From an optimization exercise on the open Yosys and OpenROAD flow, aimed at small area and a short achievable clock period; shortcuts taken in it are not production practice. In this exercise RTL edits were held to simulation tests only and were not proved equivalent to the original. Not every run is shown, and edits may drop behaviour that the tests do not exercise. The clock cells of runs 5 to 13 come from the design's own scripts or RTL, not from TritonCTS. No driver is modelled on the clock port, so clock power and skew are understated where the tree is cut down; a real chip needs a root buffer or a tree.

==> design.v <==
module BC_FIR(
    input  [12:0] in,
    input         clock_s,
    output [12:0] out
);
    reg [11:0] d0;
    reg [11:0] d1;
    reg [11:0] d2;
    reg [11:0] d3;
    reg [11:0] d4;
    reg [11:0] d5;
    reg [11:0] d6;
    reg [11:0] d7;
    reg [11:0] d8;
    reg [11:0] d9;
    reg [11:0] d10;
    reg [11:0] d11;
    reg [11:0] d12;
    reg [11:0] d13;
    reg [11:0] d14;
    reg [11:0] d15;
    reg [11:0] d16;
    reg [11:0] d17;
    reg [11:0] d18;
    reg [11:0] d19;
    reg [11:0] d20;
    reg [11:0] d21;
    reg [11:0] d22;
    reg [11:0] d23;
    reg [11:0] d24;
    reg [11:0] d25;
    reg [11:0] d26;
    reg [11:0] d27;
    reg [11:0] d28;
    reg [11:0] d29;
    reg r3_0;
    reg r3_1;
    reg r3_2;
    reg r3_3;
    reg r3_4;
    reg r3_5;
    reg r3_6;
    reg r3_7;
    reg r3_8;
    reg r3_9;
    reg r3_10;
    reg r3_11;
    reg r3_12;
    reg r3_13;
    reg r2_0;
    reg r2_1;
    reg r2_2;
    reg r2_3;
    reg r2_4;
    reg r2_5;
    reg r2_6;
    reg r2_7;
    reg r2_8;
    reg r2_9;
    reg r2_10;
    reg r2_11;
    reg r2_12;
    reg r2_13;
    reg r1_0;
    reg r1_1;
    reg r1_2;
    reg r1_3;
    reg r1_4;
    reg r1_5;
    reg r1_6;
    reg r1_7;
    reg r1_8;
    reg r1_9;
    reg r1_10;
    reg r1_11;
    reg r1_12;
    reg r1_13;
    reg r1_14;
    reg [12:0] y;
    wire w1;
    wire w2;
    wire w3;
    wire w4;
    wire w5;
    wire w6;
    wire w7;
    wire w8;
    wire w9;
    wire w10;
    wire w11;
    wire w12;
    wire w13;
    wire w14;
    wire w15;
    wire w16;
    wire w17;
    wire w18;
    wire w19;
    wire w20;
    wire w21;
    wire w22;
    wire w23;
    wire w24;
    wire w25;
    wire w26;
    wire w27;
    wire w28;
    wire w29;
    wire w30;
    wire w31;
    wire w32;
    wire w33;
    wire w34;
    wire w35;
    wire w36;
    wire w37;
    wire w38;
    wire w39;
    wire w40;
    wire w41;
    wire w42;
    wire w43;
    wire w44;
    wire w45;
    wire w46;
    wire w47;
    wire w48;
    wire w49;
    wire w50;
    wire w51;
    wire w52;
    wire w53;
    wire w54;
    wire w55;
    wire w56;
    wire w57;
    wire w58;
    wire w59;
    wire w60;
    wire w61;
    wire w62;
    wire w63;
    wire w64;
    wire w65;
    wire w66;
    wire w67;
    wire w68;
    wire w69;
    wire w70;
    wire w71;
    wire w72;
    wire w73;
    wire w74;
    wire w75;
    wire w76;
    wire w77;
    wire w78;
    wire w79;
    wire w80;
    wire w81;
    wire w82;
    wire w83;
    wire w84;
    wire w85;
    wire w86;
    wire w87;
    wire w88;
    wire w89;
    wire w90;
    wire w91;
    wire w92;
    wire w93;
    wire w94;
    wire w95;
    wire w96;
    wire w97;
    wire w98;
    wire w99;
    wire w100;
    wire w101;
    wire w102;
    wire w103;
    wire w104;
    wire w105;
    wire w106;
    wire w107;
    wire w108;
    wire w109;
    wire w110;
    wire w111;
    wire w112;
    wire w113;
    wire w114;
    wire w115;
    wire w116;
    wire w117;
    wire w118;
    wire w119;
    wire w120;
    wire w121;
    wire w122;
    wire w123;
    wire w124;
    wire w125;
    wire w126;
    wire w127;
    wire w128;
    wire w129;
    wire w130;
    wire w131;
    wire w132;
    wire w133;
    wire w134;
    wire w135;
    wire w136;
    wire w137;
    wire w138;
    wire w139;
    wire w140;
    wire w141;
    wire w142;
    wire w143;
    wire w144;
    wire w145;
    wire w146;
    wire w147;
    wire w148;
    wire w149;
    wire w150;
    wire w151;
    wire w152;
    wire w153;
    wire w154;
    wire w155;
    wire w156;
    wire w157;
    wire w158;
    wire w159;
    wire w160;
    wire w161;
    wire w162;
    wire w163;
    wire w164;
    wire w165;
    wire w166;
    wire w167;
    wire w168;
    wire w169;
    wire w170;
    wire w171;
    wire w172;
    wire w173;
    wire w174;
    wire w175;
    wire w176;
    wire w177;
    wire w178;
    wire w179;
    wire w180;
    wire w181;
    wire w182;
    wire w183;
    wire w184;
    wire w185;
    wire w186;
    wire w187;
    wire w188;
    wire w189;
    wire w190;
    wire w191;
    wire w192;
    wire w193;
    wire w194;
    wire w195;
    wire w196;
    wire w197;
    wire w198;
    wire w199;
    wire w200;
    wire w201;
    wire w202;
    wire w203;
    wire w204;
    wire w205;
    wire w206;
    wire w207;
    wire w208;
    wire w209;
    wire w210;
    wire w211;
    wire w212;
    wire w213;
    wire w214;
    wire w215;
    wire w216;
    wire w217;
    wire w218;
    wire w219;
    wire w220;
    wire w221;
    wire w222;
    wire w223;
    wire w224;
    wire w225;
    wire w226;
    wire w227;
    wire w228;
    wire w229;
    wire w230;
    wire w231;
    wire w232;
    wire w233;
    wire w234;
    wire w235;
    wire w236;
    wire w237;
    wire w238;
    wire w239;
    wire w240;
    wire w241;
    wire w242;
    wire w243;
    wire w244;
    wire w245;
    wire w246;
    wire w247;
    wire w248;
    wire w249;
    wire w250;
    wire w251;
    wire w252;
    wire w253;
    wire w254;
    wire w255;
    wire w256;
    wire w257;
    wire w258;
    wire w259;
    wire w260;
    wire w261;
    wire w262;
    wire w263;
    wire w264;
    wire w265;
    wire w266;
    wire w267;
    wire w268;
    wire w269;
    wire w270;
    wire w271;
    wire w272;
    wire w273;
    wire w274;
    wire w275;
    wire w276;
    wire w277;
    wire w278;
    wire w279;
    wire w280;
    wire w281;
    wire w282;
    wire w283;
    wire w284;
    wire w285;
    wire w286;
    wire w287;
    wire w288;
    wire w289;
    wire w290;
    wire w291;
    wire w292;
    wire w293;
    wire w294;
    wire w295;
    wire w296;
    wire w297;
    wire w298;
    wire w299;
    wire w300;
    wire w301;
    wire w302;
    wire w303;
    wire w304;
    wire w305;
    wire w306;
    wire w307;
    wire w308;
    wire w309;
    wire w310;
    wire w311;
    wire w312;
    wire w313;
    wire w314;
    wire w315;
    wire w316;
    wire w317;
    wire w318;
    wire w319;
    wire w320;
    wire w321;
    wire w322;
    wire w323;
    wire w324;
    wire w325;
    wire w326;
    wire w327;
    wire w328;
    wire w329;
    wire w330;
    wire w331;
    wire w332;
    wire w333;
    wire w334;
    wire w335;
    wire w336;
    wire w337;
    wire w338;
    wire w339;
    wire w340;
    wire w341;
    wire w342;
    wire w343;
    wire w344;
    wire w345;
    wire w346;
    wire w347;
    wire w348;
    wire w349;
    wire w350;
    wire w351;
    wire w352;
    wire w353;
    wire w354;
    wire w355;
    wire w356;
    wire w357;
    wire w358;
    wire w359;
    wire w360;
    wire w361;
    wire w362;
    wire w363;
    wire w364;
    wire w365;
    wire w366;
    wire w367;
    wire w368;
    wire w369;
    wire w370;
    wire w371;
    wire w372;
    wire w373;
    wire w374;
    wire w375;
    wire w376;
    wire w377;
    wire w378;
    wire w379;
    wire w380;
    wire w381;
    wire w382;
    wire w383;
    wire w384;
    wire w385;
    wire w386;
    wire w387;
    wire w388;
    wire w389;
    wire w390;
    wire w391;
    wire w392;
    wire w393;
    wire w394;
    wire w395;
    wire w396;
    wire w397;
    wire w398;
    wire w399;
    wire w400;
    wire w401;
    wire w402;
    wire w403;
    wire w404;
    wire w405;
    wire w406;
    wire w407;
    wire w408;
    wire w409;
    wire w410;
    wire w411;
    wire w412;
    wire w413;
    wire w414;
    wire w415;
    wire w416;
    wire w417;
    wire w418;
    wire w419;
    wire w420;
    wire w421;
    wire w422;
    wire w423;
    wire w424;
    wire w425;
    wire w426;
    wire w427;
    wire w428;
    wire w429;
    wire w430;
    wire w431;
    wire w432;
    wire w433;
    wire w434;
    wire w435;
    wire w436;
    wire w437;
    wire w438;
    wire w439;
    wire w440;
    wire w441;
    wire w442;
    wire w443;
    wire w444;
    wire w445;
    wire w446;
    wire w447;
    wire w448;
    wire w449;
    wire w450;
    wire w451;
    wire w452;
    wire w453;
    wire w454;
    wire w455;
    wire w456;
    wire w457;
    wire w458;
    wire w459;
    wire w460;
    wire w461;
    wire w462;
    wire w463;
    wire w464;
    wire w465;
    wire w466;
    wire w467;
    wire w468;
    wire w469;
    wire w470;
    wire w471;
    wire w472;
    wire w473;
    wire w474;
    wire w475;
    wire w476;
    wire w477;
    wire w478;
    wire w479;
    wire w480;
    wire w481;
    wire w482;
    wire w483;
    wire w484;
    wire w485;
    wire w486;
    wire w487;
    wire w488;
    wire w489;
    wire w490;
    wire w491;
    wire w492;
    wire w493;
    wire w494;
    wire w495;
    wire w496;
    wire w497;
    wire w498;
    wire w499;
    wire w500;
    wire w501;
    wire w502;
    wire w503;
    wire w504;
    wire w505;
    wire w506;
    wire w507;
    wire w508;
    wire w509;
    wire w510;
    wire w511;
    wire w512;
    wire w513;
    wire w514;
    wire w515;
    wire w516;
    wire w517;
    wire w518;
    wire w519;
    wire w520;
    wire w521;
    wire w522;
    wire w523;
    wire w524;
    wire w525;
    wire w526;
    wire w527;
    wire w528;
    wire w529;
    wire w530;
    wire w531;
    wire w532;
    wire w533;
    wire w534;
    wire w535;
    wire w536;
    wire w537;
    wire w538;
    wire w539;
    wire w540;
    wire w541;
    wire w542;
    wire w543;
    wire w544;
    wire w545;
    wire w546;
    wire w547;
    wire w548;
    wire w549;
    wire w550;
    wire w551;
    wire w552;
    wire w553;
    wire w554;
    wire w555;
    wire w556;
    wire w557;
    wire w558;
    wire w559;
    wire w560;
    wire w561;
    wire w562;
    wire w563;
    wire w564;
    wire w565;
    wire w566;
    wire w567;
    wire w568;
    wire w569;
    wire w570;
    wire w571;
    wire w572;
    wire w573;
    wire w574;
    wire w575;
    wire w576;
    wire w577;
    wire w578;
    wire w579;
    wire w580;
    wire w581;
    wire w582;
    wire w583;
    wire w584;
    wire w585;
    wire w586;
    wire w587;
    wire w588;
    wire w589;
    wire w590;
    wire w591;
    wire w592;
    wire w593;
    wire w594;
    wire w595;
    wire w596;
    wire w597;
    wire w598;
    wire w599;
    wire w600;
    wire w601;
    wire w602;
    wire w603;
    wire w604;
    wire w605;
    wire w606;
    wire w607;
    wire w608;
    wire w609;
    wire w610;
    wire w611;
    wire w612;
    wire w613;
    wire w614;
    wire w615;
    wire w616;
    wire w617;
    wire w618;
    wire w619;
    wire w620;
    wire w621;
    wire w622;
    wire w623;
    fa1 u1 (.a(d1[0]), .b(d13[0]), .c(d29[0]), .s(w1), .co(w2));
    fa1 u2 (.a(d1[1]), .b(d13[1]), .c(d29[1]), .s(w3), .co(w4));
    ha1 u3 (.a(w2), .b(w3), .s(w5), .co(w6));
    fa1 u4 (.a(d1[2]), .b(d13[2]), .c(d29[0]), .s(w7), .co(w8));
    fa1 u5 (.a(d29[2]), .b(w4), .c(w7), .s(w9), .co(w10));
    ha1 u6 (.a(w6), .b(w9), .s(w11), .co(w12));
    fa1 u7 (.a(d1[3]), .b(d13[3]), .c(d29[1]), .s(w13), .co(w14));
    fa1 u8 (.a(d29[3]), .b(w8), .c(w13), .s(w15), .co(w16));
    fa1 u9 (.a(w10), .b(w15), .c(w12), .s(w17), .co(w18));
    fa1 u10 (.a(d1[0]), .b(d1[4]), .c(d13[4]), .s(w19), .co(w20));
    fa1 u11 (.a(d29[0]), .b(d29[2]), .c(d29[4]), .s(w21), .co(w22));
    fa1 u12 (.a(w14), .b(w19), .c(w21), .s(w23), .co(w24));
    fa1 u13 (.a(w16), .b(w23), .c(w18), .s(w25), .co(w26));
    fa1 u14 (.a(d1[1]), .b(d1[5]), .c(d13[5]), .s(w27), .co(w28));
    fa1 u15 (.a(d29[1]), .b(d29[3]), .c(d29[5]), .s(w29), .co(w30));
    fa1 u16 (.a(w20), .b(w27), .c(w22), .s(w31), .co(w32));
    fa1 u17 (.a(w29), .b(w24), .c(w31), .s(w33), .co(w34));
    ha1 u18 (.a(w33), .b(w26), .s(w35), .co(w36));
    fa1 u19 (.a(d1[2]), .b(d1[6]), .c(d13[0]), .s(w37), .co(w38));
    fa1 u20 (.a(d13[6]), .b(d29[2]), .c(d29[4]), .s(w39), .co(w40));
    fa1 u21 (.a(d29[6]), .b(w28), .c(w37), .s(w41), .co(w42));
    fa1 u22 (.a(w30), .b(w39), .c(w32), .s(w43), .co(w44));
    fa1 u23 (.a(w41), .b(w43), .c(w34), .s(w45), .co(w46));
    ha1 u24 (.a(w45), .b(w36), .s(w47), .co(w48));
    fa1 u25 (.a(d1[3]), .b(d1[7]), .c(d13[1]), .s(w49), .co(w50));
    fa1 u26 (.a(d13[7]), .b(d29[3]), .c(d29[5]), .s(w51), .co(w52));
    fa1 u27 (.a(d29[7]), .b(w38), .c(w49), .s(w53), .co(w54));
    fa1 u28 (.a(w40), .b(w51), .c(w42), .s(w55), .co(w56));
    fa1 u29 (.a(w53), .b(w44), .c(w55), .s(w57), .co(w58));
    fa1 u30 (.a(w57), .b(w46), .c(w48), .s(w59), .co(w60));
    fa1 u31 (.a(d1[4]), .b(d1[8]), .c(d13[2]), .s(w61), .co(w62));
    fa1 u32 (.a(d13[8]), .b(d29[4]), .c(d29[6]), .s(w63), .co(w64));
    fa1 u33 (.a(d29[8]), .b(w50), .c(w61), .s(w65), .co(w66));
    fa1 u34 (.a(w52), .b(w63), .c(w54), .s(w67), .co(w68));
    fa1 u35 (.a(w65), .b(w56), .c(w67), .s(w69), .co(w70));
    fa1 u36 (.a(w58), .b(w69), .c(w60), .s(w71), .co(w72));
    fa1 u37 (.a(d1[5]), .b(d1[9]), .c(d13[3]), .s(w73), .co(w74));
    fa1 u38 (.a(d13[9]), .b(d29[5]), .c(d29[7]), .s(w75), .co(w76));
    fa1 u39 (.a(d29[9]), .b(w62), .c(w73), .s(w77), .co(w78));
    fa1 u40 (.a(w64), .b(w75), .c(w66), .s(w79), .co(w80));
    fa1 u41 (.a(w77), .b(w68), .c(w79), .s(w81), .co(w82));
    ha1 u42 (.a(w70), .b(w81), .s(w83), .co(w84));
    fa1 u43 (.a(d1[6]), .b(d1[10]), .c(d13[4]), .s(w85), .co(w86));
    fa1 u44 (.a(d13[10]), .b(d29[6]), .c(d29[8]), .s(w87), .co(w88));
    fa1 u45 (.a(d29[10]), .b(w74), .c(w85), .s(w89), .co(w90));
    fa1 u46 (.a(w76), .b(w87), .c(w78), .s(w91), .co(w92));
    fa1 u47 (.a(w89), .b(w80), .c(w91), .s(w93), .co(w94));
    fa1 u48 (.a(w82), .b(w93), .c(w84), .s(w95), .co(w96));
    fa1 u49 (.a(d1[7]), .b(d1[11]), .c(d13[5]), .s(w97), .co(w98));
    fa1 u50 (.a(d13[11]), .b(d29[7]), .c(d29[9]), .s(w99), .co(w100));
    fa1 u51 (.a(d29[11]), .b(w86), .c(w97), .s(w101), .co(w102));
    fa1 u52 (.a(w88), .b(w99), .c(w90), .s(w103), .co(w104));
    fa1 u53 (.a(w101), .b(w92), .c(w103), .s(w105), .co(w106));
    fa1 u54 (.a(w94), .b(w105), .c(w96), .s(w107), .co(w108));
    x2 u55 (.a(d21[0]), .b(d1[8]), .y(w109));
    x2 u56 (.a(d13[6]), .b(d29[0]), .y(w110));
    x2 u57 (.a(d29[8]), .b(d29[10]), .y(w111));
    x2 u58 (.a(w109), .b(w110), .y(w112));
    x2 u59 (.a(w111), .b(w98), .y(w113));
    x2 u60 (.a(w112), .b(w100), .y(w114));
    x2 u61 (.a(w113), .b(w114), .y(w115));
    x2 u62 (.a(w102), .b(w115), .y(w116));
    x2 u63 (.a(w116), .b(w104), .y(w117));
    x2 u64 (.a(w117), .b(w106), .y(w118));
    x2 u65 (.a(w118), .b(w108), .y(w119));
    fa1 u66 (.a(r3_1), .b(d6[0]), .c(d26[0]), .s(w120), .co(w121));
    fa1 u67 (.a(r3_2), .b(d2[0]), .c(d6[1]), .s(w122), .co(w123));
    fa1 u68 (.a(d26[1]), .b(w121), .c(w122), .s(w124), .co(w125));
    fa1 u69 (.a(r3_3), .b(d2[1]), .c(d6[2]), .s(w126), .co(w127));
    fa1 u70 (.a(d26[2]), .b(w123), .c(w126), .s(w128), .co(w129));
    ha1 u71 (.a(w125), .b(w128), .s(w130), .co(w131));
    fa1 u72 (.a(r3_4), .b(d2[2]), .c(d6[3]), .s(w132), .co(w133));
    fa1 u73 (.a(d26[3]), .b(w127), .c(w132), .s(w134), .co(w135));
    fa1 u74 (.a(w129), .b(w134), .c(w131), .s(w136), .co(w137));
    fa1 u75 (.a(r3_5), .b(d2[3]), .c(d6[4]), .s(w138), .co(w139));
    fa1 u76 (.a(d26[4]), .b(w133), .c(w138), .s(w140), .co(w141));
    fa1 u77 (.a(w135), .b(w140), .c(w137), .s(w142), .co(w143));
    fa1 u78 (.a(r3_6), .b(d2[4]), .c(d6[5]), .s(w144), .co(w145));
    fa1 u79 (.a(d26[5]), .b(w139), .c(w144), .s(w146), .co(w147));
    fa1 u80 (.a(w141), .b(w146), .c(w143), .s(w148), .co(w149));
    fa1 u81 (.a(r3_7), .b(d2[5]), .c(d6[6]), .s(w150), .co(w151));
    fa1 u82 (.a(d26[6]), .b(w145), .c(w150), .s(w152), .co(w153));
    fa1 u83 (.a(w147), .b(w152), .c(w149), .s(w154), .co(w155));
    fa1 u84 (.a(r3_8), .b(d2[6]), .c(d6[7]), .s(w156), .co(w157));
    fa1 u85 (.a(d22[0]), .b(d26[7]), .c(d10[0]), .s(w158), .co(w159));
    fa1 u86 (.a(w151), .b(w156), .c(w158), .s(w160), .co(w161));
    fa1 u87 (.a(w153), .b(w160), .c(w155), .s(w162), .co(w163));
    fa1 u88 (.a(r3_9), .b(r3_10), .c(d2[7]), .s(w164), .co(w165));
    fa1 u89 (.a(d6[8]), .b(d22[1]), .c(d26[8]), .s(w166), .co(w167));
    fa1 u90 (.a(d10[1]), .b(w157), .c(w159), .s(w168), .co(w169));
    fa1 u91 (.a(w164), .b(w166), .c(w161), .s(w170), .co(w171));
    ha1 u92 (.a(w168), .b(w170), .s(w172), .co(w173));
    fa1 u93 (.a(r3_11), .b(d2[8]), .c(d6[9]), .s(w174), .co(w175));
    fa1 u94 (.a(d14[0]), .b(d22[2]), .c(d26[9]), .s(w176), .co(w177));
    fa1 u95 (.a(d10[2]), .b(d18[0]), .c(w165), .s(w178), .co(w179));
    fa1 u96 (.a(w167), .b(w174), .c(w176), .s(w180), .co(w181));
    fa1 u97 (.a(w169), .b(w178), .c(w180), .s(w182), .co(w183));
    fa1 u98 (.a(w171), .b(w182), .c(w173), .s(w184), .co(w185));
    fa1 u99 (.a(r3_12), .b(d2[9]), .c(d6[10]), .s(w186), .co(w187));
    fa1 u100 (.a(d14[1]), .b(d22[3]), .c(d26[10]), .s(w188), .co(w189));
    fa1 u101 (.a(d10[3]), .b(d18[1]), .c(w175), .s(w190), .co(w191));
    fa1 u102 (.a(w177), .b(w186), .c(w188), .s(w192), .co(w193));
    fa1 u103 (.a(w179), .b(w190), .c(w181), .s(w194), .co(w195));
    fa1 u104 (.a(w192), .b(w183), .c(w194), .s(w196), .co(w197));
    ha1 u105 (.a(w196), .b(w185), .s(w198), .co(w199));
    x2 u106 (.a(r3_13), .b(d2[10]), .y(w200));
    x2 u107 (.a(d6[11]), .b(d14[2]), .y(w201));
    x2 u108 (.a(d16[0]), .b(d22[4]), .y(w202));
    x2 u109 (.a(d26[11]), .b(d10[0]), .y(w203));
    x2 u110 (.a(d10[4]), .b(d18[2]), .y(w204));
    x2 u111 (.a(w200), .b(w201), .y(w205));
    x2 u112 (.a(w202), .b(w203), .y(w206));
    x2 u113 (.a(w204), .b(w205), .y(w207));
    x2 u114 (.a(w206), .b(w187), .y(w208));
    x2 u115 (.a(w189), .b(w207), .y(w209));
    x2 u116 (.a(w208), .b(w209), .y(w210));
    x2 u117 (.a(w191), .b(w193), .y(w211));
    x2 u118 (.a(w210), .b(w211), .y(w212));
    x2 u119 (.a(w212), .b(w195), .y(w213));
    x2 u120 (.a(w213), .b(w197), .y(w214));
    x2 u121 (.a(w214), .b(w199), .y(w215));
    assign w216 = ~r2_0;
    assign w217 = ~r2_1;
    assign w218 = ~r2_2;
    assign w219 = ~r2_3;
    assign w220 = ~r2_4;
    assign w221 = ~r2_5;
    assign w222 = ~r2_6;
    assign w223 = ~r2_7;
    assign w224 = ~r2_8;
    assign w225 = ~r2_9;
    assign w226 = ~r2_10;
    assign w227 = ~r2_11;
    assign w228 = ~r2_12;
    assign w229 = ~r2_13;
    fa1 u122 (.a(w216), .b(d11[0]), .c(d19[0]), .s(w230), .co(w231));
    fa1 u123 (.a(d17[0]), .b(d23[0]), .c(w217), .s(w232), .co(w233));
    fa1 u124 (.a(d11[0]), .b(d11[1]), .c(d19[1]), .s(w234), .co(w235));
    fa1 u125 (.a(w231), .b(w232), .c(w234), .s(w236), .co(w237));
    fa1 u126 (.a(d17[1]), .b(d23[1]), .c(w218), .s(w238), .co(w239));
    fa1 u127 (.a(d11[1]), .b(d11[2]), .c(d19[2]), .s(w240), .co(w241));
    fa1 u128 (.a(w233), .b(w235), .c(w238), .s(w242), .co(w243));
    fa1 u129 (.a(w240), .b(w237), .c(w242), .s(w244), .co(w245));
    fa1 u130 (.a(d17[2]), .b(d23[2]), .c(w219), .s(w246), .co(w247));
    fa1 u131 (.a(d11[2]), .b(d11[3]), .c(d19[3]), .s(w248), .co(w249));
    fa1 u132 (.a(w239), .b(w241), .c(w246), .s(w250), .co(w251));
    fa1 u133 (.a(w248), .b(w243), .c(w250), .s(w252), .co(w253));
    ha1 u134 (.a(w245), .b(w252), .s(w254), .co(w255));
    fa1 u135 (.a(d7[0]), .b(d15[0]), .c(d27[0]), .s(w256), .co(w257));
    fa1 u136 (.a(d17[3]), .b(d23[0]), .c(d23[3]), .s(w258), .co(w259));
    fa1 u137 (.a(w220), .b(d11[0]), .c(d11[3]), .s(w260), .co(w261));
    fa1 u138 (.a(d11[4]), .b(d19[0]), .c(d19[4]), .s(w262), .co(w263));
    fa1 u139 (.a(w247), .b(w256), .c(w249), .s(w264), .co(w265));
    fa1 u140 (.a(w258), .b(w260), .c(w262), .s(w266), .co(w267));
    fa1 u141 (.a(w251), .b(w264), .c(w266), .s(w268), .co(w269));
    fa1 u142 (.a(w253), .b(w268), .c(w255), .s(w270), .co(w271));
    fa1 u143 (.a(d7[1]), .b(d15[1]), .c(d27[1]), .s(w272), .co(w273));
    fa1 u144 (.a(d17[4]), .b(d23[1]), .c(d23[4]), .s(w274), .co(w275));
    fa1 u145 (.a(w221), .b(d11[1]), .c(d11[4]), .s(w276), .co(w277));
    fa1 u146 (.a(d11[5]), .b(d19[1]), .c(d19[5]), .s(w278), .co(w279));
    fa1 u147 (.a(w257), .b(w259), .c(w272), .s(w280), .co(w281));
    fa1 u148 (.a(w261), .b(w263), .c(w274), .s(w282), .co(w283));
    fa1 u149 (.a(w276), .b(w278), .c(w265), .s(w284), .co(w285));
    fa1 u150 (.a(w280), .b(w267), .c(w282), .s(w286), .co(w287));
    fa1 u151 (.a(w284), .b(w269), .c(w286), .s(w288), .co(w289));
    ha1 u152 (.a(w288), .b(w271), .s(w290), .co(w291));
    fa1 u153 (.a(d7[2]), .b(d15[2]), .c(d27[2]), .s(w292), .co(w293));
    fa1 u154 (.a(d17[5]), .b(d23[2]), .c(d23[5]), .s(w294), .co(w295));
    fa1 u155 (.a(w222), .b(d11[2]), .c(d11[5]), .s(w296), .co(w297));
    fa1 u156 (.a(d11[6]), .b(d19[0]), .c(d19[2]), .s(w298), .co(w299));
    fa1 u157 (.a(d19[6]), .b(w273), .c(w275), .s(w300), .co(w301));
    fa1 u158 (.a(w292), .b(w277), .c(w279), .s(w302), .co(w303));
    fa1 u159 (.a(w294), .b(w296), .c(w298), .s(w304), .co(w305));
    fa1 u160 (.a(w281), .b(w300), .c(w283), .s(w306), .co(w307));
    fa1 u161 (.a(w302), .b(w304), .c(w285), .s(w308), .co(w309));
    fa1 u162 (.a(w306), .b(w287), .c(w308), .s(w310), .co(w311));
    fa1 u163 (.a(w289), .b(w310), .c(w291), .s(w312), .co(w313));
    fa1 u164 (.a(d7[3]), .b(d15[3]), .c(d27[3]), .s(w314), .co(w315));
    fa1 u165 (.a(d17[6]), .b(d23[3]), .c(d23[6]), .s(w316), .co(w317));
    fa1 u166 (.a(w223), .b(d11[3]), .c(d11[6]), .s(w318), .co(w319));
    fa1 u167 (.a(d11[7]), .b(d19[1]), .c(d19[3]), .s(w320), .co(w321));
    fa1 u168 (.a(d19[7]), .b(w293), .c(w295), .s(w322), .co(w323));
    fa1 u169 (.a(w314), .b(w297), .c(w299), .s(w324), .co(w325));
    fa1 u170 (.a(w316), .b(w318), .c(w320), .s(w326), .co(w327));
    fa1 u171 (.a(w301), .b(w322), .c(w303), .s(w328), .co(w329));
    fa1 u172 (.a(w305), .b(w324), .c(w326), .s(w330), .co(w331));
    fa1 u173 (.a(w307), .b(w328), .c(w330), .s(w332), .co(w333));
    fa1 u174 (.a(w309), .b(w332), .c(w311), .s(w334), .co(w335));
    ha1 u175 (.a(w334), .b(w313), .s(w336), .co(w337));
    fa1 u176 (.a(d7[4]), .b(d15[4]), .c(d27[4]), .s(w338), .co(w339));
    fa1 u177 (.a(d17[7]), .b(d23[4]), .c(d23[7]), .s(w340), .co(w341));
    fa1 u178 (.a(w224), .b(d11[4]), .c(d11[7]), .s(w342), .co(w343));
    fa1 u179 (.a(d11[8]), .b(d19[2]), .c(d19[4]), .s(w344), .co(w345));
    fa1 u180 (.a(d19[8]), .b(w315), .c(w317), .s(w346), .co(w347));
    fa1 u181 (.a(w338), .b(w319), .c(w321), .s(w348), .co(w349));
    fa1 u182 (.a(w340), .b(w342), .c(w344), .s(w350), .co(w351));
    fa1 u183 (.a(w323), .b(w346), .c(w325), .s(w352), .co(w353));
    fa1 u184 (.a(w327), .b(w348), .c(w350), .s(w354), .co(w355));
    fa1 u185 (.a(w329), .b(w352), .c(w331), .s(w356), .co(w357));
    fa1 u186 (.a(w354), .b(w333), .c(w356), .s(w358), .co(w359));
    ha1 u187 (.a(w358), .b(w335), .s(w360), .co(w361));
    ha1 u188 (.a(w360), .b(w337), .s(w362), .co(w363));
    fa1 u189 (.a(d7[5]), .b(d15[5]), .c(d27[5]), .s(w364), .co(w365));
    fa1 u190 (.a(d17[0]), .b(d17[8]), .c(d23[5]), .s(w366), .co(w367));
    fa1 u191 (.a(d23[8]), .b(w225), .c(w226), .s(w368), .co(w369));
    fa1 u192 (.a(d11[5]), .b(d11[8]), .c(d11[9]), .s(w370), .co(w371));
    fa1 u193 (.a(d19[3]), .b(d19[5]), .c(d19[9]), .s(w372), .co(w373));
    fa1 u194 (.a(w339), .b(w341), .c(w364), .s(w374), .co(w375));
    fa1 u195 (.a(w343), .b(w345), .c(w366), .s(w376), .co(w377));
    fa1 u196 (.a(w368), .b(w370), .c(w372), .s(w378), .co(w379));
    fa1 u197 (.a(w347), .b(w349), .c(w374), .s(w380), .co(w381));
    fa1 u198 (.a(w351), .b(w376), .c(w378), .s(w382), .co(w383));
    fa1 u199 (.a(w353), .b(w355), .c(w380), .s(w384), .co(w385));
    fa1 u200 (.a(w382), .b(w357), .c(w384), .s(w386), .co(w387));
    fa1 u201 (.a(w359), .b(w386), .c(w361), .s(w388), .co(w389));
    fa1 u202 (.a(d7[6]), .b(d15[6]), .c(d27[6]), .s(w390), .co(w391));
    fa1 u203 (.a(d17[1]), .b(d17[9]), .c(d23[6]), .s(w392), .co(w393));
    fa1 u204 (.a(d23[9]), .b(w227), .c(d11[6]), .s(w394), .co(w395));
    fa1 u205 (.a(d11[9]), .b(d11[10]), .c(d19[4]), .s(w396), .co(w397));
    fa1 u206 (.a(d19[6]), .b(d19[10]), .c(w365), .s(w398), .co(w399));
    fa1 u207 (.a(w367), .b(w390), .c(w369), .s(w400), .co(w401));
    fa1 u208 (.a(w371), .b(w373), .c(w392), .s(w402), .co(w403));
    fa1 u209 (.a(w394), .b(w396), .c(w398), .s(w404), .co(w405));
    fa1 u210 (.a(w375), .b(w377), .c(w400), .s(w406), .co(w407));
    fa1 u211 (.a(w379), .b(w402), .c(w404), .s(w408), .co(w409));
    fa1 u212 (.a(w381), .b(w383), .c(w406), .s(w410), .co(w411));
    fa1 u213 (.a(w408), .b(w385), .c(w410), .s(w412), .co(w413));
    ha1 u214 (.a(w387), .b(w412), .s(w414), .co(w415));
    fa1 u215 (.a(d7[7]), .b(d15[7]), .c(d27[7]), .s(w416), .co(w417));
    fa1 u216 (.a(d17[2]), .b(d17[10]), .c(d23[7]), .s(w418), .co(w419));
    fa1 u217 (.a(d23[10]), .b(w228), .c(d11[7]), .s(w420), .co(w421));
    fa1 u218 (.a(d11[10]), .b(d11[11]), .c(d19[5]), .s(w422), .co(w423));
    fa1 u219 (.a(d19[7]), .b(d19[11]), .c(w391), .s(w424), .co(w425));
    fa1 u220 (.a(w393), .b(w416), .c(w395), .s(w426), .co(w427));
    fa1 u221 (.a(w397), .b(w418), .c(w420), .s(w428), .co(w429));
    fa1 u222 (.a(w422), .b(w399), .c(w424), .s(w430), .co(w431));
    fa1 u223 (.a(w401), .b(w403), .c(w426), .s(w432), .co(w433));
    fa1 u224 (.a(w428), .b(w405), .c(w430), .s(w434), .co(w435));
    fa1 u225 (.a(w407), .b(w432), .c(w409), .s(w436), .co(w437));
    fa1 u226 (.a(w434), .b(w411), .c(w436), .s(w438), .co(w439));
    fa1 u227 (.a(w413), .b(w415), .c(w438), .s(w440), .co(w441));
    x2 u228 (.a(d7[8]), .b(d15[8]), .y(w442));
    x2 u229 (.a(d27[8]), .b(d17[3]), .y(w443));
    x2 u230 (.a(d17[11]), .b(d23[8]), .y(w444));
    x2 u231 (.a(d23[11]), .b(w229), .y(w445));
    x2 u232 (.a(d11[8]), .b(d11[11]), .y(w446));
    x2 u233 (.a(d19[6]), .b(d19[8]), .y(w447));
    x2 u234 (.a(w442), .b(w443), .y(w448));
    x2 u235 (.a(w444), .b(w445), .y(w449));
    x2 u236 (.a(w446), .b(w447), .y(w450));
    x2 u237 (.a(w448), .b(w417), .y(w451));
    x2 u238 (.a(w449), .b(w450), .y(w452));
    x2 u239 (.a(w419), .b(w421), .y(w453));
    x2 u240 (.a(w423), .b(w451), .y(w454));
    x2 u241 (.a(w452), .b(w453), .y(w455));
    x2 u242 (.a(w454), .b(w425), .y(w456));
    x2 u243 (.a(w455), .b(w427), .y(w457));
    x2 u244 (.a(w429), .b(w456), .y(w458));
    x2 u245 (.a(w457), .b(w458), .y(w459));
    x2 u246 (.a(w431), .b(w459), .y(w460));
    x2 u247 (.a(w433), .b(w460), .y(w461));
    x2 u248 (.a(w435), .b(w461), .y(w462));
    x2 u249 (.a(w462), .b(w437), .y(w463));
    x2 u250 (.a(w463), .b(w439), .y(w464));
    x2 u251 (.a(w464), .b(w441), .y(w465));
    fa1c u252 (.a(r1_0), .b(d24[0]), .s(w466), .co(w467));
    fa1 u253 (.a(d0[0]), .b(d18[0]), .c(w466), .s(w468), .co(w469));
    fa1 u254 (.a(r1_1), .b(d24[1]), .c(d0[0]), .s(w470), .co(w471));
    fa1 u255 (.a(d0[1]), .b(d18[1]), .c(w467), .s(w472), .co(w473));
    fa1 u256 (.a(w470), .b(w469), .c(w472), .s(w474), .co(w475));
    fa1c u257 (.a(r1_2), .b(d24[2]), .s(w476), .co(w477));
    fa1 u258 (.a(d0[1]), .b(d0[2]), .c(d18[2]), .s(w478), .co(w479));
    fa1 u259 (.a(w476), .b(w471), .c(w478), .s(w480), .co(w481));
    fa1 u260 (.a(w473), .b(w480), .c(w475), .s(w482), .co(w483));
    fa1 u261 (.a(r1_3), .b(d24[3]), .c(d0[2]), .s(w484), .co(w485));
    fa1 u262 (.a(d0[3]), .b(d18[3]), .c(w477), .s(w486), .co(w487));
    fa1 u263 (.a(w479), .b(w484), .c(w486), .s(w488), .co(w489));
    fa1 u264 (.a(w481), .b(w488), .c(w483), .s(w490), .co(w491));
    fa1 u265 (.a(r1_4), .b(d24[4]), .c(d0[3]), .s(w492), .co(w493));
    fa1 u266 (.a(d0[4]), .b(d18[4]), .c(w485), .s(w494), .co(w495));
    fa1 u267 (.a(w492), .b(w487), .c(w494), .s(w496), .co(w497));
    fa1 u268 (.a(w489), .b(w496), .c(w491), .s(w498), .co(w499));
    fa1c u269 (.a(r1_5), .b(d24[5]), .s(w500), .co(w501));
    fa1 u270 (.a(d0[4]), .b(d0[5]), .c(d18[5]), .s(w502), .co(w503));
    fa1 u271 (.a(w500), .b(w493), .c(w502), .s(w504), .co(w505));
    fa1 u272 (.a(w495), .b(w504), .c(w497), .s(w506), .co(w507));
    fa1c u273 (.a(r1_6), .b(d8[0]), .s(w508), .co(w509));
    fa1 u274 (.a(d24[6]), .b(d28[0]), .c(d0[5]), .s(w510), .co(w511));
    fa1 u275 (.a(d0[6]), .b(d18[6]), .c(w501), .s(w512), .co(w513));
    fa1 u276 (.a(w508), .b(w503), .c(w510), .s(w514), .co(w515));
    fa1 u277 (.a(w512), .b(w505), .c(w514), .s(w516), .co(w517));
    fa1 u278 (.a(r1_7), .b(d8[1]), .c(d24[7]), .s(w518), .co(w519));
    fa1 u279 (.a(d28[1]), .b(d0[6]), .c(d0[7]), .s(w520), .co(w521));
    fa1 u280 (.a(d18[7]), .b(w509), .c(w511), .s(w522), .co(w523));
    fa1 u281 (.a(w518), .b(w520), .c(w513), .s(w524), .co(w525));
    fa1 u282 (.a(w522), .b(w515), .c(w524), .s(w526), .co(w527));
    fa1 u283 (.a(r1_8), .b(d8[2]), .c(d24[8]), .s(w528), .co(w529));
    fa1 u284 (.a(d28[2]), .b(d0[7]), .c(d0[8]), .s(w530), .co(w531));
    fa1 u285 (.a(d18[8]), .b(w519), .c(w521), .s(w532), .co(w533));
    fa1 u286 (.a(w528), .b(w530), .c(w523), .s(w534), .co(w535));
    fa1 u287 (.a(w532), .b(w525), .c(w534), .s(w536), .co(w537));
    fa1 u288 (.a(r1_9), .b(r1_10), .c(d8[3]), .s(w538), .co(w539));
    fa1 u289 (.a(d24[9]), .b(d28[3]), .c(d0[8]), .s(w540), .co(w541));
    fa1 u290 (.a(d0[9]), .b(d18[9]), .c(w529), .s(w542), .co(w543));
    fa1 u291 (.a(w531), .b(w538), .c(w540), .s(w544), .co(w545));
    fa1 u292 (.a(w533), .b(w542), .c(w544), .s(w546), .co(w547));
    fa1 u293 (.a(w535), .b(w546), .c(w537), .s(w548), .co(w549));
    fa1 u294 (.a(r1_11), .b(r1_12), .c(d8[4]), .s(w550), .co(w551));
    fa1 u295 (.a(d24[10]), .b(d28[4]), .c(d0[9]), .s(w552), .co(w553));
    fa1 u296 (.a(d0[10]), .b(d18[10]), .c(w539), .s(w554), .co(w555));
    fa1 u297 (.a(w541), .b(w550), .c(w552), .s(w556), .co(w557));
    fa1 u298 (.a(w543), .b(w554), .c(w545), .s(w558), .co(w559));
    fa1 u299 (.a(w556), .b(w547), .c(w558), .s(w560), .co(w561));
    fa1 u300 (.a(r1_13), .b(d8[5]), .c(d24[11]), .s(w562), .co(w563));
    fa1 u301 (.a(d28[5]), .b(d0[10]), .c(d0[11]), .s(w564), .co(w565));
    fa1 u302 (.a(d18[0]), .b(d18[11]), .c(w551), .s(w566), .co(w567));
    fa1 u303 (.a(w553), .b(w562), .c(w564), .s(w568), .co(w569));
    fa1 u304 (.a(w555), .b(w566), .c(w557), .s(w570), .co(w571));
    fa1 u305 (.a(w568), .b(w559), .c(w570), .s(w572), .co(w573));
    x2 u306 (.a(r1_14), .b(d4[0]), .y(w574));
    x2 u307 (.a(d8[6]), .b(d28[6]), .y(w575));
    x2 u308 (.a(d0[11]), .b(d18[1]), .y(w576));
    x2 u309 (.a(w574), .b(w575), .y(w577));
    x2 u310 (.a(w576), .b(w577), .y(w578));
    x2 u311 (.a(w563), .b(w565), .y(w579));
    x2 u312 (.a(w578), .b(w579), .y(w580));
    x2 u313 (.a(w567), .b(w580), .y(w581));
    x2 u314 (.a(w569), .b(w581), .y(w582));
    x2 u315 (.a(w582), .b(w571), .y(w583));
    ha1 u316 (.a(w499), .b(w506), .s(w584), .co(w585));
    ha1 u317 (.a(w507), .b(w516), .s(w586), .co(w587));
    ha1 u318 (.a(w517), .b(w526), .s(w588), .co(w589));
    ha1 u319 (.a(w527), .b(w536), .s(w590), .co(w591));
    ha1 u320 (.a(w549), .b(w560), .s(w592), .co(w593));
    ha1 u321 (.a(w561), .b(w572), .s(w594), .co(w595));
    x2 u322 (.a(w573), .b(w583), .y(w596));
    an1 u323 (.a(w490), .b(w482), .y(w597));
    an1 u324 (.a(w584), .b(w498), .y(w598));
    x2 u325 (.a(w586), .b(w585), .y(w599));
    ao1 u326 (.a(w587), .b(w586), .c(w585), .y(w600));
    an1 u327 (.a(w586), .b(w598), .y(w601));
    x2 u328 (.a(w588), .b(w600), .y(w602));
    ao1 u329 (.a(w589), .b(w588), .c(w587), .y(w603));
    an1 u330 (.a(w588), .b(w586), .y(w604));
    ao1 u331 (.a(w603), .b(w604), .c(w585), .y(w605));
    an1 u332 (.a(w604), .b(w598), .y(w606));
    x2 u333 (.a(w590), .b(w605), .y(w607));
    ao1 u334 (.a(w591), .b(w590), .c(w605), .y(w608));
    x2 u335 (.a(w548), .b(w608), .y(w609));
    an1 u336 (.a(w548), .b(w591), .y(w610));
    an1 u337 (.a(w548), .b(w590), .y(w611));
    ao1 u338 (.a(w610), .b(w611), .c(w605), .y(w612));
    x2 u339 (.a(w592), .b(w612), .y(w613));
    ao1 u340 (.a(w593), .b(w592), .c(w610), .y(w614));
    an1 u341 (.a(w592), .b(w611), .y(w615));
    ao1 u342 (.a(w614), .b(w615), .c(w605), .y(w616));
    x2 u343 (.a(w594), .b(w616), .y(w617));
    ao1 u344 (.a(w595), .b(w594), .c(w593), .y(w618));
    an1 u345 (.a(w594), .b(w592), .y(w619));
    ao1 u346 (.a(w618), .b(w619), .c(w610), .y(w620));
    an1 u347 (.a(w619), .b(w611), .y(w621));
    ao1 u348 (.a(w620), .b(w621), .c(w605), .y(w622));
    x2 u349 (.a(w596), .b(w622), .y(w623));
    wire [12:0] ysum = {w623, w617, w613, w609, w607, w602, w599, w584, w498, w490, w482, w474, w468};
    always @(posedge clock_s) begin
        d0 <= in[11:0];
        d1 <= d0;
        d2 <= d1;
        d3 <= d2;
        d4 <= d3;
        d5 <= d4;
        d6 <= d5;
        d7 <= d6;
        d8 <= d7;
        d9 <= d8;
        d10 <= d9;
        d11 <= d10;
        d12 <= d11;
        d13 <= d12;
        d14 <= ~d13;
        d15 <= d14;
        d16 <= d15;
        d17 <= d16;
        d18 <= d17;
        d19 <= d18;
        d20 <= d19;
        d21 <= d20;
        d22 <= ~d21;
        d23 <= d22;
        d24 <= d23;
        d25 <= d24;
        d26 <= d25;
        d27 <= d26;
        d28 <= d27;
        d29 <= d28;
        r3_0 <= w1;
        r3_1 <= w5;
        r3_2 <= w11;
        r3_3 <= w17;
        r3_4 <= w25;
        r3_5 <= w35;
        r3_6 <= w47;
        r3_7 <= w59;
        r3_8 <= w71;
        r3_9 <= w83;
        r3_10 <= w72;
        r3_11 <= w95;
        r3_12 <= w107;
        r3_13 <= w119;
        r2_0 <= r3_0;
        r2_1 <= w120;
        r2_2 <= w124;
        r2_3 <= w130;
        r2_4 <= w136;
        r2_5 <= w142;
        r2_6 <= w148;
        r2_7 <= w154;
        r2_8 <= w162;
        r2_9 <= w172;
        r2_10 <= w163;
        r2_11 <= w184;
        r2_12 <= w198;
        r2_13 <= w215;
        r1_0 <= w230;
        r1_1 <= w236;
        r1_2 <= w244;
        r1_3 <= w254;
        r1_4 <= w270;
        r1_5 <= w290;
        r1_6 <= w312;
        r1_7 <= w336;
        r1_8 <= w362;
        r1_9 <= w363;
        r1_10 <= w388;
        r1_11 <= w414;
        r1_12 <= w389;
        r1_13 <= w440;
        r1_14 <= w465;
        y <= ysum;
    end
    assign out = y;
endmodule
module fa1(input a, input b, input c, output s, output co);
    assign {co, s} = a + b + c;
endmodule
module ha1(input a, input b, output s, output co);
    assign {co, s} = a + b;
endmodule
module fa1c(input a, input b, output s, output co);
    assign s = ~(a ^ b);
    assign co = a | b;
endmodule
module x2(input a, input b, output y);
    assign y = a ^ b;
endmodule
module ao1(input a, input b, input c, output y);
    assign y = a | (b & c);
endmodule
module an1(input a, input b, output y);
    assign y = a & b;
endmodule
==> flow/run.sh <==
#!/bin/bash
# Standard ORFS layout (standard.sh), with the port buffers made from
# sky130_fd_sc_hd__buf_2 instead of the default delay-buffer cell.
set -euo pipefail
bash standard.sh "BUFFER_PORTS_ARGS=-buffer_cell sky130_fd_sc_hd__buf_2" finish > standard_flow.log 2>&1
==> standard.sh <==
#!/bin/bash
# synth_recipe.tcl (not shown) runs the flow's synth.tcl, then flattens the netlist and writes it again
# the make line also repeats each setting of config.mk as NAME=value (left out here)
make -C /OpenROAD-flow-scripts/flow DESIGN_CONFIG=/design/flow/config.mk WORK_HOME=/design/flow/orfs CLKGATE_MAP_FILE= SYNTH_SCRIPT=/design/flow/synth_recipe.tcl "${@:-finish}"
==> config.mk <==
export PLATFORM = sky130hd
export DESIGN_NAME = BC_FIR
export DESIGN_NICKNAME = BC_FIR
export VERILOG_FILES = /design/flow/design.v
export SDC_FILE = /design/flow/constraint.sdc
export NUM_CORES = 4
export LEC_CHECK = 0
export CAP_MARGIN = 20
export CORE_MARGIN = 2
export CORE_UTILIZATION = 40
export CTS_BUF_LIST = sky130_fd_sc_hd__clkbuf_8 sky130_fd_sc_hd__clkbuf_16
export CTS_CLUSTER_DIAMETER = 60
export CTS_CLUSTER_SIZE = 20
export SLEW_MARGIN = 20
export SYNTH_HIERARCHICAL = 1
export SYNTH_MINIMUM_KEEP_SIZE = 0
==> constraint.sdc <==
create_clock -name core_clock -period 16.0 [get_ports {clock_s}]
set_input_delay 3.2000 -clock core_clock [delete_from_list [all_inputs] [get_ports {clock_s}]]
set_output_delay 3.2000 -clock core_clock [all_outputs]
set_load 0.01 [all_outputs]
### Met3 routing, run 1

Scale: 2 px per µm. Cells faint in the background.
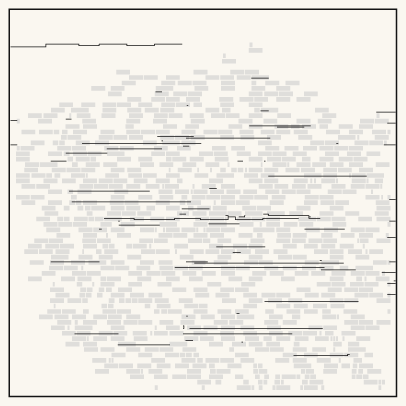
wire length on this layer: 1,230 µm
main direction: horizontal
share of all routed wire: 4.5%
longest straight run: 74.5 µm
nets with wire on the layer: 36

### Metal 2, run 1

Scale: 2 px per µm. Cells faint in the background.
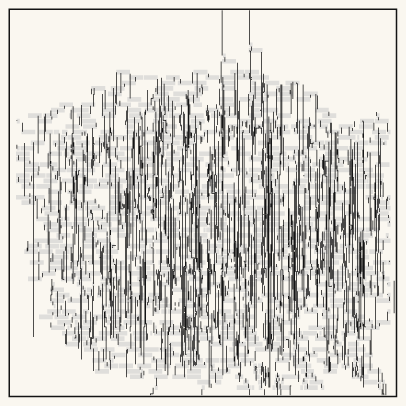
share of all routed wire: 48%
wire length on this layer: 13,200 µm

==> summary.md, run 1 <==
| Metric | Value |
|---|---|
| Drt total wl | `27.54 mm` |
| Critical path depth | `1` |
| Simple-gate area share of the yosys netlist | `0.2630%` |
| Synth Warn # | `7` |
| Ant. Diodes | `0` |
| Placed Instances | `1,301` |
| Worst setup SP type | `flip-flop` |
| Hold slack final | `0.3051 ns` |
| Biggest register | `y` |
| Max reg flops | `13` |
| Top cells by area, synth | `dfxtp_1, fa_1, xor2_1, ha_1, inv_1` |
| Seq Cell Count | `416` |
| DP Area | `0.01497 mm²` |
| Clock tree buffer depth | `3` |
| Synth Area in Compound Gates | `0.5260%` |
| WHS Path Cells | `0` |
| CP delay by family, top | `flip-flops` |
| Critical Path End Type | `output pin` |
| CP Cell Sequence | `buf_2` |
| Clkbuf count | `28` |
| Die area | `0.03721 mm²` |
| # setup viols final | `0` |
| Count of flip-flops with a built-in enable after synthesis | `0` |
| Hold WC Path Type | `reg2reg` |
| Worst skew pair latency | `0.58 ns` |
| Ys flop type | `dfxtp_1` |
| CP max FO | `1` |
| Most Crowded Layer GR | `met2` |
| Post-synthesis cell area | `0.01427 mm²` |
| Met1 Use GR | `22.04%` |
| Design Area, Final | `0.01582 mm²` |
| Capturing point of the worst reg2reg path | `r1_14$_DFF_P_` |
| TritonCTS clock tree | `built` |
| Gp weighted congestion | `0.8149` |
| Fin util | `44.81%` |
| Yosys cell types | `7` |
| Period Utilization, post-route | `26.33%` |
| Min-delay src | `d12[6]$_DFF_P_` |
| Pin slew with the least headroom to its limit | `0.5005 ns` |
| Worst Setup EP | `out[10]` |
| Area leader, netlist | `dfxtp_1` |
| Commonest non-fill, non-tap cell in the layout | `dfxtp_1` |
| Min Clock Period, post-route | `4.212 ns` |
| Fraction of area in registers | `52.63%` |
| Outcome | `timing/DRC/antenna clean` |
### Port wiring, run 1

Scale: 2 px per µm.
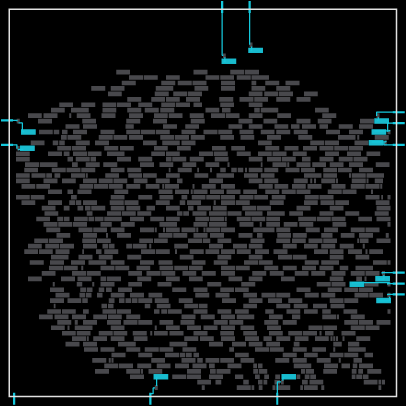
legend:
  `in`:
    color: cyan
    bits: 13
    direction: input
    edge: 6 right, 3 bottom, 2 left, 2 top
    end_cells: 12
    wire: 171 µm

### Selected gate families, run 1

Scale: 2 px per µm.
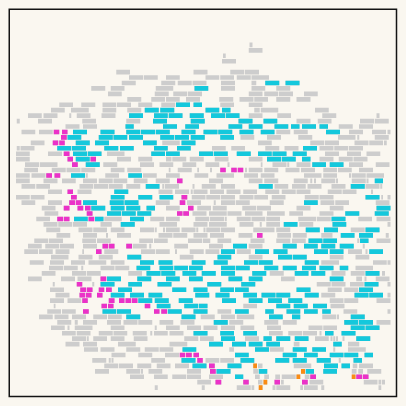
legend:
  XOR/XNOR gates:
    color: magenta
    cells: 69
    most_used: xor2_1
  adder and majority cells:
    color: cyan
    cells: 260
    most_used: fa_1
  AND and OR gates:
    color: orange
    cells: 6
    most_used: and2_1

==> run 1 -> run 2 <==
--- a/config.mk
+++ b/config.mk
@@ -8,7 +8,7 @@
 export CAP_MARGIN = 20
 export CORE_MARGIN = 2
 export CORE_UTILIZATION = 40
-export CTS_BUF_LIST = sky130_fd_sc_hd__clkbuf_8 sky130_fd_sc_hd__clkbuf_16
+export CTS_BUF_LIST = sky130_fd_sc_hd__clkbuf_8
 export CTS_CLUSTER_DIAMETER = 60
 export CTS_CLUSTER_SIZE = 20
 export SLEW_MARGIN = 20
### Selected gate families, run 2

Scale: 2 px per µm.
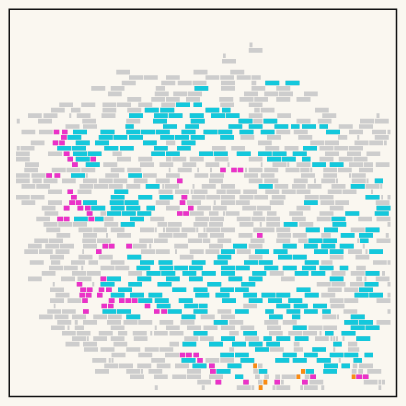
legend:
  AND and OR gates:
    color: orange
    cells: 6
    most_used: and2_1
  XOR/XNOR gates:
    color: magenta
    cells: 69
    most_used: xor2_1
  adder and majority cells:
    color: cyan
    cells: 260
    most_used: fa_1

==> run 2 against run 1 <==
Compared with the run above: non-clock buffer count unchanged; synthesized cell count unchanged; global-route usage about the same; highest routed layer unchanged; sequential share of layout area increased by 1.1 points; critical path type unchanged; largest cell class unchanged; clock skew decreased by 0.0032 ns; first-iteration DRC count decreased by 11%; core utilization decreased by 0.91 points.
==> summary.md, run 2 <==
| Metric | Value |
|---|---|
| Ant. Diodes | `1 (was 0)` |
| Area leader, netlist | `dfxtp_1 (unchanged)` |
| Fin util | `43.91% (was 44.81%)` |
| WHS Path Cells | `0 (unchanged)` |
| Drt total wl | `27.47 mm (was 27.54 mm)` |
| Design Area, Final | `0.01550 mm² (was 0.01582 mm²)` |
| Critical Path End Type | `output pin (unchanged)` |
| DP Area | `0.01497 mm² (unchanged)` |
| Hold slack final | `0.3133 ns (was 0.3051 ns)` |
| Met1 Use GR | `22.17% (was 22.04%)` |
| Count of flip-flops with a built-in enable after synthesis | `0 (unchanged)` |
| # setup viols final | `0 (unchanged)` |
| Hold WC Path Type | `reg2reg (unchanged)` |
| TritonCTS clock tree | `built (unchanged)` |
| Min Clock Period, post-route | `4.269 ns (was 4.212 ns)` |
| Simple-gate area share of the yosys netlist | `0.2630% (unchanged)` |
| Worst skew pair latency | `0.63 ns (was 0.58 ns)` |
| Post-synthesis cell area | `0.01427 mm² (unchanged)` |
| Seq Cell Count | `416 (unchanged)` |
| Die area | `0.03721 mm² (unchanged)` |
| Max reg flops | `13 (unchanged)` |
| Period Utilization, post-route | `26.68% (was 26.33%)` |
| Synth Warn # | `7 (unchanged)` |
| Outcome | `timing/DRC/antenna clean (unchanged)` |
| CP delay by family, top | `flip-flops (unchanged)` |
| Placed Instances | `1,301 (unchanged)` |
| Capturing point of the worst reg2reg path | `r1_14$_DFF_P_ (unchanged)` |
| Gp weighted congestion | `0.8149 (unchanged)` |
| Most Crowded Layer GR | `met2 (unchanged)` |
| Top cells by area, synth | `dfxtp_1, fa_1, xor2_1, ha_1, inv_1 (unchanged)` |
| Commonest non-fill, non-tap cell in the layout | `dfxtp_1 (unchanged)` |
| Yosys cell types | `7 (unchanged)` |
### Met3 routing, run 2

Scale: 2 px per µm. Cells faint in the background.
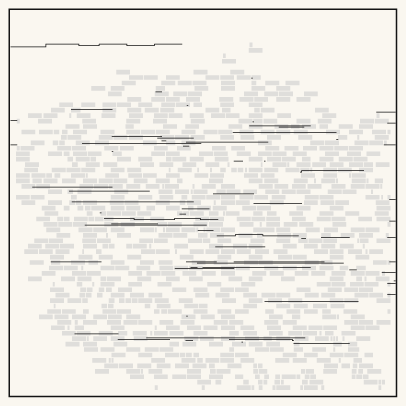
nets with wire on the layer: 36
share of all routed wire: 5.0%
main direction: horizontal
wire length on this layer: 1,370 µm
longest straight run: 79.1 µm

==> run 2 -> run 3 <==
--- a/design.v
+++ b/design.v
@@ -1029,13 +1029,13 @@
     x2 u313 (.a(w567), .b(w580), .y(w581));
     x2 u314 (.a(w569), .b(w581), .y(w582));
     x2 u315 (.a(w582), .b(w571), .y(w583));
-    ha1 u316 (.a(w499), .b(w506), .s(w584), .co(w585));
-    ha1 u317 (.a(w507), .b(w516), .s(w586), .co(w587));
+    ha1 u316 (.a(w506), .b(w499), .s(w584), .co(w585));
+    ha1 u317 (.a(w516), .b(w507), .s(w586), .co(w587));
     ha1 u318 (.a(w517), .b(w526), .s(w588), .co(w589));
     ha1 u319 (.a(w527), .b(w536), .s(w590), .co(w591));
-    ha1 u320 (.a(w549), .b(w560), .s(w592), .co(w593));
+    ha1 u320 (.a(w560), .b(w549), .s(w592), .co(w593));
     ha1 u321 (.a(w561), .b(w572), .s(w594), .co(w595));
-    x2 u322 (.a(w573), .b(w583), .y(w596));
+    x2 u322 (.a(w583), .b(w573), .y(w596));
     an1 u323 (.a(w490), .b(w482), .y(w597));
     an1 u324 (.a(w584), .b(w498), .y(w598));
     x2 u325 (.a(w586), .b(w585), .y(w599));
==> flow/run.sh (replaced) <==
#!/bin/bash
# Standard ORFS layout (standard.sh), with the port buffers made from
# sky130_fd_sc_hd__buf_2 instead of the default delay-buffer cell.
# All tool output goes to standard_flow.log here and to the ORFS logs under orfs/logs.
set -euo pipefail
# Clock tree: clkbuf_8 leaves under clkbuf_16 root/tree buffers, no dummy loads.
bash standard.sh "BUFFER_PORTS_ARGS=-buffer_cell sky130_fd_sc_hd__buf_2" \
  "CTS_ARGS=-sink_clustering_enable -repair_clock_nets -buf_list sky130_fd_sc_hd__clkbuf_8 -sink_clustering_size 20 -sink_clustering_max_diameter 60 -root_buf sky130_fd_sc_hd__clkbuf_16 -tree_buf sky130_fd_sc_hd__clkbuf_16 -dont_use_dummy_load" \
  finish > standard_flow.log 2>&1
### Selected gate families, run 3

Scale: 2 px per µm.
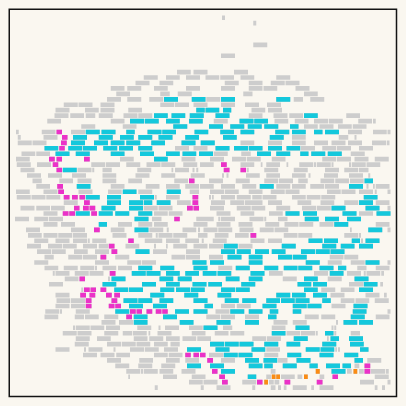
legend:
  XOR/XNOR gates:
    color: magenta
    cells: 69
    most_used: xor2_1
  adder and majority cells:
    color: cyan
    cells: 260
    most_used: fa_1
  AND and OR gates:
    color: orange
    cells: 6
    most_used: and2_1
    where: bottom right

==> run 3 against run 2 <==
Compared with the run above: sequential cell count stayed put; critical path type unchanged; routed wire length is 0.73% lower; register-to-register slack worse by 0.02 ns.
==> summary.md, run 3 <==
| Metric | Value |
|---|---|
| Outcome | `timing/DRC/antenna clean (unchanged)` |
| Met1 Use GR | `21.66% (was 22.17%)` |
| Clock tree buffer depth | `3 (unchanged)` |
| Worst setup SP type | `flip-flop (unchanged)` |
| Clkbuf count | `27 (was 28)` |
| Synth Area in Compound Gates | `0.5260% (unchanged)` |
| Most Crowded Layer GR | `met2 (unchanged)` |
| Fin util | `43.56% (was 43.91%)` |
| Post-synthesis cell area | `0.01427 mm² (unchanged)` |
| Worst Setup EP | `out[1] (was out[9])` |
| Ys flop type | `dfxtp_1 (unchanged)` |
| Commonest non-fill, non-tap cell in the layout | `dfxtp_1 (unchanged)` |
| Biggest register | `y (unchanged)` |
| Hold slack final | `0.2836 ns (was 0.3133 ns)` |
| CP Cell Sequence | `buf_2 (unchanged)` |
| Simple-gate area share of the yosys netlist | `0.2630% (unchanged)` |
| Gp weighted congestion | `0.8283 (was 0.8149)` |
| Min-delay src | `d4[2]$_DFF_P_ (was d12[6]$_DFF_P_)` |
| Fraction of area in registers | `54.15% (was 53.72%)` |
| Critical Path End Type | `output pin (unchanged)` |
| Seq Cell Count | `416 (unchanged)` |
| DP Area | `0.01497 mm² (unchanged)` |
| Design Area, Final | `0.01538 mm² (was 0.01550 mm²)` |
| Placed Instances | `1,301 (unchanged)` |
| Area leader, netlist | `dfxtp_1 (unchanged)` |
| WHS Path Cells | `0 (unchanged)` |
| CP delay by family, top | `flip-flops (unchanged)` |
| Critical path depth | `1 (unchanged)` |
| Synth Warn # | `7 (unchanged)` |
| CP max FO | `1 (unchanged)` |
| Drt total wl | `27.27 mm (was 27.47 mm)` |
| Worst skew pair latency | `0.54 ns (was 0.63 ns)` |
| # setup viols final | `0 (unchanged)` |
| Yosys cell types | `7 (unchanged)` |
| Pin slew with the least headroom to its limit | `0.5877 ns (was 0.5348 ns)` |
### Port wiring, run 3

Scale: 2 px per µm.
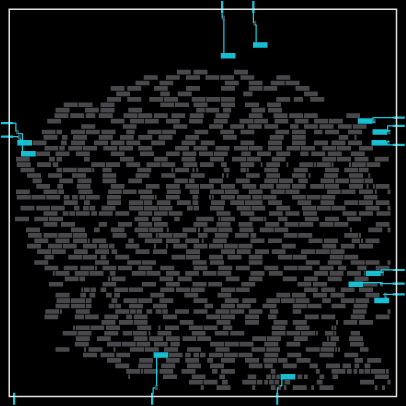
legend:
  `in`:
    color: cyan
    bits: 13
    direction: input
    edge: 6 right, 3 bottom, 2 left, 2 top
    end_cells: 12
    wire: 192 µm

==> run 3 -> run 4 <==
==> config.mk (replaced) <==
export PLATFORM = sky130hd
export DESIGN_NAME = BC_FIR
export DESIGN_NICKNAME = BC_FIR
export VERILOG_FILES = /design/flow/design.v
export SDC_FILE = /design/flow/constraint.sdc
export NUM_CORES = 4
export LEC_CHECK = 0
export CAP_MARGIN = 20
export CORE_MARGIN = 2
export CORE_UTILIZATION = 65
export PLACE_DENSITY = 0.75
export SLEW_MARGIN = 20
export SYNTH_HIERARCHICAL = 1
export SYNTH_MINIMUM_KEEP_SIZE = 0
### Selected gate families, run 4

Scale: 2 px per µm.
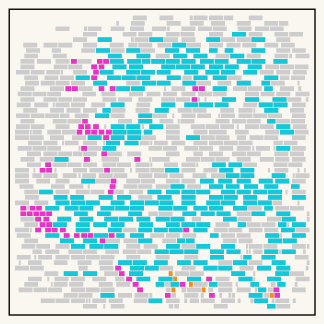
legend:
  adder and majority cells:
    color: cyan
    cells: 260
    most_used: fa_1
  XOR/XNOR gates:
    color: magenta
    cells: 69
    most_used: xor2_1
  AND and OR gates:
    color: orange
    cells: 6
    most_used: and2_1
    where: bottom middle

==> run 4 against run 3 <==
Compared with the run above: routed wire length shrank 3.0%; global-route usage rose by 8.9 points; cell count down 14%; first-iteration DRC count is 25% higher; critical path depth did not move; synthesized area stayed put; non-clock buffer count unchanged; clock-buffer cell count is 1 lower; critical path type unchanged; critical endpoint is now out[7].
==> summary.md, run 4 <==
| Metric | Value |
|---|---|
| Worst setup SP type | `flip-flop (unchanged)` |
| Ant. Diodes | `1 (was 0)` |
| Commonest non-fill, non-tap cell in the layout | `dfxtp_1 (unchanged)` |
| Critical path depth | `1 (unchanged)` |
| Clkbuf count | `26 (was 27)` |
| Clock tree buffer depth | `3 (unchanged)` |
| Clock transition at path regs | `0.11 ns (about the same)` |
| Pin slew with the least headroom to its limit | `0.4823 ns (was 0.5877 ns)` |
| Yosys cell types | `7 (unchanged)` |
| Worst Setup EP | `out[7] (was out[1])` |
| WHS Path Cells | `0 (unchanged)` |
| Biggest register | `y (unchanged)` |
| Worst skew pair latency | `0.52 ns (was 0.54 ns)` |
| Num CTS Buffers | `26 (was 27)` |
| Drt total wl | `26.46 mm (was 27.27 mm)` |
| Max reg flops | `13 (unchanged)` |
| Synth Warn # | `7 (unchanged)` |
| Cell class ranked first by area | `flip-flops and latches (unchanged)` |
| # setup viols final | `0 (unchanged)` |
| Ys flop type | `dfxtp_1 (unchanged)` |
| Die area | `0.02316 mm² (was 0.03721 mm²)` |
| Hold WC Path Type | `reg2reg (unchanged)` |
| Seq Cell Count | `416 (unchanged)` |
| Gp weighted congestion | `0.8688 (was 0.8283)` |
| Fraction of area in registers | `55.00% (was 54.15%)` |
| Area leader, netlist | `dfxtp_1 (unchanged)` |
| TritonCTS clock tree | `built (unchanged)` |
| CP Cell Sequence | `buf_2 (unchanged)` |
| CP max FO | `1 (unchanged)` |
| Commonest cells after routing, fill and taps aside | `dfxtp_1, fa_1, xor2_1, inv_1, buf_2 (unchanged)` |
| Synth Area in Compound Gates | `0.5260% (unchanged)` |
| Capturing point of the worst reg2reg path | `r1_14$_DFF_P_ (unchanged)` |
| CP delay by family, top | `flip-flops (unchanged)` |
| Placed Instances | `1,120 (was 1,301)` |
| DRT iter0 DRCs | `228 (was 183)` |
| Top cells by area, synth | `dfxtp_1, fa_1, xor2_1, ha_1, inv_1 (unchanged)` |
| Met1 Use GR | `32.86% (was 21.66%)` |
| Period Utilization, post-route | `26.03% (was 26.10%)` |
| Simple-gate area share of the yosys netlist | `0.2630% (unchanged)` |
| Fin util | `69.82% (was 43.56%)` |
| Clock Root Buffer | `clkbuf_16 (unchanged)` |
| Count of flip-flops with a built-in enable after synthesis | `0 (unchanged)` |
| Min Clock Period, post-route | `4.165 ns (was 4.175 ns)` |
| Most Crowded Layer GR | `met2 (unchanged)` |
| Outcome | `timing/DRC/antenna clean (unchanged)` |
| Design Area, Final | `0.01514 mm² (was 0.01538 mm²)` |
| Min-delay src | `d25[4]$_DFF_P_ (was d4[2]$_DFF_P_)` |
| Multiplexer area fraction after synthesis | `0% (unchanged)` |
| Syn Inst Count | `815 (unchanged)` |
| Hold slack final | `0.2988 ns (was 0.2836 ns)` |
| Critical Path End Type | `output pin (unchanged)` |
| Post-synthesis cell area | `0.01427 mm² (unchanged)` |
### Met3 routing, run 4

Scale: 2 px per µm. Cells faint in the background.
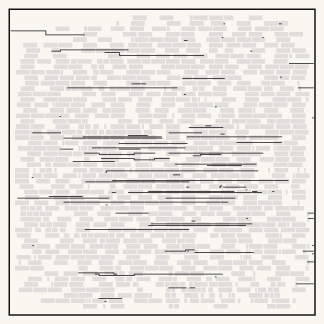
wire length on this layer: 1,640 µm
share of all routed wire: 6.2%
nets with wire on the layer: 49
longest straight run: 87.9 µm
main direction: horizontal

--- run 5 (changed files replaced; the others as in run 4) ---
==> design.v <==
module BC_FIR(
    input  [12:0] in,
    input         clock_s,
    output [12:0] out
);
    reg [11:0] d0;
    reg [11:0] d1;
    reg [11:0] d2;
    reg [11:0] d3;
    reg [11:0] d4;
    reg [11:0] d5;
    reg [11:0] d6;
    reg [11:0] d7;
    reg [11:0] d8;
    reg [11:0] d9;
    reg [11:0] d10;
    reg [11:0] d11;
    reg [11:0] d12;
    reg [11:0] d13;
    reg [11:0] d14;
    reg [11:0] d15;
    reg [11:0] d16;
    reg [11:0] d17;
    reg [11:0] d18;
    reg [11:0] d19;
    reg [11:0] d20;
    reg [11:0] d21;
    reg [11:0] d22;
    reg [11:0] d23;
    reg [11:0] d24;
    reg [11:0] d25;
    reg [11:0] d26;
    reg [11:0] d27;
    reg [11:0] d28;
    reg [11:0] d29;
    reg [11:0] d30;
    reg r2_0;
    reg r2_1;
    reg r2_2;
    reg r2_3;
    reg r2_4;
    reg r2_5;
    reg r2_6;
    reg r2_7;
    reg r2_8;
    reg r2_9;
    reg r2_10;
    reg r2_11;
    reg r2_12;
    reg r2_13;
    reg r1_0;
    reg r1_1;
    reg r1_2;
    reg r1_3;
    reg r1_4;
    reg r1_5;
    reg r1_6;
    reg r1_7;
    reg r1_8;
    reg r1_9;
    reg r1_10;
    reg r1_11;
    reg r1_12;
    reg r1_13;
    reg r1_14;
    reg r1_15;
    reg [12:0] y;
    wire w1;
    wire w2;
    wire w3;
    wire w4;
    wire w5;
    wire w6;
    wire w7;
    wire w8;
    wire w9;
    wire w10;
    wire w11;
    wire w12;
    wire w13;
    wire w14;
    wire w15;
    wire w16;
    wire w17;
    wire w18;
    wire w19;
    wire w20;
    wire w21;
    wire w22;
    wire w23;
    wire w24;
    wire w25;
    wire w26;
    wire w27;
    wire w28;
    wire w29;
    wire w30;
    wire w31;
    wire w32;
    wire w33;
    wire w34;
    wire w35;
    wire w36;
    wire w37;
    wire w38;
    wire w39;
    wire w40;
    wire w41;
    wire w42;
    wire w43;
    wire w44;
    wire w45;
    wire w46;
    wire w47;
    wire w48;
    wire w49;
    wire w50;
    wire w51;
    wire w52;
    wire w53;
    wire w54;
    wire w55;
    wire w56;
    wire w57;
    wire w58;
    wire w59;
    wire w60;
    wire w61;
    wire w62;
    wire w63;
    wire w64;
    wire w65;
    wire w66;
    wire w67;
    wire w68;
    wire w69;
    wire w70;
    wire w71;
    wire w72;
    wire w73;
    wire w74;
    wire w75;
    wire w76;
    wire w77;
    wire w78;
    wire w79;
    wire w80;
    wire w81;
    wire w82;
    wire w83;
    wire w84;
    wire w85;
    wire w86;
    wire w87;
    wire w88;
    wire w89;
    wire w90;
    wire w91;
    wire w92;
    wire w93;
    wire w94;
    wire w95;
    wire w96;
    wire w97;
    wire w98;
    wire w99;
    wire w100;
    wire w101;
    wire w102;
    wire w103;
    wire w104;
    wire w105;
    wire w106;
    wire w107;
    wire w108;
    wire w109;
    wire w110;
    wire w111;
    wire w112;
    wire w113;
    wire w114;
    wire w115;
    wire w116;
    wire w117;
    wire w118;
    wire w119;
    wire w120;
    wire w121;
    wire w122;
    wire w123;
    wire w124;
    wire w125;
    wire w126;
    wire w127;
    wire w128;
    wire w129;
    wire w130;
    wire w131;
    wire w132;
    wire w133;
    wire w134;
    wire w135;
    wire w136;
    wire w137;
    wire w138;
    wire w139;
    wire w140;
    wire w141;
    wire w142;
    wire w143;
    wire w144;
    wire w145;
    wire w146;
    wire w147;
    wire w148;
    wire w149;
    wire w150;
    wire w151;
    wire w152;
    wire w153;
    wire w154;
    wire w155;
    wire w156;
    wire w157;
    wire w158;
    wire w159;
    wire w160;
    wire w161;
    wire w162;
    wire w163;
    wire w164;
    wire w165;
    wire w166;
    wire w167;
    wire w168;
    wire w169;
    wire w170;
    wire w171;
    wire w172;
    wire w173;
    wire w174;
    wire w175;
    wire w176;
    wire w177;
    wire w178;
    wire w179;
    wire w180;
    wire w181;
    wire w182;
    wire w183;
    wire w184;
    wire w185;
    wire w186;
    wire w187;
    wire w188;
    wire w189;
    wire w190;
    wire w191;
    wire w192;
    wire w193;
    wire w194;
    wire w195;
    wire w196;
    wire w197;
    wire w198;
    wire w199;
    wire w200;
    wire w201;
    wire w202;
    wire w203;
    wire w204;
    wire w205;
    wire w206;
    wire w207;
    wire w208;
    wire w209;
    wire w210;
    wire w211;
    wire w212;
    wire w213;
    wire w214;
    wire w215;
    wire w216;
    wire w217;
    wire w218;
    wire w219;
    wire w220;
    wire w221;
    wire w222;
    wire w223;
    wire w224;
    wire w225;
    wire w226;
    wire w227;
    wire w228;
    wire w229;
    wire w230;
    wire w231;
    wire w232;
    wire w233;
    wire w234;
    wire w235;
    wire w236;
    wire w237;
    wire w238;
    wire w239;
    wire w240;
    wire w241;
    wire w242;
    wire w243;
    wire w244;
    wire w245;
    wire w246;
    wire w247;
    wire w248;
    wire w249;
    wire w250;
    wire w251;
    wire w252;
    wire w253;
    wire w254;
    wire w255;
    wire w256;
    wire w257;
    wire w258;
    wire w259;
    wire w260;
    wire w261;
    wire w262;
    wire w263;
    wire w264;
    wire w265;
    wire w266;
    wire w267;
    wire w268;
    wire w269;
    wire w270;
    wire w271;
    wire w272;
    wire w273;
    wire w274;
    wire w275;
    wire w276;
    wire w277;
    wire w278;
    wire w279;
    wire w280;
    wire w281;
    wire w282;
    wire w283;
    wire w284;
    wire w285;
    wire w286;
    wire w287;
    wire w288;
    wire w289;
    wire w290;
    wire w291;
    wire w292;
    wire w293;
    wire w294;
    wire w295;
    wire w296;
    wire w297;
    wire w298;
    wire w299;
    wire w300;
    wire w301;
    wire w302;
    wire w303;
    wire w304;
    wire w305;
    wire w306;
    wire w307;
    wire w308;
    wire w309;
    wire w310;
    wire w311;
    wire w312;
    wire w313;
    wire w314;
    wire w315;
    wire w316;
    wire w317;
    wire w318;
    wire w319;
    wire w320;
    wire w321;
    wire w322;
    wire w323;
    wire w324;
    wire w325;
    wire w326;
    wire w327;
    wire w328;
    wire w329;
    wire w330;
    wire w331;
    wire w332;
    wire w333;
    wire w334;
    wire w335;
    wire w336;
    wire w337;
    wire w338;
    wire w339;
    wire w340;
    wire w341;
    wire w342;
    wire w343;
    wire w344;
    wire w345;
    wire w346;
    wire w347;
    wire w348;
    wire w349;
    wire w350;
    wire w351;
    wire w352;
    wire w353;
    wire w354;
    wire w355;
    wire w356;
    wire w357;
    wire w358;
    wire w359;
    wire w360;
    wire w361;
    wire w362;
    wire w363;
    wire w364;
    wire w365;
    wire w366;
    wire w367;
    wire w368;
    wire w369;
    wire w370;
    wire w371;
    wire w372;
    wire w373;
    wire w374;
    wire w375;
    wire w376;
    wire w377;
    wire w378;
    wire w379;
    wire w380;
    wire w381;
    wire w382;
    wire w383;
    wire w384;
    wire w385;
    wire w386;
    wire w387;
    wire w388;
    wire w389;
    wire w390;
    wire w391;
    wire w392;
    wire w393;
    wire w394;
    wire w395;
    wire w396;
    wire w397;
    wire w398;
    wire w399;
    wire w400;
    wire w401;
    wire w402;
    wire w403;
    wire w404;
    wire w405;
    wire w406;
    wire w407;
    wire w408;
    wire w409;
    wire w410;
    wire w411;
    wire w412;
    wire w413;
    wire w414;
    wire w415;
    wire w416;
    wire w417;
    wire w418;
    wire w419;
    wire w420;
    wire w421;
    wire w422;
    wire w423;
    wire w424;
    wire w425;
    wire w426;
    wire w427;
    wire w428;
    wire w429;
    wire w430;
    wire w431;
    wire w432;
    wire w433;
    wire w434;
    wire w435;
    wire w436;
    wire w437;
    wire w438;
    wire w439;
    wire w440;
    wire w441;
    wire w442;
    wire w443;
    wire w444;
    wire w445;
    wire w446;
    wire w447;
    wire w448;
    wire w449;
    wire w450;
    wire w451;
    wire w452;
    wire w453;
    wire w454;
    wire w455;
    wire w456;
    wire w457;
    wire w458;
    wire w459;
    wire w460;
    wire w461;
    wire w462;
    wire w463;
    wire w464;
    wire w465;
    wire w466;
    wire w467;
    wire w468;
    wire w469;
    wire w470;
    wire w471;
    wire w472;
    wire w473;
    wire w474;
    wire w475;
    wire w476;
    wire w477;
    wire w478;
    wire w479;
    wire w480;
    wire w481;
    wire w482;
    wire w483;
    wire w484;
    wire w485;
    wire w486;
    wire w487;
    wire w488;
    wire w489;
    wire w490;
    wire w491;
    wire w492;
    wire w493;
    wire w494;
    wire w495;
    wire w496;
    wire w497;
    wire w498;
    wire w499;
    wire w500;
    wire w501;
    wire w502;
    wire w503;
    wire w504;
    wire w505;
    wire w506;
    wire w507;
    wire w508;
    wire w509;
    wire w510;
    wire w511;
    wire w512;
    wire w513;
    wire w514;
    wire w515;
    wire w516;
    wire w517;
    wire w518;
    wire w519;
    wire w520;
    wire w521;
    wire w522;
    wire w523;
    wire w524;
    wire w525;
    wire w526;
    wire w527;
    wire w528;
    wire w529;
    wire w530;
    wire w531;
    wire w532;
    wire w533;
    wire w534;
    wire w535;
    wire w536;
    wire w537;
    wire w538;
    wire w539;
    wire w540;
    wire w541;
    wire w542;
    wire w543;
    wire w544;
    wire w545;
    wire w546;
    wire w547;
    wire w548;
    wire w549;
    wire w550;
    wire w551;
    wire w552;
    wire w553;
    wire w554;
    wire w555;
    wire w556;
    wire w557;
    wire w558;
    wire w559;
    wire w560;
    wire w561;
    wire w562;
    wire w563;
    wire w564;
    wire w565;
    wire w566;
    wire w567;
    wire w568;
    wire w569;
    wire w570;
    wire w571;
    wire w572;
    wire w573;
    wire w574;
    wire w575;
    wire w576;
    wire w577;
    wire w578;
    wire w579;
    wire w580;
    wire w581;
    wire w582;
    wire w583;
    wire w584;
    wire w585;
    wire w586;
    wire w587;
    wire w588;
    wire w589;
    wire w590;
    wire w591;
    wire w592;
    wire w593;
    wire w594;
    wire w595;
    wire w596;
    wire w597;
    wire w598;
    wire w599;
    wire w600;
    wire w601;
    wire w602;
    wire w603;
    wire w604;
    wire w605;
    wire w606;
    wire w607;
    wire w608;
    wire w609;
    wire w610;
    wire w611;
    wire w612;
    wire w613;
    wire w614;
    wire w615;
    wire w616;
    wire w617;
    wire w618;
    wire w619;
    wire w620;
    ha1 u1 (.a(d2[0]), .b(d30[0]), .s(w1), .co(w2));
    fa1 u2 (.a(d6[0]), .b(d26[0]), .c(d2[1]), .s(w3), .co(w4));
    fa1 u3 (.a(d30[1]), .b(w2), .c(w3), .s(w5), .co(w6));
    fa1 u4 (.a(d6[1]), .b(d26[1]), .c(d2[0]), .s(w7), .co(w8));
    fa1 u5 (.a(d2[2]), .b(d30[0]), .c(d30[2]), .s(w9), .co(w10));
    fa1 u6 (.a(w4), .b(w7), .c(w9), .s(w11), .co(w12));
    ha1 u7 (.a(w6), .b(w11), .s(w13), .co(w14));
    fa1 u8 (.a(d6[2]), .b(d26[2]), .c(d2[1]), .s(w15), .co(w16));
    fa1 u9 (.a(d2[3]), .b(d30[1]), .c(d30[3]), .s(w17), .co(w18));
    fa1 u10 (.a(w8), .b(w10), .c(w15), .s(w19), .co(w20));
    fa1 u11 (.a(w17), .b(w12), .c(w19), .s(w21), .co(w22));
    ha1 u12 (.a(w14), .b(w21), .s(w23), .co(w24));
    fa1 u13 (.a(d6[3]), .b(d26[3]), .c(d2[0]), .s(w25), .co(w26));
    fa1 u14 (.a(d2[2]), .b(d2[4]), .c(d30[0]), .s(w27), .co(w28));
    fa1 u15 (.a(d30[2]), .b(d30[4]), .c(w16), .s(w29), .co(w30));
    fa1 u16 (.a(w18), .b(w25), .c(w27), .s(w31), .co(w32));
    fa1 u17 (.a(w29), .b(w20), .c(w31), .s(w33), .co(w34));
    fa1 u18 (.a(w22), .b(w33), .c(w24), .s(w35), .co(w36));
    fa1 u19 (.a(d6[4]), .b(d26[4]), .c(d2[1]), .s(w37), .co(w38));
    fa1 u20 (.a(d2[3]), .b(d2[5]), .c(d30[1]), .s(w39), .co(w40));
    fa1 u21 (.a(d30[3]), .b(d30[5]), .c(w26), .s(w41), .co(w42));
    fa1 u22 (.a(w28), .b(w37), .c(w39), .s(w43), .co(w44));
    fa1 u23 (.a(w30), .b(w41), .c(w32), .s(w45), .co(w46));
    fa1 u24 (.a(w43), .b(w34), .c(w45), .s(w47), .co(w48));
    ha1 u25 (.a(w47), .b(w36), .s(w49), .co(w50));
    fa1 u26 (.a(d6[5]), .b(d26[5]), .c(d2[2]), .s(w51), .co(w52));
    fa1 u27 (.a(d2[4]), .b(d2[6]), .c(d30[2]), .s(w53), .co(w54));
    fa1 u28 (.a(d30[4]), .b(d30[6]), .c(w38), .s(w55), .co(w56));
    fa1 u29 (.a(w40), .b(w51), .c(w53), .s(w57), .co(w58));
    fa1 u30 (.a(w42), .b(w55), .c(w44), .s(w59), .co(w60));
    fa1 u31 (.a(w57), .b(w46), .c(w59), .s(w61), .co(w62));
    fa1 u32 (.a(w48), .b(w61), .c(w50), .s(w63), .co(w64));
    fa1 u33 (.a(d6[6]), .b(d26[6]), .c(d2[3]), .s(w65), .co(w66));
    fa1 u34 (.a(d2[5]), .b(d2[7]), .c(d30[3]), .s(w67), .co(w68));
    fa1 u35 (.a(d30[5]), .b(d30[7]), .c(w52), .s(w69), .co(w70));
    fa1 u36 (.a(w54), .b(w65), .c(w67), .s(w71), .co(w72));
    fa1 u37 (.a(w56), .b(w69), .c(w58), .s(w73), .co(w74));
    fa1 u38 (.a(w71), .b(w60), .c(w73), .s(w75), .co(w76));
    fa1 u39 (.a(w62), .b(w75), .c(w64), .s(w77), .co(w78));
    fa1 u40 (.a(d6[7]), .b(d10[0]), .c(d22[0]), .s(w79), .co(w80));
    fa1 u41 (.a(d26[7]), .b(d2[4]), .c(d2[6]), .s(w81), .co(w82));
    fa1 u42 (.a(d2[8]), .b(d30[4]), .c(d30[6]), .s(w83), .co(w84));
    fa1 u43 (.a(d30[8]), .b(w79), .c(w66), .s(w85), .co(w86));
    fa1 u44 (.a(w68), .b(w81), .c(w83), .s(w87), .co(w88));
    fa1 u45 (.a(w70), .b(w85), .c(w72), .s(w89), .co(w90));
    fa1 u46 (.a(w87), .b(w74), .c(w89), .s(w91), .co(w92));
    ha1 u47 (.a(w76), .b(w91), .s(w93), .co(w94));
    ha1 u48 (.a(w93), .b(w78), .s(w95), .co(w96));
    fa1 u49 (.a(d6[8]), .b(d10[1]), .c(d22[1]), .s(w97), .co(w98));
    fa1 u50 (.a(d26[8]), .b(d2[5]), .c(d2[7]), .s(w99), .co(w100));
    fa1 u51 (.a(d2[9]), .b(d30[5]), .c(d30[7]), .s(w101), .co(w102));
    fa1 u52 (.a(d30[9]), .b(w80), .c(w97), .s(w103), .co(w104));
    fa1 u53 (.a(w82), .b(w84), .c(w99), .s(w105), .co(w106));
    fa1 u54 (.a(w101), .b(w86), .c(w103), .s(w107), .co(w108));
    fa1 u55 (.a(w88), .b(w105), .c(w90), .s(w109), .co(w110));
    fa1 u56 (.a(w107), .b(w92), .c(w109), .s(w111), .co(w112));
    ha1 u57 (.a(w94), .b(w111), .s(w113), .co(w114));
    fa1 u58 (.a(d6[9]), .b(d10[2]), .c(d14[0]), .s(w115), .co(w116));
    fa1 u59 (.a(d22[2]), .b(d26[9]), .c(d18[0]), .s(w117), .co(w118));
    fa1 u60 (.a(d2[6]), .b(d2[8]), .c(d2[10]), .s(w119), .co(w120));
    fa1 u61 (.a(d30[6]), .b(d30[8]), .c(d30[10]), .s(w121), .co(w122));
    fa1 u62 (.a(w98), .b(w115), .c(w117), .s(w123), .co(w124));
    fa1 u63 (.a(w100), .b(w102), .c(w119), .s(w125), .co(w126));
    fa1 u64 (.a(w121), .b(w104), .c(w123), .s(w127), .co(w128));
    fa1 u65 (.a(w106), .b(w125), .c(w108), .s(w129), .co(w130));
    fa1 u66 (.a(w127), .b(w110), .c(w129), .s(w131), .co(w132));
    fa1 u67 (.a(w112), .b(w131), .c(w114), .s(w133), .co(w134));
    fa1 u68 (.a(d6[10]), .b(d10[3]), .c(d14[1]), .s(w135), .co(w136));
    fa1 u69 (.a(d22[3]), .b(d26[10]), .c(d18[1]), .s(w137), .co(w138));
    fa1 u70 (.a(d2[7]), .b(d2[9]), .c(d2[11]), .s(w139), .co(w140));
    fa1 u71 (.a(d30[7]), .b(d30[9]), .c(d30[11]), .s(w141), .co(w142));
    fa1 u72 (.a(w116), .b(w118), .c(w135), .s(w143), .co(w144));
    fa1 u73 (.a(w137), .b(w120), .c(w122), .s(w145), .co(w146));
    fa1 u74 (.a(w139), .b(w141), .c(w124), .s(w147), .co(w148));
    fa1 u75 (.a(w143), .b(w126), .c(w145), .s(w149), .co(w150));
    fa1 u76 (.a(w128), .b(w147), .c(w149), .s(w151), .co(w152));
    fa1 u77 (.a(w130), .b(w151), .c(w132), .s(w153), .co(w154));
    ha1 u78 (.a(w153), .b(w134), .s(w155), .co(w156));
    x2 u79 (.a(d6[11]), .b(d10[4]), .y(w157));
    x2 u80 (.a(d14[2]), .b(d22[4]), .y(w158));
    x2 u81 (.a(d26[11]), .b(d16[0]), .y(w159));
    x2 u82 (.a(d18[2]), .b(d2[0]), .y(w160));
    x2 u83 (.a(d2[8]), .b(d2[10]), .y(w161));
    x2 u84 (.a(d30[0]), .b(d30[8]), .y(w162));
    x2 u85 (.a(d30[10]), .b(w157), .y(w163));
    x2 u86 (.a(w158), .b(w159), .y(w164));
    x2 u87 (.a(w160), .b(w161), .y(w165));
    x2 u88 (.a(w162), .b(w163), .y(w166));
    x2 u89 (.a(w164), .b(w136), .y(w167));
    x2 u90 (.a(w138), .b(w165), .y(w168));
    x2 u91 (.a(w140), .b(w142), .y(w169));
    x2 u92 (.a(w166), .b(w167), .y(w170));
    x2 u93 (.a(w168), .b(w169), .y(w171));
    x2 u94 (.a(w170), .b(w144), .y(w172));
    x2 u95 (.a(w171), .b(w146), .y(w173));
    x2 u96 (.a(w172), .b(w173), .y(w174));
    x2 u97 (.a(w148), .b(w174), .y(w175));
    x2 u98 (.a(w150), .b(w175), .y(w176));
    x2 u99 (.a(w176), .b(w152), .y(w177));
    x2 u100 (.a(w177), .b(w154), .y(w178));
    x2 u101 (.a(w178), .b(w156), .y(w179));
    assign w180 = ~r2_0;
    assign w181 = ~r2_1;
    assign w182 = ~r2_2;
    assign w183 = ~r2_3;
    assign w184 = ~r2_4;
    assign w185 = ~r2_5;
    assign w186 = ~r2_6;
    assign w187 = ~r2_7;
    assign w188 = ~r2_8;
    assign w189 = ~r2_9;
    assign w190 = ~r2_10;
    assign w191 = ~r2_11;
    assign w192 = ~r2_12;
    assign w193 = ~r2_13;
    fa1 u102 (.a(d15[0]), .b(d17[0]), .c(d19[0]), .s(w194), .co(w195));
    fa1 u103 (.a(w180), .b(d11[0]), .c(w194), .s(w196), .co(w197));
    fa1 u104 (.a(d15[1]), .b(d17[1]), .c(d19[1]), .s(w198), .co(w199));
    fa1 u105 (.a(w181), .b(d11[0]), .c(d11[1]), .s(w200), .co(w201));
    fa1 u106 (.a(d23[0]), .b(w195), .c(w198), .s(w202), .co(w203));
    fa1 u107 (.a(w200), .b(w197), .c(w202), .s(w204), .co(w205));
    fa1 u108 (.a(d15[2]), .b(d17[2]), .c(d19[2]), .s(w206), .co(w207));
    fa1 u109 (.a(w182), .b(d11[1]), .c(d11[2]), .s(w208), .co(w209));
    fa1 u110 (.a(d23[1]), .b(w199), .c(w201), .s(w210), .co(w211));
    fa1 u111 (.a(w206), .b(w208), .c(w203), .s(w212), .co(w213));
    fa1 u112 (.a(w210), .b(w205), .c(w212), .s(w214), .co(w215));
    fa1 u113 (.a(d15[3]), .b(d17[3]), .c(d19[3]), .s(w216), .co(w217));
    fa1 u114 (.a(w183), .b(d11[2]), .c(d11[3]), .s(w218), .co(w219));
    fa1 u115 (.a(d23[2]), .b(w207), .c(w209), .s(w220), .co(w221));
    fa1 u116 (.a(w216), .b(w218), .c(w211), .s(w222), .co(w223));
    fa1 u117 (.a(w220), .b(w213), .c(w222), .s(w224), .co(w225));
    ha1 u118 (.a(w215), .b(w224), .s(w226), .co(w227));
    fa1 u119 (.a(d15[0]), .b(d15[4]), .c(d17[4]), .s(w228), .co(w229));
    fa1 u120 (.a(d19[4]), .b(d27[0]), .c(w184), .s(w230), .co(w231));
    fa1 u121 (.a(d11[3]), .b(d11[4]), .c(d23[0]), .s(w232), .co(w233));
    fa1 u122 (.a(d23[3]), .b(w217), .c(w219), .s(w234), .co(w235));
    fa1 u123 (.a(w228), .b(w230), .c(w232), .s(w236), .co(w237));
    fa1 u124 (.a(w221), .b(w234), .c(w236), .s(w238), .co(w239));
    fa1 u125 (.a(w223), .b(w238), .c(w225), .s(w240), .co(w241));
    ha1 u126 (.a(w227), .b(w240), .s(w242), .co(w243));
    fa1 u127 (.a(d15[1]), .b(d15[5]), .c(d17[5]), .s(w244), .co(w245));
    fa1 u128 (.a(d19[5]), .b(d27[1]), .c(w185), .s(w246), .co(w247));
    fa1 u129 (.a(d11[4]), .b(d11[5]), .c(d23[1]), .s(w248), .co(w249));
    fa1 u130 (.a(d23[4]), .b(w229), .c(w231), .s(w250), .co(w251));
    fa1 u131 (.a(w233), .b(w244), .c(w246), .s(w252), .co(w253));
    fa1 u132 (.a(w248), .b(w235), .c(w237), .s(w254), .co(w255));
    fa1 u133 (.a(w250), .b(w252), .c(w239), .s(w256), .co(w257));
    fa1 u134 (.a(w254), .b(w256), .c(w241), .s(w258), .co(w259));
    ha1 u135 (.a(w243), .b(w258), .s(w260), .co(w261));
    fa1 u136 (.a(d7[0]), .b(d15[2]), .c(d15[6]), .s(w262), .co(w263));
    fa1 u137 (.a(d17[6]), .b(d19[0]), .c(d19[6]), .s(w264), .co(w265));
    fa1 u138 (.a(d27[0]), .b(d27[2]), .c(w186), .s(w266), .co(w267));
    fa1 u139 (.a(d11[5]), .b(d11[6]), .c(d23[2]), .s(w268), .co(w269));
    fa1 u140 (.a(d23[5]), .b(w245), .c(w247), .s(w270), .co(w271));
    fa1 u141 (.a(w249), .b(w262), .c(w264), .s(w272), .co(w273));
    fa1 u142 (.a(w266), .b(w268), .c(w251), .s(w274), .co(w275));
    fa1 u143 (.a(w253), .b(w270), .c(w272), .s(w276), .co(w277));
    fa1 u144 (.a(w255), .b(w274), .c(w276), .s(w278), .co(w279));
    fa1 u145 (.a(w257), .b(w278), .c(w259), .s(w280), .co(w281));
    ha1 u146 (.a(w261), .b(w280), .s(w282), .co(w283));
    fa1 u147 (.a(d7[1]), .b(d15[3]), .c(d15[7]), .s(w284), .co(w285));
    fa1 u148 (.a(d17[7]), .b(d19[1]), .c(d19[7]), .s(w286), .co(w287));
    fa1 u149 (.a(d27[1]), .b(d27[3]), .c(w187), .s(w288), .co(w289));
    fa1 u150 (.a(d11[6]), .b(d11[7]), .c(d23[3]), .s(w290), .co(w291));
    fa1 u151 (.a(d23[6]), .b(w263), .c(w265), .s(w292), .co(w293));
    fa1 u152 (.a(w267), .b(w269), .c(w284), .s(w294), .co(w295));
    fa1 u153 (.a(w286), .b(w288), .c(w290), .s(w296), .co(w297));
    fa1 u154 (.a(w271), .b(w273), .c(w292), .s(w298), .co(w299));
    fa1 u155 (.a(w294), .b(w296), .c(w275), .s(w300), .co(w301));
    fa1 u156 (.a(w277), .b(w298), .c(w300), .s(w302), .co(w303));
    fa1 u157 (.a(w279), .b(w302), .c(w281), .s(w304), .co(w305));
    fa1 u158 (.a(d7[2]), .b(d15[4]), .c(d15[8]), .s(w306), .co(w307));
    fa1 u159 (.a(d17[8]), .b(d19[2]), .c(d19[8]), .s(w308), .co(w309));
    fa1 u160 (.a(d27[2]), .b(d27[4]), .c(w188), .s(w310), .co(w311));
    fa1 u161 (.a(d11[7]), .b(d11[8]), .c(d23[4]), .s(w312), .co(w313));
    fa1 u162 (.a(d23[7]), .b(w285), .c(w287), .s(w314), .co(w315));
    fa1 u163 (.a(w289), .b(w291), .c(w306), .s(w316), .co(w317));
    fa1 u164 (.a(w308), .b(w310), .c(w312), .s(w318), .co(w319));
    fa1 u165 (.a(w293), .b(w295), .c(w297), .s(w320), .co(w321));
    fa1 u166 (.a(w314), .b(w316), .c(w318), .s(w322), .co(w323));
    fa1 u167 (.a(w299), .b(w320), .c(w322), .s(w324), .co(w325));
    fa1 u168 (.a(w301), .b(w324), .c(w303), .s(w326), .co(w327));
    fa1 u169 (.a(d7[3]), .b(d15[5]), .c(d15[9]), .s(w328), .co(w329));
    fa1 u170 (.a(d17[9]), .b(d19[3]), .c(d19[9]), .s(w330), .co(w331));
    fa1 u171 (.a(d27[3]), .b(d27[5]), .c(w189), .s(w332), .co(w333));
    fa1 u172 (.a(w190), .b(d11[8]), .c(d11[9]), .s(w334), .co(w335));
    fa1 u173 (.a(d23[5]), .b(d23[8]), .c(w307), .s(w336), .co(w337));
    fa1 u174 (.a(w309), .b(w311), .c(w313), .s(w338), .co(w339));
    fa1 u175 (.a(w328), .b(w330), .c(w332), .s(w340), .co(w341));
    fa1 u176 (.a(w334), .b(w315), .c(w336), .s(w342), .co(w343));
    fa1 u177 (.a(w317), .b(w319), .c(w338), .s(w344), .co(w345));
    fa1 u178 (.a(w340), .b(w321), .c(w342), .s(w346), .co(w347));
    fa1 u179 (.a(w323), .b(w344), .c(w325), .s(w348), .co(w349));
    fa1 u180 (.a(w346), .b(w348), .c(w327), .s(w350), .co(w351));
    fa1 u181 (.a(d7[4]), .b(d15[6]), .c(d15[10]), .s(w352), .co(w353));
    fa1 u182 (.a(d17[10]), .b(d19[4]), .c(d19[10]), .s(w354), .co(w355));
    fa1 u183 (.a(d27[4]), .b(d27[6]), .c(w191), .s(w356), .co(w357));
    fa1 u184 (.a(d11[9]), .b(d11[10]), .c(d23[6]), .s(w358), .co(w359));
    fa1 u185 (.a(d23[9]), .b(w329), .c(w331), .s(w360), .co(w361));
    fa1 u186 (.a(w333), .b(w335), .c(w352), .s(w362), .co(w363));
    fa1 u187 (.a(w354), .b(w356), .c(w358), .s(w364), .co(w365));
    fa1 u188 (.a(w337), .b(w339), .c(w341), .s(w366), .co(w367));
    fa1 u189 (.a(w360), .b(w362), .c(w364), .s(w368), .co(w369));
    fa1 u190 (.a(w343), .b(w345), .c(w366), .s(w370), .co(w371));
    fa1 u191 (.a(w368), .b(w347), .c(w370), .s(w372), .co(w373));
    fa1 u192 (.a(w349), .b(w372), .c(w351), .s(w374), .co(w375));
    fa1 u193 (.a(d7[5]), .b(d15[7]), .c(d15[11]), .s(w376), .co(w377));
    fa1 u194 (.a(d17[0]), .b(d17[11]), .c(d19[5]), .s(w378), .co(w379));
    fa1 u195 (.a(d19[11]), .b(d27[5]), .c(d27[7]), .s(w380), .co(w381));
    fa1 u196 (.a(w192), .b(d11[10]), .c(d11[11]), .s(w382), .co(w383));
    fa1 u197 (.a(d23[7]), .b(d23[10]), .c(w353), .s(w384), .co(w385));
    fa1 u198 (.a(w355), .b(w357), .c(w359), .s(w386), .co(w387));
    fa1 u199 (.a(w376), .b(w378), .c(w380), .s(w388), .co(w389));
    fa1 u200 (.a(w382), .b(w361), .c(w384), .s(w390), .co(w391));
    fa1 u201 (.a(w363), .b(w365), .c(w386), .s(w392), .co(w393));
    fa1 u202 (.a(w388), .b(w367), .c(w390), .s(w394), .co(w395));
    fa1 u203 (.a(w369), .b(w392), .c(w371), .s(w396), .co(w397));
    fa1 u204 (.a(w394), .b(w373), .c(w396), .s(w398), .co(w399));
    x2 u205 (.a(d7[6]), .b(d15[8]), .y(w400));
    x2 u206 (.a(d17[1]), .b(d19[6]), .y(w401));
    x2 u207 (.a(d27[6]), .b(d27[8]), .y(w402));
    x2 u208 (.a(w193), .b(d11[0]), .y(w403));
    x2 u209 (.a(d11[11]), .b(d23[0]), .y(w404));
    x2 u210 (.a(d23[8]), .b(d23[11]), .y(w405));
    x2 u211 (.a(w400), .b(w401), .y(w406));
    x2 u212 (.a(w402), .b(w403), .y(w407));
    x2 u213 (.a(w404), .b(w405), .y(w408));
    x2 u214 (.a(w406), .b(w407), .y(w409));
    x2 u215 (.a(w408), .b(w377), .y(w410));
    x2 u216 (.a(w379), .b(w381), .y(w411));
    x2 u217 (.a(w383), .b(w409), .y(w412));
    x2 u218 (.a(w410), .b(w411), .y(w413));
    x2 u219 (.a(w412), .b(w413), .y(w414));
    x2 u220 (.a(w385), .b(w387), .y(w415));
    x2 u221 (.a(w389), .b(w414), .y(w416));
    x2 u222 (.a(w415), .b(w416), .y(w417));
    x2 u223 (.a(w391), .b(w393), .y(w418));
    x2 u224 (.a(w417), .b(w418), .y(w419));
    x2 u225 (.a(w395), .b(w419), .y(w420));
    x2 u226 (.a(w420), .b(w397), .y(w421));
    x2 u227 (.a(w421), .b(w399), .y(w422));
    fa1 u228 (.a(r1_0), .b(d24[0]), .c(d0[0]), .s(w423), .co(w424));
    xn1 u229 (.a(r1_1), .b(d24[1]), .y(w425));
    or1 u230 (.a(r1_1), .b(d24[1]), .y(w426));
    fa1 u231 (.a(d0[0]), .b(d0[1]), .c(d18[0]), .s(w427), .co(w428));
    fa1 u232 (.a(w425), .b(w424), .c(w427), .s(w429), .co(w430));
    xn1 u233 (.a(r1_2), .b(d24[2]), .y(w431));
    or1 u234 (.a(r1_2), .b(d24[2]), .y(w432));
    fa1 u235 (.a(d0[1]), .b(d0[2]), .c(d18[1]), .s(w433), .co(w434));
    fa1 u236 (.a(w426), .b(w431), .c(w428), .s(w435), .co(w436));
    fa1 u237 (.a(w433), .b(w430), .c(w435), .s(w437), .co(w438));
    fa1 u238 (.a(r1_3), .b(d24[3]), .c(d0[2]), .s(w439), .co(w440));
    fa1 u239 (.a(d0[3]), .b(d18[2]), .c(w432), .s(w441), .co(w442));
    fa1 u240 (.a(w434), .b(w439), .c(w441), .s(w443), .co(w444));
    fa1 u241 (.a(w436), .b(w443), .c(w438), .s(w445), .co(w446));
    fa1 u242 (.a(r1_4), .b(d8[0]), .c(d12[0]), .s(w447), .co(w448));
    fa1 u243 (.a(d20[0]), .b(d24[4]), .c(d0[3]), .s(w449), .co(w450));
    fa1 u244 (.a(d0[4]), .b(d18[3]), .c(w440), .s(w451), .co(w452));
    fa1 u245 (.a(w447), .b(w449), .c(w442), .s(w453), .co(w454));
    fa1 u246 (.a(w451), .b(w444), .c(w453), .s(w455), .co(w456));
    ha1 u247 (.a(w455), .b(w446), .s(w457), .co(w458));
    xn1 u248 (.a(r1_5), .b(d8[1]), .y(w459));
    or1 u249 (.a(r1_5), .b(d8[1]), .y(w460));
    fa1 u250 (.a(d12[1]), .b(d20[1]), .c(d24[5]), .s(w461), .co(w462));
    fa1 u251 (.a(d0[4]), .b(d0[5]), .c(d18[4]), .s(w463), .co(w464));
    fa1 u252 (.a(w459), .b(w448), .c(w450), .s(w465), .co(w466));
    fa1 u253 (.a(w461), .b(w463), .c(w452), .s(w467), .co(w468));
    fa1 u254 (.a(w465), .b(w454), .c(w467), .s(w469), .co(w470));
    fa1 u255 (.a(w456), .b(w469), .c(w458), .s(w471), .co(w472));
    fa1 u256 (.a(r1_6), .b(d8[2]), .c(d12[2]), .s(w473), .co(w474));
    fa1 u257 (.a(d20[2]), .b(d24[6]), .c(d0[5]), .s(w475), .co(w476));
    fa1 u258 (.a(d0[6]), .b(d16[0]), .c(d18[5]), .s(w477), .co(w478));
    fa1 u259 (.a(w460), .b(w462), .c(w464), .s(w479), .co(w480));
    fa1 u260 (.a(w473), .b(w475), .c(w477), .s(w481), .co(w482));
    fa1 u261 (.a(w466), .b(w479), .c(w481), .s(w483), .co(w484));
    fa1 u262 (.a(w468), .b(w483), .c(w470), .s(w485), .co(w486));
    xn1 u263 (.a(r1_7), .b(r1_8), .y(w487));
    or1 u264 (.a(r1_7), .b(r1_8), .y(w488));
    fa1 u265 (.a(d8[3]), .b(d12[3]), .c(d20[3]), .s(w489), .co(w490));
    fa1 u266 (.a(d24[7]), .b(d0[6]), .c(d0[7]), .s(w491), .co(w492));
    fa1 u267 (.a(d16[1]), .b(d18[6]), .c(w487), .s(w493), .co(w494));
    fa1 u268 (.a(w474), .b(w476), .c(w478), .s(w495), .co(w496));
    fa1 u269 (.a(w489), .b(w491), .c(w493), .s(w497), .co(w498));
    fa1 u270 (.a(w480), .b(w482), .c(w495), .s(w499), .co(w500));
    fa1 u271 (.a(w497), .b(w484), .c(w499), .s(w501), .co(w502));
    fa1 u272 (.a(r1_9), .b(r1_10), .c(d8[4]), .s(w503), .co(w504));
    fa1 u273 (.a(d12[4]), .b(d20[4]), .c(d24[8]), .s(w505), .co(w506));
    fa1 u274 (.a(d0[7]), .b(d0[8]), .c(d16[2]), .s(w507), .co(w508));
    fa1 u275 (.a(d18[7]), .b(w488), .c(w490), .s(w509), .co(w510));
    fa1 u276 (.a(w492), .b(w503), .c(w505), .s(w511), .co(w512));
    fa1 u277 (.a(w507), .b(w494), .c(w496), .s(w513), .co(w514));
    fa1 u278 (.a(w509), .b(w511), .c(w498), .s(w515), .co(w516));
    fa1 u279 (.a(w513), .b(w500), .c(w515), .s(w517), .co(w518));
    fa1 u280 (.a(r1_11), .b(d8[5]), .c(d12[5]), .s(w519), .co(w520));
    fa1 u281 (.a(d20[5]), .b(d24[9]), .c(d0[8]), .s(w521), .co(w522));
    fa1 u282 (.a(d0[9]), .b(d16[3]), .c(d18[0]), .s(w523), .co(w524));
    fa1 u283 (.a(d18[8]), .b(w504), .c(w506), .s(w525), .co(w526));
    fa1 u284 (.a(w508), .b(w519), .c(w521), .s(w527), .co(w528));
    fa1 u285 (.a(w523), .b(w510), .c(w512), .s(w529), .co(w530));
    fa1 u286 (.a(w525), .b(w527), .c(w514), .s(w531), .co(w532));
    fa1 u287 (.a(w529), .b(w516), .c(w531), .s(w533), .co(w534));
    fa1 u288 (.a(r1_12), .b(d8[6]), .c(d12[6]), .s(w535), .co(w536));
    fa1 u289 (.a(d20[6]), .b(d24[10]), .c(d0[9]), .s(w537), .co(w538));
    fa1 u290 (.a(d0[10]), .b(d16[4]), .c(d18[1]), .s(w539), .co(w540));
    fa1 u291 (.a(d18[9]), .b(w520), .c(w522), .s(w541), .co(w542));
    fa1 u292 (.a(w524), .b(w535), .c(w537), .s(w543), .co(w544));
    fa1 u293 (.a(w539), .b(w526), .c(w528), .s(w545), .co(w546));
    fa1 u294 (.a(w541), .b(w543), .c(w530), .s(w547), .co(w548));
    fa1 u295 (.a(w545), .b(w532), .c(w547), .s(w549), .co(w550));
    fa1 u296 (.a(r1_13), .b(r1_14), .c(d8[7]), .s(w551), .co(w552));
    fa1 u297 (.a(d12[7]), .b(d20[7]), .c(d24[11]), .s(w553), .co(w554));
    fa1 u298 (.a(d0[10]), .b(d0[11]), .c(d16[5]), .s(w555), .co(w556));
    fa1 u299 (.a(d18[2]), .b(d18[10]), .c(w536), .s(w557), .co(w558));
    fa1 u300 (.a(w538), .b(w540), .c(w551), .s(w559), .co(w560));
    fa1 u301 (.a(w553), .b(w555), .c(w542), .s(w561), .co(w562));
    fa1 u302 (.a(w557), .b(w544), .c(w559), .s(w563), .co(w564));
    fa1 u303 (.a(w546), .b(w561), .c(w563), .s(w565), .co(w566));
    ha1 u304 (.a(w548), .b(w565), .s(w567), .co(w568));
    x2 u305 (.a(r1_15), .b(d8[8]), .y(w569));
    x2 u306 (.a(d12[8]), .b(d20[8]), .y(w570));
    x2 u307 (.a(d0[11]), .b(d16[6]), .y(w571));
    x2 u308 (.a(d18[3]), .b(d18[11]), .y(w572));
    x2 u309 (.a(w569), .b(w570), .y(w573));
    x2 u310 (.a(w571), .b(w572), .y(w574));
    x2 u311 (.a(w573), .b(w552), .y(w575));
    x2 u312 (.a(w554), .b(w574), .y(w576));
    x2 u313 (.a(w556), .b(w575), .y(w577));
    x2 u314 (.a(w576), .b(w577), .y(w578));
    x2 u315 (.a(w558), .b(w560), .y(w579));
    x2 u316 (.a(w578), .b(w579), .y(w580));
    x2 u317 (.a(w562), .b(w580), .y(w581));
    x2 u318 (.a(w564), .b(w581), .y(w582));
    x2 u319 (.a(w582), .b(w566), .y(w583));
    ha1 u320 (.a(w485), .b(w472), .s(w584), .co(w585));
    ha1 u321 (.a(w501), .b(w486), .s(w586), .co(w587));
    ha1 u322 (.a(w502), .b(w517), .s(w588), .co(w589));
    ha1 u323 (.a(w518), .b(w533), .s(w590), .co(w591));
    ha1 u324 (.a(w534), .b(w549), .s(w592), .co(w593));
    ha1 u325 (.a(w550), .b(w567), .s(w594), .co(w595));
    x2 u326 (.a(w583), .b(w568), .y(w596));
    an1 u327 (.a(w445), .b(w437), .y(w597));
    an1 u328 (.a(w471), .b(w457), .y(w598));
    an1 u329 (.a(w584), .b(w598), .y(w599));
    x2 u330 (.a(w586), .b(w585), .y(w600));
    ao1 u331 (.a(w587), .b(w586), .c(w585), .y(w601));
    an1 u332 (.a(w586), .b(w584), .y(w602));
    an1 u333 (.a(w602), .b(w598), .y(w603));
    x2 u334 (.a(w588), .b(w601), .y(w604));
    ao1 u335 (.a(w589), .b(w588), .c(w601), .y(w605));
    x2 u336 (.a(w590), .b(w605), .y(w606));
    ao1 u337 (.a(w591), .b(w590), .c(w589), .y(w607));
    an1 u338 (.a(w590), .b(w588), .y(w608));
    ao1 u339 (.a(w607), .b(w608), .c(w601), .y(w609));
    x2 u340 (.a(w592), .b(w609), .y(w610));
    ao1 u341 (.a(w593), .b(w592), .c(w607), .y(w611));
    an1 u342 (.a(w592), .b(w608), .y(w612));
    ao1 u343 (.a(w611), .b(w612), .c(w601), .y(w613));
    x2 u344 (.a(w594), .b(w613), .y(w614));
    ao1 u345 (.a(w595), .b(w594), .c(w593), .y(w615));
    an1 u346 (.a(w594), .b(w592), .y(w616));
    ao1 u347 (.a(w615), .b(w616), .c(w607), .y(w617));
    an1 u348 (.a(w616), .b(w608), .y(w618));
    ao1 u349 (.a(w617), .b(w618), .c(w601), .y(w619));
    x2 u350 (.a(w596), .b(w619), .y(w620));
    wire [12:0] ysum = {w620, w614, w610, w606, w604, w600, w584, w471, w457, w445, w437, w429, w423};
    always @(posedge clock_s) begin
        d0 <= in[11:0];
        d1 <= d0;
        d2 <= d1;
        d3 <= d2;
        d4 <= d3;
        d5 <= d4;
        d6 <= d5;
        d7 <= d6;
        d8 <= d7;
        d9 <= d8;
        d10 <= d9;
        d11 <= d10;
        d12 <= d11;
        d13 <= d12;
        d14 <= ~d13;
        d15 <= d14;
        d16 <= d15;
        d17 <= d16;
        d18 <= d17;
        d19 <= d18;
        d20 <= d19;
        d21 <= d20;
        d22 <= ~d21;
        d23 <= d22;
        d24 <= d23;
        d25 <= d24;
        d26 <= d25;
        d27 <= d26;
        d28 <= d27;
        d29 <= d28;
        d30 <= d29;
        r2_0 <= w1;
        r2_1 <= w5;
        r2_2 <= w13;
        r2_3 <= w23;
        r2_4 <= w35;
        r2_5 <= w49;
        r2_6 <= w63;
        r2_7 <= w77;
        r2_8 <= w95;
        r2_9 <= w113;
        r2_10 <= w96;
        r2_11 <= w133;
        r2_12 <= w155;
        r2_13 <= w179;
        r1_0 <= w196;
        r1_1 <= w204;
        r1_2 <= w214;
        r1_3 <= w226;
        r1_4 <= w242;
        r1_5 <= w260;
        r1_6 <= w282;
        r1_7 <= w283;
        r1_8 <= w304;
        r1_9 <= w326;
        r1_10 <= w305;
        r1_11 <= w350;
        r1_12 <= w374;
        r1_13 <= w398;
        r1_14 <= w375;
        r1_15 <= w422;
        y <= ysum;
    end
    assign out = y;
endmodule
module fa1(input a, input b, input c, output s, output co);
    assign {co, s} = a + b + c;
endmodule
module ha1(input a, input b, output s, output co);
    assign {co, s} = a + b;
endmodule
module xn1(input a, input b, output y);
    assign y = ~(a ^ b);
endmodule
module or1(input a, input b, output y);
    assign y = a | b;
endmodule
module x2(input a, input b, output y);
    assign y = a ^ b;
endmodule
module ao1(input a, input b, input c, output y);
    assign y = a | (b & c);
endmodule
module an1(input a, input b, output y);
    assign y = a & b;
endmodule
==> flow/run.sh <==
#!/bin/bash
# Standard ORFS layout (standard.sh) with two changes:
#  - port buffers made from sky130_fd_sc_hd__buf_2 instead of the default delay-buffer cell;
#  - the clock tree built by flow/cts_hook.tcl (PRE_CTS hook): a balanced two-level
#    buffer tree in place of TritonCTS's deeper tree.
# All tool output goes to standard_flow.log here and to the ORFS logs under orfs/logs.
set -euo pipefail
bash standard.sh "BUFFER_PORTS_ARGS=-buffer_cell sky130_fd_sc_hd__buf_2" \
  "PRE_CTS_TCL=$PWD/flow/cts_hook.tcl" \
  finish > standard_flow.log 2>&1
==> flow/cts_hook.tcl <==
# PRE_CTS hook: builds a two-level clock tree by hand, then makes the flow's
# clock_tree_synthesis call a no-op.
#   clock_s -> NROOT root buffers (clkbuf_16) -> NLEAF leaf buffers (clkbuf_8)
#   -> flip-flop clock pins.
# Flip-flops are split into NLEAF balanced clusters (k-means); each leaf buffer
# sits at its cluster's centre, each root buffer at the centre of its leaves.
# Every flip-flop sees the same two buffer levels.
set ::mct_nleaf 24
set ::mct_nroot 4
set ::mct_leaf sky130_fd_sc_hd__clkbuf_8
set ::mct_root sky130_fd_sc_hd__clkbuf_16

proc mct_kmeans {pts k seed} {
  # balanced k-means (greedy capacity-limited assignment); returns {centres assignment}
  set n [llength $pts]
  set cap [expr {int(ceil(double($n) / $k * 1.15))}]
  expr {srand($seed)}
  set best_cost 1e30
  set best {}
  for {set trial 0} {$trial < 8} {incr trial} {
    # initial centres: random distinct points
    set idx {}
    while {[llength $idx] < $k} {
      set r [expr {int(rand() * $n)}]
      if {[lsearch $idx $r] < 0} { lappend idx $r }
    }
    set cent {}
    foreach i $idx { lappend cent [lindex $pts $i] }
    for {set it 0} {$it < 25} {incr it} {
      set pairs {}
      for {set i 0} {$i < $n} {incr i} {
        lassign [lindex $pts $i] x y
        for {set c 0} {$c < $k} {incr c} {
          lassign [lindex $cent $c] cx cy
          lappend pairs [list [expr {abs($x - $cx) + abs($y - $cy)}] $i $c]
        }
      }
      set pairs [lsort -real -index 0 $pairs]
      set asg [lrepeat $n -1]
      set cnt [lrepeat $k 0]
      foreach p $pairs {
        lassign $p d i c
        if {[lindex $asg $i] < 0 && [lindex $cnt $c] < $cap} {
          lset asg $i $c
          lset cnt $c [expr {[lindex $cnt $c] + 1}]
        }
      }
      set sx [lrepeat $k 0.0]; set sy [lrepeat $k 0.0]
      for {set i 0} {$i < $n} {incr i} {
        set c [lindex $asg $i]
        lassign [lindex $pts $i] x y
        lset sx $c [expr {[lindex $sx $c] + $x}]
        lset sy $c [expr {[lindex $sy $c] + $y}]
      }
      set newc {}
      for {set c 0} {$c < $k} {incr c} {
        set m [lindex $cnt $c]
        if {$m > 0} {
          lappend newc [list [expr {[lindex $sx $c] / $m}] [expr {[lindex $sy $c] / $m}]]
        } else {
          lappend newc [lindex $cent $c]
        }
      }
      set cent $newc
    }
    set cost 0.0
    for {set i 0} {$i < $n} {incr i} {
      lassign [lindex $pts $i] x y
      lassign [lindex $cent [lindex $asg $i]] cx cy
      set cost [expr {$cost + abs($x - $cx) + abs($y - $cy)}]
    }
    if {$cost < $best_cost} {
      set best_cost $cost
      set best [list $cent $asg]
    }
  }
  return $best
}

proc mct_build {} {
  set block [ord::get_db_block]
  set db [ord::get_db]
  set clk [$block findNet clock_s]
  set sinks {}
  set pts {}
  foreach it [$clk getITerms] {
    set inst [$it getInst]
    set bb [$inst getBBox]
    lappend sinks $it
    lappend pts [list [expr {([$bb xMin] + [$bb xMax]) / 2}] [expr {([$bb yMin] + [$bb yMax]) / 2}]]
  }
  puts "manual clock tree: [llength $sinks] clock sinks"
  lassign [mct_kmeans $pts $::mct_nleaf 1] lcent lasg
  lassign [mct_kmeans $lcent $::mct_nroot 2] rcent rasg
  set rootm [$db findMaster $::mct_root]
  set leafm [$db findMaster $::mct_leaf]
  set rnets {}
  for {set r 0} {$r < $::mct_nroot} {incr r} {
    set net [odb::dbNet_create $block clknet_root_$r]
    $net setSigType CLOCK
    set inst [odb::dbInst_create $block $rootm clkbuf_root_$r]
    [$inst findITerm A] connect $clk
    [$inst findITerm X] connect $net
    lassign [lindex $rcent $r] x y
    $inst setLocation [expr {int($x)}] [expr {int($y)}]
    $inst setPlacementStatus PLACED
    lappend rnets $net
  }
  set lnets {}
  for {set l 0} {$l < $::mct_nleaf} {incr l} {
    set net [odb::dbNet_create $block clknet_leaf_$l]
    $net setSigType CLOCK
    set inst [odb::dbInst_create $block $leafm clkbuf_leaf_$l]
    [$inst findITerm A] connect [lindex $rnets [lindex $rasg $l]]
    [$inst findITerm X] connect $net
    lassign [lindex $lcent $l] x y
    $inst setLocation [expr {int($x)}] [expr {int($y)}]
    $inst setPlacementStatus PLACED
    lappend lnets $net
  }
  for {set i 0} {$i < [llength $sinks]} {incr i} {
    set it [lindex $sinks $i]
    $it disconnect
    $it connect [lindex $lnets [lindex $lasg $i]]
  }
  puts "manual clock tree: $::mct_nroot root and $::mct_nleaf leaf buffers"
}

mct_build
rename clock_tree_synthesis mct_unused_clock_tree_synthesis
proc clock_tree_synthesis {args} {
  puts "clock_tree_synthesis skipped: the clock tree was built by the PRE_CTS hook"
}
### Port wiring, run 5

Scale: 3 px per µm.
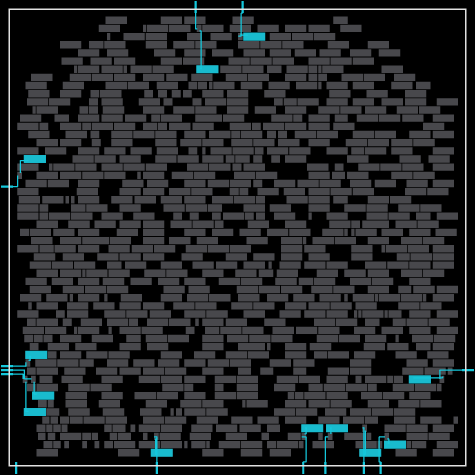
legend:
  `in`:
    color: cyan
    bits: 13
    direction: input
    edge: 6 bottom, 4 left, 2 top, 1 right
    end_cells: 12
    wire: 179 µm

==> run 5 against run 4 <==
Compared with the run above: first-iteration DRC count increased by 3.9%; worst setup slack gained 0.12 ns; sequential share of layout area up 0.095 points; routed wire length fell by 2.6%.
==> summary.md, run 5 <==
| Metric | Value |
|---|---|
| Outcome | `timing/DRC/antenna clean (unchanged)` |
| # setup viols final | `0 (unchanged)` |
| Critical Path End Type | `flip-flop (was output pin)` |
| Ys flop type | `dfxtp_1 (unchanged)` |
| Syn Inst Count | `798 (was 815)` |
| Die area | `0.02300 mm² (was 0.02316 mm²)` |
| CP max FO | `3 (was 1)` |
| Capturing point of the worst reg2reg path | `r1_12$_DFF_P_ (was r1_14$_DFF_P_)` |
| Seq Cell Count | `415 (was 416)` |
| Worst setup SP type | `flip-flop (unchanged)` |
| Critical path depth | `8 (was 1)` |
| Cell class ranked first by area | `flip-flops and latches (unchanged)` |
| Synth Warn # | `7 (unchanged)` |
| Most Crowded Layer GR | `met2 (unchanged)` |
| Design Area, Final | `0.01508 mm² (was 0.01514 mm²)` |
| Placed Instances | `1,103 (was 1,120)` |
| CP delay by family, top | `adder cells (was flip-flops)` |
| Area leader, netlist | `dfxtp_1 (unchanged)` |
| Worst skew pair latency | `0.33 ns (was 0.52 ns)` |
| DP Area | `0.01465 mm² (was 0.01475 mm²)` |
| Hold slack final | `0.3003 ns (was 0.2988 ns)` |
| Met1 Use GR | `33.07% (was 32.86%)` |
| Drt total wl | `25.77 mm (was 26.46 mm)` |
| Min-delay src | `d3[8]$_DFF_P_ (was d25[4]$_DFF_P_)` |
| Synth Area in Compound Gates | `0.4767% (was 0.5260%)` |
| Clock transition at path regs | `0.10 ns (was 0.11 ns)` |
| Count of flip-flops with a built-in enable after synthesis | `0 (unchanged)` |
| Fin util | `69.75% (was 69.82%)` |
### Met3 routing, run 5

Scale: 2 px per µm. Cells faint in the background.
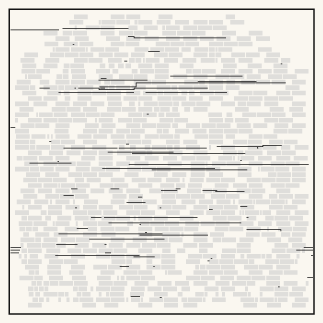
nets with wire on the layer: 43
longest straight run: 89.7 µm
share of all routed wire: 5.0%
wire length on this layer: 1,290 µm
main direction: horizontal

## Run 6: files that changed since run 5, shown whole
==> design.v <==
module BC_FIR(
    input  [12:0] in,
    input         clock_s,
    output [12:0] out
);
    reg [11:0] d0;
    reg [11:0] d1;
    reg [11:0] d2;
    reg [11:0] d3;
    reg [11:0] d4;
    reg [11:0] d5;
    reg [11:0] d6;
    reg [11:0] d7;
    reg [11:0] d8;
    reg [11:0] d9;
    reg [11:0] d10;
    reg [11:0] d11;
    reg [11:0] d12;
    reg [11:0] d13;
    reg [11:0] d14;
    reg [11:0] d15;
    reg [11:0] d16;
    reg [11:0] d17;
    reg [11:0] d18;
    reg [11:0] d19;
    reg [11:0] d20;
    reg [11:0] d21;
    reg [11:0] d22;
    reg [11:0] d23;
    reg [11:0] d24;
    reg [11:0] d25;
    reg [11:0] d26;
    reg [11:0] d27;
    reg [11:0] d28;
    reg [11:0] d29;
    reg r3_0;
    reg r3_1;
    reg r3_2;
    reg r3_3;
    reg r3_4;
    reg r3_5;
    reg r3_6;
    reg r3_7;
    reg r3_8;
    reg r3_9;
    reg r3_10;
    reg r3_11;
    reg r3_12;
    reg r3_13;
    reg r3_14;
    reg r2_0;
    reg r2_1;
    reg r2_2;
    reg r2_3;
    reg r2_4;
    reg r2_5;
    reg r2_6;
    reg r2_7;
    reg r2_8;
    reg r2_9;
    reg r2_10;
    reg r2_11;
    reg r2_12;
    reg r2_13;
    reg r1_0;
    reg r1_1;
    reg r1_2;
    reg r1_3;
    reg r1_4;
    reg r1_5;
    reg r1_6;
    reg r1_7;
    reg r1_8;
    reg r1_9;
    reg r1_10;
    reg r1_11;
    reg r1_12;
    reg r1_13;
    reg r1_14;
    reg [12:0] y;
    wire w1;
    wire w2;
    wire w3;
    wire w4;
    wire w5;
    wire w6;
    wire w7;
    wire w8;
    wire w9;
    wire w10;
    wire w11;
    wire w12;
    wire w13;
    wire w14;
    wire w15;
    wire w16;
    wire w17;
    wire w18;
    wire w19;
    wire w20;
    wire w21;
    wire w22;
    wire w23;
    wire w24;
    wire w25;
    wire w26;
    wire w27;
    wire w28;
    wire w29;
    wire w30;
    wire w31;
    wire w32;
    wire w33;
    wire w34;
    wire w35;
    wire w36;
    wire w37;
    wire w38;
    wire w39;
    wire w40;
    wire w41;
    wire w42;
    wire w43;
    wire w44;
    wire w45;
    wire w46;
    wire w47;
    wire w48;
    wire w49;
    wire w50;
    wire w51;
    wire w52;
    wire w53;
    wire w54;
    wire w55;
    wire w56;
    wire w57;
    wire w58;
    wire w59;
    wire w60;
    wire w61;
    wire w62;
    wire w63;
    wire w64;
    wire w65;
    wire w66;
    wire w67;
    wire w68;
    wire w69;
    wire w70;
    wire w71;
    wire w72;
    wire w73;
    wire w74;
    wire w75;
    wire w76;
    wire w77;
    wire w78;
    wire w79;
    wire w80;
    wire w81;
    wire w82;
    wire w83;
    wire w84;
    wire w85;
    wire w86;
    wire w87;
    wire w88;
    wire w89;
    wire w90;
    wire w91;
    wire w92;
    wire w93;
    wire w94;
    wire w95;
    wire w96;
    wire w97;
    wire w98;
    wire w99;
    wire w100;
    wire w101;
    wire w102;
    wire w103;
    wire w104;
    wire w105;
    wire w106;
    wire w107;
    wire w108;
    wire w109;
    wire w110;
    wire w111;
    wire w112;
    wire w113;
    wire w114;
    wire w115;
    wire w116;
    wire w117;
    wire w118;
    wire w119;
    wire w120;
    wire w121;
    wire w122;
    wire w123;
    wire w124;
    wire w125;
    wire w126;
    wire w127;
    wire w128;
    wire w129;
    wire w130;
    wire w131;
    wire w132;
    wire w133;
    wire w134;
    wire w135;
    wire w136;
    wire w137;
    wire w138;
    wire w139;
    wire w140;
    wire w141;
    wire w142;
    wire w143;
    wire w144;
    wire w145;
    wire w146;
    wire w147;
    wire w148;
    wire w149;
    wire w150;
    wire w151;
    wire w152;
    wire w153;
    wire w154;
    wire w155;
    wire w156;
    wire w157;
    wire w158;
    wire w159;
    wire w160;
    wire w161;
    wire w162;
    wire w163;
    wire w164;
    wire w165;
    wire w166;
    wire w167;
    wire w168;
    wire w169;
    wire w170;
    wire w171;
    wire w172;
    wire w173;
    wire w174;
    wire w175;
    wire w176;
    wire w177;
    wire w178;
    wire w179;
    wire w180;
    wire w181;
    wire w182;
    wire w183;
    wire w184;
    wire w185;
    wire w186;
    wire w187;
    wire w188;
    wire w189;
    wire w190;
    wire w191;
    wire w192;
    wire w193;
    wire w194;
    wire w195;
    wire w196;
    wire w197;
    wire w198;
    wire w199;
    wire w200;
    wire w201;
    wire w202;
    wire w203;
    wire w204;
    wire w205;
    wire w206;
    wire w207;
    wire w208;
    wire w209;
    wire w210;
    wire w211;
    wire w212;
    wire w213;
    wire w214;
    wire w215;
    wire w216;
    wire w217;
    wire w218;
    wire w219;
    wire w220;
    wire w221;
    wire w222;
    wire w223;
    wire w224;
    wire w225;
    wire w226;
    wire w227;
    wire w228;
    wire w229;
    wire w230;
    wire w231;
    wire w232;
    wire w233;
    wire w234;
    wire w235;
    wire w236;
    wire w237;
    wire w238;
    wire w239;
    wire w240;
    wire w241;
    wire w242;
    wire w243;
    wire w244;
    wire w245;
    wire w246;
    wire w247;
    wire w248;
    wire w249;
    wire w250;
    wire w251;
    wire w252;
    wire w253;
    wire w254;
    wire w255;
    wire w256;
    wire w257;
    wire w258;
    wire w259;
    wire w260;
    wire w261;
    wire w262;
    wire w263;
    wire w264;
    wire w265;
    wire w266;
    wire w267;
    wire w268;
    wire w269;
    wire w270;
    wire w271;
    wire w272;
    wire w273;
    wire w274;
    wire w275;
    wire w276;
    wire w277;
    wire w278;
    wire w279;
    wire w280;
    wire w281;
    wire w282;
    wire w283;
    wire w284;
    wire w285;
    wire w286;
    wire w287;
    wire w288;
    wire w289;
    wire w290;
    wire w291;
    wire w292;
    wire w293;
    wire w294;
    wire w295;
    wire w296;
    wire w297;
    wire w298;
    wire w299;
    wire w300;
    wire w301;
    wire w302;
    wire w303;
    wire w304;
    wire w305;
    wire w306;
    wire w307;
    wire w308;
    wire w309;
    wire w310;
    wire w311;
    wire w312;
    wire w313;
    wire w314;
    wire w315;
    wire w316;
    wire w317;
    wire w318;
    wire w319;
    wire w320;
    wire w321;
    wire w322;
    wire w323;
    wire w324;
    wire w325;
    wire w326;
    wire w327;
    wire w328;
    wire w329;
    wire w330;
    wire w331;
    wire w332;
    wire w333;
    wire w334;
    wire w335;
    wire w336;
    wire w337;
    wire w338;
    wire w339;
    wire w340;
    wire w341;
    wire w342;
    wire w343;
    wire w344;
    wire w345;
    wire w346;
    wire w347;
    wire w348;
    wire w349;
    wire w350;
    wire w351;
    wire w352;
    wire w353;
    wire w354;
    wire w355;
    wire w356;
    wire w357;
    wire w358;
    wire w359;
    wire w360;
    wire w361;
    wire w362;
    wire w363;
    wire w364;
    wire w365;
    wire w366;
    wire w367;
    wire w368;
    wire w369;
    wire w370;
    wire w371;
    wire w372;
    wire w373;
    wire w374;
    wire w375;
    wire w376;
    wire w377;
    wire w378;
    wire w379;
    wire w380;
    wire w381;
    wire w382;
    wire w383;
    wire w384;
    wire w385;
    wire w386;
    wire w387;
    wire w388;
    wire w389;
    wire w390;
    wire w391;
    wire w392;
    wire w393;
    wire w394;
    wire w395;
    wire w396;
    wire w397;
    wire w398;
    wire w399;
    wire w400;
    wire w401;
    wire w402;
    wire w403;
    wire w404;
    wire w405;
    wire w406;
    wire w407;
    wire w408;
    wire w409;
    wire w410;
    wire w411;
    wire w412;
    wire w413;
    wire w414;
    wire w415;
    wire w416;
    wire w417;
    wire w418;
    wire w419;
    wire w420;
    wire w421;
    wire w422;
    wire w423;
    wire w424;
    wire w425;
    wire w426;
    wire w427;
    wire w428;
    wire w429;
    wire w430;
    wire w431;
    wire w432;
    wire w433;
    wire w434;
    wire w435;
    wire w436;
    wire w437;
    wire w438;
    wire w439;
    wire w440;
    wire w441;
    wire w442;
    wire w443;
    wire w444;
    wire w445;
    wire w446;
    wire w447;
    wire w448;
    wire w449;
    wire w450;
    wire w451;
    wire w452;
    wire w453;
    wire w454;
    wire w455;
    wire w456;
    wire w457;
    wire w458;
    wire w459;
    wire w460;
    wire w461;
    wire w462;
    wire w463;
    wire w464;
    wire w465;
    wire w466;
    wire w467;
    wire w468;
    wire w469;
    wire w470;
    wire w471;
    wire w472;
    wire w473;
    wire w474;
    wire w475;
    wire w476;
    wire w477;
    wire w478;
    wire w479;
    wire w480;
    wire w481;
    wire w482;
    wire w483;
    wire w484;
    wire w485;
    wire w486;
    wire w487;
    wire w488;
    wire w489;
    wire w490;
    wire w491;
    wire w492;
    wire w493;
    wire w494;
    wire w495;
    wire w496;
    wire w497;
    wire w498;
    wire w499;
    wire w500;
    wire w501;
    wire w502;
    wire w503;
    wire w504;
    wire w505;
    wire w506;
    wire w507;
    wire w508;
    wire w509;
    wire w510;
    wire w511;
    wire w512;
    wire w513;
    wire w514;
    wire w515;
    wire w516;
    wire w517;
    wire w518;
    wire w519;
    wire w520;
    wire w521;
    wire w522;
    wire w523;
    wire w524;
    wire w525;
    wire w526;
    wire w527;
    wire w528;
    wire w529;
    wire w530;
    wire w531;
    wire w532;
    wire w533;
    wire w534;
    wire w535;
    wire w536;
    wire w537;
    wire w538;
    wire w539;
    wire w540;
    wire w541;
    wire w542;
    wire w543;
    wire w544;
    wire w545;
    wire w546;
    wire w547;
    wire w548;
    wire w549;
    wire w550;
    wire w551;
    wire w552;
    wire w553;
    wire w554;
    wire w555;
    wire w556;
    wire w557;
    wire w558;
    wire w559;
    wire w560;
    wire w561;
    wire w562;
    wire w563;
    wire w564;
    wire w565;
    wire w566;
    wire w567;
    wire w568;
    wire w569;
    wire w570;
    wire w571;
    wire w572;
    wire w573;
    wire w574;
    wire w575;
    wire w576;
    wire w577;
    wire w578;
    wire w579;
    wire w580;
    wire w581;
    wire w582;
    wire w583;
    wire w584;
    wire w585;
    wire w586;
    wire w587;
    wire w588;
    wire w589;
    wire w590;
    wire w591;
    wire w592;
    wire w593;
    wire w594;
    wire w595;
    wire w596;
    wire w597;
    wire w598;
    wire w599;
    wire w600;
    wire w601;
    wire w602;
    wire w603;
    wire w604;
    wire w605;
    wire w606;
    wire w607;
    wire w608;
    wire w609;
    wire w610;
    wire w611;
    wire w612;
    wire w613;
    wire w614;
    wire w615;
    wire w616;
    wire w617;
    wire w618;
    wire w619;
    wire w620;
    wire w621;
    wire w622;
    wire w623;
    wire w624;
    wire w625;
    wire w626;
    wire w627;
    fa1 u1 (.a(d13[0]), .b(d9[0]), .c(d29[0]), .s(w1), .co(w2));
    fa1 u2 (.a(d13[1]), .b(d9[0]), .c(d9[1]), .s(w3), .co(w4));
    fa1 u3 (.a(d29[1]), .b(w2), .c(w3), .s(w5), .co(w6));
    fa1 u4 (.a(d13[2]), .b(d9[1]), .c(d9[2]), .s(w7), .co(w8));
    fa1 u5 (.a(d29[0]), .b(d29[2]), .c(w4), .s(w9), .co(w10));
    fa1 u6 (.a(w7), .b(w6), .c(w9), .s(w11), .co(w12));
    fa1 u7 (.a(d13[3]), .b(d9[2]), .c(d9[3]), .s(w13), .co(w14));
    fa1 u8 (.a(d29[1]), .b(d29[3]), .c(w8), .s(w15), .co(w16));
    fa1 u9 (.a(w13), .b(w10), .c(w15), .s(w17), .co(w18));
    ha1 u10 (.a(w12), .b(w17), .s(w19), .co(w20));
    fa1 u11 (.a(d5[0]), .b(d13[0]), .c(d13[4]), .s(w21), .co(w22));
    fa1 u12 (.a(d9[0]), .b(d9[3]), .c(d9[4]), .s(w23), .co(w24));
    fa1 u13 (.a(d29[0]), .b(d29[2]), .c(d29[4]), .s(w25), .co(w26));
    fa1 u14 (.a(w14), .b(w21), .c(w23), .s(w27), .co(w28));
    fa1 u15 (.a(w25), .b(w16), .c(w27), .s(w29), .co(w30));
    fa1 u16 (.a(w18), .b(w29), .c(w20), .s(w31), .co(w32));
    fa1 u17 (.a(d5[1]), .b(d13[1]), .c(d13[5]), .s(w33), .co(w34));
    fa1 u18 (.a(d9[1]), .b(d9[4]), .c(d9[5]), .s(w35), .co(w36));
    fa1 u19 (.a(d29[1]), .b(d29[3]), .c(d29[5]), .s(w37), .co(w38));
    fa1 u20 (.a(w22), .b(w24), .c(w26), .s(w39), .co(w40));
    fa1 u21 (.a(w33), .b(w35), .c(w37), .s(w41), .co(w42));
    fa1 u22 (.a(w28), .b(w39), .c(w41), .s(w43), .co(w44));
    fa1 u23 (.a(w30), .b(w43), .c(w32), .s(w45), .co(w46));
    fa1 u24 (.a(d5[2]), .b(d13[0]), .c(d13[2]), .s(w47), .co(w48));
    fa1 u25 (.a(d13[6]), .b(d9[2]), .c(d9[5]), .s(w49), .co(w50));
    fa1 u26 (.a(d9[6]), .b(d29[2]), .c(d29[4]), .s(w51), .co(w52));
    fa1 u27 (.a(d29[6]), .b(w34), .c(w36), .s(w53), .co(w54));
    fa1 u28 (.a(w38), .b(w47), .c(w49), .s(w55), .co(w56));
    fa1 u29 (.a(w51), .b(w40), .c(w53), .s(w57), .co(w58));
    fa1 u30 (.a(w42), .b(w55), .c(w44), .s(w59), .co(w60));
    fa1 u31 (.a(w57), .b(w59), .c(w46), .s(w61), .co(w62));
    fa1 u32 (.a(d5[3]), .b(d13[1]), .c(d13[3]), .s(w63), .co(w64));
    fa1 u33 (.a(d13[7]), .b(d9[3]), .c(d9[6]), .s(w65), .co(w66));
    fa1 u34 (.a(d9[7]), .b(d29[3]), .c(d29[5]), .s(w67), .co(w68));
    fa1 u35 (.a(d29[7]), .b(w48), .c(w50), .s(w69), .co(w70));
    fa1 u36 (.a(w52), .b(w63), .c(w65), .s(w71), .co(w72));
    fa1 u37 (.a(w67), .b(w54), .c(w56), .s(w73), .co(w74));
    fa1 u38 (.a(w69), .b(w71), .c(w58), .s(w75), .co(w76));
    fa1 u39 (.a(w73), .b(w60), .c(w75), .s(w77), .co(w78));
    ha1 u40 (.a(w77), .b(w62), .s(w79), .co(w80));
    fa1 u41 (.a(d5[4]), .b(d21[0]), .c(d13[2]), .s(w81), .co(w82));
    fa1 u42 (.a(d13[4]), .b(d13[8]), .c(d9[4]), .s(w83), .co(w84));
    fa1 u43 (.a(d9[7]), .b(d9[8]), .c(d29[4]), .s(w85), .co(w86));
    fa1 u44 (.a(d29[6]), .b(d29[8]), .c(w64), .s(w87), .co(w88));
    fa1 u45 (.a(w81), .b(w66), .c(w68), .s(w89), .co(w90));
    fa1 u46 (.a(w83), .b(w85), .c(w70), .s(w91), .co(w92));
    fa1 u47 (.a(w87), .b(w72), .c(w89), .s(w93), .co(w94));
    fa1 u48 (.a(w74), .b(w91), .c(w93), .s(w95), .co(w96));
    fa1 u49 (.a(w76), .b(w95), .c(w78), .s(w97), .co(w98));
    fa1 u50 (.a(d5[5]), .b(d21[1]), .c(d13[3]), .s(w99), .co(w100));
    fa1 u51 (.a(d13[5]), .b(d13[9]), .c(d15[0]), .s(w101), .co(w102));
    fa1 u52 (.a(d9[5]), .b(d9[8]), .c(d9[9]), .s(w103), .co(w104));
    fa1 u53 (.a(d29[5]), .b(d29[7]), .c(d29[9]), .s(w105), .co(w106));
    fa1 u54 (.a(w82), .b(w84), .c(w99), .s(w107), .co(w108));
    fa1 u55 (.a(w86), .b(w101), .c(w103), .s(w109), .co(w110));
    fa1 u56 (.a(w105), .b(w88), .c(w90), .s(w111), .co(w112));
    fa1 u57 (.a(w107), .b(w109), .c(w92), .s(w113), .co(w114));
    fa1 u58 (.a(w94), .b(w111), .c(w113), .s(w115), .co(w116));
    fa1 u59 (.a(w96), .b(w115), .c(w98), .s(w117), .co(w118));
    fa1 u60 (.a(d5[6]), .b(d21[2]), .c(d13[4]), .s(w119), .co(w120));
    fa1 u61 (.a(d13[6]), .b(d13[10]), .c(d15[1]), .s(w121), .co(w122));
    fa1 u62 (.a(d9[6]), .b(d9[9]), .c(d9[10]), .s(w123), .co(w124));
    fa1 u63 (.a(d29[6]), .b(d29[8]), .c(d29[10]), .s(w125), .co(w126));
    fa1 u64 (.a(w100), .b(w102), .c(w119), .s(w127), .co(w128));
    fa1 u65 (.a(w104), .b(w106), .c(w121), .s(w129), .co(w130));
    fa1 u66 (.a(w123), .b(w125), .c(w108), .s(w131), .co(w132));
    fa1 u67 (.a(w110), .b(w127), .c(w129), .s(w133), .co(w134));
    fa1 u68 (.a(w112), .b(w131), .c(w133), .s(w135), .co(w136));
    fa1 u69 (.a(w114), .b(w135), .c(w116), .s(w137), .co(w138));
    fa1 u70 (.a(d5[7]), .b(d21[3]), .c(d13[5]), .s(w139), .co(w140));
    fa1 u71 (.a(d13[7]), .b(d13[11]), .c(d15[0]), .s(w141), .co(w142));
    fa1 u72 (.a(d15[2]), .b(d9[7]), .c(d9[10]), .s(w143), .co(w144));
    fa1 u73 (.a(d9[11]), .b(d29[7]), .c(d29[9]), .s(w145), .co(w146));
    fa1 u74 (.a(d29[11]), .b(w120), .c(w122), .s(w147), .co(w148));
    fa1 u75 (.a(w139), .b(w124), .c(w126), .s(w149), .co(w150));
    fa1 u76 (.a(w141), .b(w143), .c(w145), .s(w151), .co(w152));
    fa1 u77 (.a(w128), .b(w147), .c(w130), .s(w153), .co(w154));
    fa1 u78 (.a(w149), .b(w151), .c(w132), .s(w155), .co(w156));
    fa1 u79 (.a(w134), .b(w153), .c(w155), .s(w157), .co(w158));
    fa1 u80 (.a(w136), .b(w157), .c(w138), .s(w159), .co(w160));
    x2 u81 (.a(d5[8]), .b(d21[4]), .y(w161));
    x2 u82 (.a(d13[6]), .b(d13[8]), .y(w162));
    x2 u83 (.a(d15[0]), .b(d15[1]), .y(w163));
    x2 u84 (.a(d15[3]), .b(d9[0]), .y(w164));
    x2 u85 (.a(d9[8]), .b(d9[11]), .y(w165));
    x2 u86 (.a(d29[0]), .b(d29[8]), .y(w166));
    x2 u87 (.a(d29[10]), .b(w161), .y(w167));
    x2 u88 (.a(w162), .b(w163), .y(w168));
    x2 u89 (.a(w164), .b(w165), .y(w169));
    x2 u90 (.a(w166), .b(w167), .y(w170));
    x2 u91 (.a(w140), .b(w168), .y(w171));
    x2 u92 (.a(w169), .b(w142), .y(w172));
    x2 u93 (.a(w144), .b(w146), .y(w173));
    x2 u94 (.a(w170), .b(w171), .y(w174));
    x2 u95 (.a(w172), .b(w173), .y(w175));
    x2 u96 (.a(w174), .b(w148), .y(w176));
    x2 u97 (.a(w175), .b(w150), .y(w177));
    x2 u98 (.a(w152), .b(w176), .y(w178));
    x2 u99 (.a(w177), .b(w178), .y(w179));
    x2 u100 (.a(w154), .b(w179), .y(w180));
    x2 u101 (.a(w180), .b(w156), .y(w181));
    x2 u102 (.a(w181), .b(w158), .y(w182));
    x2 u103 (.a(w182), .b(w160), .y(w183));
    assign w184 = ~r3_0;
    assign w185 = ~r3_1;
    assign w186 = ~r3_2;
    assign w187 = ~r3_3;
    assign w188 = ~r3_4;
    assign w189 = ~r3_5;
    assign w190 = ~r3_6;
    assign w191 = ~r3_7;
    assign w192 = ~r3_8;
    assign w193 = ~r3_9;
    assign w194 = ~r3_10;
    assign w195 = ~r3_11;
    assign w196 = ~r3_12;
    assign w197 = ~r3_13;
    assign w198 = ~r3_14;
    fa1 u104 (.a(d6[0]), .b(d16[0]), .c(d22[0]), .s(w199), .co(w200));
    ha1 u105 (.a(w185), .b(w199), .s(w201), .co(w202));
    fa1 u106 (.a(d2[0]), .b(d6[1]), .c(d16[1]), .s(w203), .co(w204));
    fa1 u107 (.a(d22[1]), .b(w186), .c(w200), .s(w205), .co(w206));
    fa1 u108 (.a(w203), .b(w202), .c(w205), .s(w207), .co(w208));
    fa1 u109 (.a(d2[1]), .b(d6[2]), .c(d16[2]), .s(w209), .co(w210));
    fa1 u110 (.a(d22[2]), .b(w187), .c(w204), .s(w211), .co(w212));
    fa1 u111 (.a(w209), .b(w206), .c(w211), .s(w213), .co(w214));
    ha1 u112 (.a(w208), .b(w213), .s(w215), .co(w216));
    fa1 u113 (.a(d2[2]), .b(d6[3]), .c(d16[3]), .s(w217), .co(w218));
    fa1 u114 (.a(d22[3]), .b(w188), .c(w210), .s(w219), .co(w220));
    fa1 u115 (.a(w217), .b(w212), .c(w219), .s(w221), .co(w222));
    fa1 u116 (.a(w214), .b(w221), .c(w216), .s(w223), .co(w224));
    fa1 u117 (.a(d2[3]), .b(d6[4]), .c(d16[4]), .s(w225), .co(w226));
    fa1 u118 (.a(d22[4]), .b(w189), .c(w218), .s(w227), .co(w228));
    fa1 u119 (.a(w225), .b(w220), .c(w227), .s(w229), .co(w230));
    fa1 u120 (.a(w222), .b(w229), .c(w224), .s(w231), .co(w232));
    fa1 u121 (.a(d2[4]), .b(d6[5]), .c(d16[5]), .s(w233), .co(w234));
    fa1 u122 (.a(d22[5]), .b(w190), .c(w226), .s(w235), .co(w236));
    fa1 u123 (.a(w233), .b(w228), .c(w235), .s(w237), .co(w238));
    fa1 u124 (.a(w230), .b(w237), .c(w232), .s(w239), .co(w240));
    fa1 u125 (.a(d2[5]), .b(d6[6]), .c(d16[6]), .s(w241), .co(w242));
    fa1 u126 (.a(d22[6]), .b(w191), .c(w234), .s(w243), .co(w244));
    fa1 u127 (.a(w241), .b(w236), .c(w243), .s(w245), .co(w246));
    fa1 u128 (.a(w238), .b(w245), .c(w240), .s(w247), .co(w248));
    fa1 u129 (.a(d2[6]), .b(d6[7]), .c(d16[7]), .s(w249), .co(w250));
    fa1 u130 (.a(d22[7]), .b(w192), .c(w193), .s(w251), .co(w252));
    fa1 u131 (.a(w242), .b(w249), .c(w251), .s(w253), .co(w254));
    fa1 u132 (.a(w244), .b(w253), .c(w246), .s(w255), .co(w256));
    fa1 u133 (.a(d2[7]), .b(d6[8]), .c(d16[8]), .s(w257), .co(w258));
    fa1 u134 (.a(d22[8]), .b(w194), .c(w250), .s(w259), .co(w260));
    fa1 u135 (.a(w257), .b(w252), .c(w259), .s(w261), .co(w262));
    fa1 u136 (.a(w254), .b(w261), .c(w256), .s(w263), .co(w264));
    fa1 u137 (.a(d2[8]), .b(d6[9]), .c(d14[0]), .s(w265), .co(w266));
    fa1 u138 (.a(d16[9]), .b(d22[9]), .c(w195), .s(w267), .co(w268));
    fa1 u139 (.a(w196), .b(w258), .c(w265), .s(w269), .co(w270));
    fa1 u140 (.a(w267), .b(w260), .c(w269), .s(w271), .co(w272));
    fa1 u141 (.a(w262), .b(w271), .c(w264), .s(w273), .co(w274));
    fa1 u142 (.a(d2[9]), .b(d6[10]), .c(d14[1]), .s(w275), .co(w276));
    fa1 u143 (.a(d16[10]), .b(d22[10]), .c(w197), .s(w277), .co(w278));
    fa1 u144 (.a(w266), .b(w268), .c(w275), .s(w279), .co(w280));
    fa1 u145 (.a(w277), .b(w270), .c(w279), .s(w281), .co(w282));
    fa1 u146 (.a(w272), .b(w281), .c(w274), .s(w283), .co(w284));
    x2 u147 (.a(d2[10]), .b(d6[11]), .y(w285));
    x2 u148 (.a(d14[2]), .b(d16[11]), .y(w286));
    x2 u149 (.a(d22[11]), .b(w198), .y(w287));
    x2 u150 (.a(w285), .b(w286), .y(w288));
    x2 u151 (.a(w287), .b(w288), .y(w289));
    x2 u152 (.a(w276), .b(w278), .y(w290));
    x2 u153 (.a(w289), .b(w290), .y(w291));
    x2 u154 (.a(w291), .b(w280), .y(w292));
    x2 u155 (.a(w292), .b(w282), .y(w293));
    x2 u156 (.a(w293), .b(w284), .y(w294));
    fa1 u157 (.a(r2_0), .b(d17[0]), .c(d3[0]), .s(w295), .co(w296));
    fa1 u158 (.a(d23[0]), .b(d19[0]), .c(w295), .s(w297), .co(w298));
    fa1 u159 (.a(r2_1), .b(d17[1]), .c(d3[1]), .s(w299), .co(w300));
    fa1 u160 (.a(d23[1]), .b(d19[1]), .c(w296), .s(w301), .co(w302));
    fa1 u161 (.a(w299), .b(w298), .c(w301), .s(w303), .co(w304));
    fa1 u162 (.a(r2_2), .b(d17[2]), .c(d3[2]), .s(w305), .co(w306));
    fa1 u163 (.a(d23[2]), .b(d19[2]), .c(w300), .s(w307), .co(w308));
    fa1 u164 (.a(w305), .b(w302), .c(w307), .s(w309), .co(w310));
    ha1 u165 (.a(w304), .b(w309), .s(w311), .co(w312));
    fa1 u166 (.a(r2_3), .b(d17[3]), .c(d3[3]), .s(w313), .co(w314));
    fa1 u167 (.a(d23[3]), .b(d19[3]), .c(w306), .s(w315), .co(w316));
    fa1 u168 (.a(w313), .b(w308), .c(w315), .s(w317), .co(w318));
    fa1 u169 (.a(w310), .b(w317), .c(w312), .s(w319), .co(w320));
    fa1 u170 (.a(r2_4), .b(d17[4]), .c(d3[0]), .s(w321), .co(w322));
    fa1 u171 (.a(d3[4]), .b(d23[0]), .c(d23[4]), .s(w323), .co(w324));
    fa1 u172 (.a(d27[0]), .b(d19[0]), .c(d19[4]), .s(w325), .co(w326));
    fa1 u173 (.a(w314), .b(w321), .c(w323), .s(w327), .co(w328));
    fa1 u174 (.a(w325), .b(w316), .c(w327), .s(w329), .co(w330));
    fa1 u175 (.a(w318), .b(w329), .c(w320), .s(w331), .co(w332));
    fa1 u176 (.a(r2_5), .b(d17[5]), .c(d3[1]), .s(w333), .co(w334));
    fa1 u177 (.a(d3[5]), .b(d23[1]), .c(d23[5]), .s(w335), .co(w336));
    fa1 u178 (.a(d27[1]), .b(d19[1]), .c(d19[5]), .s(w337), .co(w338));
    fa1 u179 (.a(w322), .b(w324), .c(w333), .s(w339), .co(w340));
    fa1 u180 (.a(w326), .b(w335), .c(w337), .s(w341), .co(w342));
    fa1 u181 (.a(w328), .b(w339), .c(w341), .s(w343), .co(w344));
    fa1 u182 (.a(w330), .b(w343), .c(w332), .s(w345), .co(w346));
    fa1 u183 (.a(r2_6), .b(d17[6]), .c(d3[2]), .s(w347), .co(w348));
    fa1 u184 (.a(d3[6]), .b(d23[2]), .c(d23[6]), .s(w349), .co(w350));
    fa1 u185 (.a(d27[0]), .b(d27[2]), .c(d19[0]), .s(w351), .co(w352));
    fa1 u186 (.a(d19[2]), .b(d19[6]), .c(w334), .s(w353), .co(w354));
    fa1 u187 (.a(w336), .b(w347), .c(w338), .s(w355), .co(w356));
    fa1 u188 (.a(w349), .b(w351), .c(w353), .s(w357), .co(w358));
    fa1 u189 (.a(w340), .b(w342), .c(w355), .s(w359), .co(w360));
    fa1 u190 (.a(w357), .b(w344), .c(w359), .s(w361), .co(w362));
    ha1 u191 (.a(w361), .b(w346), .s(w363), .co(w364));
    fa1 u192 (.a(r2_7), .b(d17[7]), .c(d3[3]), .s(w365), .co(w366));
    fa1 u193 (.a(d3[7]), .b(d23[3]), .c(d23[7]), .s(w367), .co(w368));
    fa1 u194 (.a(d27[1]), .b(d27[3]), .c(d19[1]), .s(w369), .co(w370));
    fa1 u195 (.a(d19[3]), .b(d19[7]), .c(w348), .s(w371), .co(w372));
    fa1 u196 (.a(w350), .b(w352), .c(w365), .s(w373), .co(w374));
    fa1 u197 (.a(w367), .b(w369), .c(w354), .s(w375), .co(w376));
    fa1 u198 (.a(w371), .b(w356), .c(w373), .s(w377), .co(w378));
    fa1 u199 (.a(w358), .b(w375), .c(w360), .s(w379), .co(w380));
    fa1 u200 (.a(w377), .b(w362), .c(w379), .s(w381), .co(w382));
    ha1 u201 (.a(w381), .b(w364), .s(w383), .co(w384));
    fa1 u202 (.a(r2_8), .b(r2_9), .c(d17[8]), .s(w385), .co(w386));
    fa1 u203 (.a(d3[4]), .b(d3[8]), .c(d23[4]), .s(w387), .co(w388));
    fa1 u204 (.a(d23[8]), .b(d27[2]), .c(d27[4]), .s(w389), .co(w390));
    fa1 u205 (.a(d19[2]), .b(d19[4]), .c(d19[8]), .s(w391), .co(w392));
    fa1 u206 (.a(w366), .b(w368), .c(w370), .s(w393), .co(w394));
    fa1 u207 (.a(w385), .b(w387), .c(w389), .s(w395), .co(w396));
    fa1 u208 (.a(w391), .b(w372), .c(w374), .s(w397), .co(w398));
    fa1 u209 (.a(w393), .b(w395), .c(w376), .s(w399), .co(w400));
    fa1 u210 (.a(w378), .b(w397), .c(w399), .s(w401), .co(w402));
    fa1 u211 (.a(w380), .b(w401), .c(w382), .s(w403), .co(w404));
    fa1 u212 (.a(r2_10), .b(d17[9]), .c(d3[5]), .s(w405), .co(w406));
    fa1 u213 (.a(d3[9]), .b(d23[5]), .c(d23[9]), .s(w407), .co(w408));
    fa1 u214 (.a(d27[3]), .b(d27[5]), .c(d19[3]), .s(w409), .co(w410));
    fa1 u215 (.a(d19[5]), .b(d19[9]), .c(w386), .s(w411), .co(w412));
    fa1 u216 (.a(w388), .b(w390), .c(w405), .s(w413), .co(w414));
    fa1 u217 (.a(w392), .b(w407), .c(w409), .s(w415), .co(w416));
    fa1 u218 (.a(w411), .b(w394), .c(w396), .s(w417), .co(w418));
    fa1 u219 (.a(w413), .b(w415), .c(w398), .s(w419), .co(w420));
    fa1 u220 (.a(w417), .b(w400), .c(w419), .s(w421), .co(w422));
    fa1 u221 (.a(w402), .b(w421), .c(w404), .s(w423), .co(w424));
    fa1 u222 (.a(r2_11), .b(d17[10]), .c(d3[6]), .s(w425), .co(w426));
    fa1 u223 (.a(d3[10]), .b(d23[6]), .c(d23[10]), .s(w427), .co(w428));
    fa1 u224 (.a(d27[4]), .b(d27[6]), .c(d19[4]), .s(w429), .co(w430));
    fa1 u225 (.a(d19[6]), .b(d19[10]), .c(w406), .s(w431), .co(w432));
    fa1 u226 (.a(w408), .b(w410), .c(w425), .s(w433), .co(w434));
    fa1 u227 (.a(w427), .b(w429), .c(w412), .s(w435), .co(w436));
    fa1 u228 (.a(w431), .b(w414), .c(w416), .s(w437), .co(w438));
    fa1 u229 (.a(w433), .b(w435), .c(w418), .s(w439), .co(w440));
    fa1 u230 (.a(w437), .b(w420), .c(w439), .s(w441), .co(w442));
    ha1 u231 (.a(w422), .b(w441), .s(w443), .co(w444));
    fa1 u232 (.a(r2_12), .b(d17[11]), .c(d3[7]), .s(w445), .co(w446));
    fa1 u233 (.a(d3[11]), .b(d23[7]), .c(d23[11]), .s(w447), .co(w448));
    fa1 u234 (.a(d27[5]), .b(d27[7]), .c(d19[5]), .s(w449), .co(w450));
    fa1 u235 (.a(d19[7]), .b(d19[11]), .c(w426), .s(w451), .co(w452));
    fa1 u236 (.a(w428), .b(w430), .c(w445), .s(w453), .co(w454));
    fa1 u237 (.a(w447), .b(w449), .c(w432), .s(w455), .co(w456));
    fa1 u238 (.a(w451), .b(w434), .c(w453), .s(w457), .co(w458));
    fa1 u239 (.a(w436), .b(w455), .c(w438), .s(w459), .co(w460));
    fa1 u240 (.a(w457), .b(w440), .c(w459), .s(w461), .co(w462));
    fa1 u241 (.a(w442), .b(w461), .c(w444), .s(w463), .co(w464));
    x2 u242 (.a(r2_13), .b(d3[8]), .y(w465));
    x2 u243 (.a(d23[8]), .b(d27[6]), .y(w466));
    x2 u244 (.a(d27[8]), .b(d19[6]), .y(w467));
    x2 u245 (.a(d19[8]), .b(w465), .y(w468));
    x2 u246 (.a(w466), .b(w467), .y(w469));
    x2 u247 (.a(w468), .b(w446), .y(w470));
    x2 u248 (.a(w469), .b(w448), .y(w471));
    x2 u249 (.a(w450), .b(w470), .y(w472));
    x2 u250 (.a(w471), .b(w472), .y(w473));
    x2 u251 (.a(w452), .b(w454), .y(w474));
    x2 u252 (.a(w473), .b(w474), .y(w475));
    x2 u253 (.a(w456), .b(w475), .y(w476));
    x2 u254 (.a(w458), .b(w476), .y(w477));
    x2 u255 (.a(w477), .b(w460), .y(w478));
    x2 u256 (.a(w478), .b(w462), .y(w479));
    x2 u257 (.a(w479), .b(w464), .y(w480));
    assign w481 = ~r1_0;
    assign w482 = ~r1_1;
    assign w483 = ~r1_2;
    assign w484 = ~r1_3;
    assign w485 = ~r1_4;
    assign w486 = ~r1_5;
    assign w487 = ~r1_6;
    assign w488 = ~r1_7;
    assign w489 = ~r1_8;
    assign w490 = ~r1_9;
    assign w491 = ~r1_10;
    assign w492 = ~r1_11;
    assign w493 = ~r1_12;
    assign w494 = ~r1_13;
    assign w495 = ~r1_14;
    xn1 u258 (.a(d0[0]), .b(w481), .y(w496));
    or1 u259 (.a(d0[0]), .b(w481), .y(w497));
    fa1 u260 (.a(d28[0]), .b(d0[0]), .c(d0[1]), .s(w498), .co(w499));
    fa1 u261 (.a(w482), .b(w497), .c(w498), .s(w500), .co(w501));
    xn1 u262 (.a(d28[1]), .b(d0[1]), .y(w502));
    or1 u263 (.a(d28[1]), .b(d0[1]), .y(w503));
    fa1 u264 (.a(d0[2]), .b(w483), .c(w502), .s(w504), .co(w505));
    fa1 u265 (.a(w499), .b(w504), .c(w501), .s(w506), .co(w507));
    fa1 u266 (.a(d28[2]), .b(d0[2]), .c(d0[3]), .s(w508), .co(w509));
    fa1 u267 (.a(w484), .b(w503), .c(w508), .s(w510), .co(w511));
    fa1 u268 (.a(w505), .b(w510), .c(w507), .s(w512), .co(w513));
    fa1 u269 (.a(d28[3]), .b(d0[3]), .c(d0[4]), .s(w514), .co(w515));
    fa1 u270 (.a(w485), .b(w509), .c(w514), .s(w516), .co(w517));
    fa1 u271 (.a(w511), .b(w516), .c(w513), .s(w518), .co(w519));
    fa1 u272 (.a(d28[4]), .b(d0[4]), .c(d0[5]), .s(w520), .co(w521));
    fa1 u273 (.a(w486), .b(w515), .c(w520), .s(w522), .co(w523));
    ha1 u274 (.a(w517), .b(w522), .s(w524), .co(w525));
    fa1 u275 (.a(d8[0]), .b(d28[5]), .c(d0[5]), .s(w526), .co(w527));
    fa1 u276 (.a(d0[6]), .b(w487), .c(w521), .s(w528), .co(w529));
    fa1 u277 (.a(w526), .b(w523), .c(w528), .s(w530), .co(w531));
    fa1 u278 (.a(d8[1]), .b(d28[6]), .c(d0[6]), .s(w532), .co(w533));
    fa1 u279 (.a(d0[7]), .b(w488), .c(w527), .s(w534), .co(w535));
    fa1 u280 (.a(w532), .b(w529), .c(w534), .s(w536), .co(w537));
    fa1 u281 (.a(d8[2]), .b(d12[0]), .c(d28[7]), .s(w538), .co(w539));
    fa1 u282 (.a(d0[7]), .b(d0[8]), .c(w489), .s(w540), .co(w541));
    fa1 u283 (.a(w490), .b(w533), .c(w538), .s(w542), .co(w543));
    fa1 u284 (.a(w540), .b(w535), .c(w542), .s(w544), .co(w545));
    fa1 u285 (.a(d8[3]), .b(d12[1]), .c(d28[8]), .s(w546), .co(w547));
    fa1 u286 (.a(d0[8]), .b(d0[9]), .c(w491), .s(w548), .co(w549));
    fa1 u287 (.a(w539), .b(w541), .c(w546), .s(w550), .co(w551));
    fa1 u288 (.a(w548), .b(w543), .c(w550), .s(w552), .co(w553));
    fa1 u289 (.a(d8[4]), .b(d12[2]), .c(d20[0]), .s(w554), .co(w555));
    fa1 u290 (.a(d28[9]), .b(d0[9]), .c(d0[10]), .s(w556), .co(w557));
    fa1 u291 (.a(w492), .b(w493), .c(w547), .s(w558), .co(w559));
    fa1 u292 (.a(w549), .b(w554), .c(w556), .s(w560), .co(w561));
    fa1 u293 (.a(w558), .b(w551), .c(w560), .s(w562), .co(w563));
    xn1 u294 (.a(d8[5]), .b(d12[3]), .y(w564));
    or1 u295 (.a(d8[5]), .b(d12[3]), .y(w565));
    fa1 u296 (.a(d20[1]), .b(d28[10]), .c(d0[10]), .s(w566), .co(w567));
    fa1 u297 (.a(d0[11]), .b(w494), .c(w564), .s(w568), .co(w569));
    fa1 u298 (.a(w555), .b(w557), .c(w566), .s(w570), .co(w571));
    fa1 u299 (.a(w568), .b(w559), .c(w561), .s(w572), .co(w573));
    fa1 u300 (.a(w570), .b(w563), .c(w572), .s(w574), .co(w575));
    x2 u301 (.a(d4[0]), .b(d8[6]), .y(w576));
    x2 u302 (.a(d12[4]), .b(d20[2]), .y(w577));
    x2 u303 (.a(d24[0]), .b(d28[11]), .y(w578));
    x2 u304 (.a(d0[11]), .b(w495), .y(w579));
    x2 u305 (.a(w576), .b(w577), .y(w580));
    x2 u306 (.a(w578), .b(w565), .y(w581));
    x2 u307 (.a(w579), .b(w580), .y(w582));
    x2 u308 (.a(w581), .b(w567), .y(w583));
    x2 u309 (.a(w582), .b(w569), .y(w584));
    x2 u310 (.a(w583), .b(w584), .y(w585));
    x2 u311 (.a(w571), .b(w585), .y(w586));
    x2 u312 (.a(w586), .b(w573), .y(w587));
    ha1 u313 (.a(w524), .b(w519), .s(w588), .co(w589));
    ha1 u314 (.a(w525), .b(w530), .s(w590), .co(w591));
    ha1 u315 (.a(w531), .b(w536), .s(w592), .co(w593));
    ha1 u316 (.a(w537), .b(w544), .s(w594), .co(w595));
    ha1 u317 (.a(w545), .b(w552), .s(w596), .co(w597));
    ha1 u318 (.a(w553), .b(w562), .s(w598), .co(w599));
    x2 u319 (.a(w587), .b(w575), .y(w600));
    an1 u320 (.a(w512), .b(w506), .y(w601));
    an1 u321 (.a(w588), .b(w518), .y(w602));
    x2 u322 (.a(w590), .b(w589), .y(w603));
    ao1 u323 (.a(w591), .b(w590), .c(w589), .y(w604));
    an1 u324 (.a(w590), .b(w602), .y(w605));
    x2 u325 (.a(w592), .b(w604), .y(w606));
    ao1 u326 (.a(w593), .b(w592), .c(w591), .y(w607));
    an1 u327 (.a(w592), .b(w590), .y(w608));
    ao1 u328 (.a(w607), .b(w608), .c(w589), .y(w609));
    an1 u329 (.a(w608), .b(w602), .y(w610));
    x2 u330 (.a(w594), .b(w609), .y(w611));
    ao1 u331 (.a(w595), .b(w594), .c(w609), .y(w612));
    x2 u332 (.a(w596), .b(w612), .y(w613));
    ao1 u333 (.a(w597), .b(w596), .c(w595), .y(w614));
    an1 u334 (.a(w596), .b(w594), .y(w615));
    ao1 u335 (.a(w614), .b(w615), .c(w609), .y(w616));
    x2 u336 (.a(w598), .b(w616), .y(w617));
    ao1 u337 (.a(w599), .b(w598), .c(w614), .y(w618));
    an1 u338 (.a(w598), .b(w615), .y(w619));
    ao1 u339 (.a(w618), .b(w619), .c(w609), .y(w620));
    x2 u340 (.a(w574), .b(w620), .y(w621));
    an1 u341 (.a(w574), .b(w599), .y(w622));
    an1 u342 (.a(w574), .b(w598), .y(w623));
    ao1 u343 (.a(w622), .b(w623), .c(w614), .y(w624));
    an1 u344 (.a(w623), .b(w615), .y(w625));
    ao1 u345 (.a(w624), .b(w625), .c(w609), .y(w626));
    x2 u346 (.a(w600), .b(w626), .y(w627));
    wire [12:0] ysum = {w627, w621, w617, w613, w611, w606, w603, w588, w518, w512, w506, w500, w496};
    always @(posedge clock_s) begin
        d0 <= in[11:0];
        d1 <= d0;
        d2 <= d1;
        d3 <= d2;
        d4 <= d3;
        d5 <= d4;
        d6 <= d5;
        d7 <= d6;
        d8 <= d7;
        d9 <= d8;
        d10 <= ~d9;
        d11 <= d10;
        d12 <= d11;
        d13 <= d12;
        d14 <= d13;
        d15 <= d14;
        d16 <= ~d15;
        d17 <= d16;
        d18 <= d17;
        d19 <= d18;
        d20 <= d19;
        d21 <= ~d20;
        d22 <= d21;
        d23 <= d22;
        d24 <= d23;
        d25 <= d24;
        d26 <= d25;
        d27 <= d26;
        d28 <= d27;
        d29 <= d28;
        r3_0 <= w1;
        r3_1 <= w5;
        r3_2 <= w11;
        r3_3 <= w19;
        r3_4 <= w31;
        r3_5 <= w45;
        r3_6 <= w61;
        r3_7 <= w79;
        r3_8 <= w97;
        r3_9 <= w80;
        r3_10 <= w117;
        r3_11 <= w137;
        r3_12 <= w118;
        r3_13 <= w159;
        r3_14 <= w183;
        r2_0 <= w184;
        r2_1 <= w201;
        r2_2 <= w207;
        r2_3 <= w215;
        r2_4 <= w223;
        r2_5 <= w231;
        r2_6 <= w239;
        r2_7 <= w247;
        r2_8 <= w255;
        r2_9 <= w248;
        r2_10 <= w263;
        r2_11 <= w273;
        r2_12 <= w283;
        r2_13 <= w294;
        r1_0 <= w297;
        r1_1 <= w303;
        r1_2 <= w311;
        r1_3 <= w319;
        r1_4 <= w331;
        r1_5 <= w345;
        r1_6 <= w363;
        r1_7 <= w383;
        r1_8 <= w403;
        r1_9 <= w384;
        r1_10 <= w423;
        r1_11 <= w443;
        r1_12 <= w424;
        r1_13 <= w463;
        r1_14 <= w480;
        y <= ysum;
    end
    assign out = y;
endmodule
module fa1(input a, input b, input c, output s, output co);
    assign {co, s} = a + b + c;
endmodule
module ha1(input a, input b, output s, output co);
    assign {co, s} = a + b;
endmodule
module xn1(input a, input b, output y);
    assign y = ~(a ^ b);
endmodule
module or1(input a, input b, output y);
    assign y = a | b;
endmodule
module x2(input a, input b, output y);
    assign y = a ^ b;
endmodule
module ao1(input a, input b, input c, output y);
    assign y = a | (b & c);
endmodule
module an1(input a, input b, output y);
    assign y = a & b;
endmodule
### Port wiring, run 6

Scale: 3 px per µm.
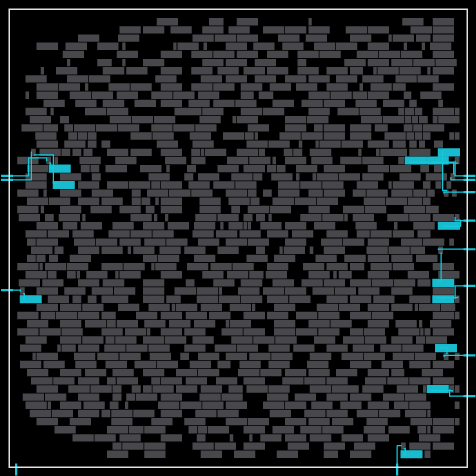
legend:
  `in`:
    color: cyan
    bits: 13
    direction: input
    edge: 8 right, 3 left, 2 bottom
    end_cells: 12
    wire: 210 µm

==> run 6 against run 5 <==
Compared with the run above: still clean; global-route usage decreased by 0.75 points; first-iteration DRC count decreased by 32%; design area increased by 0.66%; hold slack improved by 0.019 ns; routed wire length about the same; fmax increased by 2.0%; synthesized cell count increased by 3.4%; sequential cell count increased by 2; cell count increased by 2.5%; clock skew decreased by 0.023 ns.
==> summary.md, run 6 <==
| Metric | Value |
|---|---|
| Outcome | `timing/DRC/antenna clean (unchanged)` |
| Top cells by area, synth | `dfxtp_1, fa_1, xor2_1, inv_1, ha_1 (was dfxtp_1, fa_1, xor2_1, ha_1, inv_1)` |
| Pin slew with the least headroom to its limit | `0.4963 ns (was 0.4927 ns)` |
| Drt total wl | `25.79 mm (was 25.77 mm)` |
| WHS Path Cells | `0 (unchanged)` |
| Hold WC Path Type | `reg2reg (unchanged)` |
| Most Crowded Layer GR | `met2 (unchanged)` |
| CP Cell Sequence | `buf_2 (was fa_1 > fa_1 > fa_1 > fa_1 > fa_1 > fa_1 > fa_1 > fa_1)` |
| Placed Instances | `1,130 (was 1,103)` |
| Hold slack final | `0.3193 ns (was 0.3003 ns)` |
| Worst Setup EP | `out[1] (was r1_12$_DFF_P_)` |
| Count of flip-flops with a built-in enable after synthesis | `0 (unchanged)` |
| Simple-gate area share of the yosys netlist | `0.3946% (was 0.3531%)` |
| Synth Warn # | `7 (unchanged)` |
| Period Utilization, post-route | `24.77% (was 25.27%)` |
| Design Area, Final | `0.01518 mm² (was 0.01508 mm²)` |
| Syn Inst Count | `825 (was 798)` |
| Ys flop type | `dfxtp_1 (unchanged)` |
| Biggest register | `y (unchanged)` |
| DRT iter0 DRCs | `162 (was 237)` |
| Max reg flops | `13 (unchanged)` |
| Die area | `0.02315 mm² (was 0.02300 mm²)` |
| Commonest non-fill, non-tap cell in the layout | `dfxtp_1 (unchanged)` |
| Synth Area in Compound Gates | `0.5261% (was 0.4767%)` |
| Area leader, netlist | `dfxtp_1 (unchanged)` |
| # setup viols final | `0 (unchanged)` |
| Yosys cell types | `9 (unchanged)` |
| Worst skew pair latency | `0.33 ns (about the same)` |
| Critical path depth | `1 (was 8)` |
| Fin util | `69.98% (was 69.75%)` |
| DP Area | `0.01475 mm² (was 0.01465 mm²)` |
| Min Clock Period, post-route | `3.962 ns (was 4.043 ns)` |
| Ant. Diodes | `1 (was 0)` |
| Seq Cell Count | `417 (was 415)` |
### Metal 2, run 6

Scale: 2 px per µm. Cells faint in the background.
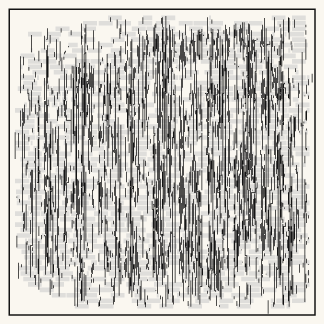
share of all routed wire: 50%
nets with wire on the layer: 1,040
main direction: vertical

--- run 7 (changed files replaced; the others as in run 6) ---
==> design.v <==
module BC_FIR(
    input  [12:0] in,
    input         clock_s,
    output [12:0] out
);
    reg [11:0] d0;
    reg [11:0] d1;
    reg [11:0] d2;
    reg [11:0] d3;
    reg [11:0] d4;
    reg [11:0] d5;
    reg [11:0] d6;
    reg [11:0] d7;
    reg [11:0] d8;
    reg [11:0] d9;
    reg [11:0] d10;
    reg [11:0] d11;
    reg [11:0] d12;
    reg [11:0] d13;
    reg [11:0] d14;
    reg [11:0] d15;
    reg [11:0] d16;
    reg [11:0] d17;
    reg [11:0] d18;
    reg [11:0] d19;
    reg [11:0] d20;
    reg [11:0] d21;
    reg [11:0] d22;
    reg [11:0] d23;
    reg [11:0] d24;
    reg [11:0] d25;
    reg [11:0] d26;
    reg [11:0] d27;
    reg [11:0] d28;
    reg [11:0] d29;
    reg pl0_0;
    reg pl0_1;
    reg pl0_2;
    reg pl0_3;
    reg pl0_4;
    reg pl0_5;
    reg pl0_6;
    reg r3_0;
    reg r3_1;
    reg r3_2;
    reg r3_3;
    reg r3_4;
    reg r3_5;
    reg r3_6;
    reg r3_7;
    reg r3_8;
    reg r3_9;
    reg r3_10;
    reg r3_11;
    reg r3_12;
    reg r3_13;
    reg pl1_0;
    reg pl1_1;
    reg pl1_2;
    reg pl1_3;
    reg pl1_4;
    reg pl1_5;
    reg pl3_0;
    reg pl3_1;
    reg pl3_2;
    reg pl3_3;
    reg pl3_4;
    reg pl3_5;
    reg r2_0;
    reg r2_1;
    reg r2_2;
    reg r2_3;
    reg r2_4;
    reg r2_5;
    reg r2_6;
    reg r2_7;
    reg r2_8;
    reg r2_9;
    reg r2_10;
    reg r2_11;
    reg r2_12;
    reg r2_13;
    reg r2_14;
    reg r2_15;
    reg r2_16;
    reg r2_17;
    reg pl2_0;
    reg pl2_1;
    reg pl2_2;
    reg pl2_3;
    reg pl2_4;
    reg pl2_5;
    reg pl2_6;
    reg r1_0;
    reg r1_1;
    reg r1_2;
    reg r1_3;
    reg r1_4;
    reg r1_5;
    reg r1_6;
    reg r1_7;
    reg r1_8;
    reg r1_9;
    reg r1_10;
    reg r1_11;
    reg r1_12;
    reg r1_13;
    reg r1_14;
    reg [12:0] y;
    wire w1;
    wire w2;
    wire w3;
    wire w4;
    wire w5;
    wire w6;
    wire w7;
    wire w8;
    wire w9;
    wire w10;
    wire w11;
    wire w12;
    wire w13;
    wire w14;
    wire w15;
    wire w16;
    wire w17;
    wire w18;
    wire w19;
    wire w20;
    wire w21;
    wire w22;
    wire w23;
    wire w24;
    wire w25;
    wire w26;
    wire w27;
    wire w28;
    wire w29;
    wire w30;
    wire w31;
    wire w32;
    wire w33;
    wire w34;
    wire w35;
    wire w36;
    wire w37;
    wire w38;
    wire w39;
    wire w40;
    wire w41;
    wire w42;
    wire w43;
    wire w44;
    wire w45;
    wire w46;
    wire w47;
    wire w48;
    wire w49;
    wire w50;
    wire w51;
    wire w52;
    wire w53;
    wire w54;
    wire w55;
    wire w56;
    wire w57;
    wire w58;
    wire w59;
    wire w60;
    wire w61;
    wire w62;
    wire w63;
    wire w64;
    wire w65;
    wire w66;
    wire w67;
    wire w68;
    wire w69;
    wire w70;
    wire w71;
    wire w72;
    wire w73;
    wire w74;
    wire w75;
    wire w76;
    wire w77;
    wire w78;
    wire w79;
    wire w80;
    wire w81;
    wire w82;
    wire w83;
    wire w84;
    wire w85;
    wire w86;
    wire w87;
    wire w88;
    wire w89;
    wire w90;
    wire w91;
    wire w92;
    wire w93;
    wire w94;
    wire w95;
    wire w96;
    wire w97;
    wire w98;
    wire w99;
    wire w100;
    wire w101;
    wire w102;
    wire w103;
    wire w104;
    wire w105;
    wire w106;
    wire w107;
    wire w108;
    wire w109;
    wire w110;
    wire w111;
    wire w112;
    wire w113;
    wire w114;
    wire w115;
    wire w116;
    wire w117;
    wire w118;
    wire w119;
    wire w120;
    wire w121;
    wire w122;
    wire w123;
    wire w124;
    wire w125;
    wire w126;
    wire w127;
    wire w128;
    wire w129;
    wire w130;
    wire w131;
    wire w132;
    wire w133;
    wire w134;
    wire w135;
    wire w136;
    wire w137;
    wire w138;
    wire w139;
    wire w140;
    wire w141;
    wire w142;
    wire w143;
    wire w144;
    wire w145;
    wire w146;
    wire w147;
    wire w148;
    wire w149;
    wire w150;
    wire w151;
    wire w152;
    wire w153;
    wire w154;
    wire w155;
    wire w156;
    wire w157;
    wire w158;
    wire w159;
    wire w160;
    wire w161;
    wire w162;
    wire w163;
    wire w164;
    wire w165;
    wire w166;
    wire w167;
    wire w168;
    wire w169;
    wire w170;
    wire w171;
    wire w172;
    wire w173;
    wire w174;
    wire w175;
    wire w176;
    wire w177;
    wire w178;
    wire w179;
    wire w180;
    wire w181;
    wire w182;
    wire w183;
    wire w184;
    wire w185;
    wire w186;
    wire w187;
    wire w188;
    wire w189;
    wire w190;
    wire w191;
    wire w192;
    wire w193;
    wire w194;
    wire w195;
    wire w196;
    wire w197;
    wire w198;
    wire w199;
    wire w200;
    wire w201;
    wire w202;
    wire w203;
    wire w204;
    wire w205;
    wire w206;
    wire w207;
    wire w208;
    wire w209;
    wire w210;
    wire w211;
    wire w212;
    wire w213;
    wire w214;
    wire w215;
    wire w216;
    wire w217;
    wire w218;
    wire w219;
    wire w220;
    wire w221;
    wire w222;
    wire w223;
    wire w224;
    wire w225;
    wire w226;
    wire w227;
    wire w228;
    wire w229;
    wire w230;
    wire w231;
    wire w232;
    wire w233;
    wire w234;
    wire w235;
    wire w236;
    wire w237;
    wire w238;
    wire w239;
    wire w240;
    wire w241;
    wire w242;
    wire w243;
    wire w244;
    wire w245;
    wire w246;
    wire w247;
    wire w248;
    wire w249;
    wire w250;
    wire w251;
    wire w252;
    wire w253;
    wire w254;
    wire w255;
    wire w256;
    wire w257;
    wire w258;
    wire w259;
    wire w260;
    wire w261;
    wire w262;
    wire w263;
    wire w264;
    wire w265;
    wire w266;
    wire w267;
    wire w268;
    wire w269;
    wire w270;
    wire w271;
    wire w272;
    wire w273;
    wire w274;
    wire w275;
    wire w276;
    wire w277;
    wire w278;
    wire w279;
    wire w280;
    wire w281;
    wire w282;
    wire w283;
    wire w284;
    wire w285;
    wire w286;
    wire w287;
    wire w288;
    wire w289;
    wire w290;
    wire w291;
    wire w292;
    wire w293;
    wire w294;
    wire w295;
    wire w296;
    wire w297;
    wire w298;
    wire w299;
    wire w300;
    wire w301;
    wire w302;
    wire w303;
    wire w304;
    wire w305;
    wire w306;
    wire w307;
    wire w308;
    wire w309;
    wire w310;
    wire w311;
    wire w312;
    wire w313;
    wire w314;
    wire w315;
    wire w316;
    wire w317;
    wire w318;
    wire w319;
    wire w320;
    wire w321;
    wire w322;
    wire w323;
    wire w324;
    wire w325;
    wire w326;
    wire w327;
    wire w328;
    wire w329;
    wire w330;
    wire w331;
    wire w332;
    wire w333;
    wire w334;
    wire w335;
    wire w336;
    wire w337;
    wire w338;
    wire w339;
    wire w340;
    wire w341;
    wire w342;
    wire w343;
    wire w344;
    wire w345;
    wire w346;
    wire w347;
    wire w348;
    wire w349;
    wire w350;
    wire w351;
    wire w352;
    wire w353;
    wire w354;
    wire w355;
    wire w356;
    wire w357;
    wire w358;
    wire w359;
    wire w360;
    wire w361;
    wire w362;
    wire w363;
    wire w364;
    wire w365;
    wire w366;
    wire w367;
    wire w368;
    wire w369;
    wire w370;
    wire w371;
    wire w372;
    wire w373;
    wire w374;
    wire w375;
    wire w376;
    wire w377;
    wire w378;
    wire w379;
    wire w380;
    wire w381;
    wire w382;
    wire w383;
    wire w384;
    wire w385;
    wire w386;
    wire w387;
    wire w388;
    wire w389;
    wire w390;
    wire w391;
    wire w392;
    wire w393;
    wire w394;
    wire w395;
    wire w396;
    wire w397;
    wire w398;
    wire w399;
    wire w400;
    wire w401;
    wire w402;
    wire w403;
    wire w404;
    wire w405;
    wire w406;
    wire w407;
    wire w408;
    wire w409;
    wire w410;
    wire w411;
    wire w412;
    wire w413;
    wire w414;
    wire w415;
    wire w416;
    wire w417;
    wire w418;
    wire w419;
    wire w420;
    wire w421;
    wire w422;
    wire w423;
    wire w424;
    wire w425;
    wire w426;
    wire w427;
    wire w428;
    wire w429;
    wire w430;
    wire w431;
    wire w432;
    wire w433;
    wire w434;
    wire w435;
    wire w436;
    wire w437;
    wire w438;
    wire w439;
    wire w440;
    wire w441;
    wire w442;
    wire w443;
    wire w444;
    wire w445;
    wire w446;
    wire w447;
    wire w448;
    wire w449;
    wire w450;
    wire w451;
    wire w452;
    wire w453;
    wire w454;
    wire w455;
    wire w456;
    wire w457;
    wire w458;
    wire w459;
    wire w460;
    wire w461;
    wire w462;
    wire w463;
    wire w464;
    wire w465;
    wire w466;
    wire w467;
    wire w468;
    wire w469;
    wire w470;
    wire w471;
    wire w472;
    wire w473;
    wire w474;
    wire w475;
    wire w476;
    wire w477;
    wire w478;
    wire w479;
    wire w480;
    wire w481;
    wire w482;
    wire w483;
    wire w484;
    wire w485;
    wire w486;
    wire w487;
    wire w488;
    wire w489;
    wire w490;
    wire w491;
    wire w492;
    wire w493;
    wire w494;
    wire w495;
    wire w496;
    wire w497;
    wire w498;
    wire w499;
    wire w500;
    wire w501;
    wire w502;
    wire w503;
    wire w504;
    wire w505;
    wire w506;
    wire w507;
    wire w508;
    wire w509;
    wire w510;
    wire w511;
    ha1 u1 (.a(d0[0]), .b(d28[0]), .s(w1), .co(w2));
    fa1 u2 (.a(d28[1]), .b(d0[1]), .c(w2), .s(w3), .co(w4));
    fa1 u3 (.a(d28[2]), .b(d0[2]), .c(w4), .s(w5), .co(w6));
    fa1 u4 (.a(d28[3]), .b(d0[3]), .c(w6), .s(w7), .co(w8));
    fa1 u5 (.a(d28[4]), .b(d0[4]), .c(w8), .s(w9), .co(w10));
    fa1 u6 (.a(d28[5]), .b(d0[5]), .c(w10), .s(w11), .co(w12));
    fa1 u7 (.a(d1[6]), .b(d29[6]), .c(pl0_6), .s(w13), .co(w14));
    fa1 u8 (.a(d1[7]), .b(d29[7]), .c(w14), .s(w15), .co(w16));
    fa1 u9 (.a(d1[8]), .b(d29[8]), .c(w16), .s(w17), .co(w18));
    fa1 u10 (.a(d1[9]), .b(d29[9]), .c(w18), .s(w19), .co(w20));
    fa1 u11 (.a(d1[10]), .b(d29[10]), .c(w20), .s(w21), .co(w22));
    fa1 u12 (.a(d1[11]), .b(d29[11]), .c(w22), .s(w23), .co(w24));
    ha1 u13 (.a(pl0_0), .b(pl0_2), .s(w25), .co(w26));
    fa1 u14 (.a(pl0_1), .b(pl0_3), .c(w26), .s(w27), .co(w28));
    fa1 u15 (.a(pl0_0), .b(pl0_2), .c(pl0_4), .s(w29), .co(w30));
    ha1 u16 (.a(w29), .b(w28), .s(w31), .co(w32));
    fa1 u17 (.a(pl0_1), .b(pl0_3), .c(pl0_5), .s(w33), .co(w34));
    fa1 u18 (.a(w30), .b(w33), .c(w32), .s(w35), .co(w36));
    fa1 u19 (.a(pl0_2), .b(pl0_4), .c(w34), .s(w37), .co(w38));
    fa1 u20 (.a(w13), .b(w37), .c(w36), .s(w39), .co(w40));
    fa1 u21 (.a(pl0_3), .b(pl0_5), .c(w38), .s(w41), .co(w42));
    fa1 u22 (.a(w15), .b(w41), .c(w40), .s(w43), .co(w44));
    fa1 u23 (.a(pl0_4), .b(w13), .c(w42), .s(w45), .co(w46));
    fa1 u24 (.a(w17), .b(w45), .c(w44), .s(w47), .co(w48));
    fa1 u25 (.a(pl0_5), .b(w15), .c(w46), .s(w49), .co(w50));
    fa1 u26 (.a(w19), .b(w49), .c(w48), .s(w51), .co(w52));
    fa1 u27 (.a(w13), .b(w17), .c(w50), .s(w53), .co(w54));
    fa1 u28 (.a(w21), .b(w53), .c(w52), .s(w55), .co(w56));
    fa1 u29 (.a(d15[0]), .b(w15), .c(w19), .s(w57), .co(w58));
    fa1 u30 (.a(w57), .b(w54), .c(w23), .s(w59), .co(w60));
    x2 u31 (.a(d15[1]), .b(pl0_0), .y(w61));
    x2 u32 (.a(w61), .b(w17), .y(w62));
    x2 u33 (.a(w62), .b(w21), .y(w63));
    x2 u34 (.a(w58), .b(w63), .y(w64));
    x2 u35 (.a(w24), .b(w64), .y(w65));
    x2 u36 (.a(w65), .b(w60), .y(w66));
    assign w67 = ~r3_0;
    assign w68 = ~r3_1;
    assign w69 = ~r3_2;
    assign w70 = ~r3_3;
    assign w71 = ~r3_4;
    assign w72 = ~r3_5;
    assign w73 = ~r3_6;
    assign w74 = ~r3_7;
    assign w75 = ~r3_8;
    assign w76 = ~r3_9;
    assign w77 = ~r3_10;
    assign w78 = ~r3_11;
    assign w79 = ~r3_12;
    assign w80 = ~r3_13;
    ha1 u37 (.a(d13[0]), .b(d17[0]), .s(w81), .co(w82));
    fa1 u38 (.a(d13[1]), .b(d17[1]), .c(w82), .s(w83), .co(w84));
    fa1 u39 (.a(d13[2]), .b(d17[2]), .c(w84), .s(w85), .co(w86));
    fa1 u40 (.a(d13[3]), .b(d17[3]), .c(w86), .s(w87), .co(w88));
    fa1 u41 (.a(d13[4]), .b(d17[4]), .c(w88), .s(w89), .co(w90));
    fa1 u42 (.a(d14[5]), .b(d18[5]), .c(pl1_5), .s(w91), .co(w92));
    fa1 u43 (.a(d14[6]), .b(d18[6]), .c(w92), .s(w93), .co(w94));
    fa1 u44 (.a(d14[7]), .b(d18[7]), .c(w94), .s(w95), .co(w96));
    fa1 u45 (.a(d14[8]), .b(d18[8]), .c(w96), .s(w97), .co(w98));
    fa1 u46 (.a(d14[9]), .b(d18[9]), .c(w98), .s(w99), .co(w100));
    fa1 u47 (.a(d14[10]), .b(d18[10]), .c(w100), .s(w101), .co(w102));
    fa1 u48 (.a(d14[11]), .b(d18[11]), .c(w102), .s(w103), .co(w104));
    assign w105 = ~pl1_0;
    assign w106 = ~pl1_1;
    assign w107 = ~pl1_2;
    ha1 u49 (.a(d5[0]), .b(d25[0]), .s(w108), .co(w109));
    fa1 u50 (.a(d5[1]), .b(d25[1]), .c(w109), .s(w110), .co(w111));
    fa1 u51 (.a(d5[2]), .b(d25[2]), .c(w111), .s(w112), .co(w113));
    fa1 u52 (.a(d5[3]), .b(d25[3]), .c(w113), .s(w114), .co(w115));
    fa1 u53 (.a(d5[4]), .b(d25[4]), .c(w115), .s(w116), .co(w117));
    fa1 u54 (.a(d6[5]), .b(d26[5]), .c(pl3_5), .s(w118), .co(w119));
    fa1 u55 (.a(d6[6]), .b(d26[6]), .c(w119), .s(w120), .co(w121));
    fa1 u56 (.a(d6[7]), .b(d26[7]), .c(w121), .s(w122), .co(w123));
    fa1 u57 (.a(d6[8]), .b(d26[8]), .c(w123), .s(w124), .co(w125));
    fa1 u58 (.a(d6[9]), .b(d26[9]), .c(w125), .s(w126), .co(w127));
    fa1 u59 (.a(d6[10]), .b(d26[10]), .c(w127), .s(w128), .co(w129));
    fa1 u60 (.a(d6[11]), .b(d26[11]), .c(w129), .s(w130), .co(w131));
    assign w132 = ~pl3_0;
    assign w133 = ~pl3_1;
    assign w134 = ~pl3_2;
    assign w135 = ~pl3_3;
    assign w136 = ~pl3_4;
    assign w137 = ~w118;
    assign w138 = ~w120;
    assign w139 = ~w122;
    assign w140 = ~w124;
    assign w141 = ~w126;
    assign w142 = ~w128;
    assign w143 = ~w130;
    fa1 u61 (.a(d16[0]), .b(pl1_0), .c(w67), .s(w144), .co(w145));
    fa1 u62 (.a(d16[1]), .b(pl1_1), .c(w68), .s(w146), .co(w147));
    fa1 u63 (.a(w132), .b(w145), .c(w146), .s(w148), .co(w149));
    fa1 u64 (.a(d16[2]), .b(pl1_2), .c(w69), .s(w150), .co(w151));
    fa1 u65 (.a(w133), .b(w147), .c(w150), .s(w152), .co(w153));
    ha1 u66 (.a(w149), .b(w152), .s(w154), .co(w155));
    fa1 u67 (.a(d16[3]), .b(pl1_3), .c(w70), .s(w156), .co(w157));
    fa1 u68 (.a(w134), .b(w151), .c(w156), .s(w158), .co(w159));
    fa1 u69 (.a(w153), .b(w158), .c(w155), .s(w160), .co(w161));
    fa1 u70 (.a(d16[4]), .b(pl1_0), .c(pl1_4), .s(w162), .co(w163));
    fa1 u71 (.a(pl3_0), .b(w71), .c(w135), .s(w164), .co(w165));
    fa1 u72 (.a(w157), .b(w162), .c(w164), .s(w166), .co(w167));
    fa1 u73 (.a(w159), .b(w166), .c(w161), .s(w168), .co(w169));
    fa1 u74 (.a(d16[5]), .b(pl1_1), .c(pl3_1), .s(w170), .co(w171));
    fa1 u75 (.a(w72), .b(w136), .c(w163), .s(w172), .co(w173));
    fa1 u76 (.a(w91), .b(w170), .c(w165), .s(w174), .co(w175));
    fa1 u77 (.a(w172), .b(w167), .c(w174), .s(w176), .co(w177));
    ha1 u78 (.a(w176), .b(w169), .s(w178), .co(w179));
    fa1 u79 (.a(d16[6]), .b(pl1_0), .c(pl1_2), .s(w180), .co(w181));
    fa1 u80 (.a(pl3_0), .b(pl3_2), .c(w73), .s(w182), .co(w183));
    fa1 u81 (.a(w171), .b(w180), .c(w182), .s(w184), .co(w185));
    fa1 u82 (.a(w137), .b(w173), .c(w93), .s(w186), .co(w187));
    fa1 u83 (.a(w175), .b(w184), .c(w186), .s(w188), .co(w189));
    fa1 u84 (.a(w177), .b(w188), .c(w179), .s(w190), .co(w191));
    fa1 u85 (.a(d16[7]), .b(pl1_1), .c(pl1_3), .s(w192), .co(w193));
    fa1 u86 (.a(pl3_1), .b(pl3_3), .c(w74), .s(w194), .co(w195));
    fa1 u87 (.a(w181), .b(w183), .c(w192), .s(w196), .co(w197));
    fa1 u88 (.a(w194), .b(w185), .c(w196), .s(w198), .co(w199));
    fa1 u89 (.a(w138), .b(w95), .c(w187), .s(w200), .co(w201));
    fa1 u90 (.a(w198), .b(w189), .c(w200), .s(w202), .co(w203));
    ha1 u91 (.a(w202), .b(w191), .s(w204), .co(w205));
    fa1 u92 (.a(d16[8]), .b(pl1_2), .c(pl1_4), .s(w206), .co(w207));
    fa1 u93 (.a(pl3_2), .b(pl3_4), .c(w75), .s(w208), .co(w209));
    fa1 u94 (.a(w193), .b(w195), .c(w206), .s(w210), .co(w211));
    fa1 u95 (.a(w208), .b(w197), .c(w210), .s(w212), .co(w213));
    fa1 u96 (.a(w139), .b(w199), .c(w212), .s(w214), .co(w215));
    fa1 u97 (.a(w97), .b(w201), .c(w214), .s(w216), .co(w217));
    ha1 u98 (.a(w203), .b(w216), .s(w218), .co(w219));
    ha1 u99 (.a(w218), .b(w205), .s(w220), .co(w221));
    fa1 u100 (.a(d16[9]), .b(pl1_3), .c(pl3_3), .s(w222), .co(w223));
    fa1 u101 (.a(w76), .b(w207), .c(w209), .s(w224), .co(w225));
    fa1 u102 (.a(w91), .b(w118), .c(w222), .s(w226), .co(w227));
    fa1 u103 (.a(w211), .b(w224), .c(w226), .s(w228), .co(w229));
    fa1 u104 (.a(w213), .b(w228), .c(w140), .s(w230), .co(w231));
    fa1 u105 (.a(w215), .b(w99), .c(w230), .s(w232), .co(w233));
    fa1 u106 (.a(w217), .b(w219), .c(w232), .s(w234), .co(w235));
    fa1 u107 (.a(d16[10]), .b(pl1_4), .c(pl3_4), .s(w236), .co(w237));
    fa1 u108 (.a(w77), .b(w105), .c(w223), .s(w238), .co(w239));
    fa1 u109 (.a(w236), .b(w225), .c(w93), .s(w240), .co(w241));
    fa1 u110 (.a(w120), .b(w238), .c(w227), .s(w242), .co(w243));
    fa1 u111 (.a(w229), .b(w240), .c(w242), .s(w244), .co(w245));
    fa1 u112 (.a(w244), .b(w141), .c(w231), .s(w246), .co(w247));
    fa1 u113 (.a(w101), .b(w233), .c(w246), .s(w248), .co(w249));
    fa1 u114 (.a(d16[11]), .b(w78), .c(w79), .s(w250), .co(w251));
    fa1 u115 (.a(w106), .b(w237), .c(w91), .s(w252), .co(w253));
    fa1 u116 (.a(w118), .b(w250), .c(w239), .s(w254), .co(w255));
    fa1 u117 (.a(w252), .b(w95), .c(w122), .s(w256), .co(w257));
    fa1 u118 (.a(w254), .b(w241), .c(w243), .s(w258), .co(w259));
    fa1 u119 (.a(w256), .b(w245), .c(w258), .s(w260), .co(w261));
    fa1 u120 (.a(w260), .b(w142), .c(w247), .s(w262), .co(w263));
    x2 u121 (.a(w80), .b(w107), .y(w264));
    x2 u122 (.a(w264), .b(w251), .y(w265));
    x2 u123 (.a(w265), .b(w253), .y(w266));
    x2 u124 (.a(w93), .b(w120), .y(w267));
    x2 u125 (.a(w266), .b(w267), .y(w268));
    x2 u126 (.a(w255), .b(w268), .y(w269));
    x2 u127 (.a(w269), .b(w97), .y(w270));
    x2 u128 (.a(w124), .b(w257), .y(w271));
    x2 u129 (.a(w259), .b(w270), .y(w272));
    x2 u130 (.a(w271), .b(w272), .y(w273));
    x2 u131 (.a(w273), .b(w261), .y(w274));
    x2 u132 (.a(w274), .b(w104), .y(w275));
    x2 u133 (.a(w143), .b(w275), .y(w276));
    ha1 u134 (.a(d10[0]), .b(d22[0]), .s(w277), .co(w278));
    fa1 u135 (.a(d10[1]), .b(d22[1]), .c(w278), .s(w279), .co(w280));
    fa1 u136 (.a(d10[2]), .b(d22[2]), .c(w280), .s(w281), .co(w282));
    fa1 u137 (.a(d10[3]), .b(d22[3]), .c(w282), .s(w283), .co(w284));
    fa1 u138 (.a(d10[4]), .b(d22[4]), .c(w284), .s(w285), .co(w286));
    fa1 u139 (.a(d10[5]), .b(d22[5]), .c(w286), .s(w287), .co(w288));
    fa1 u140 (.a(d11[6]), .b(d23[6]), .c(pl2_6), .s(w289), .co(w290));
    fa1 u141 (.a(d11[7]), .b(d23[7]), .c(w290), .s(w291), .co(w292));
    fa1 u142 (.a(d11[8]), .b(d23[8]), .c(w292), .s(w293), .co(w294));
    fa1 u143 (.a(d11[9]), .b(d23[9]), .c(w294), .s(w295), .co(w296));
    fa1 u144 (.a(d11[10]), .b(d23[10]), .c(w296), .s(w297), .co(w298));
    fa1 u145 (.a(d11[11]), .b(d23[11]), .c(w298), .s(w299), .co(w300));
    assign w301 = ~pl2_0;
    assign w302 = ~pl2_1;
    assign w303 = ~pl2_2;
    assign w304 = ~pl2_3;
    assign w305 = ~pl2_4;
    ha1 u146 (.a(r2_0), .b(pl2_0), .s(w306), .co(w307));
    fa1 u147 (.a(r2_1), .b(pl2_0), .c(pl2_1), .s(w308), .co(w309));
    fa1 u148 (.a(d17[0]), .b(w307), .c(w308), .s(w310), .co(w311));
    fa1 u149 (.a(r2_2), .b(pl2_1), .c(pl2_2), .s(w312), .co(w313));
    fa1 u150 (.a(d17[1]), .b(w309), .c(w312), .s(w314), .co(w315));
    ha1 u151 (.a(w311), .b(w314), .s(w316), .co(w317));
    fa1 u152 (.a(r2_3), .b(pl2_2), .c(pl2_3), .s(w318), .co(w319));
    fa1 u153 (.a(d17[2]), .b(w313), .c(w318), .s(w320), .co(w321));
    fa1 u154 (.a(w315), .b(w320), .c(w317), .s(w322), .co(w323));
    fa1 u155 (.a(r2_4), .b(pl2_0), .c(pl2_3), .s(w324), .co(w325));
    fa1 u156 (.a(pl2_4), .b(d17[3]), .c(w319), .s(w326), .co(w327));
    fa1 u157 (.a(w324), .b(w321), .c(w326), .s(w328), .co(w329));
    ha1 u158 (.a(w328), .b(w323), .s(w330), .co(w331));
    fa1 u159 (.a(r2_5), .b(pl2_1), .c(pl2_4), .s(w332), .co(w333));
    fa1 u160 (.a(pl2_5), .b(d17[4]), .c(w325), .s(w334), .co(w335));
    fa1 u161 (.a(w332), .b(w327), .c(w334), .s(w336), .co(w337));
    fa1 u162 (.a(w329), .b(w336), .c(w331), .s(w338), .co(w339));
    fa1 u163 (.a(r2_6), .b(pl2_2), .c(pl2_5), .s(w340), .co(w341));
    fa1 u164 (.a(d17[5]), .b(w333), .c(w289), .s(w342), .co(w343));
    fa1 u165 (.a(w340), .b(w335), .c(w342), .s(w344), .co(w345));
    fa1 u166 (.a(w337), .b(w344), .c(w339), .s(w346), .co(w347));
    fa1 u167 (.a(r2_7), .b(pl2_3), .c(d17[6]), .s(w348), .co(w349));
    fa1 u168 (.a(w341), .b(w289), .c(w348), .s(w350), .co(w351));
    fa1 u169 (.a(w343), .b(w291), .c(w350), .s(w352), .co(w353));
    fa1 u170 (.a(w345), .b(w352), .c(w347), .s(w354), .co(w355));
    fa1 u171 (.a(r2_8), .b(pl2_4), .c(w301), .s(w356), .co(w357));
    fa1 u172 (.a(d17[7]), .b(w349), .c(w356), .s(w358), .co(w359));
    fa1 u173 (.a(w291), .b(w351), .c(w358), .s(w360), .co(w361));
    fa1 u174 (.a(w293), .b(w353), .c(w360), .s(w362), .co(w363));
    fa1 u175 (.a(r2_9), .b(r2_10), .c(pl2_5), .s(w364), .co(w365));
    fa1 u176 (.a(w302), .b(d17[0]), .c(d17[8]), .s(w366), .co(w367));
    fa1 u177 (.a(w357), .b(w364), .c(w366), .s(w368), .co(w369));
    fa1 u178 (.a(w359), .b(w368), .c(w293), .s(w370), .co(w371));
    fa1 u179 (.a(w361), .b(w295), .c(w370), .s(w372), .co(w373));
    ha1 u180 (.a(w363), .b(w372), .s(w374), .co(w375));
    fa1 u181 (.a(r2_11), .b(r2_12), .c(w303), .s(w376), .co(w377));
    fa1 u182 (.a(d17[1]), .b(d17[9]), .c(w365), .s(w378), .co(w379));
    fa1 u183 (.a(w289), .b(w376), .c(w367), .s(w380), .co(w381));
    fa1 u184 (.a(w378), .b(w369), .c(w380), .s(w382), .co(w383));
    fa1 u185 (.a(w382), .b(w295), .c(w371), .s(w384), .co(w385));
    fa1 u186 (.a(w297), .b(w373), .c(w384), .s(w386), .co(w387));
    ha1 u187 (.a(w375), .b(w386), .s(w388), .co(w389));
    fa1 u188 (.a(r2_13), .b(r2_14), .c(r2_15), .s(w390), .co(w391));
    fa1 u189 (.a(w304), .b(d17[2]), .c(d17[10]), .s(w392), .co(w393));
    fa1 u190 (.a(w377), .b(w390), .c(w392), .s(w394), .co(w395));
    fa1 u191 (.a(w379), .b(w291), .c(w381), .s(w396), .co(w397));
    fa1 u192 (.a(w394), .b(w383), .c(w396), .s(w398), .co(w399));
    fa1 u193 (.a(w398), .b(w297), .c(w385), .s(w400), .co(w401));
    fa1 u194 (.a(w299), .b(w387), .c(w400), .s(w402), .co(w403));
    x2 u195 (.a(r2_16), .b(r2_17), .y(w404));
    x2 u196 (.a(pl2_0), .b(w305), .y(w405));
    x2 u197 (.a(d17[3]), .b(d17[11]), .y(w406));
    x2 u198 (.a(w404), .b(w405), .y(w407));
    x2 u199 (.a(w406), .b(w391), .y(w408));
    x2 u200 (.a(w407), .b(w393), .y(w409));
    x2 u201 (.a(w408), .b(w409), .y(w410));
    x2 u202 (.a(w410), .b(w395), .y(w411));
    x2 u203 (.a(w411), .b(w293), .y(w412));
    x2 u204 (.a(w397), .b(w412), .y(w413));
    x2 u205 (.a(w413), .b(w399), .y(w414));
    x2 u206 (.a(w414), .b(w300), .y(w415));
    x2 u207 (.a(w299), .b(w401), .y(w416));
    x2 u208 (.a(w415), .b(w416), .y(w417));
    x2 u209 (.a(w417), .b(w403), .y(w418));
    ha1 u210 (.a(r1_0), .b(d0[0]), .s(w419), .co(w420));
    fa1 u211 (.a(r1_1), .b(d0[0]), .c(d0[1]), .s(w421), .co(w422));
    ha1 u212 (.a(w420), .b(w421), .s(w423), .co(w424));
    fa1 u213 (.a(r1_2), .b(d0[1]), .c(d0[2]), .s(w425), .co(w426));
    fa1 u214 (.a(w422), .b(w425), .c(w424), .s(w427), .co(w428));
    xn1 u215 (.a(r1_3), .b(d0[2]), .y(w429));
    or1 u216 (.a(r1_3), .b(d0[2]), .y(w430));
    fa1 u217 (.a(d0[3]), .b(w429), .c(w426), .s(w431), .co(w432));
    ha1 u218 (.a(w431), .b(w428), .s(w433), .co(w434));
    fa1 u219 (.a(r1_4), .b(d0[3]), .c(d0[4]), .s(w435), .co(w436));
    fa1 u220 (.a(w430), .b(w435), .c(w432), .s(w437), .co(w438));
    xn1 u221 (.a(r1_5), .b(d0[4]), .y(w439));
    or1 u222 (.a(r1_5), .b(d0[4]), .y(w440));
    fa1 u223 (.a(d0[5]), .b(w439), .c(w436), .s(w441), .co(w442));
    fa1 u224 (.a(r1_6), .b(d0[5]), .c(d0[6]), .s(w443), .co(w444));
    fa1 u225 (.a(w440), .b(w443), .c(w442), .s(w445), .co(w446));
    xn1 u226 (.a(r1_7), .b(d0[6]), .y(w447));
    or1 u227 (.a(r1_7), .b(d0[6]), .y(w448));
    fa1 u228 (.a(d0[7]), .b(w447), .c(w444), .s(w449), .co(w450));
    xn1 u229 (.a(r1_8), .b(r1_9), .y(w451));
    or1 u230 (.a(r1_8), .b(r1_9), .y(w452));
    fa1 u231 (.a(d0[7]), .b(d0[8]), .c(w451), .s(w453), .co(w454));
    fa1 u232 (.a(w448), .b(w453), .c(w450), .s(w455), .co(w456));
    xn1 u233 (.a(r1_10), .b(d0[8]), .y(w457));
    or1 u234 (.a(r1_10), .b(d0[8]), .y(w458));
    fa1 u235 (.a(d0[9]), .b(w452), .c(w457), .s(w459), .co(w460));
    fa1 u236 (.a(w454), .b(w459), .c(w456), .s(w461), .co(w462));
    xn1 u237 (.a(r1_11), .b(d0[9]), .y(w463));
    or1 u238 (.a(r1_11), .b(d0[9]), .y(w464));
    fa1 u239 (.a(d0[10]), .b(w458), .c(w463), .s(w465), .co(w466));
    fa1 u240 (.a(w460), .b(w465), .c(w462), .s(w467), .co(w468));
    xn1 u241 (.a(r1_12), .b(r1_13), .y(w469));
    or1 u242 (.a(r1_12), .b(r1_13), .y(w470));
    fa1 u243 (.a(d0[10]), .b(d0[11]), .c(w469), .s(w471), .co(w472));
    fa1 u244 (.a(w464), .b(w471), .c(w466), .s(w473), .co(w474));
    assign w475 = ~r1_14;
    x2 u245 (.a(w475), .b(d0[11]), .y(w476));
    x2 u246 (.a(w470), .b(w476), .y(w477));
    x2 u247 (.a(w477), .b(w472), .y(w478));
    x2 u248 (.a(w478), .b(w474), .y(w479));
    ha1 u249 (.a(w437), .b(w434), .s(w480), .co(w481));
    ha1 u250 (.a(w441), .b(w438), .s(w482), .co(w483));
    ha1 u251 (.a(w449), .b(w446), .s(w484), .co(w485));
    ha1 u252 (.a(w473), .b(w468), .s(w486), .co(w487));
    an1 u253 (.a(w433), .b(w427), .y(w488));
    x2 u254 (.a(w482), .b(w481), .y(w489));
    ao1 u255 (.a(w483), .b(w482), .c(w481), .y(w490));
    an1 u256 (.a(w482), .b(w480), .y(w491));
    x2 u257 (.a(w445), .b(w490), .y(w492));
    an1 u258 (.a(w445), .b(w490), .y(w493));
    an1 u259 (.a(w445), .b(w491), .y(w494));
    x2 u260 (.a(w484), .b(w493), .y(w495));
    an1 u261 (.a(w484), .b(w445), .y(w496));
    ao1 u262 (.a(w485), .b(w496), .c(w490), .y(w497));
    an1 u263 (.a(w496), .b(w491), .y(w498));
    x2 u264 (.a(w455), .b(w497), .y(w499));
    an1 u265 (.a(w455), .b(w497), .y(w500));
    x2 u266 (.a(w461), .b(w500), .y(w501));
    an1 u267 (.a(w461), .b(w455), .y(w502));
    an1 u268 (.a(w502), .b(w497), .y(w503));
    x2 u269 (.a(w467), .b(w503), .y(w504));
    an1 u270 (.a(w467), .b(w502), .y(w505));
    an1 u271 (.a(w505), .b(w497), .y(w506));
    x2 u272 (.a(w486), .b(w506), .y(w507));
    an1 u273 (.a(w486), .b(w467), .y(w508));
    an1 u274 (.a(w508), .b(w502), .y(w509));
    ao1 u275 (.a(w487), .b(w509), .c(w497), .y(w510));
    x2 u276 (.a(w479), .b(w510), .y(w511));
    wire [12:0] ysum = {w511, w507, w504, w501, w499, w495, w492, w489, w480, w433, w427, w423, w419};
    always @(posedge clock_s) begin
        d0 <= in[11:0];
        d1 <= d0;
        d2 <= d1;
        d3 <= d2;
        d4 <= d3;
        d5 <= d4;
        d6 <= d5;
        d7 <= d6;
        d8 <= d7;
        d9 <= d8;
        d10 <= d9;
        d11 <= d10;
        d12 <= d11;
        d13 <= ~d12;
        d14 <= d13;
        d15 <= d14;
        d16 <= d15;
        d17 <= d16;
        d18 <= d17;
        d19 <= ~d18;
        d20 <= d19;
        d21 <= d20;
        d22 <= d21;
        d23 <= d22;
        d24 <= d23;
        d25 <= d24;
        d26 <= d25;
        d27 <= d26;
        d28 <= d27;
        d29 <= d28;
        pl0_0 <= w1;
        pl0_1 <= w3;
        pl0_2 <= w5;
        pl0_3 <= w7;
        pl0_4 <= w9;
        pl0_5 <= w11;
        pl0_6 <= w12;
        r3_0 <= pl0_0;
        r3_1 <= pl0_1;
        r3_2 <= w25;
        r3_3 <= w27;
        r3_4 <= w31;
        r3_5 <= w35;
        r3_6 <= w39;
        r3_7 <= w43;
        r3_8 <= w47;
        r3_9 <= w51;
        r3_10 <= w55;
        r3_11 <= w59;
        r3_12 <= w56;
        r3_13 <= w66;
        pl1_0 <= w81;
        pl1_1 <= w83;
        pl1_2 <= w85;
        pl1_3 <= w87;
        pl1_4 <= w89;
        pl1_5 <= w90;
        pl3_0 <= w108;
        pl3_1 <= w110;
        pl3_2 <= w112;
        pl3_3 <= w114;
        pl3_4 <= w116;
        pl3_5 <= w117;
        r2_0 <= w144;
        r2_1 <= w148;
        r2_2 <= w154;
        r2_3 <= w160;
        r2_4 <= w168;
        r2_5 <= w178;
        r2_6 <= w190;
        r2_7 <= w204;
        r2_8 <= w220;
        r2_9 <= w221;
        r2_10 <= w234;
        r2_11 <= w235;
        r2_12 <= w248;
        r2_13 <= w103;
        r2_14 <= w249;
        r2_15 <= w262;
        r2_16 <= w263;
        r2_17 <= w276;
        pl2_0 <= w277;
        pl2_1 <= w279;
        pl2_2 <= w281;
        pl2_3 <= w283;
        pl2_4 <= w285;
        pl2_5 <= w287;
        pl2_6 <= w288;
        r1_0 <= w306;
        r1_1 <= w310;
        r1_2 <= w316;
        r1_3 <= w322;
        r1_4 <= w330;
        r1_5 <= w338;
        r1_6 <= w346;
        r1_7 <= w354;
        r1_8 <= w362;
        r1_9 <= w355;
        r1_10 <= w374;
        r1_11 <= w388;
        r1_12 <= w389;
        r1_13 <= w402;
        r1_14 <= w418;
        y <= ysum;
    end
    assign out = y;
endmodule
module fa1(input a, input b, input c, output s, output co);
    assign {co, s} = a + b + c;
endmodule
module ha1(input a, input b, output s, output co);
    assign {co, s} = a + b;
endmodule
module xn1(input a, input b, output y);
    assign y = ~(a ^ b);
endmodule
module or1(input a, input b, output y);
    assign y = a | b;
endmodule
module x2(input a, input b, output y);
    assign y = a ^ b;
endmodule
module ao1(input a, input b, input c, output y);
    assign y = a | (b & c);
endmodule
module an1(input a, input b, output y);
    assign y = a & b;
endmodule
### Metal 2, run 7

Scale: 2 px per µm. Cells faint in the background.
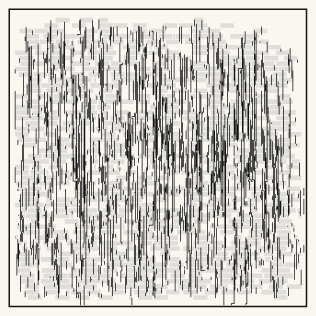
share of all routed wire: 51%
wire length on this layer: 10,200 µm
main direction: vertical
nets with wire on the layer: 935
longest straight run: 86.7 µm

==> run 7 against run 6 <==
Compared with the run above: sequential share of layout area increased by 6.4 points; die area decreased by 5.6%; hold slack got worse by 0.0052 ns; synthesized cell count fell by 6.5%; clock skew is 0.0051 ns lower; worst setup slack got worse by 0.019 ns; sequential cell count is 23 higher; core utilization increased by 0.66 points.
==> summary.md, run 7 <==
| Metric | Value |
|---|---|
| Min-delay src | `d3[8]$_DFF_P_ (was d12[9]$_DFF_P_)` |
| Hold WC Path Type | `reg2reg (unchanged)` |
| Commonest cells after routing, fill and taps aside | `dfxtp_1, fa_1, inv_1, xor2_1, buf_2 (was dfxtp_1, fa_1, xor2_1, inv_1, buf_2)` |
| Period Utilization, post-route | `24.88% (was 24.77%)` |
| Pin slew with the least headroom to its limit | `0.4180 ns (was 0.4963 ns)` |
| Ant. Diodes | `0 (was 1)` |
| Design Area, Final | `0.01434 mm² (was 0.01518 mm²)` |
| Seq Cell Count | `440 (was 417)` |
| Worst skew pair latency | `0.33 ns (about the same)` |
| Most Crowded Layer GR | `met2 (unchanged)` |
| Fin util | `70.65% (was 69.98%)` |
| Count of flip-flops with a built-in enable after synthesis | `0 (unchanged)` |
| Min Clock Period, post-route | `3.981 ns (was 3.962 ns)` |
| Outcome | `timing/DRC/antenna clean (unchanged)` |
| Synth Area in Compound Gates | `0.1675% (was 0.5261%)` |
| DP Area | `0.01391 mm² (was 0.01475 mm²)` |
| Yosys cell types | `9 (unchanged)` |
| Post-synthesis cell area | `0.01345 mm² (was 0.01427 mm²)` |
| CP delay by family, top | `flip-flops (unchanged)` |
| Worst Setup EP | `out[10] (was out[1])` |
| Worst setup SP type | `flip-flop (unchanged)` |
| Capturing point of the worst reg2reg path | `r1_14$_DFF_P_ (was r3_10$_DFF_P_)` |
| Ys flop type | `dfxtp_1 (unchanged)` |
| Gp weighted congestion | `0.8245 (was 0.8441)` |
| CP max FO | `1 (unchanged)` |
| Cell class ranked first by area | `flip-flops and latches (unchanged)` |
| Fraction of area in registers | `61.42% (was 55.00%)` |
| Placed Instances | `1,066 (was 1,130)` |
### Met3 routing, run 7

Scale: 2 px per µm. Cells faint in the background.
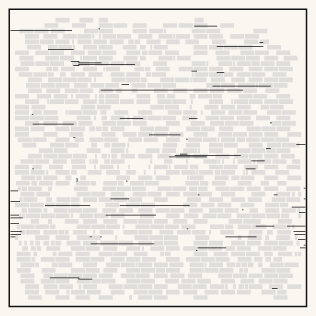
wire length on this layer: 621 µm
main direction: horizontal
longest straight run: 70.8 µm
nets with wire on the layer: 35

==> run 8: too many edits to list; what changed since run 7 <==
design.v: 1061 -> 1060 lines; modules unchanged: 7
  BC_FIR: edited, 1040 -> 1039 lines
### Selected gate families, run 8

Scale: 2 px per µm.
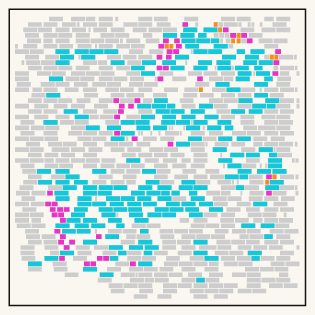
legend:
  adder and majority cells:
    color: cyan
    cells: 197
    most_used: fa_1
    where: spread over the die
  AND and OR gates:
    color: orange
    cells: 12
    most_used: and2_1
  XOR/XNOR gates:
    color: magenta
    cells: 52
    most_used: xor2_1
    where: spread over the die

==> run 8 against run 7 <==
Compared with the run above: via count decreased by 1.3%; still clean on timing, DRC and antenna; fmax increased by 0.23%; sequential cell count increased by 2; sequential share of layout area increased by 0.69 points; largest cell class unchanged; cell count decreased by 2.3%; clock skew increased by 0.019 ns; critical path depth unchanged; highest routed layer unchanged.
==> summary.md, run 8 <==
| Metric | Value |
|---|---|
| Capturing point of the worst reg2reg path | `pl3_7$_DFF_P_ (was r1_14$_DFF_P_)` |
| Synth Warn # | `7 (unchanged)` |
| Drt total wl | `18.57 mm (was 20.03 mm)` |
| CP delay by family, top | `flip-flops (unchanged)` |
| DRT iter0 DRCs | `144 (was 164)` |
| CP Cell Sequence | `buf_2 (unchanged)` |
| Biggest register | `y (unchanged)` |
| Commonest non-fill, non-tap cell in the layout | `dfxtp_1 (unchanged)` |
| Hold WC Path Type | `reg2reg (unchanged)` |
| Gp weighted congestion | `0.8534 (was 0.8245)` |
| Outcome | `timing/DRC/antenna clean (unchanged)` |
| Die area | `0.02170 mm² (was 0.02186 mm²)` |
| Multiplexer area fraction after synthesis | `0% (unchanged)` |
| Worst Setup EP | `out[12] (was out[10])` |
| WHS Path Cells | `0 (unchanged)` |
| Placed Instances | `1,041 (was 1,066)` |
| Synth Area in Compound Gates | `0.5060% (was 0.1675%)` |
| Post-synthesis cell area | `0.01335 mm² (was 0.01345 mm²)` |
| Clock transition at path regs | `0.12 ns (was 0.11 ns)` |
| Simple-gate area share of the yosys netlist | `0.5622% (was 0.7443%)` |
| Worst setup SP type | `flip-flop (unchanged)` |
| Period Utilization, post-route | `24.82% (was 24.88%)` |
| Most Crowded Layer GR | `met2 (unchanged)` |
| Min Clock Period, post-route | `3.972 ns (was 3.981 ns)` |
| Area leader, netlist | `dfxtp_1 (unchanged)` |
| Min-delay src | `d7[8]$_DFF_P_ (was d3[8]$_DFF_P_)` |
| Ys flop type | `dfxtp_1 (unchanged)` |
| Cell class ranked first by area | `flip-flops and latches (unchanged)` |
| Fin util | `70.63% (was 70.65%)` |
| Pin slew with the least headroom to its limit | `0.3847 ns (was 0.4180 ns)` |
| Critical Path End Type | `output pin (unchanged)` |
| Worst skew pair latency | `0.33 ns (about the same)` |
| Ant. Diodes | `0 (unchanged)` |
| Hold slack final | `0.3124 ns (was 0.3141 ns)` |
| Syn Inst Count | `746 (was 771)` |
| Yosys cell types | `9 (unchanged)` |
| Top cells by area, synth | `dfxtp_1, fa_1, xor2_1, ha_1, inv_1 (unchanged)` |
| Design Area, Final | `0.01425 mm² (was 0.01434 mm²)` |
### Met3 routing, run 8

Scale: 2 px per µm. Cells faint in the background.
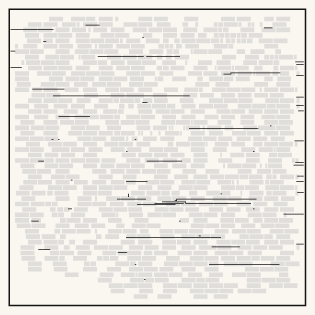
longest straight run: 68.1 µm
main direction: horizontal
share of all routed wire: 3.1%
wire length on this layer: 580 µm

## Run 9: large edit since run 8, in outline
design.v: 1060 -> 1042 lines; modules unchanged: 7
  BC_FIR: edited, 1039 -> 1021 lines
### Port wiring, run 9

Scale: 3 px per µm.
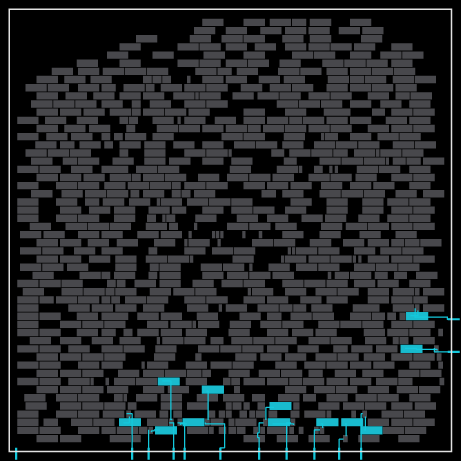
legend:
  `in`:
    color: cyan
    bits: 13
    direction: input
    edge: 11 bottom, 2 right
    end_cells: 12
    wire: 204 µm

==> run 9 against run 8 <==
Compared with the run above: first-iteration DRC count increased by 3.5%; synthesized area decreased by 0.53%; sequential cell count decreased by 2; still clean; fmax increased by 0.11%; critical endpoint is now out[4]; critical path depth unchanged; via count decreased by 1.8%; register-to-register slack got worse by 0.23 ns; routed wire length increased by 1.2%.
==> summary.md, run 9 <==
| Metric | Value |
|---|---|
| Synth Warn # | `7 (unchanged)` |
| Met1 Use GR | `27.13% (was 25.90%)` |
| Synth Area in Compound Gates | `0.3391% (was 0.5060%)` |
| Top cells by area, synth | `dfxtp_1, fa_1, xor2_1, ha_1, inv_1 (unchanged)` |
| Yosys cell types | `9 (unchanged)` |
| Critical path depth | `1 (unchanged)` |
| Pin slew with the least headroom to its limit | `0.3983 ns (was 0.3847 ns)` |
| Ys flop type | `dfxtp_1 (unchanged)` |
| Min-delay src | `d8[1]$_DFF_P_ (was d7[8]$_DFF_P_)` |
| DRT iter0 DRCs | `149 (was 144)` |
| Count of flip-flops with a built-in enable after synthesis | `0 (unchanged)` |
| Clock transition at path regs | `0.11 ns (was 0.12 ns)` |
| Cell class ranked first by area | `flip-flops and latches (unchanged)` |
| Worst skew pair latency | `0.34 ns (was 0.33 ns)` |
| Hold WC Path Type | `reg2reg (unchanged)` |
| Die area | `0.02159 mm² (was 0.02170 mm²)` |
| Commonest cells after routing, fill and taps aside | `dfxtp_1, fa_1, xor2_1, inv_1, buf_2 (unchanged)` |
| CP Cell Sequence | `buf_2 (unchanged)` |
| Period Utilization, post-route | `24.80% (was 24.82%)` |
| Worst Setup EP | `out[4] (was out[12])` |
| Hold slack final | `0.3003 ns (was 0.3124 ns)` |
| Worst setup SP type | `flip-flop (unchanged)` |
| Drt total wl | `18.79 mm (was 18.57 mm)` |
| Seq Cell Count | `440 (was 442)` |
| Simple-gate area share of the yosys netlist | `0.5181% (was 0.5622%)` |
| Ant. Diodes | `0 (unchanged)` |
| Fraction of area in registers | `62.14% (was 62.11%)` |
| Max reg flops | `13 (unchanged)` |
| Commonest non-fill, non-tap cell in the layout | `dfxtp_1 (unchanged)` |
| Design Area, Final | `0.01417 mm² (was 0.01425 mm²)` |
| Syn Inst Count | `738 (was 746)` |
| Outcome | `timing/DRC/antenna clean (unchanged)` |
| Fin util | `70.28% (was 70.63%)` |
| Area leader, netlist | `dfxtp_1 (unchanged)` |
| Post-synthesis cell area | `0.01328 mm² (was 0.01335 mm²)` |
| DP Area | `0.01374 mm² (was 0.01382 mm²)` |
| Multiplexer area fraction after synthesis | `0% (unchanged)` |
### Met3 routing, run 9

Scale: 2 px per µm. Cells faint in the background.
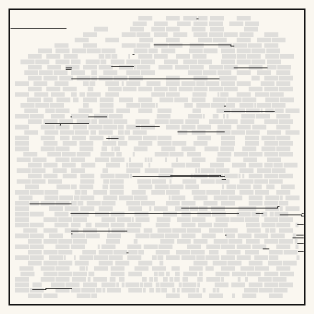
longest straight run: 83.9 µm
nets with wire on the layer: 17
main direction: horizontal

==> run 10: too many edits to list; what changed since run 9 <==
design.v: 1042 -> 1041 lines; modules unchanged: 7
  BC_FIR: edited, 1021 -> 1020 lines
--- a/config.mk
+++ b/config.mk
@@ -8,6 +8,6 @@
 export CAP_MARGIN = 20
 export CORE_MARGIN = 2
-export CORE_UTILIZATION = 65
-export PLACE_DENSITY = 0.75
+export CORE_UTILIZATION = 80
+export PLACE_DENSITY = 0.9
 export SLEW_MARGIN = 20
 export SYNTH_HIERARCHICAL = 1
### Port wiring, run 10

Scale: 4 px per µm.
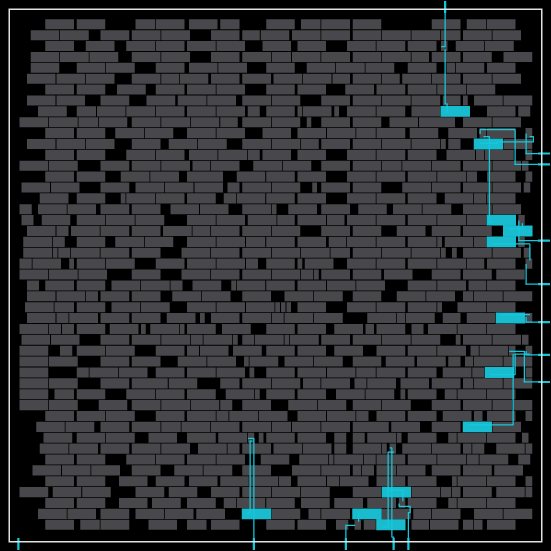
legend:
  `in`:
    color: cyan
    bits: 13
    direction: input
    edge: 7 right, 5 bottom, 1 top
    end_cells: 12
    wire: 325 µm

==> run 10 against run 9 <==
Compared with the run above: critical path type unchanged; cell count shrank 4.6%; clock skew is 0.0092 ns lower; register-to-register slack lost 0.08 ns; sequential cell count shrank 1.
==> summary.md, run 10 <==
| Metric | Value |
|---|---|
| Outcome | `timing/DRC/antenna clean (unchanged)` |
| Max reg flops | `13 (unchanged)` |
| Count of flip-flops with a built-in enable after synthesis | `0 (unchanged)` |
| Ys flop type | `dfxtp_1 (unchanged)` |
| Hold WC Path Type | `reg2reg (unchanged)` |
| Fraction of area in registers | `62.34% (was 62.14%)` |
| CP Cell Sequence | `buf_2 (unchanged)` |
| Hold slack final | `0.2879 ns (was 0.3003 ns)` |
| Period Utilization, post-route | `24.81% (was 24.80%)` |
| Worst skew pair latency | `0.33 ns (was 0.34 ns)` |
| Top cells by area, synth | `dfxtp_1, fa_1, xor2_1, ha_1, inv_1 (unchanged)` |
| Die area | `0.01763 mm² (was 0.02159 mm²)` |
| Ant. Diodes | `0 (unchanged)` |
| Synth Warn # | `7 (unchanged)` |
| Met1 Use GR | `35.65% (was 27.13%)` |
| DRT iter0 DRCs | `254 (was 149)` |
| Pin slew with the least headroom to its limit | `0.3995 ns (was 0.3983 ns)` |
| Min-delay src | `d24[8]$_DFF_P_ (was d8[1]$_DFF_P_)` |
| Worst Setup EP | `out[11] (was out[4])` |
| Biggest register | `y (unchanged)` |
| Fin util | `85.92% (was 70.28%)` |
| Yosys cell types | `9 (unchanged)` |
| Commonest non-fill, non-tap cell in the layout | `dfxtp_1 (unchanged)` |
| Design Area, Final | `0.01410 mm² (was 0.01417 mm²)` |
| Capturing point of the worst reg2reg path | `y[12]$_DFF_P_ (was r1_16$_DFF_P_)` |
| Gp weighted congestion | `0.8598 (was 0.8261)` |
| Multiplexer area fraction after synthesis | `0% (unchanged)` |
| WHS Path Cells | `0 (unchanged)` |
| CP delay by family, top | `flip-flops (unchanged)` |
| Clock transition at path regs | `0.12 ns (was 0.11 ns)` |
| DP Area | `0.01367 mm² (was 0.01374 mm²)` |
| # setup viols final | `0 (unchanged)` |
| Cell class ranked first by area | `flip-flops and latches (unchanged)` |
| CP max FO | `1 (unchanged)` |
| Seq Cell Count | `439 (was 440)` |
| Post-synthesis cell area | `0.01327 mm² (was 0.01328 mm²)` |
### Selected gate families, run 10

Scale: 3 px per µm.
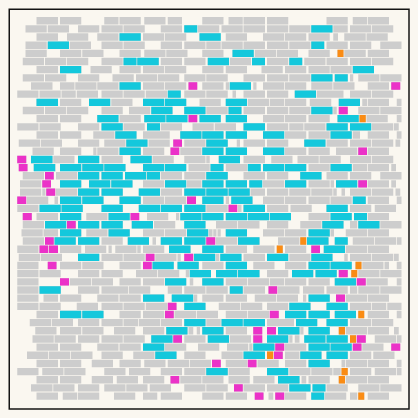
legend:
  XOR/XNOR gates:
    color: magenta
    cells: 51
    most_used: xor2_1
  AND and OR gates:
    color: orange
    cells: 13
    most_used: and2_1
  adder and majority cells:
    color: cyan
    cells: 196
    most_used: fa_1

==> run 10 -> run 11 <==
--- a/config.mk
+++ b/config.mk
@@ -7,8 +7,8 @@
 export LEC_CHECK = 0
 export CAP_MARGIN = 20
 export CORE_MARGIN = 2
-export CORE_UTILIZATION = 80
-export PLACE_DENSITY = 0.9
+export CORE_UTILIZATION = 65
+export PLACE_DENSITY = 0.75
 export SLEW_MARGIN = 20
 export SYNTH_HIERARCHICAL = 1
 export SYNTH_MINIMUM_KEEP_SIZE = 0
### Met3 routing, run 11

Scale: 2 px per µm. Cells faint in the background.
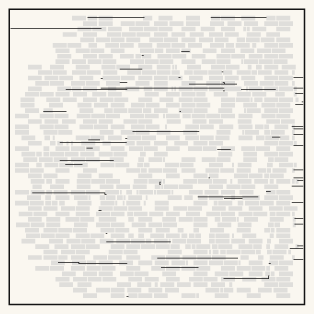
nets with wire on the layer: 35
share of all routed wire: 3.8%
longest straight run: 61.4 µm

==> run 11 against run 10 <==
Compared with the run above: still clean; hold slack improved by 0.027 ns; sequential cell count did not move; sequential share of layout area is 0.28 points lower; via count decreased by 6.8%; cell count grew 4.9%; routed wire length fell by 19%.
==> summary.md, run 11 <==
| Metric | Value |
|---|---|
| Outcome | `timing/DRC/antenna clean (unchanged)` |
| Hold WC Path Type | `reg2reg (unchanged)` |
| Syn Inst Count | `739 (unchanged)` |
| Period Utilization, post-route | `24.71% (was 24.81%)` |
| Worst Setup EP | `out[10] (was out[11])` |
| Top cells by area, synth | `dfxtp_1, fa_1, xor2_1, ha_1, inv_1 (unchanged)` |
| Drt total wl | `18.63 mm (was 23.05 mm)` |
| Hold slack final | `0.3150 ns (was 0.2879 ns)` |
| Most Crowded Layer GR | `met2 (unchanged)` |
| Pin slew with the least headroom to its limit | `0.3513 ns (was 0.3995 ns)` |
| Commonest cells after routing, fill and taps aside | `dfxtp_1, fa_1, xor2_1, inv_1, buf_2 (unchanged)` |
| Worst setup SP type | `flip-flop (unchanged)` |
| # setup viols final | `0 (unchanged)` |
| Min-delay src | `d3[9]$_DFF_P_ (was d24[8]$_DFF_P_)` |
| Ant. Diodes | `0 (unchanged)` |
| Synth Area in Compound Gates | `0.2829% (unchanged)` |
| Biggest register | `y (unchanged)` |
| DRT iter0 DRCs | `160 (was 254)` |
| Ys flop type | `dfxtp_1 (unchanged)` |
| Gp weighted congestion | `0.8152 (was 0.8598)` |
| CP delay by family, top | `flip-flops (unchanged)` |
| Critical Path End Type | `output pin (unchanged)` |
| Commonest non-fill, non-tap cell in the layout | `dfxtp_1 (unchanged)` |
| Reg2Reg Setup Slack | `12.24 ns (was 12.05 ns)` |
| Post-synthesis cell area | `0.01327 mm² (unchanged)` |
| Met1 Use GR | `26.45% (was 35.65%)` |
| Min Clock Period, post-route | `3.954 ns (was 3.970 ns)` |
| Count of flip-flops with a built-in enable after synthesis | `0 (unchanged)` |
| Synth Warn # | `7 (unchanged)` |
| DP Area | `0.01373 mm² (was 0.01367 mm²)` |
| CP max FO | `1 (unchanged)` |
| Seq Cell Count | `439 (unchanged)` |
| Fraction of area in registers | `62.07% (was 62.34%)` |
| Multiplexer area fraction after synthesis | `0% (unchanged)` |
| Critical Path Source | `y[10]$_DFF_P_ (was y[11]$_DFF_P_)` |
| Cell class ranked first by area | `flip-flops and latches (unchanged)` |
| WHS Path Cells | `0 (unchanged)` |
| CP Cell Sequence | `buf_2 (unchanged)` |
| Worst skew pair latency | `0.33 ns (about the same)` |
| Area leader, netlist | `dfxtp_1 (unchanged)` |
| Die area | `0.02157 mm² (was 0.01763 mm²)` |
### Selected gate families, run 11

Scale: 2 px per µm.
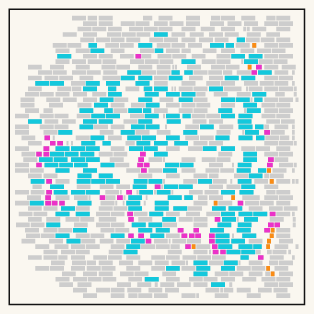
legend:
  adder and majority cells:
    color: cyan
    cells: 196
    most_used: fa_1
  XOR/XNOR gates:
    color: magenta
    cells: 51
    most_used: xor2_1
  AND and OR gates:
    color: orange
    cells: 13
    most_used: and2_1

==> run 11 -> run 12 <==
--- a/flow/cts_hook.tcl
+++ b/flow/cts_hook.tcl
@@ -5,9 +5,9 @@
 # Flip-flops are split into NLEAF balanced clusters (k-means); each leaf buffer
 # sits at its cluster's centre, each root buffer at the centre of its leaves.
 # Every flip-flop sees the same two buffer levels.
-set ::mct_nleaf 24
+set ::mct_nleaf 16
 set ::mct_nroot 4
-set ::mct_leaf sky130_fd_sc_hd__clkbuf_8
+set ::mct_leaf sky130_fd_sc_hd__clkbuf_16
 set ::mct_root sky130_fd_sc_hd__clkbuf_16
 
 proc mct_kmeans {pts k seed} {
### Selected gate families, run 12

Scale: 2 px per µm.
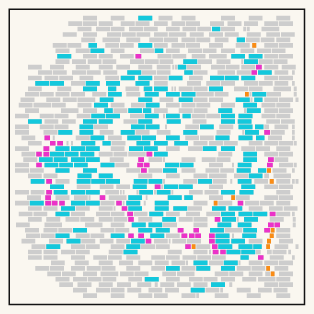
legend:
  AND and OR gates:
    color: orange
    cells: 13
    most_used: and2_1
  XOR/XNOR gates:
    color: magenta
    cells: 51
    most_used: xor2_1
  adder and majority cells:
    color: cyan
    cells: 196
    most_used: fa_1

==> run 12 against run 11 <==
Compared with the run above: still clean; first-iteration DRC count increased by 23%; worst setup slack got worse by 0.0096 ns; synthesized cell count unchanged; hold slack got worse by 0.0096 ns; register-to-register slack got worse by 0.02 ns; cell count decreased by 0.75%; design area increased by 0.50%; largest cell class unchanged; highest routed layer unchanged.
==> summary.md, run 12 <==
| Metric | Value |
|---|---|
| Outcome | `timing/DRC/antenna clean (unchanged)` |
| Met1 Use GR | `26.88% (was 26.45%)` |
| Worst skew pair latency | `0.32 ns (was 0.33 ns)` |
| Min Clock Period, post-route | `3.964 ns (was 3.954 ns)` |
| Design Area, Final | `0.01423 mm² (was 0.01416 mm²)` |
| Synth Warn # | `7 (unchanged)` |
| Area leader, netlist | `dfxtp_1 (unchanged)` |
| Period Utilization, post-route | `24.77% (was 24.71%)` |
| Maxcap violations | `0 (unchanged)` |
| Count of flip-flops with a built-in enable after synthesis | `0 (unchanged)` |
| CP Cell Sequence | `buf_2 (unchanged)` |
| Ant. Diodes | `0 (unchanged)` |
| Worst Setup EP | `out[1] (was out[10])` |
| RSZ-0062 raised after global routing | `no (unchanged)` |
| Number of global-route vias before repair | `5,612 (was 5,656)` |
| Top cells by area, synth | `dfxtp_1, fa_1, xor2_1, ha_1, inv_1 (unchanged)` |
| Critical Path Source | `y[1]$_DFF_P_ (was y[10]$_DFF_P_)` |
| Max Used Layer | `met4 (unchanged)` |
| DP Area | `0.01373 mm² (unchanged)` |
| Seq Cell Count | `439 (unchanged)` |
| Pin slew with the least headroom to its limit | `0.3796 ns (was 0.3513 ns)` |
| Hold WC Path Type | `reg2reg (unchanged)` |
| Post-synthesis cell area | `0.01327 mm² (unchanged)` |
| # setup viols final | `0 (unchanged)` |
| Gp weighted congestion | `0.8152 (unchanged)` |
| Synth Area in Compound Gates | `0.2829% (unchanged)` |
| Critical path depth | `1 (unchanged)` |
| Simple-gate area share of the yosys netlist | `0.6130% (unchanged)` |
| Post-cts resize count | `0 (unchanged)` |
| Capturing point of the worst reg2reg path | `r2_8$_DFF_P_ (was y[12]$_DFF_P_)` |
| Biggest register | `y (unchanged)` |
| CP max FO | `1 (unchanged)` |
| WHS Path Cells | `0 (unchanged)` |
| Max reg flops | `13 (unchanged)` |
| Die area | `0.02157 mm² (unchanged)` |
| Worst setup SP type | `flip-flop (unchanged)` |
| Reg2Reg Setup Slack | `12.22 ns (was 12.24 ns)` |
| Clock transition at path regs | `0.10 ns (about the same)` |
| Fin util | `70.78% (was 70.43%)` |
| Hold slack final | `0.3054 ns (was 0.3150 ns)` |
| Syn Inst Count | `739 (unchanged)` |
| Cell class ranked first by area | `flip-flops and latches (unchanged)` |
| Multiplexer area fraction after synthesis | `0% (unchanged)` |
| Commonest cells after routing, fill and taps aside | `dfxtp_1, fa_1, xor2_1, inv_1, buf_2 (unchanged)` |
| Commonest non-fill, non-tap cell in the layout | `dfxtp_1 (unchanged)` |
| Fraction of area in registers | `61.76% (was 62.07%)` |
| Ys flop type | `dfxtp_1 (unchanged)` |
| Drt total wl | `18.94 mm (was 18.63 mm)` |
| Detail-routed via count per cell | `4.625 (was 4.626)` |
| Placed Instances | `1,034 (unchanged)` |
| Critical Path End Type | `output pin (unchanged)` |
### Met3 routing, run 12

Scale: 2 px per µm. Cells faint in the background.
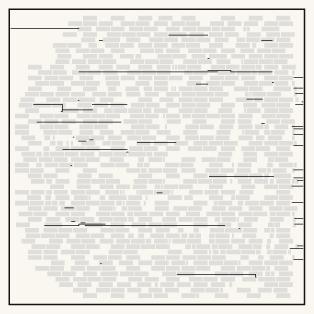
wire length on this layer: 596 µm
share of all routed wire: 3.2%
nets with wire on the layer: 34

==> run 12 -> run 13 <==
--- a/flow/run.sh
+++ b/flow/run.sh
@@ -5,6 +5,6 @@
 #    buffer tree in place of TritonCTS's deeper tree.
 # All tool output goes to standard_flow.log here and to the ORFS logs under orfs/logs.
 set -euo pipefail
-bash standard.sh "BUFFER_PORTS_ARGS=-buffer_cell sky130_fd_sc_hd__buf_2" \
+bash standard.sh "BUFFER_PORTS_ARGS=-buffer_cell sky130_fd_sc_hd__buf_1" \
   "PRE_CTS_TCL=$PWD/flow/cts_hook.tcl" \
   finish > standard_flow.log 2>&1
--- a/flow/cts_hook.tcl
+++ b/flow/cts_hook.tcl
@@ -1,13 +1,13 @@
-# PRE_CTS hook: builds a two-level clock tree by hand, then makes the flow's
-# clock_tree_synthesis call a no-op.
+# PRE_CTS hook: sizes up the output port buffers, builds a two-level clock tree
+# by hand, then makes the flow's clock_tree_synthesis call a no-op.
 #   clock_s -> NROOT root buffers (clkbuf_16) -> NLEAF leaf buffers (clkbuf_8)
 #   -> flip-flop clock pins.
 # Flip-flops are split into NLEAF balanced clusters (k-means); each leaf buffer
 # sits at its cluster's centre, each root buffer at the centre of its leaves.
 # Every flip-flop sees the same two buffer levels.
-set ::mct_nleaf 16
+set ::mct_nleaf 24
 set ::mct_nroot 4
-set ::mct_leaf sky130_fd_sc_hd__clkbuf_16
+set ::mct_leaf sky130_fd_sc_hd__clkbuf_8
 set ::mct_root sky130_fd_sc_hd__clkbuf_16
 
 proc mct_kmeans {pts k seed} {
@@ -126,6 +126,20 @@
   puts "manual clock tree: $::mct_nroot root and $::mct_nleaf leaf buffers"
 }
 
+# The port buffers were made from buf_1 (BUFFER_PORTS_ARGS); the output ports,
+# which drive the external load, get buf_2. detailed_placement in cts.tcl legalizes.
+proc mct_upsize_outputs {} {
+  set n 0
+  foreach inst [[ord::get_db_block] getInsts] {
+    if {[string match output* [$inst getName]] && [[$inst getMaster] getName] eq "sky130_fd_sc_hd__buf_1"} {
+      replace_cell [$inst getName] sky130_fd_sc_hd__buf_2
+      incr n
+    }
+  }
+  puts "output port buffers sized up to buf_2: $n"
+}
+
+mct_upsize_outputs
 mct_build
 rename clock_tree_synthesis mct_unused_clock_tree_synthesis
 proc clock_tree_synthesis {args} {
### Met3 routing, run 13

Scale: 2 px per µm. Cells faint in the background.
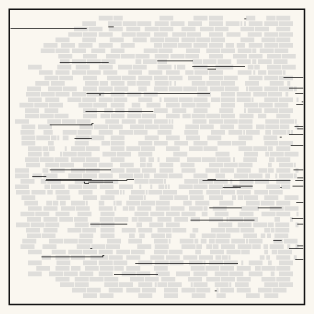
share of all routed wire: 3.8%
wire length on this layer: 695 µm
main direction: horizontal
longest straight run: 61.4 µm

==> run 13 against run 12 <==
Compared with the run above: still clean; die area unchanged; sequential share of layout area is 0.37 points higher; critical path type unchanged; largest cell class unchanged.
==> summary.md, run 13 <==
| Metric | Value |
|---|---|
| Post-cts resize count | `0 (unchanged)` |
| Cell class ranked first by area | `flip-flops and latches (unchanged)` |
| Max reg flops | `13 (unchanged)` |
| Commonest cells after routing, fill and taps aside | `dfxtp_1, fa_1, xor2_1, inv_1, clkbuf_8 (was dfxtp_1, fa_1, xor2_1, inv_1, buf_2)` |
| CP max FO | `1 (unchanged)` |
| Worst Setup EP | `out[4] (was out[1])` |
| Simple-gate area share of the yosys netlist | `0.6130% (unchanged)` |
| Count of flip-flops with a built-in enable after synthesis | `0 (unchanged)` |
| Critical Path Source | `y[4]$_DFF_P_ (was y[1]$_DFF_P_)` |
| Critical path depth | `1 (unchanged)` |
| Synth Warn # | `7 (unchanged)` |
| Fin util | `70.36% (was 70.78%)` |
| Critical Path End Type | `output pin (unchanged)` |
| Biggest register | `y (unchanged)` |
| Placed Instances | `1,034 (unchanged)` |
| Maxcap violations | `0 (unchanged)` |
| Reg2Reg Setup Slack | `12.24 ns (was 12.22 ns)` |
| DRT iter0 DRCs | `176 (was 197)` |
| Design Area, Final | `0.01414 mm² (was 0.01423 mm²)` |
| Commonest non-fill, non-tap cell in the layout | `dfxtp_1 (unchanged)` |
| Hold WC Path Type | `reg2reg (unchanged)` |
| # setup viols final | `0 (unchanged)` |
| Ys flop type | `dfxtp_1 (unchanged)` |
| RSZ-0062 raised after global routing | `no (unchanged)` |
| Period Utilization, post-route | `24.81% (was 24.77%)` |
| Outcome | `timing/DRC/antenna clean (unchanged)` |
| CP delay by family, top | `flip-flops (unchanged)` |
| Number of global-route vias before repair | `5,439 (was 5,612)` |
| Seq Cell Count | `439 (unchanged)` |
| Yosys cell types | `9 (unchanged)` |
| Syn Inst Count | `739 (unchanged)` |
| WHS Path Cells | `0 (unchanged)` |
| Min Clock Period, post-route | `3.970 ns (was 3.964 ns)` |
| Worst skew pair latency | `0.32 ns (about the same)` |
| Ant. Diodes | `0 (unchanged)` |
| Post-synthesis cell area | `0.01327 mm² (unchanged)` |
| Worst setup SP type | `flip-flop (unchanged)` |
| Clock transition at path regs | `0.10 ns (about the same)` |
| Synth Area in Compound Gates | `0.2829% (unchanged)` |
| Min-delay src | `d25[6]$_DFF_P_ (was d15[4]$_DFF_P_)` |
| CP Cell Sequence | `buf_2 (unchanged)` |
| Drt total wl | `18.11 mm (was 18.94 mm)` |
| DP Area | `0.01370 mm² (was 0.01373 mm²)` |
| Fraction of area in registers | `62.13% (was 61.76%)` |
| Gp weighted congestion | `0.8205 (was 0.8152)` |
| Die area | `0.02157 mm² (unchanged)` |
| Most Crowded Layer GR | `met2 (unchanged)` |
| Max Used Layer | `met4 (unchanged)` |
| Multiplexer area fraction after synthesis | `0% (unchanged)` |
| Hold slack final | `0.3054 ns (about the same)` |
### Selected gate families, run 13

Scale: 2 px per µm.
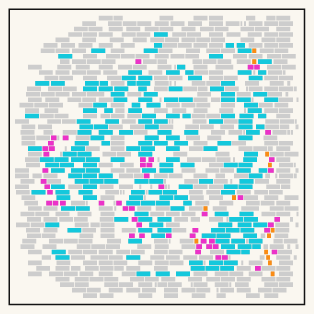
legend:
  XOR/XNOR gates:
    color: magenta
    cells: 51
    most_used: xor2_1
  adder and majority cells:
    color: cyan
    cells: 196
    most_used: fa_1
  AND and OR gates:
    color: orange
    cells: 13
    most_used: and2_1


==> notes/layouts.md <==
Pictures saved along the way, in no particular order.

Met3 routing.
(a)
Scale: 2 px per µm. Cells faint in the background.
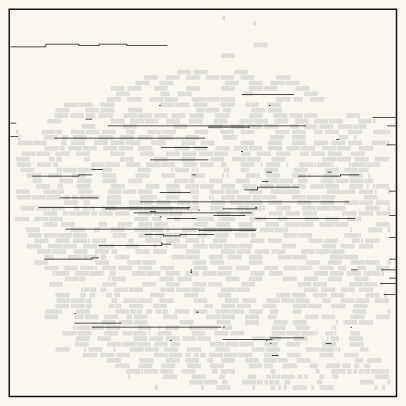
(b)
Scale: 2 px per µm. Cells faint in the background.
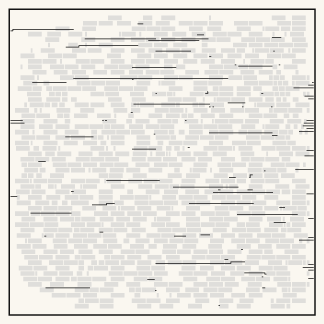
(c)
Scale: 3 px per µm. Cells faint in the background.
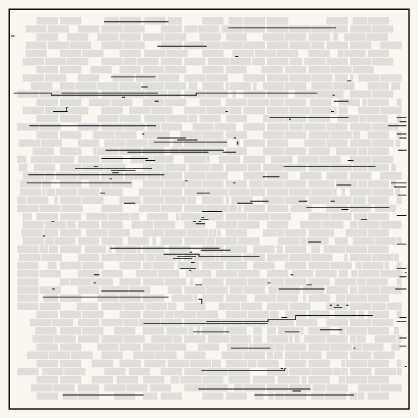
(a) comes from run 3.
(c) comes from run 10.
(b) comes from run 6.


==> gallery <==
Port wiring.
shot_01.png
Scale: 3 px per µm.
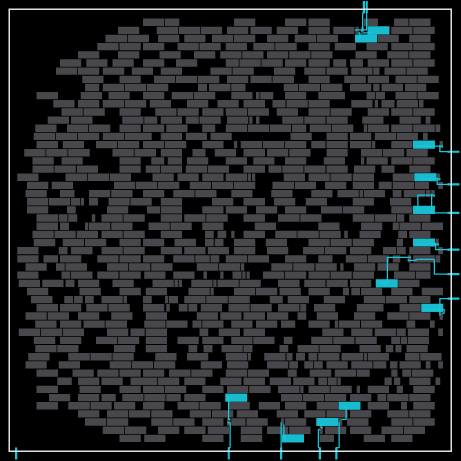
shot_02.png
Scale: 2 px per µm.
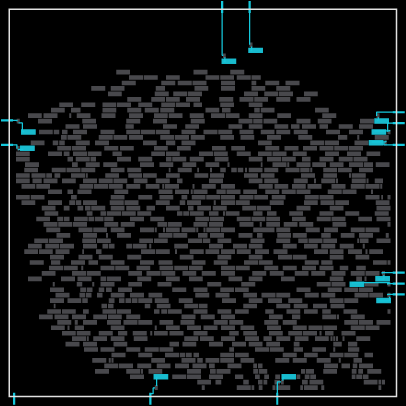
shot_03.png
Scale: 3 px per µm.
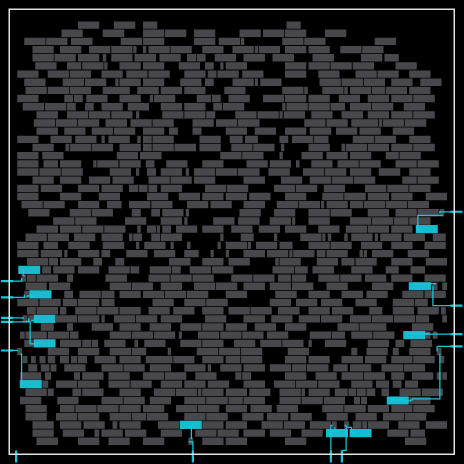
shot_04.png
Scale: 3 px per µm.
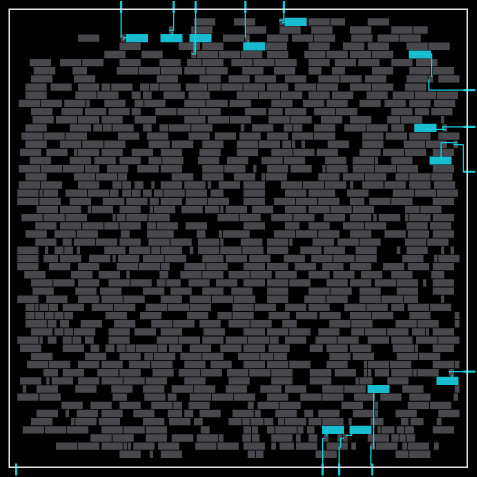
shot_05.png
Scale: 3 px per µm.
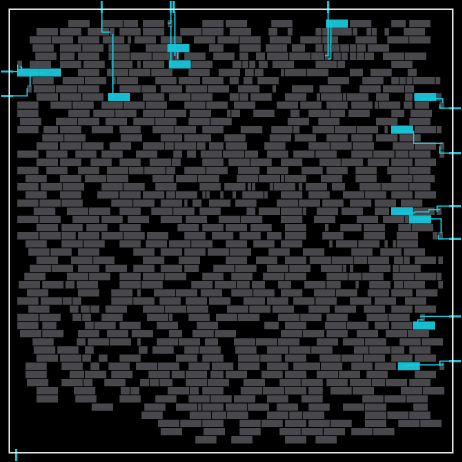
Run 2 is shot_02.png.
Run 13 is shot_01.png.
Run 8 is shot_05.png.
Run 4 is shot_04.png.
Run 7 is shot_03.png.
The one with the largest die is shot_02.png.

Key to shot_01.png:
legend:
  `in`:
    color: cyan
    bits: 13
    direction: input
    edge: 6 right, 5 bottom, 2 top
    end_cells: 12
    wire: 202 µm

[what the ideal ports hide]
No port has a modelled driver above. Below, the same layouts with a new extraction and two added sets of constraints. Step 1 sets driving cells, clkbuf_16 on the clock port and buf_2 on the other inputs (assumed; they add their load-dependent delay and slew). Step 2 moves the port delays by t, midway between the first and last clock arrival at a register: inputs arrive t later, outputs are due t later. That takes back most of the time a late clock gives input paths. Slacks: ideal ports / drivers / drivers and shift; pairs: ideal ports / drivers.
run	shift t [ns]	setup WS [ns]	worst setup path after step 2	worst register clock-pin slew, ns	cell pins on the clock port's net
run 1	0.613	11.788 / 11.737 / 12.088	register to register	0.08 / 0.08	1
run 2	0.659	11.731 / 11.684 / 12.124	register to register	0.12 / 0.12	1
run 3	0.564	11.825 / 11.777 / 12.099	register to register	0.12 / 0.12	1
run 4	0.538	11.835 / 11.790 / 12.100	register to register	0.11 / 0.11	1
run 5	0.411	11.957 / 11.925 / 11.957	register to register	0.11 / 0.11	4
run 6	0.415	12.038 / 11.937 / 12.204	register to register	0.11 / 0.11	4
run 7	0.417	12.019 / 11.917 / 12.062	register to register	0.12 / 0.12	4
run 8	0.398	12.028 / 11.939 / 12.337	register to output	0.12 / 0.12	4
run 9	0.413	12.032 / 11.931 / 12.132	register to register	0.12 / 0.12	4
run 10	0.406	12.030 / 11.933 / 12.048	register to register	0.12 / 0.12	4
run 11	0.408	12.046 / 11.952 / 12.238	register to register	0.12 / 0.12	4
run 12	0.404	12.036 / 11.944 / 12.222	register to register	0.11 / 0.11	4
run 13	0.409	12.030 / 11.932 / 12.239	register to register	0.11 / 0.11	4
After both steps setup and hold are still met in every run listed.
